Background: an optimization exercise with open tools, aiming at small area and a short achievable clock period. Do not read the settings as production practice.
Where RTL was checked, it was by simulation tests only, not by an equivalence proof against the original.
The series may have gaps, and a smaller design here may also do less where the tests do not look.
Function not checked in runs 1 to 3: the RTL went through the layout flow alone.

===== flow/config.mk =====
export PLATFORM = sky130hd
export DESIGN_NAME = mult16_top
export DESIGN_NICKNAME = mult16_top
export VERILOG_FILES = /design/flow/design.v
export SDC_FILE = /design/flow/constraint.sdc
export NUM_CORES = 4
export LEC_CHECK = 0
export CAP_MARGIN = 20
export CORE_MARGIN = 2
export CORE_UTILIZATION = 40
export CTS_BUF_LIST = sky130_fd_sc_hd__clkbuf_8
export CTS_CLUSTER_DIAMETER = 300
export CTS_CLUSTER_SIZE = 64
export SLEW_MARGIN = 20
export SYNTH_HIERARCHICAL = 1
export SYNTH_MINIMUM_KEEP_SIZE = 0

===== flow/standard.sh =====
#!/bin/bash
# synth_recipe.tcl (not shown) runs the flow's synth.tcl, then flattens the netlist and writes it again
# the make line also repeats each setting of config.mk as NAME=value (left out here)
make -C /OpenROAD-flow-scripts/flow DESIGN_CONFIG=/design/flow/config.mk WORK_HOME=/design/flow/orfs CLKGATE_MAP_FILE= SYNTH_SCRIPT=/design/flow/synth_recipe.tcl "${@:-finish}"

===== flow/constraint.sdc =====
create_clock -name core_clock -period 15.0 [get_ports {clk}]
set_input_delay 3.0000 -clock core_clock [delete_from_list [all_inputs] [get_ports {clk}]]
set_output_delay 3.0000 -clock core_clock [all_outputs]
set_load 0.01 [all_outputs]

===== flow/flow/run.sh =====
#!/bin/bash
# The standard layout (standard.sh), except that the input and output
# port buffers are buf_2 cells and clock tree synthesis inserts no dummy loads.
# All of the flow's output goes to standard.log.
set -e
export BUFFER_PORTS_ARGS="-buffer_cell sky130_fd_sc_hd__buf_2"
export CTS_ARGS="-sink_clustering_enable -repair_clock_nets -dont_use_dummy_load -buf_list sky130_fd_sc_hd__clkbuf_8 -sink_clustering_size 64 -sink_clustering_max_diameter 300"
bash standard.sh > standard.log 2>&1

===== flow/design.v =====
module mult16_top (
  input         clk,
  input  [15:0] a,
  input  [15:0] b,
  output [31:0] p
);
  reg  [15:0] a_r, b_r;
  reg  [31:0] p_r;
  wire [31:0] o;
  multiplier_16bit u_mul (.a(a_r), .b(b_r), .o(o));
  always @(posedge clk) begin
    a_r <= a;
    b_r <= b;
    p_r <= o;
  end
  assign p = p_r;
endmodule

module mul_aoi21(input a1, a2, b1, output y);
  assign y = ~((a1 & a2) | b1);
endmodule
module mul_fa(input a, b, cin, output sum, cout);
  assign sum = a ^ b ^ cin;
  assign cout = (a & b) | (a & cin) | (b & cin);
endmodule
module mul_inv(input a, output y);
  assign y = ~a;
endmodule
module mul_mux2i(input s, a0, a1, output y);
  assign y = ~(s ? a1 : a0);
endmodule
module mul_nand2(input a, b, output y);
  assign y = ~(a & b);
endmodule
module mul_nor2(input a, b, output y);
  assign y = ~(a | b);
endmodule
module mul_oai21(input a1, a2, b1, output y);
  assign y = ~((a1 | a2) & b1);
endmodule
module mul_xnor2(input a, b, output y);
  assign y = ~(a ^ b);
endmodule
module mul_xor2(input a, b, output y);
  assign y = a ^ b;
endmodule
module multiplier_16bit(input [15:0] a, b, output [31:0] o);
  wire n1;
  wire n2;
  wire n3;
  wire n4;
  wire n5;
  wire n6;
  wire n7;
  wire n8;
  wire n9;
  wire n10;
  wire n11;
  wire n12;
  wire n13;
  wire n14;
  wire n15;
  wire n16;
  wire n17;
  wire n18;
  wire n19;
  wire n20;
  wire n21;
  wire n22;
  wire n23;
  wire n24;
  wire n25;
  wire n26;
  wire n27;
  wire n28;
  wire n29;
  wire n30;
  wire n31;
  wire n32;
  wire n33;
  wire n34;
  wire n35;
  wire n36;
  wire n37;
  wire n38;
  wire n39;
  wire n40;
  wire n41;
  wire n42;
  wire n43;
  wire n44;
  wire n45;
  wire n46;
  wire n47;
  wire n48;
  wire n49;
  wire n50;
  wire n51;
  wire n52;
  wire n53;
  wire n54;
  wire n55;
  wire n56;
  wire n57;
  wire n58;
  wire n59;
  wire n60;
  wire n61;
  wire n62;
  wire n63;
  wire n64;
  wire n65;
  wire n66;
  wire n67;
  wire n68;
  wire n69;
  wire n70;
  wire n71;
  wire n72;
  wire n73;
  wire n74;
  wire n75;
  wire n76;
  wire n77;
  wire n78;
  wire n79;
  wire n80;
  wire n81;
  wire n82;
  wire n83;
  wire n84;
  wire n85;
  wire n86;
  wire n87;
  wire n88;
  wire n89;
  wire n90;
  wire n91;
  wire n92;
  wire n93;
  wire n94;
  wire n95;
  wire n96;
  wire n97;
  wire n98;
  wire n99;
  wire n100;
  wire n101;
  wire n102;
  wire n103;
  wire n104;
  wire n105;
  wire n106;
  wire n107;
  wire n108;
  wire n109;
  wire n110;
  wire n111;
  wire n112;
  wire n113;
  wire n114;
  wire n115;
  wire n116;
  wire n117;
  wire n118;
  wire n119;
  wire n120;
  wire n121;
  wire n122;
  wire n123;
  wire n124;
  wire n125;
  wire n126;
  wire n127;
  wire n128;
  wire n129;
  wire n130;
  wire n131;
  wire n132;
  wire n133;
  wire n134;
  wire n135;
  wire n136;
  wire n137;
  wire n138;
  wire n139;
  wire n140;
  wire n141;
  wire n142;
  wire n143;
  wire n144;
  wire n145;
  wire n146;
  wire n147;
  wire n148;
  wire n149;
  wire n150;
  wire n151;
  wire n152;
  wire n153;
  wire n154;
  wire n155;
  wire n156;
  wire n157;
  wire n158;
  wire n159;
  wire n160;
  wire n161;
  wire n162;
  wire n163;
  wire n164;
  wire n165;
  wire n166;
  wire n167;
  wire n168;
  wire n169;
  wire n170;
  wire n171;
  wire n172;
  wire n173;
  wire n174;
  wire n175;
  wire n176;
  wire n177;
  wire n178;
  wire n179;
  wire n180;
  wire n181;
  wire n182;
  wire n183;
  wire n184;
  wire n185;
  wire n186;
  wire n187;
  wire n188;
  wire n189;
  wire n190;
  wire n191;
  wire n192;
  wire n193;
  wire n194;
  wire n195;
  wire n196;
  wire n197;
  wire n198;
  wire n199;
  wire n200;
  wire n201;
  wire n202;
  wire n203;
  wire n204;
  wire n205;
  wire n206;
  wire n207;
  wire n208;
  wire n209;
  wire n210;
  wire n211;
  wire n212;
  wire n213;
  wire n214;
  wire n215;
  wire n216;
  wire n217;
  wire n218;
  wire n219;
  wire n220;
  wire n221;
  wire n222;
  wire n223;
  wire n224;
  wire n225;
  wire n226;
  wire n227;
  wire n228;
  wire n229;
  wire n230;
  wire n231;
  wire n232;
  wire n233;
  wire n234;
  wire n235;
  wire n236;
  wire n237;
  wire n238;
  wire n239;
  wire n240;
  wire n241;
  wire n242;
  wire n243;
  wire n244;
  wire n245;
  wire n246;
  wire n247;
  wire n248;
  wire n249;
  wire n250;
  wire n251;
  wire n252;
  wire n253;
  wire n254;
  wire n255;
  wire n256;
  wire n257;
  wire n258;
  wire n259;
  wire n260;
  wire n261;
  wire n262;
  wire n263;
  wire n264;
  wire n265;
  wire n266;
  wire n267;
  wire n268;
  wire n269;
  wire n270;
  wire n271;
  wire n272;
  wire n273;
  wire n274;
  wire n275;
  wire n276;
  wire n277;
  wire n278;
  wire n279;
  wire n280;
  wire n281;
  wire n282;
  wire n283;
  wire n284;
  wire n285;
  wire n286;
  wire n287;
  wire n288;
  wire n289;
  wire n290;
  wire n291;
  wire n292;
  wire n293;
  wire n294;
  wire n295;
  wire n296;
  wire n297;
  wire n298;
  wire n299;
  wire n300;
  wire n301;
  wire n302;
  wire n303;
  wire n304;
  wire n305;
  wire n306;
  wire n307;
  wire n308;
  wire n309;
  wire n310;
  wire n311;
  wire n312;
  wire n313;
  wire n314;
  wire n315;
  wire n316;
  wire n317;
  wire n318;
  wire n319;
  wire n320;
  wire n321;
  wire n322;
  wire n323;
  wire n324;
  wire n325;
  wire n326;
  wire n327;
  wire n328;
  wire n329;
  wire n330;
  wire n331;
  wire n332;
  wire n333;
  wire n334;
  wire n335;
  wire n336;
  wire n337;
  wire n338;
  wire n339;
  wire n340;
  wire n341;
  wire n342;
  wire n343;
  wire n344;
  wire n345;
  wire n346;
  wire n347;
  wire n348;
  wire n349;
  wire n350;
  wire n351;
  wire n352;
  wire n353;
  wire n354;
  wire n355;
  wire n356;
  wire n357;
  wire n358;
  wire n359;
  wire n360;
  wire n361;
  wire n362;
  wire n363;
  wire n364;
  wire n365;
  wire n366;
  wire n367;
  wire n368;
  wire n369;
  wire n370;
  wire n371;
  wire n372;
  wire n373;
  wire n374;
  wire n375;
  wire n376;
  wire n377;
  wire n378;
  wire n379;
  wire n380;
  wire n381;
  wire n382;
  wire n383;
  wire n384;
  wire n385;
  wire n386;
  wire n387;
  wire n388;
  wire n389;
  wire n390;
  wire n391;
  wire n392;
  wire n393;
  wire n394;
  wire n395;
  wire n396;
  wire n397;
  wire n398;
  wire n399;
  wire n400;
  wire n401;
  wire n402;
  wire n403;
  wire n404;
  wire n405;
  wire n406;
  wire n407;
  wire n408;
  wire n409;
  wire n410;
  wire n411;
  wire n412;
  wire n413;
  wire n414;
  wire n415;
  wire n416;
  wire n417;
  wire n418;
  wire n419;
  wire n420;
  wire n421;
  wire n422;
  wire n423;
  wire n424;
  wire n425;
  wire n426;
  wire n427;
  wire n428;
  wire n429;
  wire n430;
  wire n431;
  wire n432;
  wire n433;
  wire n434;
  wire n435;
  wire n436;
  wire n437;
  wire n438;
  wire n439;
  wire n440;
  wire n441;
  wire n442;
  wire n443;
  wire n444;
  wire n445;
  wire n446;
  wire n447;
  wire n448;
  wire n449;
  wire n450;
  wire n451;
  wire n452;
  wire n453;
  wire n454;
  wire n455;
  wire n456;
  wire n457;
  wire n458;
  wire n459;
  wire n460;
  wire n461;
  wire n462;
  wire n463;
  wire n464;
  wire n465;
  wire n466;
  wire n467;
  wire n468;
  wire n469;
  wire n470;
  wire n471;
  wire n472;
  wire n473;
  wire n474;
  wire n475;
  wire n476;
  wire n477;
  wire n478;
  wire n479;
  wire n480;
  wire n481;
  wire n482;
  wire n483;
  wire n484;
  wire n485;
  wire n486;
  wire n487;
  wire n488;
  wire n489;
  wire n490;
  wire n491;
  wire n492;
  wire n493;
  wire n494;
  wire n495;
  wire n496;
  wire n497;
  wire n498;
  wire n499;
  wire n500;
  wire n501;
  wire n502;
  wire n503;
  wire n504;
  wire n505;
  wire n506;
  wire n507;
  wire n508;
  wire n509;
  wire n510;
  wire n511;
  wire n512;
  wire n513;
  wire n514;
  wire n515;
  wire n516;
  wire n517;
  wire n518;
  wire n519;
  wire n520;
  wire n521;
  wire n522;
  wire n523;
  wire n524;
  wire n525;
  wire n526;
  wire n527;
  wire n528;
  wire n529;
  wire n530;
  wire n531;
  wire n532;
  wire n533;
  wire n534;
  wire n535;
  wire n536;
  wire n537;
  wire n538;
  wire n539;
  wire n540;
  wire n541;
  wire n542;
  wire n543;
  wire n544;
  wire n545;
  wire n546;
  wire n547;
  wire n548;
  wire n549;
  wire n550;
  wire n551;
  wire n552;
  wire n553;
  wire n554;
  wire n555;
  wire n556;
  wire n557;
  wire n558;
  wire n559;
  wire n560;
  wire n561;
  wire n562;
  wire n563;
  wire n564;
  wire n565;
  wire n566;
  wire n567;
  wire n568;
  wire n569;
  wire n570;
  wire n571;
  wire n572;
  wire n573;
  wire n574;
  wire n575;
  wire n576;
  wire n577;
  wire n578;
  wire n579;
  wire n580;
  wire n581;
  wire n582;
  wire n583;
  wire n584;
  wire n585;
  wire n586;
  wire n587;
  wire n588;
  wire n589;
  wire n590;
  wire n591;
  wire n592;
  wire n593;
  wire n594;
  wire n595;
  wire n596;
  wire n597;
  wire n598;
  wire n599;
  wire n600;
  wire n601;
  wire n602;
  wire n603;
  wire n604;
  wire n605;
  wire n606;
  wire n607;
  wire n608;
  wire n609;
  wire n610;
  wire n611;
  wire n612;
  wire n613;
  wire n614;
  wire n615;
  wire n616;
  wire n617;
  wire n618;
  wire n619;
  wire n620;
  wire n621;
  wire n622;
  wire n623;
  wire n624;
  wire n625;
  wire n626;
  wire n627;
  wire n628;
  wire n629;
  wire n630;
  wire n631;
  wire n632;
  wire n633;
  wire n634;
  wire n635;
  wire n636;
  wire n637;
  wire n638;
  wire n639;
  wire n640;
  wire n641;
  wire n642;
  wire n643;
  wire n644;
  wire n645;
  wire n646;
  wire n647;
  wire n648;
  wire n649;
  wire n650;
  wire n651;
  wire n652;
  wire n653;
  wire n654;
  wire n655;
  wire n656;
  wire n657;
  wire n658;
  wire n659;
  wire n660;
  wire n661;
  wire n662;
  wire n663;
  wire n664;
  wire n665;
  wire n666;
  wire n667;
  wire n668;
  wire n669;
  wire n670;
  wire n671;
  wire n672;
  wire n673;
  wire n674;
  wire n675;
  wire n676;
  wire n677;
  wire n678;
  wire n679;
  wire n680;
  wire n681;
  wire n682;
  wire n683;
  wire n684;
  wire n685;
  wire n686;
  wire n687;
  wire n688;
  wire n689;
  wire n690;
  wire n691;
  wire n692;
  wire n693;
  wire n694;
  wire n695;
  wire n696;
  wire n697;
  wire n698;
  wire n699;
  wire n700;
  wire n701;
  wire n702;
  wire n703;
  wire n704;
  wire n705;
  wire n706;
  wire n707;
  wire n708;
  wire n709;
  wire n710;
  wire n711;
  wire n712;
  wire n713;
  wire n714;
  wire n715;
  wire n716;
  wire n717;
  wire n718;
  wire n719;
  wire n720;
  wire n721;
  wire n722;
  wire n723;
  wire n724;
  wire n725;
  wire n726;
  wire n727;
  wire n728;
  wire n729;
  wire n730;
  wire n731;
  wire n732;
  wire n733;
  wire n734;
  wire n735;
  wire n736;
  wire n737;
  wire n738;
  wire n739;
  wire n740;
  wire n741;
  wire n742;
  wire n743;
  wire n744;
  wire n745;
  wire n746;
  wire n747;
  wire n748;
  wire n749;
  wire n750;
  wire n751;
  wire n752;
  wire n753;
  wire n754;
  wire n755;
  wire n756;
  wire n757;
  wire n758;
  wire n759;
  wire n760;
  wire n761;
  wire n762;
  wire n763;
  wire n764;
  wire n765;
  wire n766;
  wire n767;
  wire n768;
  wire n769;
  wire n770;
  wire n771;
  wire n772;
  wire n773;
  wire n774;
  wire n775;
  wire n776;
  wire n777;
  wire n778;
  wire n779;
  wire n780;
  wire n781;
  wire n782;
  wire n783;
  wire n784;
  wire n785;
  wire n786;
  wire n787;
  wire n788;
  wire n789;
  wire n790;
  wire n791;
  wire n792;
  wire n793;
  wire n794;
  wire n795;
  wire n796;
  wire n797;
  wire n798;
  wire n799;
  wire n800;
  wire n801;
  wire n802;
  wire n803;
  wire n804;
  wire n805;
  wire n806;
  wire n807;
  wire n808;
  wire n809;
  wire n810;
  wire n811;
  wire n812;
  wire n813;
  wire n814;
  wire n815;
  wire n816;
  wire n817;
  wire n818;
  wire n819;
  wire n820;
  wire n821;
  wire n822;
  wire n823;
  wire n824;
  wire n825;
  wire n826;
  wire n827;
  wire n828;
  wire n829;
  wire n830;
  wire n831;
  wire n832;
  wire n833;
  wire n834;
  wire n835;
  wire n836;
  wire n837;
  wire n838;
  wire n839;
  wire n840;
  wire n841;
  wire n842;
  wire n843;
  wire n844;
  wire n845;
  wire n846;
  wire n847;
  wire n848;
  wire n849;
  wire n850;
  wire n851;
  wire n852;
  wire n853;
  wire n854;
  wire n855;
  wire n856;
  wire n857;
  wire n858;
  wire n859;
  wire n860;
  wire n861;
  wire n862;
  wire n863;
  wire n864;
  wire n865;
  wire n866;
  wire n867;
  wire n868;
  wire n869;
  wire n870;
  wire n871;
  wire n872;
  wire n873;
  wire n874;
  wire n875;
  wire n876;
  wire n877;
  wire n878;
  wire n879;
  wire n880;
  wire n881;
  wire n882;
  wire n883;
  wire n884;
  wire n885;
  wire n886;
  wire n887;
  wire n888;
  wire n889;
  wire n890;
  wire n891;
  wire n892;
  wire n893;
  wire n894;
  wire n895;
  wire n896;
  wire n897;
  wire n898;
  wire n899;
  wire n900;
  wire n901;
  wire n902;
  wire n903;
  wire n904;
  wire n905;
  wire n906;
  wire n907;
  wire n908;
  wire n909;
  wire n910;
  wire n911;
  wire n912;
  wire n913;
  wire n914;
  wire n915;
  wire n916;
  wire n917;
  wire n918;
  wire n919;
  wire n920;
  wire n921;
  wire n922;
  wire n923;
  wire n924;
  wire n925;
  wire n926;
  wire n927;
  wire n928;
  wire n929;
  wire n930;
  wire n931;
  wire n932;
  wire n933;
  wire n934;
  wire n935;
  wire n936;
  wire n937;
  wire n938;
  wire n939;
  wire n940;
  wire n941;
  wire n942;
  wire n943;
  wire n944;
  wire n945;
  wire n946;
  wire n947;
  wire n948;
  wire n949;
  wire n950;
  wire n951;
  wire n952;
  wire n953;
  wire n954;
  wire n955;
  wire n956;
  wire n957;
  wire n958;
  wire n959;
  wire n960;
  wire n961;
  wire n962;
  wire n963;
  wire n964;
  wire n965;
  wire n966;
  wire n967;
  wire n968;
  wire n969;
  wire n970;
  wire n971;
  wire n972;
  wire n973;
  wire n974;
  wire n975;
  wire n976;
  wire n977;
  wire n978;
  wire n979;
  wire n980;
  wire n981;
  wire n982;
  wire n983;
  wire n984;
  wire n985;
  wire n986;
  wire n987;
  wire n988;
  wire n989;
  wire n990;
  wire n991;
  wire n992;
  wire n993;
  wire n994;
  wire n995;
  wire n996;
  wire n997;
  wire n998;
  wire n999;
  wire n1000;
  wire n1001;
  wire n1002;
  wire n1003;
  wire n1004;
  wire n1005;
  wire n1006;
  wire n1007;
  wire n1008;
  wire n1009;
  wire n1010;
  mul_inv u0 (.a(a[0]), .y(n1));
  mul_inv u1 (.a(a[1]), .y(n2));
  mul_inv u2 (.a(a[2]), .y(n3));
  mul_inv u3 (.a(a[3]), .y(n4));
  mul_inv u4 (.a(a[4]), .y(n5));
  mul_inv u5 (.a(a[5]), .y(n6));
  mul_inv u6 (.a(a[6]), .y(n7));
  mul_inv u7 (.a(a[7]), .y(n8));
  mul_inv u8 (.a(a[8]), .y(n9));
  mul_inv u9 (.a(a[9]), .y(n10));
  mul_inv u10 (.a(a[10]), .y(n11));
  mul_inv u11 (.a(a[11]), .y(n12));
  mul_inv u12 (.a(a[12]), .y(n13));
  mul_inv u13 (.a(a[13]), .y(n14));
  mul_inv u14 (.a(a[14]), .y(n15));
  mul_inv u15 (.a(a[15]), .y(n16));
  mul_inv u16 (.a(b[0]), .y(n17));
  mul_inv u17 (.a(b[1]), .y(n18));
  mul_inv u18 (.a(b[2]), .y(n19));
  mul_inv u19 (.a(b[3]), .y(n20));
  mul_inv u20 (.a(b[4]), .y(n21));
  mul_inv u21 (.a(b[5]), .y(n22));
  mul_inv u22 (.a(b[6]), .y(n23));
  mul_inv u23 (.a(b[7]), .y(n24));
  mul_inv u24 (.a(b[8]), .y(n25));
  mul_inv u25 (.a(b[9]), .y(n26));
  mul_inv u26 (.a(b[10]), .y(n27));
  mul_inv u27 (.a(b[11]), .y(n28));
  mul_inv u28 (.a(b[12]), .y(n29));
  mul_inv u29 (.a(b[13]), .y(n30));
  mul_inv u30 (.a(b[14]), .y(n31));
  mul_inv u31 (.a(b[15]), .y(n32));
  mul_nor2 u32 (.a(n1), .b(n17), .y(n33));
  mul_nor2 u33 (.a(n1), .b(n18), .y(n34));
  mul_nor2 u34 (.a(n1), .b(n19), .y(n35));
  mul_nor2 u35 (.a(n1), .b(n20), .y(n36));
  mul_nor2 u36 (.a(n1), .b(n21), .y(n37));
  mul_nor2 u37 (.a(n1), .b(n22), .y(n38));
  mul_nor2 u38 (.a(n1), .b(n23), .y(n39));
  mul_nor2 u39 (.a(n1), .b(n24), .y(n40));
  mul_nor2 u40 (.a(n1), .b(n25), .y(n41));
  mul_nor2 u41 (.a(n1), .b(n26), .y(n42));
  mul_nor2 u42 (.a(n1), .b(n27), .y(n43));
  mul_nor2 u43 (.a(n1), .b(n28), .y(n44));
  mul_nor2 u44 (.a(n1), .b(n29), .y(n45));
  mul_nor2 u45 (.a(n1), .b(n30), .y(n46));
  mul_nor2 u46 (.a(n1), .b(n31), .y(n47));
  mul_nor2 u47 (.a(n1), .b(n32), .y(n48));
  mul_nor2 u48 (.a(n2), .b(n17), .y(n49));
  mul_nor2 u49 (.a(n2), .b(n18), .y(n50));
  mul_nor2 u50 (.a(n2), .b(n19), .y(n51));
  mul_nor2 u51 (.a(n2), .b(n20), .y(n52));
  mul_nor2 u52 (.a(n2), .b(n21), .y(n53));
  mul_nor2 u53 (.a(n2), .b(n22), .y(n54));
  mul_nor2 u54 (.a(n2), .b(n23), .y(n55));
  mul_nor2 u55 (.a(n2), .b(n24), .y(n56));
  mul_nor2 u56 (.a(n2), .b(n25), .y(n57));
  mul_nor2 u57 (.a(n2), .b(n26), .y(n58));
  mul_nor2 u58 (.a(n2), .b(n27), .y(n59));
  mul_nor2 u59 (.a(n2), .b(n28), .y(n60));
  mul_nor2 u60 (.a(n2), .b(n29), .y(n61));
  mul_nor2 u61 (.a(n2), .b(n30), .y(n62));
  mul_nor2 u62 (.a(n2), .b(n31), .y(n63));
  mul_nor2 u63 (.a(n2), .b(n32), .y(n64));
  mul_nor2 u64 (.a(n3), .b(n17), .y(n65));
  mul_nor2 u65 (.a(n3), .b(n18), .y(n66));
  mul_nor2 u66 (.a(n3), .b(n19), .y(n67));
  mul_nor2 u67 (.a(n3), .b(n20), .y(n68));
  mul_nor2 u68 (.a(n3), .b(n21), .y(n69));
  mul_nor2 u69 (.a(n3), .b(n22), .y(n70));
  mul_nor2 u70 (.a(n3), .b(n23), .y(n71));
  mul_nor2 u71 (.a(n3), .b(n24), .y(n72));
  mul_nor2 u72 (.a(n3), .b(n25), .y(n73));
  mul_nor2 u73 (.a(n3), .b(n26), .y(n74));
  mul_nor2 u74 (.a(n3), .b(n27), .y(n75));
  mul_nor2 u75 (.a(n3), .b(n28), .y(n76));
  mul_nor2 u76 (.a(n3), .b(n29), .y(n77));
  mul_nor2 u77 (.a(n3), .b(n30), .y(n78));
  mul_nor2 u78 (.a(n3), .b(n31), .y(n79));
  mul_nor2 u79 (.a(n3), .b(n32), .y(n80));
  mul_nor2 u80 (.a(n4), .b(n17), .y(n81));
  mul_nor2 u81 (.a(n4), .b(n18), .y(n82));
  mul_nor2 u82 (.a(n4), .b(n19), .y(n83));
  mul_nor2 u83 (.a(n4), .b(n20), .y(n84));
  mul_nor2 u84 (.a(n4), .b(n21), .y(n85));
  mul_nor2 u85 (.a(n4), .b(n22), .y(n86));
  mul_nor2 u86 (.a(n4), .b(n23), .y(n87));
  mul_nor2 u87 (.a(n4), .b(n24), .y(n88));
  mul_nor2 u88 (.a(n4), .b(n25), .y(n89));
  mul_nor2 u89 (.a(n4), .b(n26), .y(n90));
  mul_nor2 u90 (.a(n4), .b(n27), .y(n91));
  mul_nor2 u91 (.a(n4), .b(n28), .y(n92));
  mul_nor2 u92 (.a(n4), .b(n29), .y(n93));
  mul_nor2 u93 (.a(n4), .b(n30), .y(n94));
  mul_nor2 u94 (.a(n4), .b(n31), .y(n95));
  mul_nor2 u95 (.a(n4), .b(n32), .y(n96));
  mul_nor2 u96 (.a(n5), .b(n17), .y(n97));
  mul_nor2 u97 (.a(n5), .b(n18), .y(n98));
  mul_nor2 u98 (.a(n5), .b(n19), .y(n99));
  mul_nor2 u99 (.a(n5), .b(n20), .y(n100));
  mul_nor2 u100 (.a(n5), .b(n21), .y(n101));
  mul_nor2 u101 (.a(n5), .b(n22), .y(n102));
  mul_nor2 u102 (.a(n5), .b(n23), .y(n103));
  mul_nor2 u103 (.a(n5), .b(n24), .y(n104));
  mul_nor2 u104 (.a(n5), .b(n25), .y(n105));
  mul_nor2 u105 (.a(n5), .b(n26), .y(n106));
  mul_nor2 u106 (.a(n5), .b(n27), .y(n107));
  mul_nor2 u107 (.a(n5), .b(n28), .y(n108));
  mul_nor2 u108 (.a(n5), .b(n29), .y(n109));
  mul_nor2 u109 (.a(n5), .b(n30), .y(n110));
  mul_nor2 u110 (.a(n5), .b(n31), .y(n111));
  mul_nor2 u111 (.a(n5), .b(n32), .y(n112));
  mul_nor2 u112 (.a(n6), .b(n17), .y(n113));
  mul_nor2 u113 (.a(n6), .b(n18), .y(n114));
  mul_nor2 u114 (.a(n6), .b(n19), .y(n115));
  mul_nor2 u115 (.a(n6), .b(n20), .y(n116));
  mul_nor2 u116 (.a(n6), .b(n21), .y(n117));
  mul_nor2 u117 (.a(n6), .b(n22), .y(n118));
  mul_nor2 u118 (.a(n6), .b(n23), .y(n119));
  mul_nor2 u119 (.a(n6), .b(n24), .y(n120));
  mul_nor2 u120 (.a(n6), .b(n25), .y(n121));
  mul_nor2 u121 (.a(n6), .b(n26), .y(n122));
  mul_nor2 u122 (.a(n6), .b(n27), .y(n123));
  mul_nor2 u123 (.a(n6), .b(n28), .y(n124));
  mul_nor2 u124 (.a(n6), .b(n29), .y(n125));
  mul_nor2 u125 (.a(n6), .b(n30), .y(n126));
  mul_nor2 u126 (.a(n6), .b(n31), .y(n127));
  mul_nor2 u127 (.a(n6), .b(n32), .y(n128));
  mul_nor2 u128 (.a(n7), .b(n17), .y(n129));
  mul_nor2 u129 (.a(n7), .b(n18), .y(n130));
  mul_nor2 u130 (.a(n7), .b(n19), .y(n131));
  mul_nor2 u131 (.a(n7), .b(n20), .y(n132));
  mul_nor2 u132 (.a(n7), .b(n21), .y(n133));
  mul_nor2 u133 (.a(n7), .b(n22), .y(n134));
  mul_nor2 u134 (.a(n7), .b(n23), .y(n135));
  mul_nor2 u135 (.a(n7), .b(n24), .y(n136));
  mul_nor2 u136 (.a(n7), .b(n25), .y(n137));
  mul_nor2 u137 (.a(n7), .b(n26), .y(n138));
  mul_nor2 u138 (.a(n7), .b(n27), .y(n139));
  mul_nor2 u139 (.a(n7), .b(n28), .y(n140));
  mul_nor2 u140 (.a(n7), .b(n29), .y(n141));
  mul_nor2 u141 (.a(n7), .b(n30), .y(n142));
  mul_nor2 u142 (.a(n7), .b(n31), .y(n143));
  mul_nor2 u143 (.a(n7), .b(n32), .y(n144));
  mul_nor2 u144 (.a(n8), .b(n17), .y(n145));
  mul_nor2 u145 (.a(n8), .b(n18), .y(n146));
  mul_nor2 u146 (.a(n8), .b(n19), .y(n147));
  mul_nor2 u147 (.a(n8), .b(n20), .y(n148));
  mul_nor2 u148 (.a(n8), .b(n21), .y(n149));
  mul_nor2 u149 (.a(n8), .b(n22), .y(n150));
  mul_nor2 u150 (.a(n8), .b(n23), .y(n151));
  mul_nor2 u151 (.a(n8), .b(n24), .y(n152));
  mul_nor2 u152 (.a(n8), .b(n25), .y(n153));
  mul_nor2 u153 (.a(n8), .b(n26), .y(n154));
  mul_nor2 u154 (.a(n8), .b(n27), .y(n155));
  mul_nor2 u155 (.a(n8), .b(n28), .y(n156));
  mul_nor2 u156 (.a(n8), .b(n29), .y(n157));
  mul_nor2 u157 (.a(n8), .b(n30), .y(n158));
  mul_nor2 u158 (.a(n8), .b(n31), .y(n159));
  mul_nor2 u159 (.a(n8), .b(n32), .y(n160));
  mul_nor2 u160 (.a(n9), .b(n17), .y(n161));
  mul_nor2 u161 (.a(n9), .b(n18), .y(n162));
  mul_nor2 u162 (.a(n9), .b(n19), .y(n163));
  mul_nor2 u163 (.a(n9), .b(n20), .y(n164));
  mul_nor2 u164 (.a(n9), .b(n21), .y(n165));
  mul_nor2 u165 (.a(n9), .b(n22), .y(n166));
  mul_nor2 u166 (.a(n9), .b(n23), .y(n167));
  mul_nor2 u167 (.a(n9), .b(n24), .y(n168));
  mul_nor2 u168 (.a(n9), .b(n25), .y(n169));
  mul_nor2 u169 (.a(n9), .b(n26), .y(n170));
  mul_nor2 u170 (.a(n9), .b(n27), .y(n171));
  mul_nor2 u171 (.a(n9), .b(n28), .y(n172));
  mul_nor2 u172 (.a(n9), .b(n29), .y(n173));
  mul_nor2 u173 (.a(n9), .b(n30), .y(n174));
  mul_nor2 u174 (.a(n9), .b(n31), .y(n175));
  mul_nor2 u175 (.a(n9), .b(n32), .y(n176));
  mul_nor2 u176 (.a(n10), .b(n17), .y(n177));
  mul_nor2 u177 (.a(n10), .b(n18), .y(n178));
  mul_nor2 u178 (.a(n10), .b(n19), .y(n179));
  mul_nor2 u179 (.a(n10), .b(n20), .y(n180));
  mul_nor2 u180 (.a(n10), .b(n21), .y(n181));
  mul_nor2 u181 (.a(n10), .b(n22), .y(n182));
  mul_nor2 u182 (.a(n10), .b(n23), .y(n183));
  mul_nor2 u183 (.a(n10), .b(n24), .y(n184));
  mul_nor2 u184 (.a(n10), .b(n25), .y(n185));
  mul_nor2 u185 (.a(n10), .b(n26), .y(n186));
  mul_nor2 u186 (.a(n10), .b(n27), .y(n187));
  mul_nor2 u187 (.a(n10), .b(n28), .y(n188));
  mul_nor2 u188 (.a(n10), .b(n29), .y(n189));
  mul_nor2 u189 (.a(n10), .b(n30), .y(n190));
  mul_nor2 u190 (.a(n10), .b(n31), .y(n191));
  mul_nor2 u191 (.a(n10), .b(n32), .y(n192));
  mul_nor2 u192 (.a(n11), .b(n17), .y(n193));
  mul_nor2 u193 (.a(n11), .b(n18), .y(n194));
  mul_nor2 u194 (.a(n11), .b(n19), .y(n195));
  mul_nor2 u195 (.a(n11), .b(n20), .y(n196));
  mul_nor2 u196 (.a(n11), .b(n21), .y(n197));
  mul_nor2 u197 (.a(n11), .b(n22), .y(n198));
  mul_nor2 u198 (.a(n11), .b(n23), .y(n199));
  mul_nor2 u199 (.a(n11), .b(n24), .y(n200));
  mul_nor2 u200 (.a(n11), .b(n25), .y(n201));
  mul_nor2 u201 (.a(n11), .b(n26), .y(n202));
  mul_nor2 u202 (.a(n11), .b(n27), .y(n203));
  mul_nor2 u203 (.a(n11), .b(n28), .y(n204));
  mul_nor2 u204 (.a(n11), .b(n29), .y(n205));
  mul_nor2 u205 (.a(n11), .b(n30), .y(n206));
  mul_nor2 u206 (.a(n11), .b(n31), .y(n207));
  mul_nor2 u207 (.a(n11), .b(n32), .y(n208));
  mul_nor2 u208 (.a(n12), .b(n17), .y(n209));
  mul_nor2 u209 (.a(n12), .b(n18), .y(n210));
  mul_nor2 u210 (.a(n12), .b(n19), .y(n211));
  mul_nor2 u211 (.a(n12), .b(n20), .y(n212));
  mul_nor2 u212 (.a(n12), .b(n21), .y(n213));
  mul_nor2 u213 (.a(n12), .b(n22), .y(n214));
  mul_nor2 u214 (.a(n12), .b(n23), .y(n215));
  mul_nor2 u215 (.a(n12), .b(n24), .y(n216));
  mul_nor2 u216 (.a(n12), .b(n25), .y(n217));
  mul_nor2 u217 (.a(n12), .b(n26), .y(n218));
  mul_nor2 u218 (.a(n12), .b(n27), .y(n219));
  mul_nor2 u219 (.a(n12), .b(n28), .y(n220));
  mul_nor2 u220 (.a(n12), .b(n29), .y(n221));
  mul_nor2 u221 (.a(n12), .b(n30), .y(n222));
  mul_nor2 u222 (.a(n12), .b(n31), .y(n223));
  mul_nor2 u223 (.a(n12), .b(n32), .y(n224));
  mul_nor2 u224 (.a(n13), .b(n17), .y(n225));
  mul_nor2 u225 (.a(n13), .b(n18), .y(n226));
  mul_nor2 u226 (.a(n13), .b(n19), .y(n227));
  mul_nor2 u227 (.a(n13), .b(n20), .y(n228));
  mul_nor2 u228 (.a(n13), .b(n21), .y(n229));
  mul_nor2 u229 (.a(n13), .b(n22), .y(n230));
  mul_nor2 u230 (.a(n13), .b(n23), .y(n231));
  mul_nor2 u231 (.a(n13), .b(n24), .y(n232));
  mul_nor2 u232 (.a(n13), .b(n25), .y(n233));
  mul_nor2 u233 (.a(n13), .b(n26), .y(n234));
  mul_nor2 u234 (.a(n13), .b(n27), .y(n235));
  mul_nor2 u235 (.a(n13), .b(n28), .y(n236));
  mul_nor2 u236 (.a(n13), .b(n29), .y(n237));
  mul_nor2 u237 (.a(n13), .b(n30), .y(n238));
  mul_nor2 u238 (.a(n13), .b(n31), .y(n239));
  mul_nor2 u239 (.a(n13), .b(n32), .y(n240));
  mul_nor2 u240 (.a(n14), .b(n17), .y(n241));
  mul_nor2 u241 (.a(n14), .b(n18), .y(n242));
  mul_nor2 u242 (.a(n14), .b(n19), .y(n243));
  mul_nor2 u243 (.a(n14), .b(n20), .y(n244));
  mul_nor2 u244 (.a(n14), .b(n21), .y(n245));
  mul_nor2 u245 (.a(n14), .b(n22), .y(n246));
  mul_nor2 u246 (.a(n14), .b(n23), .y(n247));
  mul_nor2 u247 (.a(n14), .b(n24), .y(n248));
  mul_nor2 u248 (.a(n14), .b(n25), .y(n249));
  mul_nor2 u249 (.a(n14), .b(n26), .y(n250));
  mul_nor2 u250 (.a(n14), .b(n27), .y(n251));
  mul_nor2 u251 (.a(n14), .b(n28), .y(n252));
  mul_nor2 u252 (.a(n14), .b(n29), .y(n253));
  mul_nor2 u253 (.a(n14), .b(n30), .y(n254));
  mul_nor2 u254 (.a(n14), .b(n31), .y(n255));
  mul_nor2 u255 (.a(n14), .b(n32), .y(n256));
  mul_nor2 u256 (.a(n15), .b(n17), .y(n257));
  mul_nor2 u257 (.a(n15), .b(n18), .y(n258));
  mul_nor2 u258 (.a(n15), .b(n19), .y(n259));
  mul_nor2 u259 (.a(n15), .b(n20), .y(n260));
  mul_nor2 u260 (.a(n15), .b(n21), .y(n261));
  mul_nor2 u261 (.a(n15), .b(n22), .y(n262));
  mul_nor2 u262 (.a(n15), .b(n23), .y(n263));
  mul_nor2 u263 (.a(n15), .b(n24), .y(n264));
  mul_nor2 u264 (.a(n15), .b(n25), .y(n265));
  mul_nor2 u265 (.a(n15), .b(n26), .y(n266));
  mul_nor2 u266 (.a(n15), .b(n27), .y(n267));
  mul_nor2 u267 (.a(n15), .b(n28), .y(n268));
  mul_nor2 u268 (.a(n15), .b(n29), .y(n269));
  mul_nor2 u269 (.a(n15), .b(n30), .y(n270));
  mul_nor2 u270 (.a(n15), .b(n31), .y(n271));
  mul_nor2 u271 (.a(n15), .b(n32), .y(n272));
  mul_nor2 u272 (.a(n16), .b(n17), .y(n273));
  mul_nor2 u273 (.a(n16), .b(n18), .y(n274));
  mul_nor2 u274 (.a(n16), .b(n19), .y(n275));
  mul_nor2 u275 (.a(n16), .b(n20), .y(n276));
  mul_nor2 u276 (.a(n16), .b(n21), .y(n277));
  mul_nor2 u277 (.a(n16), .b(n22), .y(n278));
  mul_nor2 u278 (.a(n16), .b(n23), .y(n279));
  mul_nor2 u279 (.a(n16), .b(n24), .y(n280));
  mul_nor2 u280 (.a(n16), .b(n25), .y(n281));
  mul_nor2 u281 (.a(n16), .b(n26), .y(n282));
  mul_nor2 u282 (.a(n16), .b(n27), .y(n283));
  mul_nor2 u283 (.a(n16), .b(n28), .y(n284));
  mul_nor2 u284 (.a(n16), .b(n29), .y(n285));
  mul_nor2 u285 (.a(n16), .b(n30), .y(n286));
  mul_nor2 u286 (.a(n16), .b(n31), .y(n287));
  mul_nor2 u287 (.a(n16), .b(n32), .y(n288));
  mul_fa u288 (.a(n35), .b(n50), .cin(n65), .sum(n289), .cout(n290));
  mul_fa u289 (.a(n36), .b(n51), .cin(n66), .sum(n291), .cout(n292));
  mul_fa u290 (.a(n81), .b(n290), .cin(n291), .sum(n293), .cout(n294));
  mul_fa u291 (.a(n37), .b(n52), .cin(n67), .sum(n295), .cout(n296));
  mul_fa u292 (.a(n82), .b(n97), .cin(n292), .sum(n297), .cout(n298));
  mul_fa u293 (.a(n295), .b(n294), .cin(n297), .sum(n299), .cout(n300));
  mul_fa u294 (.a(n38), .b(n53), .cin(n68), .sum(n301), .cout(n302));
  mul_fa u295 (.a(n83), .b(n98), .cin(n113), .sum(n303), .cout(n304));
  mul_fa u296 (.a(n296), .b(n301), .cin(n303), .sum(n305), .cout(n306));
  mul_xnor2 u297 (.a(n298), .b(n305), .y(n307));
  mul_nand2 u298 (.a(n298), .b(n305), .y(n308));
  mul_fa u299 (.a(n39), .b(n54), .cin(n69), .sum(n309), .cout(n310));
  mul_fa u300 (.a(n84), .b(n99), .cin(n114), .sum(n311), .cout(n312));
  mul_fa u301 (.a(n129), .b(n302), .cin(n304), .sum(n313), .cout(n314));
  mul_fa u302 (.a(n309), .b(n311), .cin(n313), .sum(n315), .cout(n316));
  mul_inv u303 (.a(n306), .y(n317));
  mul_xnor2 u304 (.a(n317), .b(n308), .y(n318));
  mul_nor2 u305 (.a(n317), .b(n308), .y(n319));
  mul_fa u306 (.a(n40), .b(n55), .cin(n70), .sum(n320), .cout(n321));
  mul_fa u307 (.a(n85), .b(n100), .cin(n115), .sum(n322), .cout(n323));
  mul_fa u308 (.a(n130), .b(n145), .cin(n310), .sum(n324), .cout(n325));
  mul_fa u309 (.a(n312), .b(n320), .cin(n322), .sum(n326), .cout(n327));
  mul_fa u310 (.a(n314), .b(n324), .cin(n326), .sum(n328), .cout(n329));
  mul_xnor2 u311 (.a(n319), .b(n316), .y(n330));
  mul_nand2 u312 (.a(n319), .b(n316), .y(n331));
  mul_fa u313 (.a(n41), .b(n56), .cin(n71), .sum(n332), .cout(n333));
  mul_fa u314 (.a(n86), .b(n101), .cin(n116), .sum(n334), .cout(n335));
  mul_fa u315 (.a(n131), .b(n146), .cin(n161), .sum(n336), .cout(n337));
  mul_fa u316 (.a(n321), .b(n323), .cin(n332), .sum(n338), .cout(n339));
  mul_fa u317 (.a(n334), .b(n336), .cin(n325), .sum(n340), .cout(n341));
  mul_xnor2 u318 (.a(n327), .b(n338), .y(n342));
  mul_xnor2 u319 (.a(n342), .b(n329), .y(n343));
  mul_mux2i u320 (.s(n342), .a0(n329), .a1(n327), .y(n344));
  mul_xnor2 u321 (.a(n340), .b(n331), .y(n345));
  mul_xnor2 u322 (.a(n345), .b(n343), .y(n346));
  mul_mux2i u323 (.s(n345), .a0(n340), .a1(n343), .y(n347));
  mul_fa u324 (.a(n42), .b(n57), .cin(n72), .sum(n348), .cout(n349));
  mul_fa u325 (.a(n87), .b(n102), .cin(n117), .sum(n350), .cout(n351));
  mul_fa u326 (.a(n132), .b(n147), .cin(n162), .sum(n352), .cout(n353));
  mul_fa u327 (.a(n177), .b(n333), .cin(n335), .sum(n354), .cout(n355));
  mul_fa u328 (.a(n337), .b(n348), .cin(n350), .sum(n356), .cout(n357));
  mul_fa u329 (.a(n352), .b(n339), .cin(n354), .sum(n358), .cout(n359));
  mul_xnor2 u330 (.a(n356), .b(n341), .y(n360));
  mul_xnor2 u331 (.a(n360), .b(n358), .y(n361));
  mul_mux2i u332 (.s(n360), .a0(n358), .a1(n356), .y(n362));
  mul_xnor2 u333 (.a(n361), .b(n344), .y(n363));
  mul_xnor2 u334 (.a(n363), .b(n347), .y(n364));
  mul_mux2i u335 (.s(n363), .a0(n344), .a1(n347), .y(n365));
  mul_fa u336 (.a(n43), .b(n58), .cin(n73), .sum(n366), .cout(n367));
  mul_fa u337 (.a(n88), .b(n103), .cin(n118), .sum(n368), .cout(n369));
  mul_fa u338 (.a(n133), .b(n148), .cin(n163), .sum(n370), .cout(n371));
  mul_fa u339 (.a(n178), .b(n193), .cin(n349), .sum(n372), .cout(n373));
  mul_fa u340 (.a(n351), .b(n353), .cin(n366), .sum(n374), .cout(n375));
  mul_fa u341 (.a(n368), .b(n370), .cin(n355), .sum(n376), .cout(n377));
  mul_fa u342 (.a(n372), .b(n357), .cin(n374), .sum(n378), .cout(n379));
  mul_xnor2 u343 (.a(n359), .b(n376), .y(n380));
  mul_xnor2 u344 (.a(n380), .b(n378), .y(n381));
  mul_mux2i u345 (.s(n380), .a0(n378), .a1(n359), .y(n382));
  mul_inv u346 (.a(n362), .y(n383));
  mul_xnor2 u347 (.a(n383), .b(n381), .y(n384));
  mul_nand2 u348 (.a(n383), .b(n381), .y(n385));
  mul_fa u349 (.a(n44), .b(n59), .cin(n74), .sum(n386), .cout(n387));
  mul_fa u350 (.a(n89), .b(n104), .cin(n119), .sum(n388), .cout(n389));
  mul_fa u351 (.a(n134), .b(n149), .cin(n164), .sum(n390), .cout(n391));
  mul_fa u352 (.a(n179), .b(n194), .cin(n209), .sum(n392), .cout(n393));
  mul_fa u353 (.a(n367), .b(n369), .cin(n371), .sum(n394), .cout(n395));
  mul_fa u354 (.a(n386), .b(n388), .cin(n390), .sum(n396), .cout(n397));
  mul_fa u355 (.a(n392), .b(n373), .cin(n375), .sum(n398), .cout(n399));
  mul_xnor2 u356 (.a(n394), .b(n396), .y(n400));
  mul_xnor2 u357 (.a(n400), .b(n398), .y(n401));
  mul_mux2i u358 (.s(n400), .a0(n398), .a1(n394), .y(n402));
  mul_xnor2 u359 (.a(n377), .b(n379), .y(n403));
  mul_xnor2 u360 (.a(n403), .b(n401), .y(n404));
  mul_mux2i u361 (.s(n403), .a0(n401), .a1(n377), .y(n405));
  mul_xnor2 u362 (.a(n382), .b(n404), .y(n406));
  mul_xnor2 u363 (.a(n406), .b(n385), .y(n407));
  mul_mux2i u364 (.s(n406), .a0(n382), .a1(n385), .y(n408));
  mul_fa u365 (.a(n45), .b(n60), .cin(n75), .sum(n409), .cout(n410));
  mul_fa u366 (.a(n90), .b(n105), .cin(n120), .sum(n411), .cout(n412));
  mul_fa u367 (.a(n135), .b(n150), .cin(n165), .sum(n413), .cout(n414));
  mul_fa u368 (.a(n180), .b(n195), .cin(n210), .sum(n415), .cout(n416));
  mul_fa u369 (.a(n225), .b(n387), .cin(n389), .sum(n417), .cout(n418));
  mul_fa u370 (.a(n391), .b(n393), .cin(n409), .sum(n419), .cout(n420));
  mul_fa u371 (.a(n411), .b(n413), .cin(n415), .sum(n421), .cout(n422));
  mul_fa u372 (.a(n395), .b(n417), .cin(n397), .sum(n423), .cout(n424));
  mul_xnor2 u373 (.a(n419), .b(n421), .y(n425));
  mul_xnor2 u374 (.a(n425), .b(n423), .y(n426));
  mul_mux2i u375 (.s(n425), .a0(n423), .a1(n419), .y(n427));
  mul_xnor2 u376 (.a(n399), .b(n402), .y(n428));
  mul_xnor2 u377 (.a(n428), .b(n426), .y(n429));
  mul_mux2i u378 (.s(n428), .a0(n399), .a1(n426), .y(n430));
  mul_xnor2 u379 (.a(n405), .b(n429), .y(n431));
  mul_xnor2 u380 (.a(n431), .b(n408), .y(n432));
  mul_inv u381 (.a(n405), .y(n433));
  mul_mux2i u382 (.s(n431), .a0(n408), .a1(n433), .y(n434));
  mul_fa u383 (.a(n46), .b(n61), .cin(n76), .sum(n435), .cout(n436));
  mul_fa u384 (.a(n91), .b(n106), .cin(n121), .sum(n437), .cout(n438));
  mul_fa u385 (.a(n136), .b(n151), .cin(n166), .sum(n439), .cout(n440));
  mul_fa u386 (.a(n181), .b(n196), .cin(n211), .sum(n441), .cout(n442));
  mul_fa u387 (.a(n226), .b(n241), .cin(n410), .sum(n443), .cout(n444));
  mul_fa u388 (.a(n412), .b(n414), .cin(n416), .sum(n445), .cout(n446));
  mul_fa u389 (.a(n435), .b(n437), .cin(n439), .sum(n447), .cout(n448));
  mul_fa u390 (.a(n441), .b(n418), .cin(n420), .sum(n449), .cout(n450));
  mul_fa u391 (.a(n443), .b(n422), .cin(n445), .sum(n451), .cout(n452));
  mul_xnor2 u392 (.a(n447), .b(n424), .y(n453));
  mul_xnor2 u393 (.a(n453), .b(n449), .y(n454));
  mul_mux2i u394 (.s(n453), .a0(n449), .a1(n447), .y(n455));
  mul_xnor2 u395 (.a(n451), .b(n427), .y(n456));
  mul_xnor2 u396 (.a(n456), .b(n454), .y(n457));
  mul_mux2i u397 (.s(n456), .a0(n451), .a1(n454), .y(n458));
  mul_xnor2 u398 (.a(n457), .b(n430), .y(n459));
  mul_nor2 u399 (.a(n457), .b(n430), .y(n460));
  mul_fa u400 (.a(n47), .b(n62), .cin(n77), .sum(n461), .cout(n462));
  mul_fa u401 (.a(n92), .b(n107), .cin(n122), .sum(n463), .cout(n464));
  mul_fa u402 (.a(n137), .b(n152), .cin(n167), .sum(n465), .cout(n466));
  mul_fa u403 (.a(n182), .b(n197), .cin(n212), .sum(n467), .cout(n468));
  mul_fa u404 (.a(n227), .b(n242), .cin(n257), .sum(n469), .cout(n470));
  mul_fa u405 (.a(n436), .b(n438), .cin(n440), .sum(n471), .cout(n472));
  mul_fa u406 (.a(n442), .b(n461), .cin(n463), .sum(n473), .cout(n474));
  mul_fa u407 (.a(n465), .b(n467), .cin(n469), .sum(n475), .cout(n476));
  mul_fa u408 (.a(n444), .b(n446), .cin(n448), .sum(n477), .cout(n478));
  mul_xnor2 u409 (.a(n471), .b(n473), .y(n479));
  mul_xnor2 u410 (.a(n479), .b(n452), .y(n480));
  mul_mux2i u411 (.s(n479), .a0(n452), .a1(n471), .y(n481));
  mul_xnor2 u412 (.a(n475), .b(n450), .y(n482));
  mul_xnor2 u413 (.a(n482), .b(n477), .y(n483));
  mul_mux2i u414 (.s(n482), .a0(n477), .a1(n475), .y(n484));
  mul_xnor2 u415 (.a(n480), .b(n483), .y(n485));
  mul_xnor2 u416 (.a(n485), .b(n455), .y(n486));
  mul_inv u417 (.a(n480), .y(n487));
  mul_mux2i u418 (.s(n485), .a0(n455), .a1(n487), .y(n488));
  mul_xnor2 u419 (.a(n486), .b(n458), .y(n489));
  mul_xnor2 u420 (.a(n489), .b(n460), .y(n490));
  mul_inv u421 (.a(n486), .y(n491));
  mul_mux2i u422 (.s(n489), .a0(n460), .a1(n491), .y(n492));
  mul_fa u423 (.a(n48), .b(n63), .cin(n78), .sum(n493), .cout(n494));
  mul_fa u424 (.a(n93), .b(n108), .cin(n123), .sum(n495), .cout(n496));
  mul_fa u425 (.a(n138), .b(n153), .cin(n168), .sum(n497), .cout(n498));
  mul_fa u426 (.a(n183), .b(n198), .cin(n213), .sum(n499), .cout(n500));
  mul_fa u427 (.a(n228), .b(n243), .cin(n258), .sum(n501), .cout(n502));
  mul_fa u428 (.a(n273), .b(n462), .cin(n464), .sum(n503), .cout(n504));
  mul_fa u429 (.a(n466), .b(n468), .cin(n470), .sum(n505), .cout(n506));
  mul_fa u430 (.a(n493), .b(n495), .cin(n497), .sum(n507), .cout(n508));
  mul_fa u431 (.a(n499), .b(n501), .cin(n472), .sum(n509), .cout(n510));
  mul_fa u432 (.a(n503), .b(n474), .cin(n476), .sum(n511), .cout(n512));
  mul_xnor2 u433 (.a(n505), .b(n507), .y(n513));
  mul_xnor2 u434 (.a(n513), .b(n478), .y(n514));
  mul_mux2i u435 (.s(n513), .a0(n478), .a1(n505), .y(n515));
  mul_xnor2 u436 (.a(n509), .b(n511), .y(n516));
  mul_xnor2 u437 (.a(n516), .b(n514), .y(n517));
  mul_mux2i u438 (.s(n516), .a0(n514), .a1(n509), .y(n518));
  mul_xnor2 u439 (.a(n481), .b(n484), .y(n519));
  mul_xnor2 u440 (.a(n519), .b(n517), .y(n520));
  mul_inv u441 (.a(n481), .y(n521));
  mul_mux2i u442 (.s(n519), .a0(n517), .a1(n521), .y(n522));
  mul_xnor2 u443 (.a(n520), .b(n488), .y(n523));
  mul_nand2 u444 (.a(n520), .b(n488), .y(n524));
  mul_fa u445 (.a(n64), .b(n79), .cin(n94), .sum(n525), .cout(n526));
  mul_fa u446 (.a(n109), .b(n124), .cin(n139), .sum(n527), .cout(n528));
  mul_fa u447 (.a(n154), .b(n169), .cin(n184), .sum(n529), .cout(n530));
  mul_fa u448 (.a(n199), .b(n214), .cin(n229), .sum(n531), .cout(n532));
  mul_fa u449 (.a(n244), .b(n259), .cin(n274), .sum(n533), .cout(n534));
  mul_fa u450 (.a(n494), .b(n496), .cin(n498), .sum(n535), .cout(n536));
  mul_fa u451 (.a(n500), .b(n502), .cin(n525), .sum(n537), .cout(n538));
  mul_fa u452 (.a(n527), .b(n529), .cin(n531), .sum(n539), .cout(n540));
  mul_fa u453 (.a(n533), .b(n504), .cin(n506), .sum(n541), .cout(n542));
  mul_fa u454 (.a(n508), .b(n535), .cin(n537), .sum(n543), .cout(n544));
  mul_xnor2 u455 (.a(n539), .b(n510), .y(n545));
  mul_xnor2 u456 (.a(n545), .b(n541), .y(n546));
  mul_mux2i u457 (.s(n545), .a0(n541), .a1(n539), .y(n547));
  mul_xnor2 u458 (.a(n512), .b(n515), .y(n548));
  mul_xnor2 u459 (.a(n548), .b(n546), .y(n549));
  mul_mux2i u460 (.s(n548), .a0(n512), .a1(n546), .y(n550));
  mul_xnor2 u461 (.a(n543), .b(n549), .y(n551));
  mul_xnor2 u462 (.a(n551), .b(n518), .y(n552));
  mul_mux2i u463 (.s(n551), .a0(n549), .a1(n518), .y(n553));
  mul_xnor2 u464 (.a(n522), .b(n524), .y(n554));
  mul_xnor2 u465 (.a(n554), .b(n552), .y(n555));
  mul_inv u466 (.a(n522), .y(n556));
  mul_mux2i u467 (.s(n554), .a0(n552), .a1(n556), .y(n557));
  mul_fa u468 (.a(n80), .b(n95), .cin(n110), .sum(n558), .cout(n559));
  mul_fa u469 (.a(n125), .b(n140), .cin(n155), .sum(n560), .cout(n561));
  mul_fa u470 (.a(n170), .b(n185), .cin(n200), .sum(n562), .cout(n563));
  mul_fa u471 (.a(n215), .b(n230), .cin(n245), .sum(n564), .cout(n565));
  mul_fa u472 (.a(n260), .b(n275), .cin(n526), .sum(n566), .cout(n567));
  mul_fa u473 (.a(n528), .b(n530), .cin(n532), .sum(n568), .cout(n569));
  mul_fa u474 (.a(n534), .b(n558), .cin(n560), .sum(n570), .cout(n571));
  mul_fa u475 (.a(n562), .b(n564), .cin(n536), .sum(n572), .cout(n573));
  mul_fa u476 (.a(n538), .b(n566), .cin(n540), .sum(n574), .cout(n575));
  mul_xnor2 u477 (.a(n568), .b(n570), .y(n576));
  mul_xnor2 u478 (.a(n576), .b(n572), .y(n577));
  mul_mux2i u479 (.s(n576), .a0(n572), .a1(n568), .y(n578));
  mul_xnor2 u480 (.a(n542), .b(n544), .y(n579));
  mul_xnor2 u481 (.a(n579), .b(n574), .y(n580));
  mul_mux2i u482 (.s(n579), .a0(n574), .a1(n542), .y(n581));
  mul_xnor2 u483 (.a(n577), .b(n547), .y(n582));
  mul_xnor2 u484 (.a(n582), .b(n580), .y(n583));
  mul_mux2i u485 (.s(n582), .a0(n577), .a1(n580), .y(n584));
  mul_xnor2 u486 (.a(n550), .b(n583), .y(n585));
  mul_xnor2 u487 (.a(n585), .b(n553), .y(n586));
  mul_inv u488 (.a(n550), .y(n587));
  mul_mux2i u489 (.s(n585), .a0(n553), .a1(n587), .y(n588));
  mul_fa u490 (.a(n96), .b(n111), .cin(n126), .sum(n589), .cout(n590));
  mul_fa u491 (.a(n141), .b(n156), .cin(n171), .sum(n591), .cout(n592));
  mul_fa u492 (.a(n186), .b(n201), .cin(n216), .sum(n593), .cout(n594));
  mul_fa u493 (.a(n231), .b(n246), .cin(n261), .sum(n595), .cout(n596));
  mul_fa u494 (.a(n276), .b(n559), .cin(n561), .sum(n597), .cout(n598));
  mul_fa u495 (.a(n563), .b(n565), .cin(n589), .sum(n599), .cout(n600));
  mul_fa u496 (.a(n591), .b(n593), .cin(n595), .sum(n601), .cout(n602));
  mul_fa u497 (.a(n567), .b(n569), .cin(n597), .sum(n603), .cout(n604));
  mul_xnor2 u498 (.a(n571), .b(n599), .y(n605));
  mul_xnor2 u499 (.a(n605), .b(n575), .y(n606));
  mul_mux2i u500 (.s(n605), .a0(n575), .a1(n571), .y(n607));
  mul_xnor2 u501 (.a(n601), .b(n573), .y(n608));
  mul_xnor2 u502 (.a(n608), .b(n603), .y(n609));
  mul_mux2i u503 (.s(n608), .a0(n603), .a1(n601), .y(n610));
  mul_xnor2 u504 (.a(n606), .b(n578), .y(n611));
  mul_xnor2 u505 (.a(n611), .b(n609), .y(n612));
  mul_mux2i u506 (.s(n611), .a0(n606), .a1(n609), .y(n613));
  mul_xnor2 u507 (.a(n581), .b(n612), .y(n614));
  mul_xnor2 u508 (.a(n614), .b(n584), .y(n615));
  mul_mux2i u509 (.s(n614), .a0(n584), .a1(n581), .y(n616));
  mul_fa u510 (.a(n112), .b(n127), .cin(n142), .sum(n617), .cout(n618));
  mul_fa u511 (.a(n157), .b(n172), .cin(n187), .sum(n619), .cout(n620));
  mul_fa u512 (.a(n202), .b(n217), .cin(n232), .sum(n621), .cout(n622));
  mul_fa u513 (.a(n247), .b(n262), .cin(n277), .sum(n623), .cout(n624));
  mul_fa u514 (.a(n590), .b(n592), .cin(n594), .sum(n625), .cout(n626));
  mul_fa u515 (.a(n596), .b(n617), .cin(n619), .sum(n627), .cout(n628));
  mul_fa u516 (.a(n621), .b(n623), .cin(n598), .sum(n629), .cout(n630));
  mul_fa u517 (.a(n600), .b(n602), .cin(n625), .sum(n631), .cout(n632));
  mul_xnor2 u518 (.a(n627), .b(n604), .y(n633));
  mul_xnor2 u519 (.a(n633), .b(n631), .y(n634));
  mul_mux2i u520 (.s(n633), .a0(n631), .a1(n627), .y(n635));
  mul_xnor2 u521 (.a(n629), .b(n607), .y(n636));
  mul_xnor2 u522 (.a(n636), .b(n610), .y(n637));
  mul_mux2i u523 (.s(n636), .a0(n607), .a1(n610), .y(n638));
  mul_xnor2 u524 (.a(n634), .b(n637), .y(n639));
  mul_xnor2 u525 (.a(n639), .b(n613), .y(n640));
  mul_inv u526 (.a(n634), .y(n641));
  mul_mux2i u527 (.s(n639), .a0(n613), .a1(n641), .y(n642));
  mul_fa u528 (.a(n128), .b(n143), .cin(n158), .sum(n643), .cout(n644));
  mul_fa u529 (.a(n173), .b(n188), .cin(n203), .sum(n645), .cout(n646));
  mul_fa u530 (.a(n218), .b(n233), .cin(n248), .sum(n647), .cout(n648));
  mul_fa u531 (.a(n263), .b(n278), .cin(n618), .sum(n649), .cout(n650));
  mul_fa u532 (.a(n620), .b(n622), .cin(n624), .sum(n651), .cout(n652));
  mul_fa u533 (.a(n643), .b(n645), .cin(n647), .sum(n653), .cout(n654));
  mul_fa u534 (.a(n626), .b(n649), .cin(n628), .sum(n655), .cout(n656));
  mul_xnor2 u535 (.a(n651), .b(n653), .y(n657));
  mul_xnor2 u536 (.a(n657), .b(n632), .y(n658));
  mul_mux2i u537 (.s(n657), .a0(n632), .a1(n651), .y(n659));
  mul_xnor2 u538 (.a(n630), .b(n655), .y(n660));
  mul_xnor2 u539 (.a(n660), .b(n658), .y(n661));
  mul_mux2i u540 (.s(n660), .a0(n658), .a1(n630), .y(n662));
  mul_xnor2 u541 (.a(n635), .b(n661), .y(n663));
  mul_xnor2 u542 (.a(n663), .b(n638), .y(n664));
  mul_mux2i u543 (.s(n663), .a0(n661), .a1(n638), .y(n665));
  mul_fa u544 (.a(n144), .b(n159), .cin(n174), .sum(n666), .cout(n667));
  mul_fa u545 (.a(n189), .b(n204), .cin(n219), .sum(n668), .cout(n669));
  mul_fa u546 (.a(n234), .b(n249), .cin(n264), .sum(n670), .cout(n671));
  mul_fa u547 (.a(n279), .b(n644), .cin(n646), .sum(n672), .cout(n673));
  mul_fa u548 (.a(n648), .b(n666), .cin(n668), .sum(n674), .cout(n675));
  mul_fa u549 (.a(n670), .b(n650), .cin(n652), .sum(n676), .cout(n677));
  mul_xnor2 u550 (.a(n672), .b(n654), .y(n678));
  mul_xnor2 u551 (.a(n678), .b(n676), .y(n679));
  mul_mux2i u552 (.s(n678), .a0(n676), .a1(n672), .y(n680));
  mul_xnor2 u553 (.a(n674), .b(n656), .y(n681));
  mul_xnor2 u554 (.a(n681), .b(n679), .y(n682));
  mul_mux2i u555 (.s(n681), .a0(n679), .a1(n674), .y(n683));
  mul_xnor2 u556 (.a(n659), .b(n682), .y(n684));
  mul_xnor2 u557 (.a(n684), .b(n662), .y(n685));
  mul_mux2i u558 (.s(n684), .a0(n659), .a1(n662), .y(n686));
  mul_fa u559 (.a(n160), .b(n175), .cin(n190), .sum(n687), .cout(n688));
  mul_fa u560 (.a(n205), .b(n220), .cin(n235), .sum(n689), .cout(n690));
  mul_fa u561 (.a(n250), .b(n265), .cin(n280), .sum(n691), .cout(n692));
  mul_fa u562 (.a(n667), .b(n669), .cin(n671), .sum(n693), .cout(n694));
  mul_fa u563 (.a(n687), .b(n689), .cin(n691), .sum(n695), .cout(n696));
  mul_fa u564 (.a(n673), .b(n675), .cin(n693), .sum(n697), .cout(n698));
  mul_xnor2 u565 (.a(n695), .b(n677), .y(n699));
  mul_xnor2 u566 (.a(n699), .b(n697), .y(n700));
  mul_mux2i u567 (.s(n699), .a0(n697), .a1(n695), .y(n701));
  mul_xnor2 u568 (.a(n680), .b(n700), .y(n702));
  mul_xnor2 u569 (.a(n702), .b(n683), .y(n703));
  mul_mux2i u570 (.s(n702), .a0(n680), .a1(n683), .y(n704));
  mul_fa u571 (.a(n176), .b(n191), .cin(n206), .sum(n705), .cout(n706));
  mul_fa u572 (.a(n221), .b(n236), .cin(n251), .sum(n707), .cout(n708));
  mul_fa u573 (.a(n266), .b(n281), .cin(n688), .sum(n709), .cout(n710));
  mul_fa u574 (.a(n690), .b(n692), .cin(n705), .sum(n711), .cout(n712));
  mul_fa u575 (.a(n707), .b(n694), .cin(n709), .sum(n713), .cout(n714));
  mul_xnor2 u576 (.a(n696), .b(n711), .y(n715));
  mul_xnor2 u577 (.a(n715), .b(n698), .y(n716));
  mul_mux2i u578 (.s(n715), .a0(n698), .a1(n696), .y(n717));
  mul_xnor2 u579 (.a(n713), .b(n716), .y(n718));
  mul_xnor2 u580 (.a(n718), .b(n701), .y(n719));
  mul_inv u581 (.a(n713), .y(n720));
  mul_mux2i u582 (.s(n718), .a0(n701), .a1(n720), .y(n721));
  mul_fa u583 (.a(n192), .b(n207), .cin(n222), .sum(n722), .cout(n723));
  mul_fa u584 (.a(n237), .b(n252), .cin(n267), .sum(n724), .cout(n725));
  mul_fa u585 (.a(n282), .b(n706), .cin(n708), .sum(n726), .cout(n727));
  mul_fa u586 (.a(n722), .b(n724), .cin(n710), .sum(n728), .cout(n729));
  mul_xnor2 u587 (.a(n712), .b(n726), .y(n730));
  mul_xnor2 u588 (.a(n730), .b(n717), .y(n731));
  mul_inv u589 (.a(n712), .y(n732));
  mul_mux2i u590 (.s(n730), .a0(n717), .a1(n732), .y(n733));
  mul_xnor2 u591 (.a(n714), .b(n728), .y(n734));
  mul_xnor2 u592 (.a(n734), .b(n731), .y(n735));
  mul_inv u593 (.a(n714), .y(n736));
  mul_mux2i u594 (.s(n734), .a0(n731), .a1(n736), .y(n737));
  mul_fa u595 (.a(n208), .b(n223), .cin(n238), .sum(n738), .cout(n739));
  mul_fa u596 (.a(n253), .b(n268), .cin(n283), .sum(n740), .cout(n741));
  mul_fa u597 (.a(n723), .b(n725), .cin(n738), .sum(n742), .cout(n743));
  mul_fa u598 (.a(n740), .b(n727), .cin(n742), .sum(n744), .cout(n745));
  mul_xnor2 u599 (.a(n729), .b(n744), .y(n746));
  mul_xnor2 u600 (.a(n746), .b(n733), .y(n747));
  mul_mux2i u601 (.s(n746), .a0(n733), .a1(n729), .y(n748));
  mul_fa u602 (.a(n224), .b(n239), .cin(n254), .sum(n749), .cout(n750));
  mul_fa u603 (.a(n269), .b(n284), .cin(n739), .sum(n751), .cout(n752));
  mul_fa u604 (.a(n741), .b(n749), .cin(n743), .sum(n753), .cout(n754));
  mul_xnor2 u605 (.a(n751), .b(n753), .y(n755));
  mul_xnor2 u606 (.a(n755), .b(n745), .y(n756));
  mul_mux2i u607 (.s(n755), .a0(n745), .a1(n751), .y(n757));
  mul_fa u608 (.a(n240), .b(n255), .cin(n270), .sum(n758), .cout(n759));
  mul_fa u609 (.a(n285), .b(n750), .cin(n758), .sum(n760), .cout(n761));
  mul_fa u610 (.a(n752), .b(n760), .cin(n754), .sum(n762), .cout(n763));
  mul_fa u611 (.a(n256), .b(n271), .cin(n286), .sum(n764), .cout(n765));
  mul_fa u612 (.a(n759), .b(n764), .cin(n761), .sum(n766), .cout(n767));
  mul_fa u613 (.a(n272), .b(n287), .cin(n765), .sum(n768), .cout(n769));
  mul_xnor2 u614 (.a(n34), .b(n49), .y(n770));
  mul_nand2 u615 (.a(n34), .b(n49), .y(n771));
  mul_inv u616 (.a(n307), .y(n772));
  mul_xnor2 u617 (.a(n772), .b(n300), .y(n773));
  mul_nand2 u618 (.a(n772), .b(n300), .y(n774));
  mul_inv u619 (.a(n318), .y(n775));
  mul_xnor2 u620 (.a(n775), .b(n315), .y(n776));
  mul_nand2 u621 (.a(n775), .b(n315), .y(n777));
  mul_inv u622 (.a(n330), .y(n778));
  mul_xnor2 u623 (.a(n778), .b(n328), .y(n779));
  mul_nand2 u624 (.a(n778), .b(n328), .y(n780));
  mul_inv u625 (.a(n384), .y(n781));
  mul_xnor2 u626 (.a(n781), .b(n365), .y(n782));
  mul_nand2 u627 (.a(n781), .b(n365), .y(n783));
  mul_xor2 u628 (.a(n459), .b(n434), .y(n784));
  mul_nor2 u629 (.a(n459), .b(n434), .y(n785));
  mul_xor2 u630 (.a(n523), .b(n492), .y(n786));
  mul_nor2 u631 (.a(n523), .b(n492), .y(n787));
  mul_inv u632 (.a(n586), .y(n788));
  mul_xor2 u633 (.a(n788), .b(n557), .y(n789));
  mul_nor2 u634 (.a(n788), .b(n557), .y(n790));
  mul_xor2 u635 (.a(n615), .b(n588), .y(n791));
  mul_nor2 u636 (.a(n615), .b(n588), .y(n792));
  mul_inv u637 (.a(n640), .y(n793));
  mul_xnor2 u638 (.a(n793), .b(n616), .y(n794));
  mul_nand2 u639 (.a(n793), .b(n616), .y(n795));
  mul_inv u640 (.a(n664), .y(n796));
  mul_xnor2 u641 (.a(n796), .b(n642), .y(n797));
  mul_nand2 u642 (.a(n796), .b(n642), .y(n798));
  mul_inv u643 (.a(n685), .y(n799));
  mul_xor2 u644 (.a(n799), .b(n665), .y(n800));
  mul_nor2 u645 (.a(n799), .b(n665), .y(n801));
  mul_xnor2 u646 (.a(n703), .b(n686), .y(n802));
  mul_nand2 u647 (.a(n703), .b(n686), .y(n803));
  mul_inv u648 (.a(n719), .y(n804));
  mul_xnor2 u649 (.a(n804), .b(n704), .y(n805));
  mul_nand2 u650 (.a(n804), .b(n704), .y(n806));
  mul_inv u651 (.a(n735), .y(n807));
  mul_xnor2 u652 (.a(n807), .b(n721), .y(n808));
  mul_nand2 u653 (.a(n807), .b(n721), .y(n809));
  mul_xnor2 u654 (.a(n737), .b(n747), .y(n810));
  mul_nand2 u655 (.a(n737), .b(n747), .y(n811));
  mul_inv u656 (.a(n756), .y(n812));
  mul_xor2 u657 (.a(n812), .b(n748), .y(n813));
  mul_nor2 u658 (.a(n812), .b(n748), .y(n814));
  mul_inv u659 (.a(n757), .y(n815));
  mul_xnor2 u660 (.a(n815), .b(n762), .y(n816));
  mul_nand2 u661 (.a(n815), .b(n762), .y(n817));
  mul_xnor2 u662 (.a(n766), .b(n763), .y(n818));
  mul_nand2 u663 (.a(n766), .b(n763), .y(n819));
  mul_xnor2 u664 (.a(n768), .b(n767), .y(n820));
  mul_nand2 u665 (.a(n768), .b(n767), .y(n821));
  mul_xnor2 u666 (.a(n288), .b(n769), .y(n822));
  mul_nand2 u667 (.a(n288), .b(n769), .y(n823));
  mul_inv u668 (.a(n771), .y(n824));
  mul_nand2 u669 (.a(n289), .b(n824), .y(n825));
  mul_inv u670 (.a(n825), .y(n826));
  mul_nand2 u671 (.a(n293), .b(n826), .y(n827));
  mul_inv u672 (.a(n827), .y(n828));
  mul_nand2 u673 (.a(n299), .b(n828), .y(n829));
  mul_oai21 u674 (.a1(n773), .a2(n829), .b1(n774), .y(n830));
  mul_inv u675 (.a(n777), .y(n831));
  mul_inv u676 (.a(n776), .y(n832));
  mul_aoi21 u677 (.a1(n832), .a2(n830), .b1(n831), .y(n833));
  mul_oai21 u678 (.a1(n779), .a2(n777), .b1(n780), .y(n834));
  mul_nor2 u679 (.a(n779), .b(n776), .y(n835));
  mul_aoi21 u680 (.a1(n835), .a2(n830), .b1(n834), .y(n836));
  mul_nor2 u681 (.a(n346), .b(n836), .y(n837));
  mul_inv u682 (.a(n346), .y(n838));
  mul_nand2 u683 (.a(n364), .b(n838), .y(n839));
  mul_nor2 u684 (.a(n839), .b(n836), .y(n840));
  mul_inv u685 (.a(n783), .y(n841));
  mul_inv u686 (.a(n782), .y(n842));
  mul_aoi21 u687 (.a1(n842), .a2(n840), .b1(n841), .y(n843));
  mul_inv u688 (.a(n407), .y(n844));
  mul_nor2 u689 (.a(n844), .b(n783), .y(n845));
  mul_inv u690 (.a(n407), .y(n846));
  mul_nor2 u691 (.a(n846), .b(n782), .y(n847));
  mul_aoi21 u692 (.a1(n847), .a2(n840), .b1(n845), .y(n848));
  mul_inv u693 (.a(n432), .y(n849));
  mul_nor2 u694 (.a(n849), .b(n848), .y(n850));
  mul_aoi21 u695 (.a1(n784), .a2(n850), .b1(n785), .y(n851));
  mul_nand2 u696 (.a(n490), .b(n785), .y(n852));
  mul_nand2 u697 (.a(n490), .b(n784), .y(n853));
  mul_inv u698 (.a(n852), .y(n854));
  mul_inv u699 (.a(n853), .y(n855));
  mul_aoi21 u700 (.a1(n855), .a2(n850), .b1(n854), .y(n856));
  mul_inv u701 (.a(n852), .y(n857));
  mul_aoi21 u702 (.a1(n786), .a2(n857), .b1(n787), .y(n858));
  mul_inv u703 (.a(n853), .y(n859));
  mul_nand2 u704 (.a(n786), .b(n859), .y(n860));
  mul_inv u705 (.a(n850), .y(n861));
  mul_oai21 u706 (.a1(n860), .a2(n861), .b1(n858), .y(n862));
  mul_nand2 u707 (.a(n555), .b(n862), .y(n863));
  mul_nand2 u708 (.a(n789), .b(n555), .y(n864));
  mul_inv u709 (.a(n790), .y(n865));
  mul_inv u710 (.a(n865), .y(n866));
  mul_inv u711 (.a(n864), .y(n867));
  mul_aoi21 u712 (.a1(n867), .a2(n862), .b1(n866), .y(n868));
  mul_aoi21 u713 (.a1(n791), .a2(n790), .b1(n792), .y(n869));
  mul_inv u714 (.a(n791), .y(n870));
  mul_nor2 u715 (.a(n870), .b(n864), .y(n871));
  mul_inv u716 (.a(n869), .y(n872));
  mul_aoi21 u717 (.a1(n871), .a2(n862), .b1(n872), .y(n873));
  mul_inv u718 (.a(n795), .y(n874));
  mul_inv u719 (.a(n794), .y(n875));
  mul_aoi21 u720 (.a1(n875), .a2(n792), .b1(n874), .y(n876));
  mul_nand2 u721 (.a(n875), .b(n791), .y(n877));
  mul_inv u722 (.a(n790), .y(n878));
  mul_oai21 u723 (.a1(n877), .a2(n878), .b1(n876), .y(n879));
  mul_nor2 u724 (.a(n877), .b(n864), .y(n880));
  mul_aoi21 u725 (.a1(n880), .a2(n862), .b1(n879), .y(n881));
  mul_oai21 u726 (.a1(n797), .a2(n795), .b1(n798), .y(n882));
  mul_nor2 u727 (.a(n797), .b(n794), .y(n883));
  mul_aoi21 u728 (.a1(n883), .a2(n792), .b1(n882), .y(n884));
  mul_nand2 u729 (.a(n883), .b(n791), .y(n885));
  mul_inv u730 (.a(n790), .y(n886));
  mul_oai21 u731 (.a1(n885), .a2(n886), .b1(n884), .y(n887));
  mul_nor2 u732 (.a(n885), .b(n864), .y(n888));
  mul_aoi21 u733 (.a1(n888), .a2(n862), .b1(n887), .y(n889));
  mul_inv u734 (.a(n798), .y(n890));
  mul_aoi21 u735 (.a1(n800), .a2(n890), .b1(n801), .y(n891));
  mul_inv u736 (.a(n800), .y(n892));
  mul_nor2 u737 (.a(n892), .b(n797), .y(n893));
  mul_inv u738 (.a(n893), .y(n894));
  mul_oai21 u739 (.a1(n894), .a2(n876), .b1(n891), .y(n895));
  mul_nor2 u740 (.a(n894), .b(n877), .y(n896));
  mul_inv u741 (.a(n895), .y(n897));
  mul_inv u742 (.a(n896), .y(n898));
  mul_oai21 u743 (.a1(n898), .a2(n868), .b1(n897), .y(n899));
  mul_inv u744 (.a(n803), .y(n900));
  mul_inv u745 (.a(n802), .y(n901));
  mul_aoi21 u746 (.a1(n901), .a2(n801), .b1(n900), .y(n902));
  mul_nand2 u747 (.a(n901), .b(n800), .y(n903));
  mul_oai21 u748 (.a1(n903), .a2(n889), .b1(n902), .y(n904));
  mul_oai21 u749 (.a1(n805), .a2(n902), .b1(n806), .y(n905));
  mul_nor2 u750 (.a(n805), .b(n903), .y(n906));
  mul_inv u751 (.a(n905), .y(n907));
  mul_inv u752 (.a(n906), .y(n908));
  mul_oai21 u753 (.a1(n908), .a2(n889), .b1(n907), .y(n909));
  mul_oai21 u754 (.a1(n808), .a2(n806), .b1(n809), .y(n910));
  mul_nor2 u755 (.a(n808), .b(n805), .y(n911));
  mul_inv u756 (.a(n910), .y(n912));
  mul_inv u757 (.a(n911), .y(n913));
  mul_oai21 u758 (.a1(n913), .a2(n902), .b1(n912), .y(n914));
  mul_nor2 u759 (.a(n913), .b(n903), .y(n915));
  mul_inv u760 (.a(n914), .y(n916));
  mul_inv u761 (.a(n915), .y(n917));
  mul_oai21 u762 (.a1(n917), .a2(n889), .b1(n916), .y(n918));
  mul_inv u763 (.a(n811), .y(n919));
  mul_inv u764 (.a(n810), .y(n920));
  mul_aoi21 u765 (.a1(n920), .a2(n910), .b1(n919), .y(n921));
  mul_nand2 u766 (.a(n920), .b(n911), .y(n922));
  mul_oai21 u767 (.a1(n922), .a2(n902), .b1(n921), .y(n923));
  mul_nor2 u768 (.a(n922), .b(n903), .y(n924));
  mul_inv u769 (.a(n923), .y(n925));
  mul_inv u770 (.a(n924), .y(n926));
  mul_oai21 u771 (.a1(n926), .a2(n889), .b1(n925), .y(n927));
  mul_inv u772 (.a(n811), .y(n928));
  mul_aoi21 u773 (.a1(n813), .a2(n928), .b1(n814), .y(n929));
  mul_inv u774 (.a(n810), .y(n930));
  mul_nand2 u775 (.a(n813), .b(n930), .y(n931));
  mul_inv u776 (.a(n929), .y(n932));
  mul_inv u777 (.a(n931), .y(n933));
  mul_aoi21 u778 (.a1(n933), .a2(n910), .b1(n932), .y(n934));
  mul_nand2 u779 (.a(n933), .b(n911), .y(n935));
  mul_oai21 u780 (.a1(n935), .a2(n902), .b1(n934), .y(n936));
  mul_nor2 u781 (.a(n935), .b(n903), .y(n937));
  mul_inv u782 (.a(n936), .y(n938));
  mul_inv u783 (.a(n937), .y(n939));
  mul_oai21 u784 (.a1(n939), .a2(n889), .b1(n938), .y(n940));
  mul_oai21 u785 (.a1(n816), .a2(n929), .b1(n817), .y(n941));
  mul_nor2 u786 (.a(n816), .b(n931), .y(n942));
  mul_aoi21 u787 (.a1(n942), .a2(n914), .b1(n941), .y(n943));
  mul_nand2 u788 (.a(n942), .b(n915), .y(n944));
  mul_oai21 u789 (.a1(n944), .a2(n889), .b1(n943), .y(n945));
  mul_oai21 u790 (.a1(n818), .a2(n817), .b1(n819), .y(n946));
  mul_nor2 u791 (.a(n818), .b(n816), .y(n947));
  mul_inv u792 (.a(n946), .y(n948));
  mul_inv u793 (.a(n947), .y(n949));
  mul_oai21 u794 (.a1(n949), .a2(n929), .b1(n948), .y(n950));
  mul_nor2 u795 (.a(n949), .b(n931), .y(n951));
  mul_aoi21 u796 (.a1(n951), .a2(n914), .b1(n950), .y(n952));
  mul_nand2 u797 (.a(n951), .b(n915), .y(n953));
  mul_oai21 u798 (.a1(n953), .a2(n889), .b1(n952), .y(n954));
  mul_oai21 u799 (.a1(n820), .a2(n819), .b1(n821), .y(n955));
  mul_nor2 u800 (.a(n820), .b(n818), .y(n956));
  mul_inv u801 (.a(n817), .y(n957));
  mul_inv u802 (.a(n816), .y(n958));
  mul_aoi21 u803 (.a1(n958), .a2(n814), .b1(n957), .y(n959));
  mul_nand2 u804 (.a(n958), .b(n813), .y(n960));
  mul_inv u805 (.a(n955), .y(n961));
  mul_inv u806 (.a(n956), .y(n962));
  mul_oai21 u807 (.a1(n962), .a2(n959), .b1(n961), .y(n963));
  mul_nor2 u808 (.a(n962), .b(n960), .y(n964));
  mul_aoi21 u809 (.a1(n964), .a2(n923), .b1(n963), .y(n965));
  mul_nand2 u810 (.a(n964), .b(n924), .y(n966));
  mul_oai21 u811 (.a1(n966), .a2(n889), .b1(n965), .y(n967));
  mul_oai21 u812 (.a1(n822), .a2(n821), .b1(n823), .y(n968));
  mul_nor2 u813 (.a(n822), .b(n820), .y(n969));
  mul_inv u814 (.a(n968), .y(n970));
  mul_inv u815 (.a(n969), .y(n971));
  mul_oai21 u816 (.a1(n971), .a2(n819), .b1(n970), .y(n972));
  mul_nor2 u817 (.a(n971), .b(n818), .y(n973));
  mul_inv u818 (.a(n972), .y(n974));
  mul_inv u819 (.a(n973), .y(n975));
  mul_oai21 u820 (.a1(n975), .a2(n959), .b1(n974), .y(n976));
  mul_nor2 u821 (.a(n975), .b(n960), .y(n977));
  mul_aoi21 u822 (.a1(n977), .a2(n923), .b1(n976), .y(n978));
  mul_nand2 u823 (.a(n977), .b(n924), .y(n979));
  mul_oai21 u824 (.a1(n979), .a2(n889), .b1(n978), .y(n980));
  mul_inv u825 (.a(n770), .y(n981));
  mul_xnor2 u826 (.a(n771), .b(n289), .y(n982));
  mul_xnor2 u827 (.a(n825), .b(n293), .y(n983));
  mul_xnor2 u828 (.a(n827), .b(n299), .y(n984));
  mul_xor2 u829 (.a(n829), .b(n773), .y(n985));
  mul_xnor2 u830 (.a(n830), .b(n776), .y(n986));
  mul_xor2 u831 (.a(n833), .b(n779), .y(n987));
  mul_xor2 u832 (.a(n836), .b(n346), .y(n988));
  mul_xor2 u833 (.a(n837), .b(n364), .y(n989));
  mul_xnor2 u834 (.a(n840), .b(n782), .y(n990));
  mul_xnor2 u835 (.a(n843), .b(n407), .y(n991));
  mul_xnor2 u836 (.a(n848), .b(n432), .y(n992));
  mul_xor2 u837 (.a(n850), .b(n784), .y(n993));
  mul_xnor2 u838 (.a(n851), .b(n490), .y(n994));
  mul_xnor2 u839 (.a(n856), .b(n786), .y(n995));
  mul_xor2 u840 (.a(n862), .b(n555), .y(n996));
  mul_xnor2 u841 (.a(n863), .b(n789), .y(n997));
  mul_xnor2 u842 (.a(n868), .b(n791), .y(n998));
  mul_xor2 u843 (.a(n873), .b(n794), .y(n999));
  mul_xor2 u844 (.a(n881), .b(n797), .y(n1000));
  mul_xnor2 u845 (.a(n889), .b(n800), .y(n1001));
  mul_xnor2 u846 (.a(n899), .b(n802), .y(n1002));
  mul_xnor2 u847 (.a(n904), .b(n805), .y(n1003));
  mul_xnor2 u848 (.a(n909), .b(n808), .y(n1004));
  mul_xnor2 u849 (.a(n918), .b(n810), .y(n1005));
  mul_xor2 u850 (.a(n927), .b(n813), .y(n1006));
  mul_xnor2 u851 (.a(n940), .b(n816), .y(n1007));
  mul_xnor2 u852 (.a(n945), .b(n818), .y(n1008));
  mul_xnor2 u853 (.a(n954), .b(n820), .y(n1009));
  mul_xnor2 u854 (.a(n967), .b(n822), .y(n1010));
  assign o[0] = n33;
  assign o[1] = n981;
  assign o[2] = n982;
  assign o[3] = n983;
  assign o[4] = n984;
  assign o[5] = n985;
  assign o[6] = n986;
  assign o[7] = n987;
  assign o[8] = n988;
  assign o[9] = n989;
  assign o[10] = n990;
  assign o[11] = n991;
  assign o[12] = n992;
  assign o[13] = n993;
  assign o[14] = n994;
  assign o[15] = n995;
  assign o[16] = n996;
  assign o[17] = n997;
  assign o[18] = n998;
  assign o[19] = n999;
  assign o[20] = n1000;
  assign o[21] = n1001;
  assign o[22] = n1002;
  assign o[23] = n1003;
  assign o[24] = n1004;
  assign o[25] = n1005;
  assign o[26] = n1006;
  assign o[27] = n1007;
  assign o[28] = n1008;
  assign o[29] = n1009;
  assign o[30] = n1010;
  assign o[31] = n980;
endmodule

==> results.tsv, run 1 <==
stage	metric	value	unit
status	outcome	complete, no violations	
sta	relSlewSlack	0.504	
drt	vias	6180	
setup_path	r2r-end	p_r[26]	
synthesis	yosys.area.top_type_share	0.366	
sta	setup_viol	0	
setup_path	crit_fanout	16	
sta	tightest_slew	742	ps
global_route	grt_max_degree	17	
clocking	clk-insertion-delay-late	370	ps
clocking	ctsResizeCount	0	
clocking	cts.sinks	64	
layout	antennaDiodeCount	0	
layout	final-instance-count-excl-fill	1267	
clocking	clk_path_buf_depth	2	
setup_path	cp-end-kind	flip-flop	
run	maxCapViolCount	0	
synthesis	ys_types	11	
global_route	grt_use_total	0.189	
sta	period_share	0.360	
worst_hold_path	hold_end	p_r[0]	
floorplan	start_util	0.405	
drt	remaining_drc_errors	0	
setup_path	critPathRequiredTime	15300	ps
placed_design	dp_cells	1258	
synthesis	synth.top_cells.by_area	fa_1 37%, dfxtp_1 15%, xnor2_1 14%	
global_route	antenna_found_initial	0	
global_route	grt_pass1_wl	32700	um
floorplan	dieArea	22400	um2
clocking	cts_made_buffers	9	
worst_hold_path	hold_depth	2	
setup_path	r2r_setup_slack	9600	ps
synthesis	ys_seq_area_frac	0.151	
synthesis	syn_nets	1139	
placed_design	io_buffers	64	
drt	antenna_left	0	
synthesis	syn_area	8490	um2
floorplan	num_io_pins	65	
## run 1: metrics by stage
stage	instance area (um2)	hold WS (ps)	setup WS (ps)
6_report	9030	715	9600
5_1_grt	9030	785	9050
4_1_cts	9030	728	9470
3_5_place_dp	8910	705	9480
3_3_place_gp	8910	715	9630
2_1_floorplan	8490	677	10300
## run 1: synthesized netlist by cell type
master,count
mux2i_1,49
dfxtp_1,64
o21ai_1,30
xnor2_1,139
inv_1,115
xor2_1,15
fa_1,155
a21oi_2,24
buf_4,32
nor2_1,289
nand2_1,39
## run 1: Yosys stat by module (local to each module, per instance), a selection
| module | flip-flops and latches | cells |
|---|---|---|
| mul_xor2 | 0 | 1 |
| mul_nor2 | 0 | 1 |
| mult16_top | 64 | 64 |
| mul_inv | 0 | 1 |
| mul_fa | 0 | 1 |
| mul_nand2 | 0 | 1 |
| mul_mux2i | 0 | 1 |
| multiplier_16bit | 0 | 32 |
| mul_oai21 | 0 | 1 |
| mul_aoi21 | 0 | 1 |
## run 1: worst max-delay path by stage
stage | from | endpoint
finish | b_r[8] | p_r[26]
global route | b_r[6] | p_r[26]
CTS | b_r[6] | p_r[26]
detailed placement | b_r[6] | p_r[26]
global placement | b_r[6] | p_r[26]
floorplan | b_r[7] | p_r[26]
## run 1: worst max-delay path, stage by stage, from the launching register on
cell and delay [ps]:
dfxtp_1 300, inv_1 460, nor2_1 150, fa_1 520
fa_1 430, fa_1 450, xnor2_1 260, mux2i_1 300
xnor2_1 210, mux2i_1 300, mux2i_1 150, xor2_1 330
nand2_1 120, inv_1 70, nand2_1 40, o21ai_1 530
a21oi_2 300, o21ai_1 230, xor2_1 170
## run 1: layout by cell type, fill, tap and decap left out
cell type / count
clkbuf_8: 9
buf_2: 64
o21ai_1: 30
fa_1: 155
inv_1: 115
nor2_1: 289
mux2i_1: 49
dfxtp_1: 64
a21oi_2: 24
xor2_1: 15
nand2_1: 39
xnor2_1: 139
## run 1: state kept, by name, summed over array words and instances, names as in the netlist
register,count
p_r,32
a_r,16
b_r,16
## run 1: kinds of logic (layout without fill, tap and decap cells)
| logic type | Yosys count | count (layout) | share of synthesized area |
|---|---|---|---|
| AOI/OAI and AO/OA | 54 | 54 | 0.0425 |
| and+or+nand+nor | 328 | 328 | 0.145 |
| xor gates and xnor gates | 154 | 154 | 0.159 |
| muxes | 49 | 49 | 0.0578 |
| DFF | 64 | 64 | 0.151 |
| adders and majority gates | 155 | 155 | 0.366 |
| buffers and inverters | 147 | 188 | 0.0792 |
## run 1: cell type report
| class | count | area (um2) | share of cell area |
|---|---|---|---|
| Sequential cell | 64 | 1280 | 0.142 |
| Timing Repair Buffer | 64 | 320 | 0.0355 |
| Tap cell | 275 | 344 | 0.0381 |
| Multi-Input combinational cell | 740 | 6530 | 0.723 |
| Clock buffer | 9 | 124 | 0.0137 |
| Inverter | 115 | 432 | 0.0478 |
## run 1: metal layers
layer / part of all wire / wire length (um) / global-route usage / up-vias
li1: - / - / - / 2896
met1: 0.39 / 7480 / 0.219 / 3082
met2: 0.52 / 10000 / 0.342 / 155
met3: 0.046 / 891 / 0.0302 / 47
met4: 0.043 / 826 / 0.0863 / 0
met5: 0 / 0 / 0 / -
Run 1, drive-strength map:
Scale bar: 50 um.
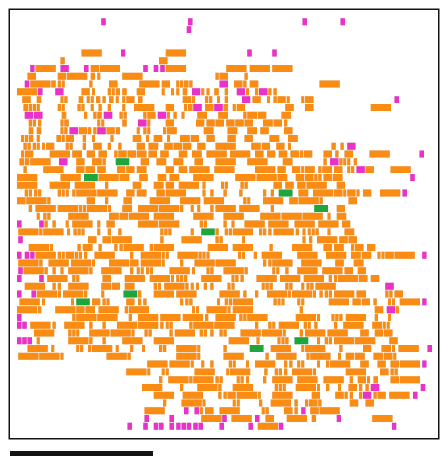
Key: magenta = _2 cells [cells 88]; orange = _0 and _1 cells [cells 895]; green = _6 and larger [cells 9]
Layout area overhead: 6.46%
final setup margin: 9600 ps
nonclk buf count: 64
fin area: 9030 um2

Run 1, routing congestion:
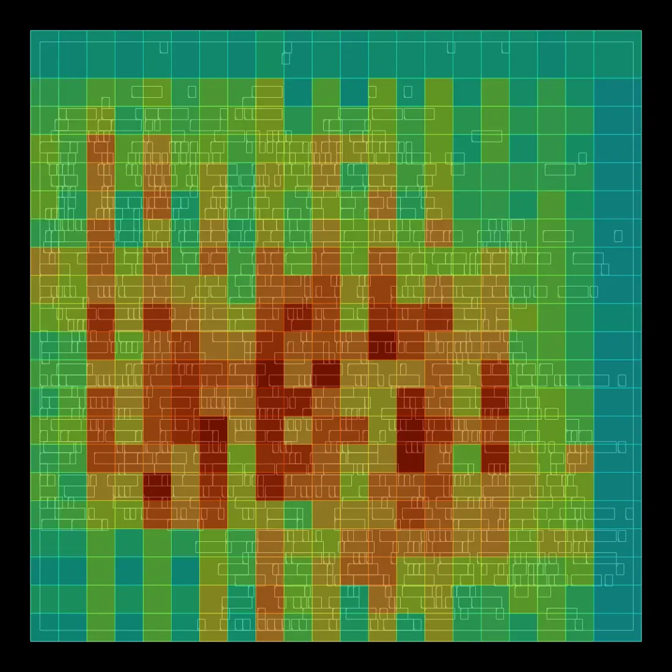
GRT met3 Usage: 0.0302
met1 usage: 0.219
GRT met2 Usage: 0.342

Run 1, supply network:
Pins as bars on the die edge. Tap cells in grey.
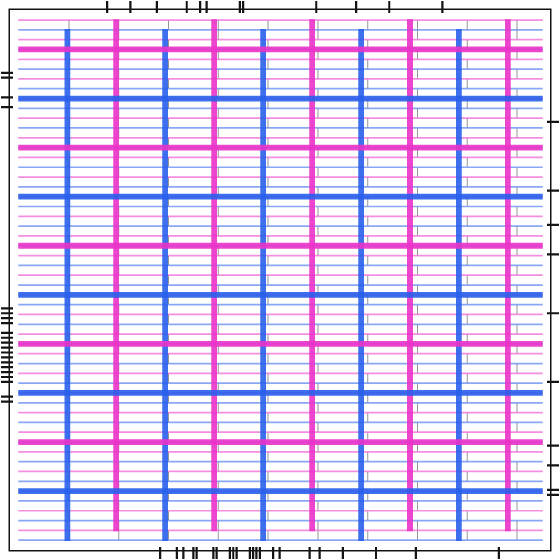
Key: blue = VSS; magenta = VDD
65 signal pins sit on the boundary. 275 tap cells. 54 met1 rails follow the rows. 10 straps on met4.
chip width: 150 um
core box area: 21000 um2

==> run 2: a larger rewrite; changed files in full <==
==> flow/design.v <==
module mult16_top (
  input         clk,
  input  [15:0] a,
  input  [15:0] b,
  output [31:0] p
);
  reg  [15:0] a_r, b_r;
  reg  [31:0] p_r;
  wire [31:0] o;
  multiplier_16bit u_mul (.a(a_r), .b(b_r), .o(o));
  always @(posedge clk) begin
    a_r <= a;
    b_r <= b;
    p_r <= o;
  end
  assign p = p_r;
endmodule

module mul_aoi21(input a1, a2, b1, output y);
  assign y = ~((a1 & a2) | b1);
endmodule
module mul_fa(input a, b, cin, output sum, cout);
  assign sum = a ^ b ^ cin;
  assign cout = (a & b) | (a & cin) | (b & cin);
endmodule
module mul_inv(input a, output y);
  assign y = ~a;
endmodule
module mul_mux2i(input s, a0, a1, output y);
  assign y = ~(s ? a1 : a0);
endmodule
module mul_nand2(input a, b, output y);
  assign y = ~(a & b);
endmodule
module mul_nor2(input a, b, output y);
  assign y = ~(a | b);
endmodule
module mul_oai21(input a1, a2, b1, output y);
  assign y = ~((a1 | a2) & b1);
endmodule
module mul_xnor2(input a, b, output y);
  assign y = ~(a ^ b);
endmodule
module mul_xor2(input a, b, output y);
  assign y = a ^ b;
endmodule
module multiplier_16bit(input [15:0] a, b, output [31:0] o);
  wire n1;
  wire n2;
  wire n3;
  wire n4;
  wire n5;
  wire n6;
  wire n7;
  wire n8;
  wire n9;
  wire n10;
  wire n11;
  wire n12;
  wire n13;
  wire n14;
  wire n15;
  wire n16;
  wire n17;
  wire n18;
  wire n19;
  wire n20;
  wire n21;
  wire n22;
  wire n23;
  wire n24;
  wire n25;
  wire n26;
  wire n27;
  wire n28;
  wire n29;
  wire n30;
  wire n31;
  wire n32;
  wire n33;
  wire n34;
  wire n35;
  wire n36;
  wire n37;
  wire n38;
  wire n39;
  wire n40;
  wire n41;
  wire n42;
  wire n43;
  wire n44;
  wire n45;
  wire n46;
  wire n47;
  wire n48;
  wire n49;
  wire n50;
  wire n51;
  wire n52;
  wire n53;
  wire n54;
  wire n55;
  wire n56;
  wire n57;
  wire n58;
  wire n59;
  wire n60;
  wire n61;
  wire n62;
  wire n63;
  wire n64;
  wire n65;
  wire n66;
  wire n67;
  wire n68;
  wire n69;
  wire n70;
  wire n71;
  wire n72;
  wire n73;
  wire n74;
  wire n75;
  wire n76;
  wire n77;
  wire n78;
  wire n79;
  wire n80;
  wire n81;
  wire n82;
  wire n83;
  wire n84;
  wire n85;
  wire n86;
  wire n87;
  wire n88;
  wire n89;
  wire n90;
  wire n91;
  wire n92;
  wire n93;
  wire n94;
  wire n95;
  wire n96;
  wire n97;
  wire n98;
  wire n99;
  wire n100;
  wire n101;
  wire n102;
  wire n103;
  wire n104;
  wire n105;
  wire n106;
  wire n107;
  wire n108;
  wire n109;
  wire n110;
  wire n111;
  wire n112;
  wire n113;
  wire n114;
  wire n115;
  wire n116;
  wire n117;
  wire n118;
  wire n119;
  wire n120;
  wire n121;
  wire n122;
  wire n123;
  wire n124;
  wire n125;
  wire n126;
  wire n127;
  wire n128;
  wire n129;
  wire n130;
  wire n131;
  wire n132;
  wire n133;
  wire n134;
  wire n135;
  wire n136;
  wire n137;
  wire n138;
  wire n139;
  wire n140;
  wire n141;
  wire n142;
  wire n143;
  wire n144;
  wire n145;
  wire n146;
  wire n147;
  wire n148;
  wire n149;
  wire n150;
  wire n151;
  wire n152;
  wire n153;
  wire n154;
  wire n155;
  wire n156;
  wire n157;
  wire n158;
  wire n159;
  wire n160;
  wire n161;
  wire n162;
  wire n163;
  wire n164;
  wire n165;
  wire n166;
  wire n167;
  wire n168;
  wire n169;
  wire n170;
  wire n171;
  wire n172;
  wire n173;
  wire n174;
  wire n175;
  wire n176;
  wire n177;
  wire n178;
  wire n179;
  wire n180;
  wire n181;
  wire n182;
  wire n183;
  wire n184;
  wire n185;
  wire n186;
  wire n187;
  wire n188;
  wire n189;
  wire n190;
  wire n191;
  wire n192;
  wire n193;
  wire n194;
  wire n195;
  wire n196;
  wire n197;
  wire n198;
  wire n199;
  wire n200;
  wire n201;
  wire n202;
  wire n203;
  wire n204;
  wire n205;
  wire n206;
  wire n207;
  wire n208;
  wire n209;
  wire n210;
  wire n211;
  wire n212;
  wire n213;
  wire n214;
  wire n215;
  wire n216;
  wire n217;
  wire n218;
  wire n219;
  wire n220;
  wire n221;
  wire n222;
  wire n223;
  wire n224;
  wire n225;
  wire n226;
  wire n227;
  wire n228;
  wire n229;
  wire n230;
  wire n231;
  wire n232;
  wire n233;
  wire n234;
  wire n235;
  wire n236;
  wire n237;
  wire n238;
  wire n239;
  wire n240;
  wire n241;
  wire n242;
  wire n243;
  wire n244;
  wire n245;
  wire n246;
  wire n247;
  wire n248;
  wire n249;
  wire n250;
  wire n251;
  wire n252;
  wire n253;
  wire n254;
  wire n255;
  wire n256;
  wire n257;
  wire n258;
  wire n259;
  wire n260;
  wire n261;
  wire n262;
  wire n263;
  wire n264;
  wire n265;
  wire n266;
  wire n267;
  wire n268;
  wire n269;
  wire n270;
  wire n271;
  wire n272;
  wire n273;
  wire n274;
  wire n275;
  wire n276;
  wire n277;
  wire n278;
  wire n279;
  wire n280;
  wire n281;
  wire n282;
  wire n283;
  wire n284;
  wire n285;
  wire n286;
  wire n287;
  wire n288;
  wire n289;
  wire n290;
  wire n291;
  wire n292;
  wire n293;
  wire n294;
  wire n295;
  wire n296;
  wire n297;
  wire n298;
  wire n299;
  wire n300;
  wire n301;
  wire n302;
  wire n303;
  wire n304;
  wire n305;
  wire n306;
  wire n307;
  wire n308;
  wire n309;
  wire n310;
  wire n311;
  wire n312;
  wire n313;
  wire n314;
  wire n315;
  wire n316;
  wire n317;
  wire n318;
  wire n319;
  wire n320;
  wire n321;
  wire n322;
  wire n323;
  wire n324;
  wire n325;
  wire n326;
  wire n327;
  wire n328;
  wire n329;
  wire n330;
  wire n331;
  wire n332;
  wire n333;
  wire n334;
  wire n335;
  wire n336;
  wire n337;
  wire n338;
  wire n339;
  wire n340;
  wire n341;
  wire n342;
  wire n343;
  wire n344;
  wire n345;
  wire n346;
  wire n347;
  wire n348;
  wire n349;
  wire n350;
  wire n351;
  wire n352;
  wire n353;
  wire n354;
  wire n355;
  wire n356;
  wire n357;
  wire n358;
  wire n359;
  wire n360;
  wire n361;
  wire n362;
  wire n363;
  wire n364;
  wire n365;
  wire n366;
  wire n367;
  wire n368;
  wire n369;
  wire n370;
  wire n371;
  wire n372;
  wire n373;
  wire n374;
  wire n375;
  wire n376;
  wire n377;
  wire n378;
  wire n379;
  wire n380;
  wire n381;
  wire n382;
  wire n383;
  wire n384;
  wire n385;
  wire n386;
  wire n387;
  wire n388;
  wire n389;
  wire n390;
  wire n391;
  wire n392;
  wire n393;
  wire n394;
  wire n395;
  wire n396;
  wire n397;
  wire n398;
  wire n399;
  wire n400;
  wire n401;
  wire n402;
  wire n403;
  wire n404;
  wire n405;
  wire n406;
  wire n407;
  wire n408;
  wire n409;
  wire n410;
  wire n411;
  wire n412;
  wire n413;
  wire n414;
  wire n415;
  wire n416;
  wire n417;
  wire n418;
  wire n419;
  wire n420;
  wire n421;
  wire n422;
  wire n423;
  wire n424;
  wire n425;
  wire n426;
  wire n427;
  wire n428;
  wire n429;
  wire n430;
  wire n431;
  wire n432;
  wire n433;
  wire n434;
  wire n435;
  wire n436;
  wire n437;
  wire n438;
  wire n439;
  wire n440;
  wire n441;
  wire n442;
  wire n443;
  wire n444;
  wire n445;
  wire n446;
  wire n447;
  wire n448;
  wire n449;
  wire n450;
  wire n451;
  wire n452;
  wire n453;
  wire n454;
  wire n455;
  wire n456;
  wire n457;
  wire n458;
  wire n459;
  wire n460;
  wire n461;
  wire n462;
  wire n463;
  wire n464;
  wire n465;
  wire n466;
  wire n467;
  wire n468;
  wire n469;
  wire n470;
  wire n471;
  wire n472;
  wire n473;
  wire n474;
  wire n475;
  wire n476;
  wire n477;
  wire n478;
  wire n479;
  wire n480;
  wire n481;
  wire n482;
  wire n483;
  wire n484;
  wire n485;
  wire n486;
  wire n487;
  wire n488;
  wire n489;
  wire n490;
  wire n491;
  wire n492;
  wire n493;
  wire n494;
  wire n495;
  wire n496;
  wire n497;
  wire n498;
  wire n499;
  wire n500;
  wire n501;
  wire n502;
  wire n503;
  wire n504;
  wire n505;
  wire n506;
  wire n507;
  wire n508;
  wire n509;
  wire n510;
  wire n511;
  wire n512;
  wire n513;
  wire n514;
  wire n515;
  wire n516;
  wire n517;
  wire n518;
  wire n519;
  wire n520;
  wire n521;
  wire n522;
  wire n523;
  wire n524;
  wire n525;
  wire n526;
  wire n527;
  wire n528;
  wire n529;
  wire n530;
  wire n531;
  wire n532;
  wire n533;
  wire n534;
  wire n535;
  wire n536;
  wire n537;
  wire n538;
  wire n539;
  wire n540;
  wire n541;
  wire n542;
  wire n543;
  wire n544;
  wire n545;
  wire n546;
  wire n547;
  wire n548;
  wire n549;
  wire n550;
  wire n551;
  wire n552;
  wire n553;
  wire n554;
  wire n555;
  wire n556;
  wire n557;
  wire n558;
  wire n559;
  wire n560;
  wire n561;
  wire n562;
  wire n563;
  wire n564;
  wire n565;
  wire n566;
  wire n567;
  wire n568;
  wire n569;
  wire n570;
  wire n571;
  wire n572;
  wire n573;
  wire n574;
  wire n575;
  wire n576;
  wire n577;
  wire n578;
  wire n579;
  wire n580;
  wire n581;
  wire n582;
  wire n583;
  wire n584;
  wire n585;
  wire n586;
  wire n587;
  wire n588;
  wire n589;
  wire n590;
  wire n591;
  wire n592;
  wire n593;
  wire n594;
  wire n595;
  wire n596;
  wire n597;
  wire n598;
  wire n599;
  wire n600;
  wire n601;
  wire n602;
  wire n603;
  wire n604;
  wire n605;
  wire n606;
  wire n607;
  wire n608;
  wire n609;
  wire n610;
  wire n611;
  wire n612;
  wire n613;
  wire n614;
  wire n615;
  wire n616;
  wire n617;
  wire n618;
  wire n619;
  wire n620;
  wire n621;
  wire n622;
  wire n623;
  wire n624;
  wire n625;
  wire n626;
  wire n627;
  wire n628;
  wire n629;
  wire n630;
  wire n631;
  wire n632;
  wire n633;
  wire n634;
  wire n635;
  wire n636;
  wire n637;
  wire n638;
  wire n639;
  wire n640;
  wire n641;
  wire n642;
  wire n643;
  wire n644;
  wire n645;
  wire n646;
  wire n647;
  wire n648;
  wire n649;
  wire n650;
  wire n651;
  wire n652;
  wire n653;
  wire n654;
  wire n655;
  wire n656;
  wire n657;
  wire n658;
  wire n659;
  wire n660;
  wire n661;
  wire n662;
  wire n663;
  wire n664;
  wire n665;
  wire n666;
  wire n667;
  wire n668;
  wire n669;
  wire n670;
  wire n671;
  wire n672;
  wire n673;
  wire n674;
  wire n675;
  wire n676;
  wire n677;
  wire n678;
  wire n679;
  wire n680;
  wire n681;
  wire n682;
  wire n683;
  wire n684;
  wire n685;
  wire n686;
  wire n687;
  wire n688;
  wire n689;
  wire n690;
  wire n691;
  wire n692;
  wire n693;
  wire n694;
  wire n695;
  wire n696;
  wire n697;
  wire n698;
  wire n699;
  wire n700;
  wire n701;
  wire n702;
  wire n703;
  wire n704;
  wire n705;
  wire n706;
  wire n707;
  wire n708;
  wire n709;
  wire n710;
  wire n711;
  wire n712;
  wire n713;
  wire n714;
  wire n715;
  wire n716;
  wire n717;
  wire n718;
  wire n719;
  wire n720;
  wire n721;
  wire n722;
  wire n723;
  wire n724;
  wire n725;
  wire n726;
  wire n727;
  wire n728;
  wire n729;
  wire n730;
  wire n731;
  wire n732;
  wire n733;
  wire n734;
  wire n735;
  wire n736;
  wire n737;
  wire n738;
  wire n739;
  wire n740;
  wire n741;
  wire n742;
  wire n743;
  wire n744;
  wire n745;
  wire n746;
  wire n747;
  wire n748;
  wire n749;
  wire n750;
  wire n751;
  wire n752;
  wire n753;
  wire n754;
  wire n755;
  wire n756;
  wire n757;
  wire n758;
  wire n759;
  wire n760;
  wire n761;
  wire n762;
  wire n763;
  wire n764;
  wire n765;
  wire n766;
  wire n767;
  wire n768;
  wire n769;
  wire n770;
  wire n771;
  wire n772;
  wire n773;
  wire n774;
  wire n775;
  wire n776;
  wire n777;
  wire n778;
  wire n779;
  wire n780;
  wire n781;
  wire n782;
  wire n783;
  wire n784;
  wire n785;
  wire n786;
  wire n787;
  wire n788;
  wire n789;
  wire n790;
  wire n791;
  wire n792;
  wire n793;
  wire n794;
  wire n795;
  wire n796;
  wire n797;
  wire n798;
  wire n799;
  wire n800;
  wire n801;
  wire n802;
  wire n803;
  wire n804;
  wire n805;
  wire n806;
  wire n807;
  wire n808;
  wire n809;
  wire n810;
  wire n811;
  wire n812;
  wire n813;
  wire n814;
  wire n815;
  wire n816;
  wire n817;
  wire n818;
  wire n819;
  wire n820;
  wire n821;
  wire n822;
  wire n823;
  wire n824;
  wire n825;
  wire n826;
  wire n827;
  wire n828;
  wire n829;
  wire n830;
  wire n831;
  wire n832;
  wire n833;
  wire n834;
  wire n835;
  wire n836;
  wire n837;
  wire n838;
  wire n839;
  wire n840;
  wire n841;
  wire n842;
  wire n843;
  wire n844;
  wire n845;
  wire n846;
  wire n847;
  wire n848;
  wire n849;
  wire n850;
  wire n851;
  wire n852;
  wire n853;
  wire n854;
  wire n855;
  wire n856;
  wire n857;
  wire n858;
  wire n859;
  wire n860;
  wire n861;
  wire n862;
  wire n863;
  wire n864;
  wire n865;
  wire n866;
  wire n867;
  wire n868;
  wire n869;
  wire n870;
  wire n871;
  wire n872;
  wire n873;
  wire n874;
  wire n875;
  wire n876;
  wire n877;
  wire n878;
  wire n879;
  wire n880;
  wire n881;
  wire n882;
  wire n883;
  wire n884;
  wire n885;
  wire n886;
  wire n887;
  wire n888;
  wire n889;
  wire n890;
  wire n891;
  wire n892;
  wire n893;
  wire n894;
  wire n895;
  wire n896;
  wire n897;
  wire n898;
  wire n899;
  wire n900;
  wire n901;
  wire n902;
  wire n903;
  wire n904;
  wire n905;
  wire n906;
  wire n907;
  wire n908;
  wire n909;
  wire n910;
  wire n911;
  wire n912;
  wire n913;
  wire n914;
  wire n915;
  wire n916;
  wire n917;
  wire n918;
  wire n919;
  wire n920;
  wire n921;
  wire n922;
  wire n923;
  wire n924;
  wire n925;
  wire n926;
  wire n927;
  wire n928;
  wire n929;
  wire n930;
  wire n931;
  wire n932;
  wire n933;
  wire n934;
  wire n935;
  wire n936;
  wire n937;
  wire n938;
  wire n939;
  wire n940;
  wire n941;
  wire n942;
  wire n943;
  wire n944;
  wire n945;
  wire n946;
  wire n947;
  wire n948;
  wire n949;
  wire n950;
  wire n951;
  wire n952;
  wire n953;
  wire n954;
  wire n955;
  wire n956;
  wire n957;
  wire n958;
  wire n959;
  wire n960;
  wire n961;
  wire n962;
  wire n963;
  wire n964;
  wire n965;
  wire n966;
  wire n967;
  wire n968;
  wire n969;
  wire n970;
  wire n971;
  wire n972;
  wire n973;
  wire n974;
  wire n975;
  wire n976;
  wire n977;
  wire n978;
  wire n979;
  wire n980;
  wire n981;
  wire n982;
  wire n983;
  wire n984;
  wire n985;
  wire n986;
  wire n987;
  wire n988;
  wire n989;
  wire n990;
  wire n991;
  wire n992;
  wire n993;
  wire n994;
  wire n995;
  wire n996;
  wire n997;
  wire n998;
  wire n999;
  wire n1000;
  wire n1001;
  wire n1002;
  wire n1003;
  wire n1004;
  wire n1005;
  wire n1006;
  wire n1007;
  wire n1008;
  wire n1009;
  wire n1010;
  wire n1011;
  wire n1012;
  wire n1013;
  wire n1014;
  wire n1015;
  wire n1016;
  wire n1017;
  wire n1018;
  wire n1019;
  wire n1020;
  wire n1021;
  wire n1022;
  wire n1023;
  wire n1024;
  wire n1025;
  wire n1026;
  wire n1027;
  wire n1028;
  wire n1029;
  wire n1030;
  wire n1031;
  wire n1032;
  wire n1033;
  wire n1034;
  wire n1035;
  wire n1036;
  wire n1037;
  wire n1038;
  wire n1039;
  wire n1040;
  wire n1041;
  wire n1042;
  wire n1043;
  wire n1044;
  wire n1045;
  wire n1046;
  wire n1047;
  wire n1048;
  wire n1049;
  wire n1050;
  wire n1051;
  wire n1052;
  wire n1053;
  wire n1054;
  wire n1055;
  wire n1056;
  wire n1057;
  wire n1058;
  wire n1059;
  wire n1060;
  wire n1061;
  wire n1062;
  wire n1063;
  wire n1064;
  wire n1065;
  wire n1066;
  wire n1067;
  wire n1068;
  wire n1069;
  wire n1070;
  wire n1071;
  wire n1072;
  wire n1073;
  wire n1074;
  wire n1075;
  wire n1076;
  wire n1077;
  wire n1078;
  wire n1079;
  wire n1080;
  wire n1081;
  wire n1082;
  wire n1083;
  wire n1084;
  wire n1085;
  wire n1086;
  wire n1087;
  wire n1088;
  wire n1089;
  wire n1090;
  wire n1091;
  wire n1092;
  wire n1093;
  wire n1094;
  wire n1095;
  wire n1096;
  wire n1097;
  wire n1098;
  wire n1099;
  wire n1100;
  wire n1101;
  wire n1102;
  wire n1103;
  wire n1104;
  mul_inv u0 (.a(a[0]), .y(n1));
  mul_inv u1 (.a(a[0]), .y(n2));
  mul_inv u2 (.a(a[0]), .y(n3));
  mul_inv u3 (.a(a[0]), .y(n4));
  mul_inv u4 (.a(a[1]), .y(n5));
  mul_inv u5 (.a(a[1]), .y(n6));
  mul_inv u6 (.a(a[1]), .y(n7));
  mul_inv u7 (.a(a[1]), .y(n8));
  mul_inv u8 (.a(a[2]), .y(n9));
  mul_inv u9 (.a(a[2]), .y(n10));
  mul_inv u10 (.a(a[2]), .y(n11));
  mul_inv u11 (.a(a[2]), .y(n12));
  mul_inv u12 (.a(a[3]), .y(n13));
  mul_inv u13 (.a(a[3]), .y(n14));
  mul_inv u14 (.a(a[3]), .y(n15));
  mul_inv u15 (.a(a[3]), .y(n16));
  mul_inv u16 (.a(a[4]), .y(n17));
  mul_inv u17 (.a(a[4]), .y(n18));
  mul_inv u18 (.a(a[4]), .y(n19));
  mul_inv u19 (.a(a[4]), .y(n20));
  mul_inv u20 (.a(a[5]), .y(n21));
  mul_inv u21 (.a(a[5]), .y(n22));
  mul_inv u22 (.a(a[5]), .y(n23));
  mul_inv u23 (.a(a[5]), .y(n24));
  mul_inv u24 (.a(a[6]), .y(n25));
  mul_inv u25 (.a(a[6]), .y(n26));
  mul_inv u26 (.a(a[6]), .y(n27));
  mul_inv u27 (.a(a[6]), .y(n28));
  mul_inv u28 (.a(a[7]), .y(n29));
  mul_inv u29 (.a(a[7]), .y(n30));
  mul_inv u30 (.a(a[7]), .y(n31));
  mul_inv u31 (.a(a[7]), .y(n32));
  mul_inv u32 (.a(a[8]), .y(n33));
  mul_inv u33 (.a(a[8]), .y(n34));
  mul_inv u34 (.a(a[8]), .y(n35));
  mul_inv u35 (.a(a[8]), .y(n36));
  mul_inv u36 (.a(a[9]), .y(n37));
  mul_inv u37 (.a(a[9]), .y(n38));
  mul_inv u38 (.a(a[9]), .y(n39));
  mul_inv u39 (.a(a[9]), .y(n40));
  mul_inv u40 (.a(a[10]), .y(n41));
  mul_inv u41 (.a(a[10]), .y(n42));
  mul_inv u42 (.a(a[10]), .y(n43));
  mul_inv u43 (.a(a[10]), .y(n44));
  mul_inv u44 (.a(a[11]), .y(n45));
  mul_inv u45 (.a(a[11]), .y(n46));
  mul_inv u46 (.a(a[11]), .y(n47));
  mul_inv u47 (.a(a[11]), .y(n48));
  mul_inv u48 (.a(a[12]), .y(n49));
  mul_inv u49 (.a(a[12]), .y(n50));
  mul_inv u50 (.a(a[12]), .y(n51));
  mul_inv u51 (.a(a[12]), .y(n52));
  mul_inv u52 (.a(a[13]), .y(n53));
  mul_inv u53 (.a(a[13]), .y(n54));
  mul_inv u54 (.a(a[13]), .y(n55));
  mul_inv u55 (.a(a[13]), .y(n56));
  mul_inv u56 (.a(a[14]), .y(n57));
  mul_inv u57 (.a(a[14]), .y(n58));
  mul_inv u58 (.a(a[14]), .y(n59));
  mul_inv u59 (.a(a[14]), .y(n60));
  mul_inv u60 (.a(a[15]), .y(n61));
  mul_inv u61 (.a(a[15]), .y(n62));
  mul_inv u62 (.a(a[15]), .y(n63));
  mul_inv u63 (.a(a[15]), .y(n64));
  mul_inv u64 (.a(b[0]), .y(n65));
  mul_inv u65 (.a(b[0]), .y(n66));
  mul_inv u66 (.a(b[0]), .y(n67));
  mul_inv u67 (.a(b[0]), .y(n68));
  mul_inv u68 (.a(b[1]), .y(n69));
  mul_inv u69 (.a(b[1]), .y(n70));
  mul_inv u70 (.a(b[1]), .y(n71));
  mul_inv u71 (.a(b[1]), .y(n72));
  mul_inv u72 (.a(b[2]), .y(n73));
  mul_inv u73 (.a(b[2]), .y(n74));
  mul_inv u74 (.a(b[2]), .y(n75));
  mul_inv u75 (.a(b[2]), .y(n76));
  mul_inv u76 (.a(b[3]), .y(n77));
  mul_inv u77 (.a(b[3]), .y(n78));
  mul_inv u78 (.a(b[3]), .y(n79));
  mul_inv u79 (.a(b[3]), .y(n80));
  mul_inv u80 (.a(b[4]), .y(n81));
  mul_inv u81 (.a(b[4]), .y(n82));
  mul_inv u82 (.a(b[4]), .y(n83));
  mul_inv u83 (.a(b[4]), .y(n84));
  mul_inv u84 (.a(b[5]), .y(n85));
  mul_inv u85 (.a(b[5]), .y(n86));
  mul_inv u86 (.a(b[5]), .y(n87));
  mul_inv u87 (.a(b[5]), .y(n88));
  mul_inv u88 (.a(b[6]), .y(n89));
  mul_inv u89 (.a(b[6]), .y(n90));
  mul_inv u90 (.a(b[6]), .y(n91));
  mul_inv u91 (.a(b[6]), .y(n92));
  mul_inv u92 (.a(b[7]), .y(n93));
  mul_inv u93 (.a(b[7]), .y(n94));
  mul_inv u94 (.a(b[7]), .y(n95));
  mul_inv u95 (.a(b[7]), .y(n96));
  mul_inv u96 (.a(b[8]), .y(n97));
  mul_inv u97 (.a(b[8]), .y(n98));
  mul_inv u98 (.a(b[8]), .y(n99));
  mul_inv u99 (.a(b[8]), .y(n100));
  mul_inv u100 (.a(b[9]), .y(n101));
  mul_inv u101 (.a(b[9]), .y(n102));
  mul_inv u102 (.a(b[9]), .y(n103));
  mul_inv u103 (.a(b[9]), .y(n104));
  mul_inv u104 (.a(b[10]), .y(n105));
  mul_inv u105 (.a(b[10]), .y(n106));
  mul_inv u106 (.a(b[10]), .y(n107));
  mul_inv u107 (.a(b[10]), .y(n108));
  mul_inv u108 (.a(b[11]), .y(n109));
  mul_inv u109 (.a(b[11]), .y(n110));
  mul_inv u110 (.a(b[11]), .y(n111));
  mul_inv u111 (.a(b[11]), .y(n112));
  mul_inv u112 (.a(b[12]), .y(n113));
  mul_inv u113 (.a(b[12]), .y(n114));
  mul_inv u114 (.a(b[12]), .y(n115));
  mul_inv u115 (.a(b[12]), .y(n116));
  mul_inv u116 (.a(b[13]), .y(n117));
  mul_inv u117 (.a(b[13]), .y(n118));
  mul_inv u118 (.a(b[13]), .y(n119));
  mul_inv u119 (.a(b[13]), .y(n120));
  mul_inv u120 (.a(b[14]), .y(n121));
  mul_inv u121 (.a(b[14]), .y(n122));
  mul_inv u122 (.a(b[14]), .y(n123));
  mul_inv u123 (.a(b[14]), .y(n124));
  mul_inv u124 (.a(b[15]), .y(n125));
  mul_inv u125 (.a(b[15]), .y(n126));
  mul_inv u126 (.a(b[15]), .y(n127));
  mul_inv u127 (.a(b[15]), .y(n128));
  mul_nor2 u128 (.a(n1), .b(n65), .y(n129));
  mul_nor2 u129 (.a(n1), .b(n69), .y(n130));
  mul_nor2 u130 (.a(n1), .b(n73), .y(n131));
  mul_nor2 u131 (.a(n1), .b(n77), .y(n132));
  mul_nor2 u132 (.a(n2), .b(n81), .y(n133));
  mul_nor2 u133 (.a(n2), .b(n85), .y(n134));
  mul_nor2 u134 (.a(n2), .b(n89), .y(n135));
  mul_nor2 u135 (.a(n2), .b(n93), .y(n136));
  mul_nor2 u136 (.a(n3), .b(n97), .y(n137));
  mul_nor2 u137 (.a(n3), .b(n101), .y(n138));
  mul_nor2 u138 (.a(n3), .b(n105), .y(n139));
  mul_nor2 u139 (.a(n3), .b(n109), .y(n140));
  mul_nor2 u140 (.a(n4), .b(n113), .y(n141));
  mul_nor2 u141 (.a(n4), .b(n117), .y(n142));
  mul_nor2 u142 (.a(n4), .b(n121), .y(n143));
  mul_nor2 u143 (.a(n4), .b(n125), .y(n144));
  mul_nor2 u144 (.a(n5), .b(n65), .y(n145));
  mul_nor2 u145 (.a(n5), .b(n69), .y(n146));
  mul_nor2 u146 (.a(n5), .b(n73), .y(n147));
  mul_nor2 u147 (.a(n5), .b(n77), .y(n148));
  mul_nor2 u148 (.a(n6), .b(n81), .y(n149));
  mul_nor2 u149 (.a(n6), .b(n85), .y(n150));
  mul_nor2 u150 (.a(n6), .b(n89), .y(n151));
  mul_nor2 u151 (.a(n6), .b(n93), .y(n152));
  mul_nor2 u152 (.a(n7), .b(n97), .y(n153));
  mul_nor2 u153 (.a(n7), .b(n101), .y(n154));
  mul_nor2 u154 (.a(n7), .b(n105), .y(n155));
  mul_nor2 u155 (.a(n7), .b(n109), .y(n156));
  mul_nor2 u156 (.a(n8), .b(n113), .y(n157));
  mul_nor2 u157 (.a(n8), .b(n117), .y(n158));
  mul_nor2 u158 (.a(n8), .b(n121), .y(n159));
  mul_nor2 u159 (.a(n8), .b(n125), .y(n160));
  mul_nor2 u160 (.a(n9), .b(n65), .y(n161));
  mul_nor2 u161 (.a(n9), .b(n69), .y(n162));
  mul_nor2 u162 (.a(n9), .b(n73), .y(n163));
  mul_nor2 u163 (.a(n9), .b(n77), .y(n164));
  mul_nor2 u164 (.a(n10), .b(n81), .y(n165));
  mul_nor2 u165 (.a(n10), .b(n85), .y(n166));
  mul_nor2 u166 (.a(n10), .b(n89), .y(n167));
  mul_nor2 u167 (.a(n10), .b(n93), .y(n168));
  mul_nor2 u168 (.a(n11), .b(n97), .y(n169));
  mul_nor2 u169 (.a(n11), .b(n101), .y(n170));
  mul_nor2 u170 (.a(n11), .b(n105), .y(n171));
  mul_nor2 u171 (.a(n11), .b(n109), .y(n172));
  mul_nor2 u172 (.a(n12), .b(n113), .y(n173));
  mul_nor2 u173 (.a(n12), .b(n117), .y(n174));
  mul_nor2 u174 (.a(n12), .b(n121), .y(n175));
  mul_nor2 u175 (.a(n12), .b(n125), .y(n176));
  mul_nor2 u176 (.a(n13), .b(n65), .y(n177));
  mul_nor2 u177 (.a(n13), .b(n69), .y(n178));
  mul_nor2 u178 (.a(n13), .b(n73), .y(n179));
  mul_nor2 u179 (.a(n13), .b(n77), .y(n180));
  mul_nor2 u180 (.a(n14), .b(n81), .y(n181));
  mul_nor2 u181 (.a(n14), .b(n85), .y(n182));
  mul_nor2 u182 (.a(n14), .b(n89), .y(n183));
  mul_nor2 u183 (.a(n14), .b(n93), .y(n184));
  mul_nor2 u184 (.a(n15), .b(n97), .y(n185));
  mul_nor2 u185 (.a(n15), .b(n101), .y(n186));
  mul_nor2 u186 (.a(n15), .b(n105), .y(n187));
  mul_nor2 u187 (.a(n15), .b(n109), .y(n188));
  mul_nor2 u188 (.a(n16), .b(n113), .y(n189));
  mul_nor2 u189 (.a(n16), .b(n117), .y(n190));
  mul_nor2 u190 (.a(n16), .b(n121), .y(n191));
  mul_nor2 u191 (.a(n16), .b(n125), .y(n192));
  mul_nor2 u192 (.a(n17), .b(n66), .y(n193));
  mul_nor2 u193 (.a(n17), .b(n70), .y(n194));
  mul_nor2 u194 (.a(n17), .b(n74), .y(n195));
  mul_nor2 u195 (.a(n17), .b(n78), .y(n196));
  mul_nor2 u196 (.a(n18), .b(n82), .y(n197));
  mul_nor2 u197 (.a(n18), .b(n86), .y(n198));
  mul_nor2 u198 (.a(n18), .b(n90), .y(n199));
  mul_nor2 u199 (.a(n18), .b(n94), .y(n200));
  mul_nor2 u200 (.a(n19), .b(n98), .y(n201));
  mul_nor2 u201 (.a(n19), .b(n102), .y(n202));
  mul_nor2 u202 (.a(n19), .b(n106), .y(n203));
  mul_nor2 u203 (.a(n19), .b(n110), .y(n204));
  mul_nor2 u204 (.a(n20), .b(n114), .y(n205));
  mul_nor2 u205 (.a(n20), .b(n118), .y(n206));
  mul_nor2 u206 (.a(n20), .b(n122), .y(n207));
  mul_nor2 u207 (.a(n20), .b(n126), .y(n208));
  mul_nor2 u208 (.a(n21), .b(n66), .y(n209));
  mul_nor2 u209 (.a(n21), .b(n70), .y(n210));
  mul_nor2 u210 (.a(n21), .b(n74), .y(n211));
  mul_nor2 u211 (.a(n21), .b(n78), .y(n212));
  mul_nor2 u212 (.a(n22), .b(n82), .y(n213));
  mul_nor2 u213 (.a(n22), .b(n86), .y(n214));
  mul_nor2 u214 (.a(n22), .b(n90), .y(n215));
  mul_nor2 u215 (.a(n22), .b(n94), .y(n216));
  mul_nor2 u216 (.a(n23), .b(n98), .y(n217));
  mul_nor2 u217 (.a(n23), .b(n102), .y(n218));
  mul_nor2 u218 (.a(n23), .b(n106), .y(n219));
  mul_nor2 u219 (.a(n23), .b(n110), .y(n220));
  mul_nor2 u220 (.a(n24), .b(n114), .y(n221));
  mul_nor2 u221 (.a(n24), .b(n118), .y(n222));
  mul_nor2 u222 (.a(n24), .b(n122), .y(n223));
  mul_nor2 u223 (.a(n24), .b(n126), .y(n224));
  mul_nor2 u224 (.a(n25), .b(n66), .y(n225));
  mul_nor2 u225 (.a(n25), .b(n70), .y(n226));
  mul_nor2 u226 (.a(n25), .b(n74), .y(n227));
  mul_nor2 u227 (.a(n25), .b(n78), .y(n228));
  mul_nor2 u228 (.a(n26), .b(n82), .y(n229));
  mul_nor2 u229 (.a(n26), .b(n86), .y(n230));
  mul_nor2 u230 (.a(n26), .b(n90), .y(n231));
  mul_nor2 u231 (.a(n26), .b(n94), .y(n232));
  mul_nor2 u232 (.a(n27), .b(n98), .y(n233));
  mul_nor2 u233 (.a(n27), .b(n102), .y(n234));
  mul_nor2 u234 (.a(n27), .b(n106), .y(n235));
  mul_nor2 u235 (.a(n27), .b(n110), .y(n236));
  mul_nor2 u236 (.a(n28), .b(n114), .y(n237));
  mul_nor2 u237 (.a(n28), .b(n118), .y(n238));
  mul_nor2 u238 (.a(n28), .b(n122), .y(n239));
  mul_nor2 u239 (.a(n28), .b(n126), .y(n240));
  mul_nor2 u240 (.a(n29), .b(n66), .y(n241));
  mul_nor2 u241 (.a(n29), .b(n70), .y(n242));
  mul_nor2 u242 (.a(n29), .b(n74), .y(n243));
  mul_nor2 u243 (.a(n29), .b(n78), .y(n244));
  mul_nor2 u244 (.a(n30), .b(n82), .y(n245));
  mul_nor2 u245 (.a(n30), .b(n86), .y(n246));
  mul_nor2 u246 (.a(n30), .b(n90), .y(n247));
  mul_nor2 u247 (.a(n30), .b(n94), .y(n248));
  mul_nor2 u248 (.a(n31), .b(n98), .y(n249));
  mul_nor2 u249 (.a(n31), .b(n102), .y(n250));
  mul_nor2 u250 (.a(n31), .b(n106), .y(n251));
  mul_nor2 u251 (.a(n31), .b(n110), .y(n252));
  mul_nor2 u252 (.a(n32), .b(n114), .y(n253));
  mul_nor2 u253 (.a(n32), .b(n118), .y(n254));
  mul_nor2 u254 (.a(n32), .b(n122), .y(n255));
  mul_nor2 u255 (.a(n32), .b(n126), .y(n256));
  mul_nor2 u256 (.a(n33), .b(n67), .y(n257));
  mul_nor2 u257 (.a(n33), .b(n71), .y(n258));
  mul_nor2 u258 (.a(n33), .b(n75), .y(n259));
  mul_nor2 u259 (.a(n33), .b(n79), .y(n260));
  mul_nor2 u260 (.a(n34), .b(n83), .y(n261));
  mul_nor2 u261 (.a(n34), .b(n87), .y(n262));
  mul_nor2 u262 (.a(n34), .b(n91), .y(n263));
  mul_nor2 u263 (.a(n34), .b(n95), .y(n264));
  mul_nor2 u264 (.a(n35), .b(n99), .y(n265));
  mul_nor2 u265 (.a(n35), .b(n103), .y(n266));
  mul_nor2 u266 (.a(n35), .b(n107), .y(n267));
  mul_nor2 u267 (.a(n35), .b(n111), .y(n268));
  mul_nor2 u268 (.a(n36), .b(n115), .y(n269));
  mul_nor2 u269 (.a(n36), .b(n119), .y(n270));
  mul_nor2 u270 (.a(n36), .b(n123), .y(n271));
  mul_nor2 u271 (.a(n36), .b(n127), .y(n272));
  mul_nor2 u272 (.a(n37), .b(n67), .y(n273));
  mul_nor2 u273 (.a(n37), .b(n71), .y(n274));
  mul_nor2 u274 (.a(n37), .b(n75), .y(n275));
  mul_nor2 u275 (.a(n37), .b(n79), .y(n276));
  mul_nor2 u276 (.a(n38), .b(n83), .y(n277));
  mul_nor2 u277 (.a(n38), .b(n87), .y(n278));
  mul_nor2 u278 (.a(n38), .b(n91), .y(n279));
  mul_nor2 u279 (.a(n38), .b(n95), .y(n280));
  mul_nor2 u280 (.a(n39), .b(n99), .y(n281));
  mul_nor2 u281 (.a(n39), .b(n103), .y(n282));
  mul_nor2 u282 (.a(n39), .b(n107), .y(n283));
  mul_nor2 u283 (.a(n39), .b(n111), .y(n284));
  mul_nor2 u284 (.a(n40), .b(n115), .y(n285));
  mul_nor2 u285 (.a(n40), .b(n119), .y(n286));
  mul_nor2 u286 (.a(n40), .b(n123), .y(n287));
  mul_nor2 u287 (.a(n40), .b(n127), .y(n288));
  mul_nor2 u288 (.a(n41), .b(n67), .y(n289));
  mul_nor2 u289 (.a(n41), .b(n71), .y(n290));
  mul_nor2 u290 (.a(n41), .b(n75), .y(n291));
  mul_nor2 u291 (.a(n41), .b(n79), .y(n292));
  mul_nor2 u292 (.a(n42), .b(n83), .y(n293));
  mul_nor2 u293 (.a(n42), .b(n87), .y(n294));
  mul_nor2 u294 (.a(n42), .b(n91), .y(n295));
  mul_nor2 u295 (.a(n42), .b(n95), .y(n296));
  mul_nor2 u296 (.a(n43), .b(n99), .y(n297));
  mul_nor2 u297 (.a(n43), .b(n103), .y(n298));
  mul_nor2 u298 (.a(n43), .b(n107), .y(n299));
  mul_nor2 u299 (.a(n43), .b(n111), .y(n300));
  mul_nor2 u300 (.a(n44), .b(n115), .y(n301));
  mul_nor2 u301 (.a(n44), .b(n119), .y(n302));
  mul_nor2 u302 (.a(n44), .b(n123), .y(n303));
  mul_nor2 u303 (.a(n44), .b(n127), .y(n304));
  mul_nor2 u304 (.a(n45), .b(n67), .y(n305));
  mul_nor2 u305 (.a(n45), .b(n71), .y(n306));
  mul_nor2 u306 (.a(n45), .b(n75), .y(n307));
  mul_nor2 u307 (.a(n45), .b(n79), .y(n308));
  mul_nor2 u308 (.a(n46), .b(n83), .y(n309));
  mul_nor2 u309 (.a(n46), .b(n87), .y(n310));
  mul_nor2 u310 (.a(n46), .b(n91), .y(n311));
  mul_nor2 u311 (.a(n46), .b(n95), .y(n312));
  mul_nor2 u312 (.a(n47), .b(n99), .y(n313));
  mul_nor2 u313 (.a(n47), .b(n103), .y(n314));
  mul_nor2 u314 (.a(n47), .b(n107), .y(n315));
  mul_nor2 u315 (.a(n47), .b(n111), .y(n316));
  mul_nor2 u316 (.a(n48), .b(n115), .y(n317));
  mul_nor2 u317 (.a(n48), .b(n119), .y(n318));
  mul_nor2 u318 (.a(n48), .b(n123), .y(n319));
  mul_nor2 u319 (.a(n48), .b(n127), .y(n320));
  mul_nor2 u320 (.a(n49), .b(n68), .y(n321));
  mul_nor2 u321 (.a(n49), .b(n72), .y(n322));
  mul_nor2 u322 (.a(n49), .b(n76), .y(n323));
  mul_nor2 u323 (.a(n49), .b(n80), .y(n324));
  mul_nor2 u324 (.a(n50), .b(n84), .y(n325));
  mul_nor2 u325 (.a(n50), .b(n88), .y(n326));
  mul_nor2 u326 (.a(n50), .b(n92), .y(n327));
  mul_nor2 u327 (.a(n50), .b(n96), .y(n328));
  mul_nor2 u328 (.a(n51), .b(n100), .y(n329));
  mul_nor2 u329 (.a(n51), .b(n104), .y(n330));
  mul_nor2 u330 (.a(n51), .b(n108), .y(n331));
  mul_nor2 u331 (.a(n51), .b(n112), .y(n332));
  mul_nor2 u332 (.a(n52), .b(n116), .y(n333));
  mul_nor2 u333 (.a(n52), .b(n120), .y(n334));
  mul_nor2 u334 (.a(n52), .b(n124), .y(n335));
  mul_nor2 u335 (.a(n52), .b(n128), .y(n336));
  mul_nor2 u336 (.a(n53), .b(n68), .y(n337));
  mul_nor2 u337 (.a(n53), .b(n72), .y(n338));
  mul_nor2 u338 (.a(n53), .b(n76), .y(n339));
  mul_nor2 u339 (.a(n53), .b(n80), .y(n340));
  mul_nor2 u340 (.a(n54), .b(n84), .y(n341));
  mul_nor2 u341 (.a(n54), .b(n88), .y(n342));
  mul_nor2 u342 (.a(n54), .b(n92), .y(n343));
  mul_nor2 u343 (.a(n54), .b(n96), .y(n344));
  mul_nor2 u344 (.a(n55), .b(n100), .y(n345));
  mul_nor2 u345 (.a(n55), .b(n104), .y(n346));
  mul_nor2 u346 (.a(n55), .b(n108), .y(n347));
  mul_nor2 u347 (.a(n55), .b(n112), .y(n348));
  mul_nor2 u348 (.a(n56), .b(n116), .y(n349));
  mul_nor2 u349 (.a(n56), .b(n120), .y(n350));
  mul_nor2 u350 (.a(n56), .b(n124), .y(n351));
  mul_nor2 u351 (.a(n56), .b(n128), .y(n352));
  mul_nor2 u352 (.a(n57), .b(n68), .y(n353));
  mul_nor2 u353 (.a(n57), .b(n72), .y(n354));
  mul_nor2 u354 (.a(n57), .b(n76), .y(n355));
  mul_nor2 u355 (.a(n57), .b(n80), .y(n356));
  mul_nor2 u356 (.a(n58), .b(n84), .y(n357));
  mul_nor2 u357 (.a(n58), .b(n88), .y(n358));
  mul_nor2 u358 (.a(n58), .b(n92), .y(n359));
  mul_nor2 u359 (.a(n58), .b(n96), .y(n360));
  mul_nor2 u360 (.a(n59), .b(n100), .y(n361));
  mul_nor2 u361 (.a(n59), .b(n104), .y(n362));
  mul_nor2 u362 (.a(n59), .b(n108), .y(n363));
  mul_nor2 u363 (.a(n59), .b(n112), .y(n364));
  mul_nor2 u364 (.a(n60), .b(n116), .y(n365));
  mul_nor2 u365 (.a(n60), .b(n120), .y(n366));
  mul_nor2 u366 (.a(n60), .b(n124), .y(n367));
  mul_nor2 u367 (.a(n60), .b(n128), .y(n368));
  mul_nor2 u368 (.a(n61), .b(n68), .y(n369));
  mul_nor2 u369 (.a(n61), .b(n72), .y(n370));
  mul_nor2 u370 (.a(n61), .b(n76), .y(n371));
  mul_nor2 u371 (.a(n61), .b(n80), .y(n372));
  mul_nor2 u372 (.a(n62), .b(n84), .y(n373));
  mul_nor2 u373 (.a(n62), .b(n88), .y(n374));
  mul_nor2 u374 (.a(n62), .b(n92), .y(n375));
  mul_nor2 u375 (.a(n62), .b(n96), .y(n376));
  mul_nor2 u376 (.a(n63), .b(n100), .y(n377));
  mul_nor2 u377 (.a(n63), .b(n104), .y(n378));
  mul_nor2 u378 (.a(n63), .b(n108), .y(n379));
  mul_nor2 u379 (.a(n63), .b(n112), .y(n380));
  mul_nor2 u380 (.a(n64), .b(n116), .y(n381));
  mul_nor2 u381 (.a(n64), .b(n120), .y(n382));
  mul_nor2 u382 (.a(n64), .b(n124), .y(n383));
  mul_nor2 u383 (.a(n64), .b(n128), .y(n384));
  mul_fa u384 (.a(n131), .b(n146), .cin(n161), .sum(n385), .cout(n386));
  mul_fa u385 (.a(n132), .b(n147), .cin(n162), .sum(n387), .cout(n388));
  mul_fa u386 (.a(n177), .b(n386), .cin(n387), .sum(n389), .cout(n390));
  mul_fa u387 (.a(n133), .b(n148), .cin(n163), .sum(n391), .cout(n392));
  mul_fa u388 (.a(n178), .b(n193), .cin(n388), .sum(n393), .cout(n394));
  mul_fa u389 (.a(n391), .b(n390), .cin(n393), .sum(n395), .cout(n396));
  mul_fa u390 (.a(n134), .b(n149), .cin(n164), .sum(n397), .cout(n398));
  mul_fa u391 (.a(n179), .b(n194), .cin(n209), .sum(n399), .cout(n400));
  mul_fa u392 (.a(n392), .b(n397), .cin(n399), .sum(n401), .cout(n402));
  mul_xnor2 u393 (.a(n394), .b(n401), .y(n403));
  mul_nand2 u394 (.a(n394), .b(n401), .y(n404));
  mul_fa u395 (.a(n135), .b(n150), .cin(n165), .sum(n405), .cout(n406));
  mul_fa u396 (.a(n180), .b(n195), .cin(n210), .sum(n407), .cout(n408));
  mul_fa u397 (.a(n225), .b(n398), .cin(n400), .sum(n409), .cout(n410));
  mul_fa u398 (.a(n405), .b(n407), .cin(n409), .sum(n411), .cout(n412));
  mul_inv u399 (.a(n402), .y(n413));
  mul_xnor2 u400 (.a(n413), .b(n404), .y(n414));
  mul_nor2 u401 (.a(n413), .b(n404), .y(n415));
  mul_fa u402 (.a(n136), .b(n151), .cin(n166), .sum(n416), .cout(n417));
  mul_fa u403 (.a(n181), .b(n196), .cin(n211), .sum(n418), .cout(n419));
  mul_fa u404 (.a(n226), .b(n241), .cin(n406), .sum(n420), .cout(n421));
  mul_fa u405 (.a(n408), .b(n416), .cin(n418), .sum(n422), .cout(n423));
  mul_fa u406 (.a(n410), .b(n420), .cin(n422), .sum(n424), .cout(n425));
  mul_xnor2 u407 (.a(n415), .b(n412), .y(n426));
  mul_nand2 u408 (.a(n415), .b(n412), .y(n427));
  mul_fa u409 (.a(n137), .b(n152), .cin(n167), .sum(n428), .cout(n429));
  mul_fa u410 (.a(n182), .b(n197), .cin(n212), .sum(n430), .cout(n431));
  mul_fa u411 (.a(n227), .b(n242), .cin(n257), .sum(n432), .cout(n433));
  mul_fa u412 (.a(n417), .b(n419), .cin(n428), .sum(n434), .cout(n435));
  mul_fa u413 (.a(n430), .b(n432), .cin(n421), .sum(n436), .cout(n437));
  mul_fa u414 (.a(n423), .b(n434), .cin(n436), .sum(n438), .cout(n439));
  mul_inv u415 (.a(n427), .y(n440));
  mul_xnor2 u416 (.a(n440), .b(n425), .y(n441));
  mul_nand2 u417 (.a(n440), .b(n425), .y(n442));
  mul_fa u418 (.a(n138), .b(n153), .cin(n168), .sum(n443), .cout(n444));
  mul_fa u419 (.a(n183), .b(n198), .cin(n213), .sum(n445), .cout(n446));
  mul_fa u420 (.a(n228), .b(n243), .cin(n258), .sum(n447), .cout(n448));
  mul_fa u421 (.a(n273), .b(n429), .cin(n431), .sum(n449), .cout(n450));
  mul_fa u422 (.a(n433), .b(n443), .cin(n445), .sum(n451), .cout(n452));
  mul_fa u423 (.a(n447), .b(n435), .cin(n449), .sum(n453), .cout(n454));
  mul_fa u424 (.a(n451), .b(n437), .cin(n453), .sum(n455), .cout(n456));
  mul_inv u425 (.a(n442), .y(n457));
  mul_xnor2 u426 (.a(n457), .b(n439), .y(n458));
  mul_nand2 u427 (.a(n457), .b(n439), .y(n459));
  mul_fa u428 (.a(n139), .b(n154), .cin(n169), .sum(n460), .cout(n461));
  mul_fa u429 (.a(n184), .b(n199), .cin(n214), .sum(n462), .cout(n463));
  mul_fa u430 (.a(n229), .b(n244), .cin(n259), .sum(n464), .cout(n465));
  mul_fa u431 (.a(n274), .b(n289), .cin(n444), .sum(n466), .cout(n467));
  mul_fa u432 (.a(n446), .b(n448), .cin(n460), .sum(n468), .cout(n469));
  mul_fa u433 (.a(n462), .b(n464), .cin(n450), .sum(n470), .cout(n471));
  mul_fa u434 (.a(n466), .b(n452), .cin(n468), .sum(n472), .cout(n473));
  mul_xnor2 u435 (.a(n470), .b(n454), .y(n474));
  mul_xnor2 u436 (.a(n474), .b(n459), .y(n475));
  mul_inv u437 (.a(n470), .y(n476));
  mul_mux2i u438 (.s(n474), .a0(n459), .a1(n476), .y(n477));
  mul_xnor2 u439 (.a(n472), .b(n456), .y(n478));
  mul_xnor2 u440 (.a(n478), .b(n475), .y(n479));
  mul_inv u441 (.a(n472), .y(n480));
  mul_mux2i u442 (.s(n478), .a0(n475), .a1(n480), .y(n481));
  mul_fa u443 (.a(n140), .b(n155), .cin(n170), .sum(n482), .cout(n483));
  mul_fa u444 (.a(n185), .b(n200), .cin(n215), .sum(n484), .cout(n485));
  mul_fa u445 (.a(n230), .b(n245), .cin(n260), .sum(n486), .cout(n487));
  mul_fa u446 (.a(n275), .b(n290), .cin(n305), .sum(n488), .cout(n489));
  mul_fa u447 (.a(n461), .b(n463), .cin(n465), .sum(n490), .cout(n491));
  mul_fa u448 (.a(n482), .b(n484), .cin(n486), .sum(n492), .cout(n493));
  mul_fa u449 (.a(n488), .b(n467), .cin(n469), .sum(n494), .cout(n495));
  mul_fa u450 (.a(n490), .b(n492), .cin(n471), .sum(n496), .cout(n497));
  mul_xnor2 u451 (.a(n473), .b(n494), .y(n498));
  mul_xnor2 u452 (.a(n498), .b(n496), .y(n499));
  mul_mux2i u453 (.s(n498), .a0(n496), .a1(n473), .y(n500));
  mul_xnor2 u454 (.a(n499), .b(n477), .y(n501));
  mul_nand2 u455 (.a(n499), .b(n477), .y(n502));
  mul_fa u456 (.a(n141), .b(n156), .cin(n171), .sum(n503), .cout(n504));
  mul_fa u457 (.a(n186), .b(n201), .cin(n216), .sum(n505), .cout(n506));
  mul_fa u458 (.a(n231), .b(n246), .cin(n261), .sum(n507), .cout(n508));
  mul_fa u459 (.a(n276), .b(n291), .cin(n306), .sum(n509), .cout(n510));
  mul_fa u460 (.a(n321), .b(n483), .cin(n485), .sum(n511), .cout(n512));
  mul_fa u461 (.a(n487), .b(n489), .cin(n503), .sum(n513), .cout(n514));
  mul_fa u462 (.a(n505), .b(n507), .cin(n509), .sum(n515), .cout(n516));
  mul_fa u463 (.a(n491), .b(n511), .cin(n493), .sum(n517), .cout(n518));
  mul_fa u464 (.a(n513), .b(n515), .cin(n495), .sum(n519), .cout(n520));
  mul_xnor2 u465 (.a(n517), .b(n497), .y(n521));
  mul_xnor2 u466 (.a(n521), .b(n519), .y(n522));
  mul_mux2i u467 (.s(n521), .a0(n519), .a1(n517), .y(n523));
  mul_xnor2 u468 (.a(n500), .b(n522), .y(n524));
  mul_xnor2 u469 (.a(n524), .b(n502), .y(n525));
  mul_mux2i u470 (.s(n524), .a0(n500), .a1(n502), .y(n526));
  mul_fa u471 (.a(n142), .b(n157), .cin(n172), .sum(n527), .cout(n528));
  mul_fa u472 (.a(n187), .b(n202), .cin(n217), .sum(n529), .cout(n530));
  mul_fa u473 (.a(n232), .b(n247), .cin(n262), .sum(n531), .cout(n532));
  mul_fa u474 (.a(n277), .b(n292), .cin(n307), .sum(n533), .cout(n534));
  mul_fa u475 (.a(n322), .b(n337), .cin(n504), .sum(n535), .cout(n536));
  mul_fa u476 (.a(n506), .b(n508), .cin(n510), .sum(n537), .cout(n538));
  mul_fa u477 (.a(n527), .b(n529), .cin(n531), .sum(n539), .cout(n540));
  mul_fa u478 (.a(n533), .b(n512), .cin(n514), .sum(n541), .cout(n542));
  mul_fa u479 (.a(n535), .b(n537), .cin(n516), .sum(n543), .cout(n544));
  mul_fa u480 (.a(n539), .b(n518), .cin(n541), .sum(n545), .cout(n546));
  mul_xnor2 u481 (.a(n543), .b(n520), .y(n547));
  mul_xnor2 u482 (.a(n547), .b(n545), .y(n548));
  mul_mux2i u483 (.s(n547), .a0(n545), .a1(n543), .y(n549));
  mul_inv u484 (.a(n523), .y(n550));
  mul_xnor2 u485 (.a(n550), .b(n548), .y(n551));
  mul_nand2 u486 (.a(n550), .b(n548), .y(n552));
  mul_fa u487 (.a(n143), .b(n158), .cin(n173), .sum(n553), .cout(n554));
  mul_fa u488 (.a(n188), .b(n203), .cin(n218), .sum(n555), .cout(n556));
  mul_fa u489 (.a(n233), .b(n248), .cin(n263), .sum(n557), .cout(n558));
  mul_fa u490 (.a(n278), .b(n293), .cin(n308), .sum(n559), .cout(n560));
  mul_fa u491 (.a(n323), .b(n338), .cin(n353), .sum(n561), .cout(n562));
  mul_fa u492 (.a(n528), .b(n530), .cin(n532), .sum(n563), .cout(n564));
  mul_fa u493 (.a(n534), .b(n553), .cin(n555), .sum(n565), .cout(n566));
  mul_fa u494 (.a(n557), .b(n559), .cin(n561), .sum(n567), .cout(n568));
  mul_fa u495 (.a(n536), .b(n538), .cin(n563), .sum(n569), .cout(n570));
  mul_fa u496 (.a(n540), .b(n565), .cin(n567), .sum(n571), .cout(n572));
  mul_xnor2 u497 (.a(n542), .b(n544), .y(n573));
  mul_xnor2 u498 (.a(n573), .b(n546), .y(n574));
  mul_mux2i u499 (.s(n573), .a0(n546), .a1(n542), .y(n575));
  mul_xnor2 u500 (.a(n569), .b(n571), .y(n576));
  mul_xnor2 u501 (.a(n576), .b(n574), .y(n577));
  mul_mux2i u502 (.s(n576), .a0(n574), .a1(n569), .y(n578));
  mul_xnor2 u503 (.a(n549), .b(n577), .y(n579));
  mul_xnor2 u504 (.a(n579), .b(n552), .y(n580));
  mul_mux2i u505 (.s(n579), .a0(n549), .a1(n552), .y(n581));
  mul_fa u506 (.a(n144), .b(n159), .cin(n174), .sum(n582), .cout(n583));
  mul_fa u507 (.a(n189), .b(n204), .cin(n219), .sum(n584), .cout(n585));
  mul_fa u508 (.a(n234), .b(n249), .cin(n264), .sum(n586), .cout(n587));
  mul_fa u509 (.a(n279), .b(n294), .cin(n309), .sum(n588), .cout(n589));
  mul_fa u510 (.a(n324), .b(n339), .cin(n354), .sum(n590), .cout(n591));
  mul_fa u511 (.a(n369), .b(n554), .cin(n556), .sum(n592), .cout(n593));
  mul_fa u512 (.a(n558), .b(n560), .cin(n562), .sum(n594), .cout(n595));
  mul_fa u513 (.a(n582), .b(n584), .cin(n586), .sum(n596), .cout(n597));
  mul_fa u514 (.a(n588), .b(n590), .cin(n564), .sum(n598), .cout(n599));
  mul_fa u515 (.a(n592), .b(n566), .cin(n594), .sum(n600), .cout(n601));
  mul_fa u516 (.a(n568), .b(n596), .cin(n570), .sum(n602), .cout(n603));
  mul_fa u517 (.a(n598), .b(n572), .cin(n600), .sum(n604), .cout(n605));
  mul_xnor2 u518 (.a(n602), .b(n575), .y(n606));
  mul_xnor2 u519 (.a(n606), .b(n604), .y(n607));
  mul_mux2i u520 (.s(n606), .a0(n602), .a1(n604), .y(n608));
  mul_xnor2 u521 (.a(n578), .b(n607), .y(n609));
  mul_xnor2 u522 (.a(n609), .b(n581), .y(n610));
  mul_inv u523 (.a(n578), .y(n611));
  mul_mux2i u524 (.s(n609), .a0(n581), .a1(n611), .y(n612));
  mul_fa u525 (.a(n160), .b(n175), .cin(n190), .sum(n613), .cout(n614));
  mul_fa u526 (.a(n205), .b(n220), .cin(n235), .sum(n615), .cout(n616));
  mul_fa u527 (.a(n250), .b(n265), .cin(n280), .sum(n617), .cout(n618));
  mul_fa u528 (.a(n295), .b(n310), .cin(n325), .sum(n619), .cout(n620));
  mul_fa u529 (.a(n340), .b(n355), .cin(n370), .sum(n621), .cout(n622));
  mul_fa u530 (.a(n583), .b(n585), .cin(n587), .sum(n623), .cout(n624));
  mul_fa u531 (.a(n589), .b(n591), .cin(n613), .sum(n625), .cout(n626));
  mul_fa u532 (.a(n615), .b(n617), .cin(n619), .sum(n627), .cout(n628));
  mul_fa u533 (.a(n621), .b(n593), .cin(n595), .sum(n629), .cout(n630));
  mul_fa u534 (.a(n623), .b(n597), .cin(n625), .sum(n631), .cout(n632));
  mul_fa u535 (.a(n627), .b(n599), .cin(n629), .sum(n633), .cout(n634));
  mul_xnor2 u536 (.a(n601), .b(n631), .y(n635));
  mul_xnor2 u537 (.a(n635), .b(n603), .y(n636));
  mul_mux2i u538 (.s(n635), .a0(n603), .a1(n601), .y(n637));
  mul_xnor2 u539 (.a(n633), .b(n605), .y(n638));
  mul_xnor2 u540 (.a(n638), .b(n636), .y(n639));
  mul_mux2i u541 (.s(n638), .a0(n636), .a1(n633), .y(n640));
  mul_inv u542 (.a(n639), .y(n641));
  mul_xnor2 u543 (.a(n641), .b(n608), .y(n642));
  mul_nor2 u544 (.a(n641), .b(n608), .y(n643));
  mul_fa u545 (.a(n176), .b(n191), .cin(n206), .sum(n644), .cout(n645));
  mul_fa u546 (.a(n221), .b(n236), .cin(n251), .sum(n646), .cout(n647));
  mul_fa u547 (.a(n266), .b(n281), .cin(n296), .sum(n648), .cout(n649));
  mul_fa u548 (.a(n311), .b(n326), .cin(n341), .sum(n650), .cout(n651));
  mul_fa u549 (.a(n356), .b(n371), .cin(n614), .sum(n652), .cout(n653));
  mul_fa u550 (.a(n616), .b(n618), .cin(n620), .sum(n654), .cout(n655));
  mul_fa u551 (.a(n622), .b(n644), .cin(n646), .sum(n656), .cout(n657));
  mul_fa u552 (.a(n648), .b(n650), .cin(n624), .sum(n658), .cout(n659));
  mul_fa u553 (.a(n626), .b(n652), .cin(n654), .sum(n660), .cout(n661));
  mul_fa u554 (.a(n628), .b(n656), .cin(n630), .sum(n662), .cout(n663));
  mul_xnor2 u555 (.a(n658), .b(n632), .y(n664));
  mul_xnor2 u556 (.a(n664), .b(n634), .y(n665));
  mul_mux2i u557 (.s(n664), .a0(n634), .a1(n658), .y(n666));
  mul_xnor2 u558 (.a(n660), .b(n662), .y(n667));
  mul_xnor2 u559 (.a(n667), .b(n665), .y(n668));
  mul_mux2i u560 (.s(n667), .a0(n665), .a1(n660), .y(n669));
  mul_xnor2 u561 (.a(n637), .b(n668), .y(n670));
  mul_xnor2 u562 (.a(n670), .b(n640), .y(n671));
  mul_mux2i u563 (.s(n670), .a0(n637), .a1(n640), .y(n672));
  mul_fa u564 (.a(n192), .b(n207), .cin(n222), .sum(n673), .cout(n674));
  mul_fa u565 (.a(n237), .b(n252), .cin(n267), .sum(n675), .cout(n676));
  mul_fa u566 (.a(n282), .b(n297), .cin(n312), .sum(n677), .cout(n678));
  mul_fa u567 (.a(n327), .b(n342), .cin(n357), .sum(n679), .cout(n680));
  mul_fa u568 (.a(n372), .b(n645), .cin(n647), .sum(n681), .cout(n682));
  mul_fa u569 (.a(n649), .b(n651), .cin(n673), .sum(n683), .cout(n684));
  mul_fa u570 (.a(n675), .b(n677), .cin(n679), .sum(n685), .cout(n686));
  mul_fa u571 (.a(n653), .b(n655), .cin(n681), .sum(n687), .cout(n688));
  mul_fa u572 (.a(n657), .b(n683), .cin(n685), .sum(n689), .cout(n690));
  mul_fa u573 (.a(n659), .b(n661), .cin(n687), .sum(n691), .cout(n692));
  mul_xnor2 u574 (.a(n689), .b(n663), .y(n693));
  mul_xnor2 u575 (.a(n693), .b(n691), .y(n694));
  mul_mux2i u576 (.s(n693), .a0(n691), .a1(n689), .y(n695));
  mul_xnor2 u577 (.a(n666), .b(n694), .y(n696));
  mul_xnor2 u578 (.a(n696), .b(n669), .y(n697));
  mul_mux2i u579 (.s(n696), .a0(n666), .a1(n669), .y(n698));
  mul_fa u580 (.a(n208), .b(n223), .cin(n238), .sum(n699), .cout(n700));
  mul_fa u581 (.a(n253), .b(n268), .cin(n283), .sum(n701), .cout(n702));
  mul_fa u582 (.a(n298), .b(n313), .cin(n328), .sum(n703), .cout(n704));
  mul_fa u583 (.a(n343), .b(n358), .cin(n373), .sum(n705), .cout(n706));
  mul_fa u584 (.a(n674), .b(n676), .cin(n678), .sum(n707), .cout(n708));
  mul_fa u585 (.a(n680), .b(n699), .cin(n701), .sum(n709), .cout(n710));
  mul_fa u586 (.a(n703), .b(n705), .cin(n682), .sum(n711), .cout(n712));
  mul_fa u587 (.a(n684), .b(n707), .cin(n686), .sum(n713), .cout(n714));
  mul_fa u588 (.a(n709), .b(n688), .cin(n711), .sum(n715), .cout(n716));
  mul_xnor2 u589 (.a(n690), .b(n713), .y(n717));
  mul_xnor2 u590 (.a(n717), .b(n692), .y(n718));
  mul_mux2i u591 (.s(n717), .a0(n692), .a1(n690), .y(n719));
  mul_xnor2 u592 (.a(n715), .b(n718), .y(n720));
  mul_xnor2 u593 (.a(n720), .b(n695), .y(n721));
  mul_inv u594 (.a(n715), .y(n722));
  mul_mux2i u595 (.s(n720), .a0(n695), .a1(n722), .y(n723));
  mul_fa u596 (.a(n224), .b(n239), .cin(n254), .sum(n724), .cout(n725));
  mul_fa u597 (.a(n269), .b(n284), .cin(n299), .sum(n726), .cout(n727));
  mul_fa u598 (.a(n314), .b(n329), .cin(n344), .sum(n728), .cout(n729));
  mul_fa u599 (.a(n359), .b(n374), .cin(n700), .sum(n730), .cout(n731));
  mul_fa u600 (.a(n702), .b(n704), .cin(n706), .sum(n732), .cout(n733));
  mul_fa u601 (.a(n724), .b(n726), .cin(n728), .sum(n734), .cout(n735));
  mul_fa u602 (.a(n708), .b(n730), .cin(n710), .sum(n736), .cout(n737));
  mul_fa u603 (.a(n732), .b(n734), .cin(n712), .sum(n738), .cout(n739));
  mul_xnor2 u604 (.a(n714), .b(n736), .y(n740));
  mul_xnor2 u605 (.a(n740), .b(n738), .y(n741));
  mul_mux2i u606 (.s(n740), .a0(n738), .a1(n714), .y(n742));
  mul_xnor2 u607 (.a(n716), .b(n741), .y(n743));
  mul_xnor2 u608 (.a(n743), .b(n719), .y(n744));
  mul_inv u609 (.a(n716), .y(n745));
  mul_mux2i u610 (.s(n743), .a0(n719), .a1(n745), .y(n746));
  mul_fa u611 (.a(n240), .b(n255), .cin(n270), .sum(n747), .cout(n748));
  mul_fa u612 (.a(n285), .b(n300), .cin(n315), .sum(n749), .cout(n750));
  mul_fa u613 (.a(n330), .b(n345), .cin(n360), .sum(n751), .cout(n752));
  mul_fa u614 (.a(n375), .b(n725), .cin(n727), .sum(n753), .cout(n754));
  mul_fa u615 (.a(n729), .b(n747), .cin(n749), .sum(n755), .cout(n756));
  mul_fa u616 (.a(n751), .b(n731), .cin(n733), .sum(n757), .cout(n758));
  mul_fa u617 (.a(n753), .b(n735), .cin(n755), .sum(n759), .cout(n760));
  mul_fa u618 (.a(n737), .b(n757), .cin(n759), .sum(n761), .cout(n762));
  mul_xnor2 u619 (.a(n739), .b(n742), .y(n763));
  mul_xnor2 u620 (.a(n763), .b(n761), .y(n764));
  mul_mux2i u621 (.s(n763), .a0(n739), .a1(n761), .y(n765));
  mul_fa u622 (.a(n256), .b(n271), .cin(n286), .sum(n766), .cout(n767));
  mul_fa u623 (.a(n301), .b(n316), .cin(n331), .sum(n768), .cout(n769));
  mul_fa u624 (.a(n346), .b(n361), .cin(n376), .sum(n770), .cout(n771));
  mul_fa u625 (.a(n748), .b(n750), .cin(n752), .sum(n772), .cout(n773));
  mul_fa u626 (.a(n766), .b(n768), .cin(n770), .sum(n774), .cout(n775));
  mul_fa u627 (.a(n754), .b(n756), .cin(n772), .sum(n776), .cout(n777));
  mul_fa u628 (.a(n774), .b(n758), .cin(n760), .sum(n778), .cout(n779));
  mul_xnor2 u629 (.a(n776), .b(n778), .y(n780));
  mul_xnor2 u630 (.a(n780), .b(n762), .y(n781));
  mul_mux2i u631 (.s(n780), .a0(n762), .a1(n776), .y(n782));
  mul_fa u632 (.a(n272), .b(n287), .cin(n302), .sum(n783), .cout(n784));
  mul_fa u633 (.a(n317), .b(n332), .cin(n347), .sum(n785), .cout(n786));
  mul_fa u634 (.a(n362), .b(n377), .cin(n767), .sum(n787), .cout(n788));
  mul_fa u635 (.a(n769), .b(n771), .cin(n783), .sum(n789), .cout(n790));
  mul_fa u636 (.a(n785), .b(n773), .cin(n787), .sum(n791), .cout(n792));
  mul_fa u637 (.a(n775), .b(n789), .cin(n777), .sum(n793), .cout(n794));
  mul_xnor2 u638 (.a(n791), .b(n779), .y(n795));
  mul_xnor2 u639 (.a(n795), .b(n793), .y(n796));
  mul_mux2i u640 (.s(n795), .a0(n793), .a1(n791), .y(n797));
  mul_fa u641 (.a(n288), .b(n303), .cin(n318), .sum(n798), .cout(n799));
  mul_fa u642 (.a(n333), .b(n348), .cin(n363), .sum(n800), .cout(n801));
  mul_fa u643 (.a(n378), .b(n784), .cin(n786), .sum(n802), .cout(n803));
  mul_fa u644 (.a(n798), .b(n800), .cin(n788), .sum(n804), .cout(n805));
  mul_fa u645 (.a(n790), .b(n802), .cin(n792), .sum(n806), .cout(n807));
  mul_xnor2 u646 (.a(n804), .b(n794), .y(n808));
  mul_xnor2 u647 (.a(n808), .b(n806), .y(n809));
  mul_mux2i u648 (.s(n808), .a0(n806), .a1(n804), .y(n810));
  mul_fa u649 (.a(n304), .b(n319), .cin(n334), .sum(n811), .cout(n812));
  mul_fa u650 (.a(n349), .b(n364), .cin(n379), .sum(n813), .cout(n814));
  mul_fa u651 (.a(n799), .b(n801), .cin(n811), .sum(n815), .cout(n816));
  mul_fa u652 (.a(n813), .b(n803), .cin(n815), .sum(n817), .cout(n818));
  mul_fa u653 (.a(n805), .b(n817), .cin(n807), .sum(n819), .cout(n820));
  mul_fa u654 (.a(n320), .b(n335), .cin(n350), .sum(n821), .cout(n822));
  mul_fa u655 (.a(n365), .b(n380), .cin(n812), .sum(n823), .cout(n824));
  mul_fa u656 (.a(n814), .b(n821), .cin(n816), .sum(n825), .cout(n826));
  mul_fa u657 (.a(n823), .b(n818), .cin(n825), .sum(n827), .cout(n828));
  mul_fa u658 (.a(n336), .b(n351), .cin(n366), .sum(n829), .cout(n830));
  mul_fa u659 (.a(n381), .b(n822), .cin(n829), .sum(n831), .cout(n832));
  mul_fa u660 (.a(n824), .b(n831), .cin(n826), .sum(n833), .cout(n834));
  mul_fa u661 (.a(n352), .b(n367), .cin(n382), .sum(n835), .cout(n836));
  mul_fa u662 (.a(n830), .b(n835), .cin(n832), .sum(n837), .cout(n838));
  mul_fa u663 (.a(n368), .b(n383), .cin(n836), .sum(n839), .cout(n840));
  mul_xnor2 u664 (.a(n130), .b(n145), .y(n841));
  mul_nand2 u665 (.a(n130), .b(n145), .y(n842));
  mul_inv u666 (.a(n403), .y(n843));
  mul_xnor2 u667 (.a(n843), .b(n396), .y(n844));
  mul_nand2 u668 (.a(n843), .b(n396), .y(n845));
  mul_inv u669 (.a(n414), .y(n846));
  mul_xnor2 u670 (.a(n846), .b(n411), .y(n847));
  mul_nand2 u671 (.a(n846), .b(n411), .y(n848));
  mul_inv u672 (.a(n426), .y(n849));
  mul_xnor2 u673 (.a(n849), .b(n424), .y(n850));
  mul_nand2 u674 (.a(n849), .b(n424), .y(n851));
  mul_inv u675 (.a(n441), .y(n852));
  mul_xnor2 u676 (.a(n852), .b(n438), .y(n853));
  mul_nand2 u677 (.a(n852), .b(n438), .y(n854));
  mul_inv u678 (.a(n458), .y(n855));
  mul_xnor2 u679 (.a(n855), .b(n455), .y(n856));
  mul_nand2 u680 (.a(n855), .b(n455), .y(n857));
  mul_inv u681 (.a(n501), .y(n858));
  mul_xnor2 u682 (.a(n858), .b(n481), .y(n859));
  mul_nand2 u683 (.a(n858), .b(n481), .y(n860));
  mul_inv u684 (.a(n551), .y(n861));
  mul_xnor2 u685 (.a(n861), .b(n526), .y(n862));
  mul_nand2 u686 (.a(n861), .b(n526), .y(n863));
  mul_xor2 u687 (.a(n642), .b(n612), .y(n864));
  mul_nor2 u688 (.a(n642), .b(n612), .y(n865));
  mul_xnor2 u689 (.a(n671), .b(n643), .y(n866));
  mul_nand2 u690 (.a(n671), .b(n643), .y(n867));
  mul_xnor2 u691 (.a(n697), .b(n672), .y(n868));
  mul_nand2 u692 (.a(n697), .b(n672), .y(n869));
  mul_inv u693 (.a(n721), .y(n870));
  mul_xnor2 u694 (.a(n870), .b(n698), .y(n871));
  mul_nand2 u695 (.a(n870), .b(n698), .y(n872));
  mul_inv u696 (.a(n744), .y(n873));
  mul_xnor2 u697 (.a(n873), .b(n723), .y(n874));
  mul_nand2 u698 (.a(n873), .b(n723), .y(n875));
  mul_inv u699 (.a(n764), .y(n876));
  mul_xnor2 u700 (.a(n876), .b(n746), .y(n877));
  mul_nand2 u701 (.a(n876), .b(n746), .y(n878));
  mul_inv u702 (.a(n765), .y(n879));
  mul_xnor2 u703 (.a(n879), .b(n781), .y(n880));
  mul_nand2 u704 (.a(n879), .b(n781), .y(n881));
  mul_inv u705 (.a(n796), .y(n882));
  mul_xor2 u706 (.a(n882), .b(n782), .y(n883));
  mul_nor2 u707 (.a(n882), .b(n782), .y(n884));
  mul_inv u708 (.a(n809), .y(n885));
  mul_xor2 u709 (.a(n885), .b(n797), .y(n886));
  mul_nor2 u710 (.a(n885), .b(n797), .y(n887));
  mul_inv u711 (.a(n810), .y(n888));
  mul_xnor2 u712 (.a(n888), .b(n819), .y(n889));
  mul_nand2 u713 (.a(n888), .b(n819), .y(n890));
  mul_xnor2 u714 (.a(n827), .b(n820), .y(n891));
  mul_nand2 u715 (.a(n827), .b(n820), .y(n892));
  mul_xnor2 u716 (.a(n833), .b(n828), .y(n893));
  mul_nand2 u717 (.a(n833), .b(n828), .y(n894));
  mul_xnor2 u718 (.a(n837), .b(n834), .y(n895));
  mul_nand2 u719 (.a(n837), .b(n834), .y(n896));
  mul_xnor2 u720 (.a(n839), .b(n838), .y(n897));
  mul_nand2 u721 (.a(n839), .b(n838), .y(n898));
  mul_xnor2 u722 (.a(n384), .b(n840), .y(n899));
  mul_nand2 u723 (.a(n384), .b(n840), .y(n900));
  mul_inv u724 (.a(n842), .y(n901));
  mul_nand2 u725 (.a(n385), .b(n901), .y(n902));
  mul_inv u726 (.a(n902), .y(n903));
  mul_nand2 u727 (.a(n389), .b(n903), .y(n904));
  mul_inv u728 (.a(n904), .y(n905));
  mul_nand2 u729 (.a(n395), .b(n905), .y(n906));
  mul_oai21 u730 (.a1(n844), .a2(n906), .b1(n845), .y(n907));
  mul_inv u731 (.a(n848), .y(n908));
  mul_inv u732 (.a(n847), .y(n909));
  mul_aoi21 u733 (.a1(n909), .a2(n907), .b1(n908), .y(n910));
  mul_oai21 u734 (.a1(n850), .a2(n848), .b1(n851), .y(n911));
  mul_nor2 u735 (.a(n850), .b(n847), .y(n912));
  mul_aoi21 u736 (.a1(n912), .a2(n907), .b1(n911), .y(n913));
  mul_oai21 u737 (.a1(n853), .a2(n913), .b1(n854), .y(n914));
  mul_inv u738 (.a(n857), .y(n915));
  mul_inv u739 (.a(n856), .y(n916));
  mul_aoi21 u740 (.a1(n916), .a2(n914), .b1(n915), .y(n917));
  mul_nor2 u741 (.a(n479), .b(n857), .y(n918));
  mul_nor2 u742 (.a(n479), .b(n856), .y(n919));
  mul_aoi21 u743 (.a1(n919), .a2(n914), .b1(n918), .y(n920));
  mul_oai21 u744 (.a1(n859), .a2(n920), .b1(n860), .y(n921));
  mul_inv u745 (.a(n525), .y(n922));
  mul_nor2 u746 (.a(n922), .b(n860), .y(n923));
  mul_inv u747 (.a(n525), .y(n924));
  mul_nor2 u748 (.a(n924), .b(n859), .y(n925));
  mul_inv u749 (.a(n920), .y(n926));
  mul_aoi21 u750 (.a1(n925), .a2(n926), .b1(n923), .y(n927));
  mul_oai21 u751 (.a1(n862), .a2(n927), .b1(n863), .y(n928));
  mul_inv u752 (.a(n863), .y(n929));
  mul_nand2 u753 (.a(n580), .b(n929), .y(n930));
  mul_inv u754 (.a(n580), .y(n931));
  mul_nor2 u755 (.a(n931), .b(n862), .y(n932));
  mul_inv u756 (.a(n930), .y(n933));
  mul_inv u757 (.a(n933), .y(n934));
  mul_inv u758 (.a(n932), .y(n935));
  mul_oai21 u759 (.a1(n935), .a2(n927), .b1(n934), .y(n936));
  mul_nand2 u760 (.a(n610), .b(n936), .y(n937));
  mul_inv u761 (.a(n865), .y(n938));
  mul_inv u762 (.a(n864), .y(n939));
  mul_oai21 u763 (.a1(n939), .a2(n937), .b1(n938), .y(n940));
  mul_inv u764 (.a(n867), .y(n941));
  mul_inv u765 (.a(n866), .y(n942));
  mul_aoi21 u766 (.a1(n942), .a2(n865), .b1(n941), .y(n943));
  mul_nand2 u767 (.a(n942), .b(n864), .y(n944));
  mul_oai21 u768 (.a1(n944), .a2(n937), .b1(n943), .y(n945));
  mul_oai21 u769 (.a1(n868), .a2(n867), .b1(n869), .y(n946));
  mul_nor2 u770 (.a(n868), .b(n866), .y(n947));
  mul_aoi21 u771 (.a1(n947), .a2(n865), .b1(n946), .y(n948));
  mul_nand2 u772 (.a(n947), .b(n864), .y(n949));
  mul_oai21 u773 (.a1(n949), .a2(n937), .b1(n948), .y(n950));
  mul_oai21 u774 (.a1(n871), .a2(n869), .b1(n872), .y(n951));
  mul_nor2 u775 (.a(n871), .b(n868), .y(n952));
  mul_inv u776 (.a(n951), .y(n953));
  mul_inv u777 (.a(n952), .y(n954));
  mul_oai21 u778 (.a1(n954), .a2(n943), .b1(n953), .y(n955));
  mul_nor2 u779 (.a(n954), .b(n944), .y(n956));
  mul_inv u780 (.a(n937), .y(n957));
  mul_aoi21 u781 (.a1(n956), .a2(n957), .b1(n955), .y(n958));
  mul_oai21 u782 (.a1(n874), .a2(n872), .b1(n875), .y(n959));
  mul_nor2 u783 (.a(n874), .b(n871), .y(n960));
  mul_inv u784 (.a(n959), .y(n961));
  mul_inv u785 (.a(n960), .y(n962));
  mul_oai21 u786 (.a1(n962), .a2(n948), .b1(n961), .y(n963));
  mul_nor2 u787 (.a(n962), .b(n949), .y(n964));
  mul_inv u788 (.a(n937), .y(n965));
  mul_aoi21 u789 (.a1(n964), .a2(n965), .b1(n963), .y(n966));
  mul_oai21 u790 (.a1(n877), .a2(n875), .b1(n878), .y(n967));
  mul_nor2 u791 (.a(n877), .b(n874), .y(n968));
  mul_inv u792 (.a(n872), .y(n969));
  mul_aoi21 u793 (.a1(n968), .a2(n969), .b1(n967), .y(n970));
  mul_inv u794 (.a(n871), .y(n971));
  mul_nand2 u795 (.a(n968), .b(n971), .y(n972));
  mul_oai21 u796 (.a1(n972), .a2(n948), .b1(n970), .y(n973));
  mul_nor2 u797 (.a(n972), .b(n949), .y(n974));
  mul_inv u798 (.a(n937), .y(n975));
  mul_aoi21 u799 (.a1(n974), .a2(n975), .b1(n973), .y(n976));
  mul_oai21 u800 (.a1(n880), .a2(n878), .b1(n881), .y(n977));
  mul_nor2 u801 (.a(n880), .b(n877), .y(n978));
  mul_aoi21 u802 (.a1(n978), .a2(n959), .b1(n977), .y(n979));
  mul_nand2 u803 (.a(n978), .b(n960), .y(n980));
  mul_oai21 u804 (.a1(n980), .a2(n948), .b1(n979), .y(n981));
  mul_nor2 u805 (.a(n980), .b(n949), .y(n982));
  mul_inv u806 (.a(n937), .y(n983));
  mul_aoi21 u807 (.a1(n982), .a2(n983), .b1(n981), .y(n984));
  mul_inv u808 (.a(n881), .y(n985));
  mul_aoi21 u809 (.a1(n883), .a2(n985), .b1(n884), .y(n986));
  mul_inv u810 (.a(n880), .y(n987));
  mul_nand2 u811 (.a(n883), .b(n987), .y(n988));
  mul_oai21 u812 (.a1(n988), .a2(n970), .b1(n986), .y(n989));
  mul_nor2 u813 (.a(n988), .b(n972), .y(n990));
  mul_aoi21 u814 (.a1(n990), .a2(n950), .b1(n989), .y(n991));
  mul_aoi21 u815 (.a1(n886), .a2(n884), .b1(n887), .y(n992));
  mul_nand2 u816 (.a(n886), .b(n883), .y(n993));
  mul_oai21 u817 (.a1(n993), .a2(n984), .b1(n992), .y(n994));
  mul_oai21 u818 (.a1(n889), .a2(n992), .b1(n890), .y(n995));
  mul_nor2 u819 (.a(n889), .b(n993), .y(n996));
  mul_inv u820 (.a(n995), .y(n997));
  mul_inv u821 (.a(n996), .y(n998));
  mul_oai21 u822 (.a1(n998), .a2(n984), .b1(n997), .y(n999));
  mul_oai21 u823 (.a1(n891), .a2(n890), .b1(n892), .y(n1000));
  mul_nor2 u824 (.a(n891), .b(n889), .y(n1001));
  mul_inv u825 (.a(n1000), .y(n1002));
  mul_inv u826 (.a(n1001), .y(n1003));
  mul_oai21 u827 (.a1(n1003), .a2(n992), .b1(n1002), .y(n1004));
  mul_nor2 u828 (.a(n1003), .b(n993), .y(n1005));
  mul_inv u829 (.a(n1004), .y(n1006));
  mul_inv u830 (.a(n1005), .y(n1007));
  mul_oai21 u831 (.a1(n1007), .a2(n984), .b1(n1006), .y(n1008));
  mul_oai21 u832 (.a1(n893), .a2(n892), .b1(n894), .y(n1009));
  mul_nor2 u833 (.a(n893), .b(n891), .y(n1010));
  mul_inv u834 (.a(n890), .y(n1011));
  mul_aoi21 u835 (.a1(n1010), .a2(n1011), .b1(n1009), .y(n1012));
  mul_inv u836 (.a(n889), .y(n1013));
  mul_nand2 u837 (.a(n1010), .b(n1013), .y(n1014));
  mul_oai21 u838 (.a1(n1014), .a2(n992), .b1(n1012), .y(n1015));
  mul_nor2 u839 (.a(n1014), .b(n993), .y(n1016));
  mul_inv u840 (.a(n1015), .y(n1017));
  mul_inv u841 (.a(n1016), .y(n1018));
  mul_oai21 u842 (.a1(n1018), .a2(n984), .b1(n1017), .y(n1019));
  mul_oai21 u843 (.a1(n895), .a2(n894), .b1(n896), .y(n1020));
  mul_nor2 u844 (.a(n895), .b(n893), .y(n1021));
  mul_inv u845 (.a(n1020), .y(n1022));
  mul_inv u846 (.a(n1021), .y(n1023));
  mul_oai21 u847 (.a1(n1023), .a2(n892), .b1(n1022), .y(n1024));
  mul_nor2 u848 (.a(n1023), .b(n891), .y(n1025));
  mul_inv u849 (.a(n890), .y(n1026));
  mul_aoi21 u850 (.a1(n1025), .a2(n1026), .b1(n1024), .y(n1027));
  mul_inv u851 (.a(n889), .y(n1028));
  mul_nand2 u852 (.a(n1025), .b(n1028), .y(n1029));
  mul_oai21 u853 (.a1(n1029), .a2(n992), .b1(n1027), .y(n1030));
  mul_nor2 u854 (.a(n1029), .b(n993), .y(n1031));
  mul_inv u855 (.a(n1030), .y(n1032));
  mul_inv u856 (.a(n1031), .y(n1033));
  mul_oai21 u857 (.a1(n1033), .a2(n984), .b1(n1032), .y(n1034));
  mul_oai21 u858 (.a1(n897), .a2(n896), .b1(n898), .y(n1035));
  mul_nor2 u859 (.a(n897), .b(n895), .y(n1036));
  mul_inv u860 (.a(n894), .y(n1037));
  mul_aoi21 u861 (.a1(n1036), .a2(n1037), .b1(n1035), .y(n1038));
  mul_inv u862 (.a(n1036), .y(n1039));
  mul_nor2 u863 (.a(n1039), .b(n893), .y(n1040));
  mul_inv u864 (.a(n1040), .y(n1041));
  mul_oai21 u865 (.a1(n1041), .a2(n892), .b1(n1038), .y(n1042));
  mul_nor2 u866 (.a(n1041), .b(n891), .y(n1043));
  mul_inv u867 (.a(n890), .y(n1044));
  mul_aoi21 u868 (.a1(n1043), .a2(n1044), .b1(n1042), .y(n1045));
  mul_inv u869 (.a(n889), .y(n1046));
  mul_nand2 u870 (.a(n1043), .b(n1046), .y(n1047));
  mul_oai21 u871 (.a1(n1047), .a2(n992), .b1(n1045), .y(n1048));
  mul_nor2 u872 (.a(n1047), .b(n993), .y(n1049));
  mul_inv u873 (.a(n1048), .y(n1050));
  mul_inv u874 (.a(n1049), .y(n1051));
  mul_oai21 u875 (.a1(n1051), .a2(n984), .b1(n1050), .y(n1052));
  mul_oai21 u876 (.a1(n899), .a2(n898), .b1(n900), .y(n1053));
  mul_nor2 u877 (.a(n899), .b(n897), .y(n1054));
  mul_inv u878 (.a(n1053), .y(n1055));
  mul_inv u879 (.a(n1054), .y(n1056));
  mul_oai21 u880 (.a1(n1056), .a2(n896), .b1(n1055), .y(n1057));
  mul_nor2 u881 (.a(n1056), .b(n895), .y(n1058));
  mul_inv u882 (.a(n894), .y(n1059));
  mul_aoi21 u883 (.a1(n1058), .a2(n1059), .b1(n1057), .y(n1060));
  mul_inv u884 (.a(n1058), .y(n1061));
  mul_nor2 u885 (.a(n1061), .b(n893), .y(n1062));
  mul_inv u886 (.a(n1062), .y(n1063));
  mul_oai21 u887 (.a1(n1063), .a2(n892), .b1(n1060), .y(n1064));
  mul_nor2 u888 (.a(n1063), .b(n891), .y(n1065));
  mul_inv u889 (.a(n890), .y(n1066));
  mul_aoi21 u890 (.a1(n1065), .a2(n1066), .b1(n1064), .y(n1067));
  mul_inv u891 (.a(n889), .y(n1068));
  mul_nand2 u892 (.a(n1065), .b(n1068), .y(n1069));
  mul_oai21 u893 (.a1(n1069), .a2(n992), .b1(n1067), .y(n1070));
  mul_nor2 u894 (.a(n1069), .b(n993), .y(n1071));
  mul_inv u895 (.a(n1070), .y(n1072));
  mul_inv u896 (.a(n1071), .y(n1073));
  mul_oai21 u897 (.a1(n1073), .a2(n984), .b1(n1072), .y(n1074));
  mul_inv u898 (.a(n841), .y(n1075));
  mul_xnor2 u899 (.a(n842), .b(n385), .y(n1076));
  mul_xnor2 u900 (.a(n902), .b(n389), .y(n1077));
  mul_xnor2 u901 (.a(n904), .b(n395), .y(n1078));
  mul_xor2 u902 (.a(n906), .b(n844), .y(n1079));
  mul_xnor2 u903 (.a(n907), .b(n847), .y(n1080));
  mul_xor2 u904 (.a(n910), .b(n850), .y(n1081));
  mul_xor2 u905 (.a(n913), .b(n853), .y(n1082));
  mul_xnor2 u906 (.a(n914), .b(n856), .y(n1083));
  mul_xor2 u907 (.a(n917), .b(n479), .y(n1084));
  mul_xor2 u908 (.a(n920), .b(n859), .y(n1085));
  mul_xor2 u909 (.a(n921), .b(n525), .y(n1086));
  mul_xor2 u910 (.a(n927), .b(n862), .y(n1087));
  mul_xor2 u911 (.a(n928), .b(n580), .y(n1088));
  mul_xor2 u912 (.a(n936), .b(n610), .y(n1089));
  mul_xnor2 u913 (.a(n937), .b(n864), .y(n1090));
  mul_xnor2 u914 (.a(n940), .b(n866), .y(n1091));
  mul_xnor2 u915 (.a(n945), .b(n868), .y(n1092));
  mul_xnor2 u916 (.a(n950), .b(n871), .y(n1093));
  mul_xor2 u917 (.a(n958), .b(n874), .y(n1094));
  mul_xor2 u918 (.a(n966), .b(n877), .y(n1095));
  mul_xor2 u919 (.a(n976), .b(n880), .y(n1096));
  mul_xnor2 u920 (.a(n984), .b(n883), .y(n1097));
  mul_xnor2 u921 (.a(n991), .b(n886), .y(n1098));
  mul_xnor2 u922 (.a(n994), .b(n889), .y(n1099));
  mul_xnor2 u923 (.a(n999), .b(n891), .y(n1100));
  mul_xnor2 u924 (.a(n1008), .b(n893), .y(n1101));
  mul_xnor2 u925 (.a(n1019), .b(n895), .y(n1102));
  mul_xnor2 u926 (.a(n1034), .b(n897), .y(n1103));
  mul_xnor2 u927 (.a(n1052), .b(n899), .y(n1104));
  assign o[0] = n129;
  assign o[1] = n1075;
  assign o[2] = n1076;
  assign o[3] = n1077;
  assign o[4] = n1078;
  assign o[5] = n1079;
  assign o[6] = n1080;
  assign o[7] = n1081;
  assign o[8] = n1082;
  assign o[9] = n1083;
  assign o[10] = n1084;
  assign o[11] = n1085;
  assign o[12] = n1086;
  assign o[13] = n1087;
  assign o[14] = n1088;
  assign o[15] = n1089;
  assign o[16] = n1090;
  assign o[17] = n1091;
  assign o[18] = n1092;
  assign o[19] = n1093;
  assign o[20] = n1094;
  assign o[21] = n1095;
  assign o[22] = n1096;
  assign o[23] = n1097;
  assign o[24] = n1098;
  assign o[25] = n1099;
  assign o[26] = n1100;
  assign o[27] = n1101;
  assign o[28] = n1102;
  assign o[29] = n1103;
  assign o[30] = n1104;
  assign o[31] = n1074;
endmodule
Run 2, routing congestion:
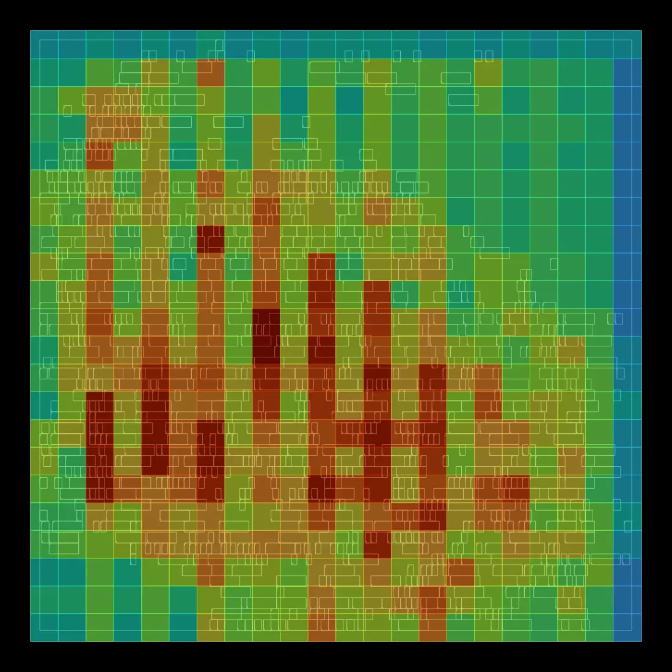
drt wl/cell: 15.1 um
utilization after layout: 0.430
GRT met3 Usage: 0.0282
met1 usage: 0.222

Run 2, drive-strength map:
Scale bar: 50 um.
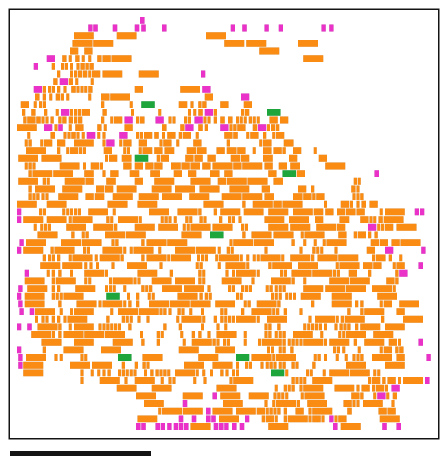
Key: magenta = _2 cells [cells 86]; green = _6 and larger [cells 9]; orange = _0 and _1 cells [cells 970]
fin area: 9310 um2
Layout area overhead: 6.33%

Run 2, signal routing as the flow saved it:
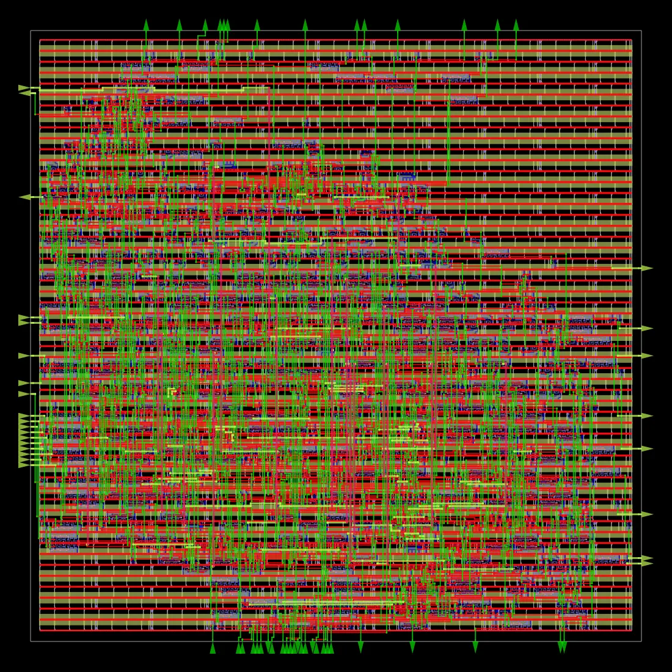
wire length on met3: 780 um
Post-Route WL: 20300 um
met2 routed WL: 10500 um
via count: 6246

==> results.tsv, run 2 <==
stage	metric	value	unit	change
synthesis	syn_area	8750	um2	was 8490 um2
layout	mostFrequentLayoutCells	294 x nor2_1, 216 x inv_1, 176 x fa_1, 97 x xnor2_1		was 289 x nor2_1, 155 x fa_1, 139 x xnor2_1, 115 x inv_1
clocking	cts_setup_buffers	0		unchanged
global_route	grt_use_total	0.190		was 0.189
synthesis	ys_types	11		unchanged
setup_path	slowest_stage	fa_1		was o21ai_1
placed_design	io_buffers	64		unchanged
synthesis	synth_mux_area_frac	0.0297		was 0.0578
drt	antenna_left	0		unchanged
clocking	clk_path_buf_depth	2		unchanged
global_route	grt_pass1_wl	34300	um	was 32700 um
sta	tightest_slew	709	ps	was 742 ps
drt	drt_iter0_markers	344		was 269
placed_design	place_area	9180	um2	was 8910 um2
clocking	ctsResizeCount	0		unchanged
clocking	cts.sinks	64		unchanged
placed_design	dp_hpwl	17900	um	was 14600 um
placed_design	gp_congestion	0.930		was 0.870
synthesis	ys_warn_count	7		unchanged
synthesis	ys.flop_type	dfxtp_1		unchanged
drt	via_per_inst	4.64		was 4.88
synthesis	ys_async_sr_fraction	0		unchanged
synthesis	yosysTopAreaCell	fa_1		unchanged
layout	antennaDiodeCount	0		unchanged
floorplan	start_util	0.405		about the same
clocking	htreeDepth	3		unchanged
floorplan	die_y	152	um	was 150 um
run	maxCapViolCount	0		unchanged
sta	finalHoldViolCount	0		unchanged
synthesis	syn_nets	1233		was 1139
setup_path	critPathRequiredTime	15230	ps	was 15300 ps
synthesis	synth_top_family_by_area	adder cells		unchanged
layout	final_common_cell	nor2_1		unchanged
clocking	root_buffer	clkbuf_8		unchanged
placed_design	dp_cells	1336		was 1258
floorplan	num_io_pins	65		unchanged
sta	finalMaxSlewViolations	0		unchanged
setup_path	critical-path-max-stage-delay	490	ps	was 530 ps
synthesis	ys_seq_area_frac	0.146		was 0.151
global_route	antenna_found_initial	0		unchanged
layout	largest_reg_flops	32		unchanged
setup_path	worst-path-buf-inv	2		unchanged
setup_path	crit_chain	inv_1, nor2_1, fa_1, fa_1, fa_1, fa_1, xnor2_1, mux2i_1, xnor2_1, nor2_1, a21oi_2, o21ai_1, nand2_1, inv_1, a21oi_2, o21ai_1, xnor2_1		was inv_1, nor2_1, fa_1, fa_1, fa_1, xnor2_1, mux2i_1, xnor2_1, mux2i_1, mux2i_1, xor2_1, nand2_1, inv_1, nand2_1, o21ai_1, a21oi_2, o21ai_1, xor2_1
synthesis	synth-adder-area-share	0.403		was 0.366
sta	finalSetupTns	0	ps	unchanged
floorplan	dieArea	23100	um2	was 22400 um2
setup_path	critPathMostFrequentCell	fa_1		
layout	final-instance-count-excl-fill	1345		was 1267
clocking	cts_hold_buf	0		unchanged
sta	relSlewSlack	0.524		was 0.504
floorplan	core_area	21600	um2	was 21000 um2
setup_path	crit_type	flip-flop to flip-flop		unchanged
sta	period_share	0.331		was 0.360
synthesis	synth_edf_count	0		unchanged
synthesis	yosysMostFrequentCell	nor2_1		unchanged
clocking	cts_made_buffers	9		unchanged
sta	setup_viol	0		unchanged
synthesis	synth_compound_area_frac	0.0455		was 0.0425
sta	fmax	0.201	GHz	was 0.185 GHz
drt	remaining_drc_errors	0		unchanged
sta	period_needed	4970	ps	was 5400 ps
layout	regMostFlops	p_r		unchanged
floorplan	die_w	152	um	was 150 um
layout	seqCellArea	1280	um2	unchanged
synthesis	ys_ff_latch	64		unchanged
setup_path	crit_fanout	8		was 16
clocking	path_clk_slew	90	ps	was 80 ps
setup_path	cp.arrival	5210	ps	was 5700 ps
setup_path	cp-end-kind	flip-flop		unchanged
sta	finalClockSkew	37.1	ps	was 15.7 ps
layout	multi_input_area	6420	um2	was 6530 um2
layout	top_regs	p_r (32), a_r (16), b_r (16)		unchanged
synthesis	synth.top_cells.by_area	fa_1 40%, dfxtp_1 15%, nor2_1 13%		was fa_1 37%, dfxtp_1 15%, xnor2_1 14%
synthesis	yosys.area.top_type_share	0.403		was 0.366
worst_hold_path	hold_class	flip-flop to flip-flop		unchanged
synthesis	syn-mean-instance-area	8.55	um2	was 8.92 um2
setup_path	cp_top_family	adder cells		unchanged
drt	firstDrtPassIters	5		was 4
global_route	grt_max_degree	14		was 17
synthesis	synth-xor-area-share	0.112		was 0.159
synthesis	synthSimpleGateAreaFrac	0.144		was 0.145
setup_path	cp-start-kind	flip-flop		unchanged
clocking	clk-insertion-delay-late	380	ps	was 370 ps
clocking	cts_tree	done		unchanged
layout	drive_above_1_share	0.0892		was 0.0978
status	outcome	complete, no violations		unchanged
sta	rsz0062_at_grt	no		unchanged
global_route	grt_pass1_vias	6924		was 6690
synthesis	synth_common_cells	294 x nor2_1, 216 x inv_1, 176 x fa_1		was 289 x nor2_1, 155 x fa_1, 139 x xnor2_1
run 2: cell types whose count changed after synthesis, sizes merged:
| cell | previous run | this run |
|---|---|---|
| mux2i | 49 | 26 |
| fa | 155 | 176 |
| xnor2 | 139 | 97 |
| nor2 | 289 | 294 |
| o21ai | 30 | 41 |
| a21oi | 24 | 22 |
| inv | 115 | 216 |
| nand2 | 39 | 41 |
run 2: logic make-up after synthesis:
kind of cell / count (synthesis)
AND/OR/NAND/NOR: 335
buffers and inverters: 248
adder cells (fa/ha/maj): 176
XOR/XNOR: 112
flip-flops: 64
AO/OA/AOI/OAI: 63
multiplexers: 26
run 2: per-layer routing:
layer	global-route usage	wire (um)	vias up
met5	0	0	-
met4	0.0863	828	0
met3	0.0282	780	43
met2	0.345	10500	162
met1	0.222	8220	3027
li1	-	-	3014
run 2: through the flow:
step | setup slack, ps | hold WS, ps
after floorplan | 10560 | 606
after global placement | 10070 | 578
after detailed placement | 9980 | 582
after CTS | 9970 | 599
after global routing | 9600 | 631
final | 10030 | 597
run 2: final timing paths:
check,slack (ps),cells past startpoint,startpoint,endpoint
worst max-delay path,10030,17,b_r[8],p_r[26]
worst min-delay path,600,2,a_r[0],p_r[0]
worst max register to register,10030,17,b_r[8],p_r[26]
worst min register to register,600,2,a_r[0],p_r[0]
run 2: layout make-up:
type / instances / share of cell area
Clock buffer: 9 / 0.0133
Inverter: 216 / 0.0871
Multi-Input combinational cell: 712 / 0.690
Sequential cell: 64 / 0.138
Tap cell: 280 / 0.0376
Timing Repair Buffer: 64 / 0.0344
run 2: modules after synthesis, one instance, submodules excluded, excerpt:
module,flip-flops and latches,copies in the design,cells inside
mul_inv,0,216,1
multiplier_16bit,0,1,32
mul_oai21,0,41,1
mul_xnor2,0,97,1
mult16_top,64,1,64
mul_xor2,0,15,1
run 2: tightest hold or removal path: cells and delay by family (launching register included):
family	cells	cell delay [ps]
buffers and inverters	1	120
AND/OR/NAND/NOR	1	80
flip-flops	1	360
--- run 3: outline of the changes from run 2 ---
flow/design.v: 2112 -> 2094 lines; modules unchanged: 10
  multiplier_16bit: edited, 2066 -> 2048 lines
Run 3, supply network:
Pins as bars on the die edge. Tap cells in grey.
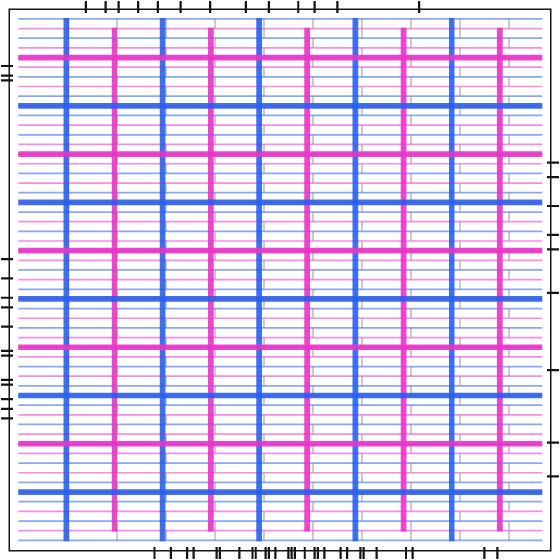
Key: magenta = VDD; blue = VSS
10 straps on met5. 10 straps on met4. 65 signal pins sit on the boundary.

Run 3, layout detail:
Scale bar: 20 um. Window x 51 to 101, y 51 to 101 um. Cells in grey, sequential cells in the stronger grey; small squares are vias.
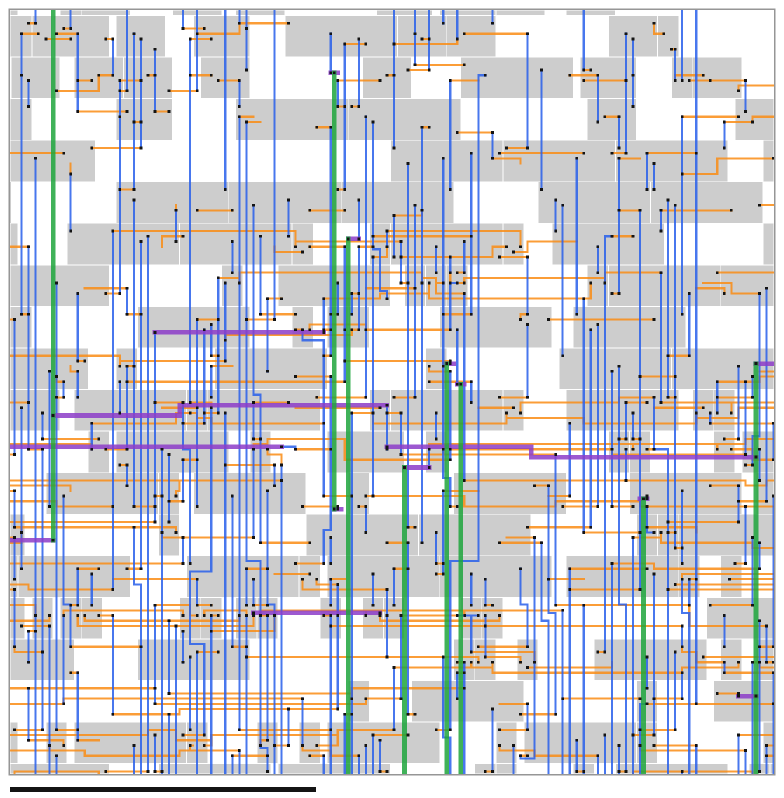
Key: purple = metal 3; orange = metal 1; blue = metal 2; green = metal 4
Most frequent: nor2_1 (58), fa_1 (52), xnor2_1 (11). Sequential cells in the window: 0. 131 logic cells have their middle in the window.

Run 3, routing congestion:
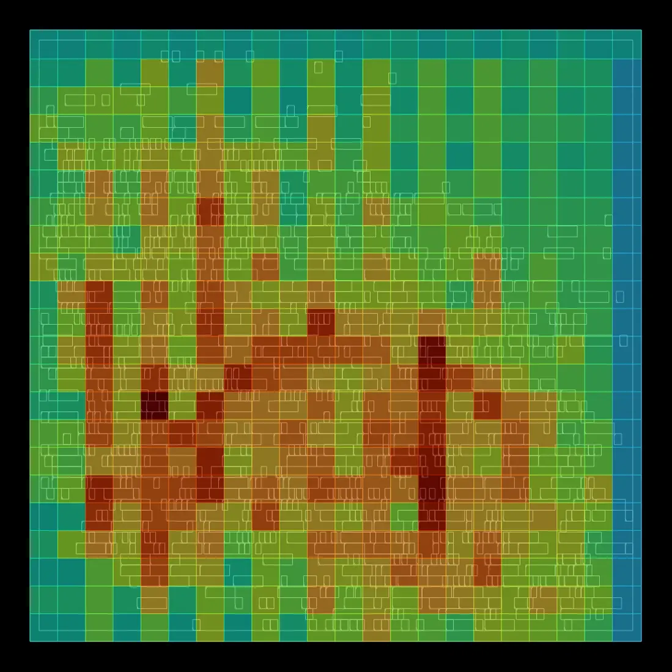
met1 usage: 0.219
drt wl/cell: 15.0 um
GRT met2 Usage: 0.339

==> results.tsv, run 3 <==
stage	metric	value	unit	change
layout	fin_util	0.430		about the same
worst_hold_path	hold_depth	2		unchanged
synthesis	syn_area	8770	um2	was 8750 um2
clocking	ctsResizeCount	0		unchanged
clocking	cts_made_buffers	9		unchanged
sta	period_share	0.350		was 0.331
clocking	clk_path_buf_depth	2		unchanged
floorplan	core_area	21700	um2	was 21600 um2
sta	fmax	0.190	GHz	was 0.201 GHz
drt	via_per_inst	4.67		was 4.64
placed_design	place_area	9210	um2	was 9180 um2
layout	top_regs	p_r (32), a_r (16), b_r (16)		unchanged
synthesis	yosys.area.top_type_share	0.397		was 0.403
setup_path	cp.arrival	5490	ps	was 5210 ps
floorplan	dieArea	23100	um2	about the same
layout	mostFrequentLayoutCells	297 x nor2_1, 197 x inv_1, 174 x fa_1, 98 x xnor2_1		was 294 x nor2_1, 216 x inv_1, 176 x fa_1, 97 x xnor2_1
placed_design	post-place-ws	9750	ps	was 9980 ps
setup_path	reg2regPathDepth	18		was 17
global_route	grt_use_total	0.186		was 0.190
layout	area_delta_synth_final	6.32	%	was 6.33%
clocking	htreeDepth	3		unchanged
layout	antennaDiodeCount	0		unchanged
sta	rsz0062_at_grt	no		unchanged
synthesis	synth.top_cells.by_area	fa_1 40%, dfxtp_1 15%, nor2_1 13%		unchanged
synthesis	ys_warn_count	7		unchanged
global_route	antenna_found_initial	0		unchanged
setup_path	crit_chain	inv_1, nor2_1, fa_1, fa_1, fa_1, fa_1, xnor2_1, xnor2_1, xnor2_1, mux2i_1, xor2_1, nand2_1, nor2_1, a21oi_2, o21ai_1, inv_1, o21ai_1, xnor2_1		was inv_1, nor2_1, fa_1, fa_1, fa_1, fa_1, xnor2_1, mux2i_1, xnor2_1, nor2_1, a21oi_2, o21ai_1, nand2_1, inv_1, a21oi_2, o21ai_1, xnor2_1
drt	antenna_left	0		unchanged
setup_path	critical-path-max-stage-delay	810	ps	was 490 ps
drt	wl	20100	um	was 20300 um
clocking	cts_setup_buffers	0		unchanged
status	outcome	complete, no violations		unchanged
layout	final_cell_area	9330	um2	was 9310 um2
global_route	grt_pass1_vias	6787		was 6924
global_route	grt_pass1_wl	33800	um	was 34300 um
worst_hold_path	hold_class	flip-flop to flip-flop		unchanged
synthesis	yosysMostFrequentCell	nor2_1		unchanged
drt	vias	6250		was 6246
sta	period_needed	5250	ps	was 4970 ps
layout	drive_above_1_share	0.102		was 0.0892
floorplan	start_util	0.405		about the same
synthesis	syn-mean-instance-area	8.64	um2	was 8.55 um2
floorplan	die_y	152	um	about the same
worst_hold_path	hold_start	a_r[0]		unchanged
placed_design	dp_hpwl	17400	um	was 17900 um
sta	finalHoldViolCount	0		unchanged
synthesis	ys_ff_latch	64		unchanged
clocking	cts_tree	done		unchanged
synthesis	ys.flop_type	dfxtp_1		unchanged
placed_design	io_buffers	64		unchanged
sta	setup_viol	0		unchanged
layout	final_common_cell	nor2_1		unchanged
run	maxCapViolCount	0		unchanged
synthesis	ys_async_sr_fraction	0		unchanged
setup_path	slowest_stage	o21ai_1		was fa_1
sta	relSlewSlack	0.311		was 0.524
synthesis	synth_common_cells	297 x nor2_1, 197 x inv_1, 174 x fa_1		was 294 x nor2_1, 216 x inv_1, 176 x fa_1
setup_path	cp-start-kind	flip-flop		unchanged
floorplan	num_io_pins	65		unchanged
sta	tightest_slew	1030	ps	was 709 ps
sta	fin_ws	9750	ps	was 10030 ps
floorplan	die_w	152	um	about the same
sta	finalSetupTns	0	ps	unchanged
sta	finalMaxSlewViolations	0		unchanged
clocking	cts_hold_buf	0		unchanged
synthesis	synth_edf_count	0		unchanged
setup_path	crit_type	flip-flop to flip-flop		unchanged
layout	largest_reg_flops	32		unchanged
clocking	cts.sinks	64		unchanged
drt	remaining_drc_errors	0		unchanged
layout	regMostFlops	p_r		unchanged
synthesis	ys_seq_area_frac	0.146		about the same
drt	firstDrtPassIters	5		unchanged
setup_path	r2r_setup_slack	9750	ps	was 10030 ps
clocking	clk-insertion-delay-late	380	ps	about the same
sta	hold_slack	611	ps	was 597 ps
global_route	grt_max_degree	14		unchanged
sta	finalClockSkew	28.3	ps	was 37.1 ps
setup_path	cp-end-kind	flip-flop		unchanged
clocking	root_buffer	clkbuf_8		unchanged
clocking	path_clk_slew	80	ps	was 90 ps
## run 3: changes by cell type in the layout (fill, tap and decap cells not counted)
cell | previous run | this run
nor2_1 | 294 | 297
fa_1 | 176 | 174
xnor2_1 | 97 | 98
xor2_1 | 15 | 18
a21oi_2 | 22 | 35
mux2i_1 | 26 | 28
inv_1 | 216 | 197
nand2_1 | 41 | 42
o21ai_1 | 41 | 31
## run 3: metal layers
layer / global-route usage / routed length, um / vias to the layer above
met3: 0.0294 / 696 / 39
met2: 0.339 / 10600 / 130
met4: 0.0721 / 723 / 0
met1: 0.219 / 8100 / 3074
li1: - / - / 3007
met5: 0 / 0 / -
## run 3: critical path, delay by kind of cell, from the launching register on
family | cells | cell delay (ps)
fa+ha+maj | 4 | 1690
compound gates | 3 | 1120
xor+xnor | 5 | 1030
simple gates | 3 | 360
flops | 1 | 330
mux | 1 | 290
buf+inv | 2 | 260
## run 3: area by class of cell
class	count	area, um2
clock buffer	9	124
fill	2174	12400
inverter	197	739
multi-input combinational	723	6510
sequential	64	1280
tap	280	350
timing repair buffer	64	320
## run 3: through the flow
stage / instances
2_1_floorplan: 1016
3_3_place_gp: 1328
3_5_place_dp: 1328
4_1_cts: 1337
5_1_grt: 1337
6_report: 1337
## run 3: worst max path at each step
stage,endpoint,slack (ps),from
floorplan,p_r[28],10210,b_r[8]
global route,p_r[27],9190,b_r[9]
global placement,p_r[28],9850,b_r[8]
CTS,p_r[28],9690,b_r[8]
finish,p_r[28],9750,b_r[8]
detailed placement,p_r[28],9750,b_r[8]
## run 3: logic make-up (layout without fill, tap and decap cells)
kind of cell,count (synthesis),count (layout),share of synthesized area
compound gates,66,66,0.0526
buf+inv,229,270,0.112
fa+ha+maj,174,174,0.397
simple gates,339,339,0.145
xor+xnor,116,116,0.116
mux,28,28,0.0319
flops,64,64,0.146
## run 3: Yosys stat by module (local to each module, per instance), a selection
module      flip-flops and latches  area [um2]  times used  cells
mul_aoi21                        0        8.76          35      1
mul_fa                           0        20.0         174      1
mul_inv                          0        3.75         197      1
mul_mux2i                        0        10.0          28      1
mul_xnor2                        0        8.76          98      1
mult16_top                      64        1280           1     64
==> run 4: too many edits to list; what changed since run 3 <==
flow/design.v: 2094 -> 1528 lines; modules unchanged: 7
  multiplier_16bit: edited, 2048 -> 1491 lines
  removed: mul_aoi21, mul_oai21, mul_xor2
==> flow/flow/run.sh (replaced) <==
#!/bin/bash
# The standard layout (standard.sh), except that the input and output
# port buffers are buf_2 cells. All of the flow's output goes to standard.log.
set -e
export BUFFER_PORTS_ARGS="-buffer_cell sky130_fd_sc_hd__buf_2"
export SETUP_SLACK_MARGIN=10.2
bash standard.sh > standard.log 2>&1
--- a/flow/config.mk
+++ b/flow/config.mk
@@ -9,7 +9,4 @@
 export CORE_MARGIN = 2
 export CORE_UTILIZATION = 40
-export CTS_BUF_LIST = sky130_fd_sc_hd__clkbuf_8
-export CTS_CLUSTER_DIAMETER = 300
-export CTS_CLUSTER_SIZE = 64
 export SLEW_MARGIN = 20
 export SYNTH_HIERARCHICAL = 1
Run 4, drive-strength map:
Scale bar: 50 um.
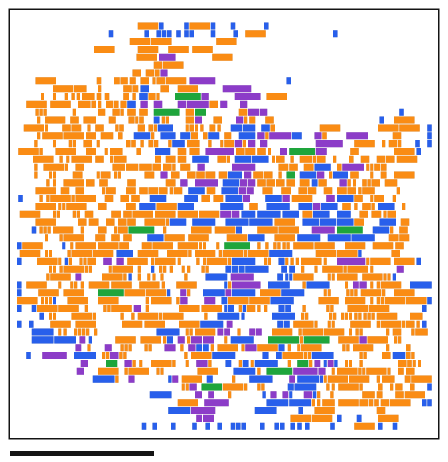
Key: purple = _3 and _4 cells [cells 99]; orange = _0 and _1 cells [cells 691]; blue = _2 cells [cells 203]; green = _6 and larger [cells 15]

Run 4, layout detail:
Scale bar: 20 um. Window x 49 to 99, y 49 to 99 um. Cells in grey, sequential cells in the stronger grey; small squares are vias.
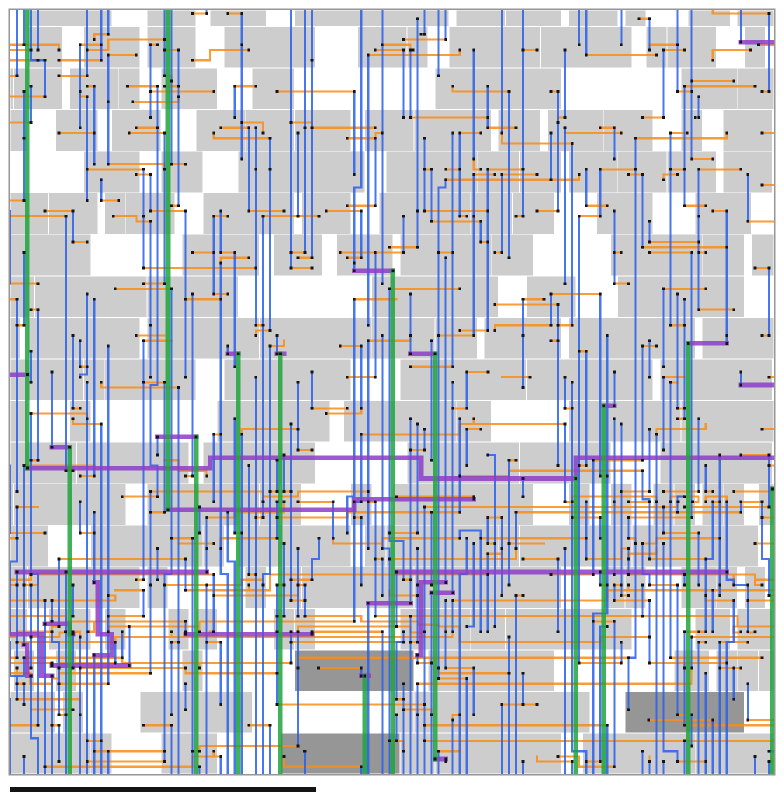
Key: blue = metal 2; purple = metal 3; orange = metal 1; green = metal 4
Netlist names of flops here include b_r (3). Sequential cells in the window: 3. Most frequent: nor2_1 (37), fa_1 (25), xnor2_1 (20). 162 logic cells have their middle in the window.

==> results.tsv, run 4 <==
stage	metric	value	unit	change
synthesis	synth_common_cells	269 x nor2_1, 157 x fa_1, 115 x xnor2_1		was 297 x nor2_1, 197 x inv_1, 174 x fa_1
drt	antenna_left	0		unchanged
global_route	grt_pass1_vias	6835		was 6787
synthesis	ys_warn_count	7		unchanged
sta	finalHoldViolCount	0		unchanged
worst_hold_path	hold_class	flip-flop to flip-flop		unchanged
sta	setup_viol	0		unchanged
synthesis	synth_edf_count	0		unchanged
global_route	grt_use_total	0.200		was 0.186
drt	wl	21100	um	was 20100 um
global_route	antenna_found_initial	0		unchanged
floorplan	num_io_pins	65		unchanged
drt	remaining_drc_errors	0		unchanged
layout	area_delta_synth_final	24.6	%	was 6.32%
worst_hold_path	hold_end	p_r[0]		unchanged
clocking	cts.sinks	64		unchanged
setup_path	r2r-end	p_r[28]		unchanged
global_route	grt_max_degree	14		unchanged
floorplan	start_util	0.409		was 0.405
synthesis	synth_compound_area_frac	0.0445		was 0.0526
layout	antennaDiodeCount	0		unchanged
clocking	cts_hold_buf	0		unchanged
layout	fin_util	0.510		was 0.430
clocking	root_buffer	clkbuf_16		was clkbuf_8
sta	tightest_slew	641	ps	was 1030 ps
layout	largest_reg_flops	32		unchanged
sta	finalMaxSlewViolations	0		unchanged
setup_path	crit_type	flip-flop to flip-flop		unchanged
setup_path	cp.arrival	5120	ps	was 5490 ps
layout	drive_above_1_share	0.314		was 0.102
placed_design	io_buffers	64		unchanged
synthesis	syn-mean-instance-area	9.34	um2	was 8.64 um2
sta	period_needed	4860	ps	was 5250 ps
layout	final_common_cell	nor2_1		unchanged
drt	firstDrtPassIters	5		unchanged
synthesis	syn_area	8330	um2	was 8770 um2
clocking	clk_path_buf_depth	2		unchanged
synthesis	ys_types	41		was 11
layout	mostFrequentLayoutCells	235 x nor2_1, 134 x fa_1, 84 x xnor2_1, 64 x buf_2, 52 x inv_1		was 297 x nor2_1, 197 x inv_1, 174 x fa_1, 98 x xnor2_1
placed_design	place_area	8980	um2	was 9210 um2
synthesis	ys_seq_area_frac	0.154		was 0.146
worst_hold_path	hold_depth	2		unchanged
setup_path	reg2reg_from	b_r[12]		was b_r[8]
sta	finalSetupTns	0	ps	unchanged
setup_path	crit_chain	clkinv_4, nor2_4, fa_2, fa_1, fa_2, xnor2_2, mux2i_1, xnor2_1, mux2i_1, xnor2_2, mux2i_1, inv_1, ha_4, nand2_4, nor4_4, buf_4, a41oi_4, o41ai_2, xor2_1		was inv_1, nor2_1, fa_1, fa_1, fa_1, fa_1, xnor2_1, xnor2_1, xnor2_1, mux2i_1, xor2_1, nand2_1, nor2_1, a21oi_2, o21ai_1, inv_1, o21ai_1, xnor2_1
setup_path	reg2regPathDepth	19		was 18
setup_path	crit_fanout	8		was 10
clocking	cts_tree	done		unchanged
setup_path	cp-startpoint	b_r[12]		was b_r[8]
sta	hold_slack	614	ps	was 611 ps
synthesis	syn_nets	1105		was 1223
synthesis	ys_async_sr_fraction	0		unchanged
placed_design	dp_hpwl	16600	um	was 17400 um
sta	fmax	0.206	GHz	was 0.190 GHz
setup_path	r2r_setup_slack	10140	ps	was 9750 ps
synthesis	yosysTopAreaCell	fa_1		unchanged
status	outcome	complete, no violations		unchanged
clocking	cts_made_buffers	9		unchanged
clocking	path_clk_slew	70	ps	was 80 ps
synthesis	ys_ff_latch	64		unchanged
global_route	grt_pass1_wl	34000	um	was 33800 um
Run 4, supply network:
Pins as bars on the die edge. Tap cells in grey.
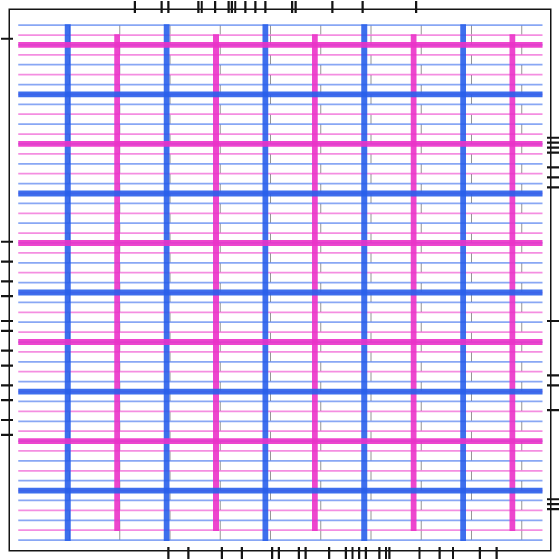
Key: magenta = VDD; blue = VSS
65 signal pins sit on the boundary. 10 straps on met5. The core has 52 rows.
die height: 148 um
chip width: 148 um
core box area: 20400 um2

## run 4: changes by cell type in the layout (fill, tap and decap cells not counted), sizes merged, moves of 18 or more
cell	previous run	this run
o21ai	31	10
nand2	42	24
mux2i	28	46
buf	64	104
ha	0	23
inv	197	97
a21oi	35	13
nor2	297	269
## run 4: worst max-delay path by stage
stage          depth (start not counted)       to  slack [ps]
2_1_floorplan                         20  p_r[27]       10340
3_3_place_gp                          20  p_r[27]        9740
3_5_place_dp                          20  p_r[27]        9760
4_1_cts                               18  p_r[24]       10200
5_1_grt                               19  p_r[28]        9970
6_report                              19  p_r[28]       10140
## run 4: routing by layer
| layer | share of wire | vias up | routed length (um) | track usage |
|---|---|---|---|---|
| li1 | - | 2997 | - | - |
| met1 | 0.38 | 3236 | 8010 | 0.226 |
| met2 | 0.54 | 172 | 11400 | 0.369 |
| met3 | 0.035 | 55 | 737 | 0.0298 |
| met4 | 0.044 | 0 | 931 | 0.0990 |
| met5 | 0 | - | 0 | 0 |
## run 4: cells by family after synthesis
| logic type | count (synthesis) |
|---|---|
| flip-flops | 64 |
| multiplexers | 46 |
| XOR/XNOR | 127 |
| adder cells (fa/ha/maj) | 180 |
| AND/OR/NAND/NOR | 318 |
| AO/OA/AOI/OAI | 51 |
| buffers and inverters | 106 |
## run 4: worst max-delay path, delay by kind of cell (launching register included)
family / cells / cell delay [ps]
and+or+nand+nor: 3 / 460
xor gates and xnor gates: 4 / 780
muxes: 3 / 750
DFF: 1 / 340
adders and majority gates: 4 / 1650
AOI/OAI and AO/OA: 2 / 400
buffers and inverters: 3 / 370
## run 4: layout make-up
class                           instances  area (um2)
Clock buffer                            9         225
Clock inverter                          7        81.3
Fill cell                            1888        9980
Inverter                              102         473
Multi-Input combinational cell        722        7310
Sequential cell                        64        1320
Tap cell                              270         338
Timing Repair Buffer                  104         637
## run 4: modules after synthesis, one instance, submodules excluded, a selection
| module | flops+latches | copies in the design | cells inside |
|---|---|---|---|
| mul_fa | 0 | 157 | 1 |
| mul_inv | 0 | 99 | 1 |
| mul_mux2i | 0 | 46 | 1 |
| mul_nand2 | 0 | 4 | 1 |
| mul_nor2 | 0 | 259 | 1 |
| mul_xnor2 | 0 | 99 | 1 |
| multiplier_16bit | 0 | 1 | 164 |
## run 4: per-stage QoR
stage	setup slack [ps]	cells
2_1_floorplan	10340	892
3_3_place_gp	9740	1223
3_5_place_dp	9760	1223
4_1_cts	10200	1260
5_1_grt	9970	1278
6_report	10140	1278
## run 4: repair_timing
action                     4_1_cts  5_1_grt
resized for setup               70      173
pin swaps                       17       48
hold endpoints to repair         0        0
buffers inserted                21       18
setup endpoints to repair       13       15
--- run 5 (diff from run 4) ---
==> flow/flow/run.sh (replaced) <==
#!/bin/bash
# The standard layout (standard.sh), except that the input and output
# port buffers are buf_2 cells. All of the flow's output goes to standard.log.
set -e
export BUFFER_PORTS_ARGS="-buffer_cell sky130_fd_sc_hd__buf_2"
bash standard.sh > standard.log 2>&1
Run 5, sequential cells grouped by signal name:
Scale bar: 50 um. Other sequential cells in the stronger grey, the rest of the logic in the fainter grey.
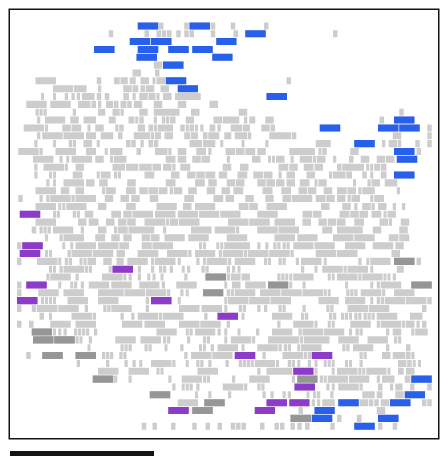
Key: blue = p_r [sequential cells 32, where widely spread]; purple = a_r [sequential cells 16]
Another 16 sequential cells are not coloured.
utilization after layout: 0.456
sequential share of cell area: 0.138

Run 5, layout detail:
Scale bar: 20 um. Window x 49 to 99, y 49 to 99 um. Cells in grey, sequential cells in the stronger grey; small squares are vias.
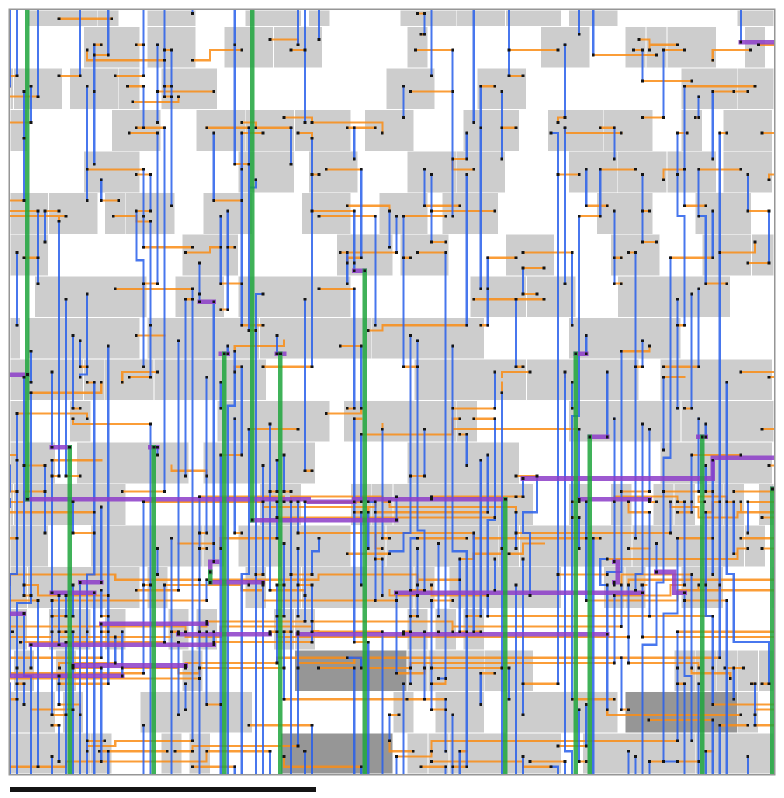
Key: blue = metal 2; purple = metal 3; orange = metal 1; green = metal 4
Netlist names of flops here include b_r (3). 155 logic cells have their middle in the window. Sequential cells in the window: 3. Most frequent: nor2_1 (47), xnor2_1 (38), fa_1 (36).

==> results.tsv, run 5 <==
stage	metric	value	unit	change
synthesis	ys.flop_type	dfxtp_1		unchanged
setup_path	critPathRequiredTime	15230	ps	was 15260 ps
drt	vias	6246		was 6460
synthesis	syn_nets	1105		unchanged
synthesis	ys_async_sr_fraction	0		unchanged
sta	fmax	0.190	GHz	was 0.206 GHz
layout	antennaDiodeCount	0		unchanged
layout	regMostFlops	p_r		unchanged
drt	via_per_inst	5.04		was 5.05
sta	tightest_slew	582	ps	was 641 ps
synthesis	ys_ff_latch	64		unchanged
synthesis	synth.top_cells.by_area	fa_1 38%, dfxtp_1 15%, nor2_1 12%		unchanged
synthesis	ys_warn_count	7		unchanged
sta	period_needed	5260	ps	was 4860 ps
sta	period_share	0.351		was 0.324
synthesis	yosys.area.top_type_share	0.377		unchanged
sta	setup_viol	0		unchanged
placed_design	io_buffers	64		unchanged
clocking	path_clk_slew	70	ps	about the same
synthesis	ys_types	41		unchanged
clocking	clk-insertion-delay-late	360	ps	about the same
layout	final_common_cell	nor2_1		unchanged
layout	final_cell_area	9280	um2	was 10400 um2
setup_path	cp_top_family	adder cells		unchanged
clocking	cts_setup_buffers	0		was 21
status	outcome	complete, no violations		unchanged
drt	drt_iter0_markers	367		was 312
synthesis	syn-mean-instance-area	9.34	um2	unchanged
setup_path	critPathMostFrequentCell	xnor2_1		was mux2i_1
global_route	grt_max_degree	14		unchanged
sta	finalMaxSlewViolations	0		unchanged
sta	rsz0062_at_grt	no		was yes
sta	hold_slack	577	ps	was 614 ps
sta	relSlewSlack	0.611		was 0.572
synthesis	yosysMostFrequentCell	nor2_1		unchanged
setup_path	crit_type	flip-flop to flip-flop		unchanged
placed_design	place_area	8980	um2	unchanged
floorplan	core_area	20400	um2	unchanged
clocking	clk_path_buf_depth	2		unchanged
drt	firstDrtPassIters	5		unchanged
global_route	grt_use_total	0.196		was 0.200
sta	finalSetupTns	0	ps	unchanged
setup_path	critical-path-max-stage-delay	490	ps	was 520 ps
clocking	htreeDepth	3		unchanged
clocking	root_buffer	clkbuf_16		unchanged
layout	area_delta_synth_final	11.4	%	was 24.6%
floorplan	dieArea	22000	um2	unchanged
setup_path	slowest_stage	fa_1		unchanged
synthesis	syn_area	8330	um2	unchanged
floorplan	die_w	148	um	unchanged
synthesis	ys_seq_area_frac	0.154		unchanged
Run 5, routing congestion:
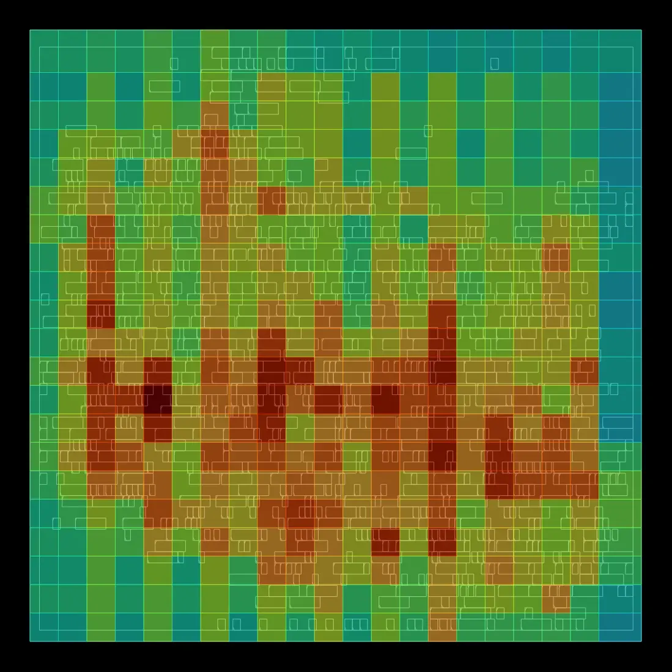
GRT met2 Usage: 0.356
GR peak layer: met2
drt wl/cell: 15.9 um

==> run 5: cell counts after synthesis <==
Identical to the previous run, type by type.
==> run 5: layout make-up <==
| cell class | instances | area [um2] |
|---|---|---|
| Multi-Input combinational cell | 722 | 6650 |
| Clock inverter | 7 | 81.3 |
| Sequential cell | 64 | 1280 |
| Tap cell | 270 | 338 |
| Clock buffer | 9 | 225 |
| Timing Repair Buffer | 65 | 328 |
| Fill cell | 2004 | 11100 |
| Inverter | 102 | 383 |
==> run 5: per-stage QoR <==
step | setup slack [ps] | cells
2_1_floorplan | 10340 | 892
3_3_place_gp | 9740 | 1223
3_5_place_dp | 9760 | 1223
4_1_cts | 9710 | 1239
5_1_grt | 9290 | 1239
6_report | 9740 | 1239
==> run 5: kinds of logic (layout without fill, tap and decap cells) <==
kind of cell	Yosys count	in the layout	share of synthesized area
XOR/XNOR	127	127	0.134
adder cells (fa/ha/maj)	180	180	0.412
flip-flops	64	64	0.154
AND/OR/NAND/NOR	318	318	0.153
AO/OA/AOI/OAI	51	51	0.0445
multiplexers	46	46	0.0553
buffers and inverters	106	183	0.0482
==> run 5: worst reg2reg max path, stage by stage, from the launching register on <==
cell	delay (ps)
dfxtp_1	320
inv_1	240
nor2_1	120
fa_1	480
fa_1	490
fa_1	410
mux2i_1	220
xnor2_1	210
xnor2_1	140
xnor2_1	270
xnor2_1	140
xnor2_1	270
mux2i_1	210
inv_1	50
ha_1	320
nand2_1	160
nor4_4	330
a22oi_1	190
o221ai_2	300
a31oi_1	140
xnor2_1	140
==> run 5: path summary, 6_finish.rpt <==
kind / startpoint / end / depth (start not counted)
min reg2reg: a_r[0] / p_r[0] / 2
min: a_r[0] / p_r[0] / 2
max reg2reg: b_r[10] / p_r[27] / 20
max: b_r[10] / p_r[27] / 20
==> run 5: routing by layer <==
metal	vias to the layer above	part of all wire	GRT usage
li1	2911	-	-
met1	3094	0.39	0.223
met2	191	0.53	0.356
met3	50	0.042	0.0301
met4	0	0.044	0.101
met5	-	0	0
==> run 5: modules after synthesis (local to each module, per instance) <==
module	flops+latches	copies in the design	cell area, um2
mul_fa	0	157	20.0
mul_nor2	0	259	3.75
mul_inv	0	99	3.75
mul_xnor2	0	99	8.76
multiplier_16bit	0	1	1220
mul_mux2i	0	46	10.0
mul_nand2	0	4	3.75
mult16_top	64	1	1280

==> static timing again, ports no longer ideal <==
How much do the figures lean on ideal ports? The routed layouts below were timed once more, with nothing changed but the port constraints. Step 1 assumes that a clkbuf_16 drives the clock port and a buf_2 every other input. Step 2 moves the port delays by t, midway between the first and last clock arrival at a register: inputs arrive t later, outputs are due t later. That takes back most of the time a late clock gives input paths. Slacks: ideal ports / drivers / drivers and shift; pairs: ideal ports / drivers.
run	t, ns	slack for setup (ns)	cell pins on the clock port's net
run 1	0.399	9.596 / 9.596 / 9.596	1
run 2	0.404	10.028 / 10.028 / 10.028	1
run 3	0.401	9.748 / 9.748 / 9.748	1
run 4	0.402	10.144 / 10.144 / 10.144	1
run 5	0.401	9.736 / 9.736 / 9.736	1
After both steps every run listed still meets setup and hold.
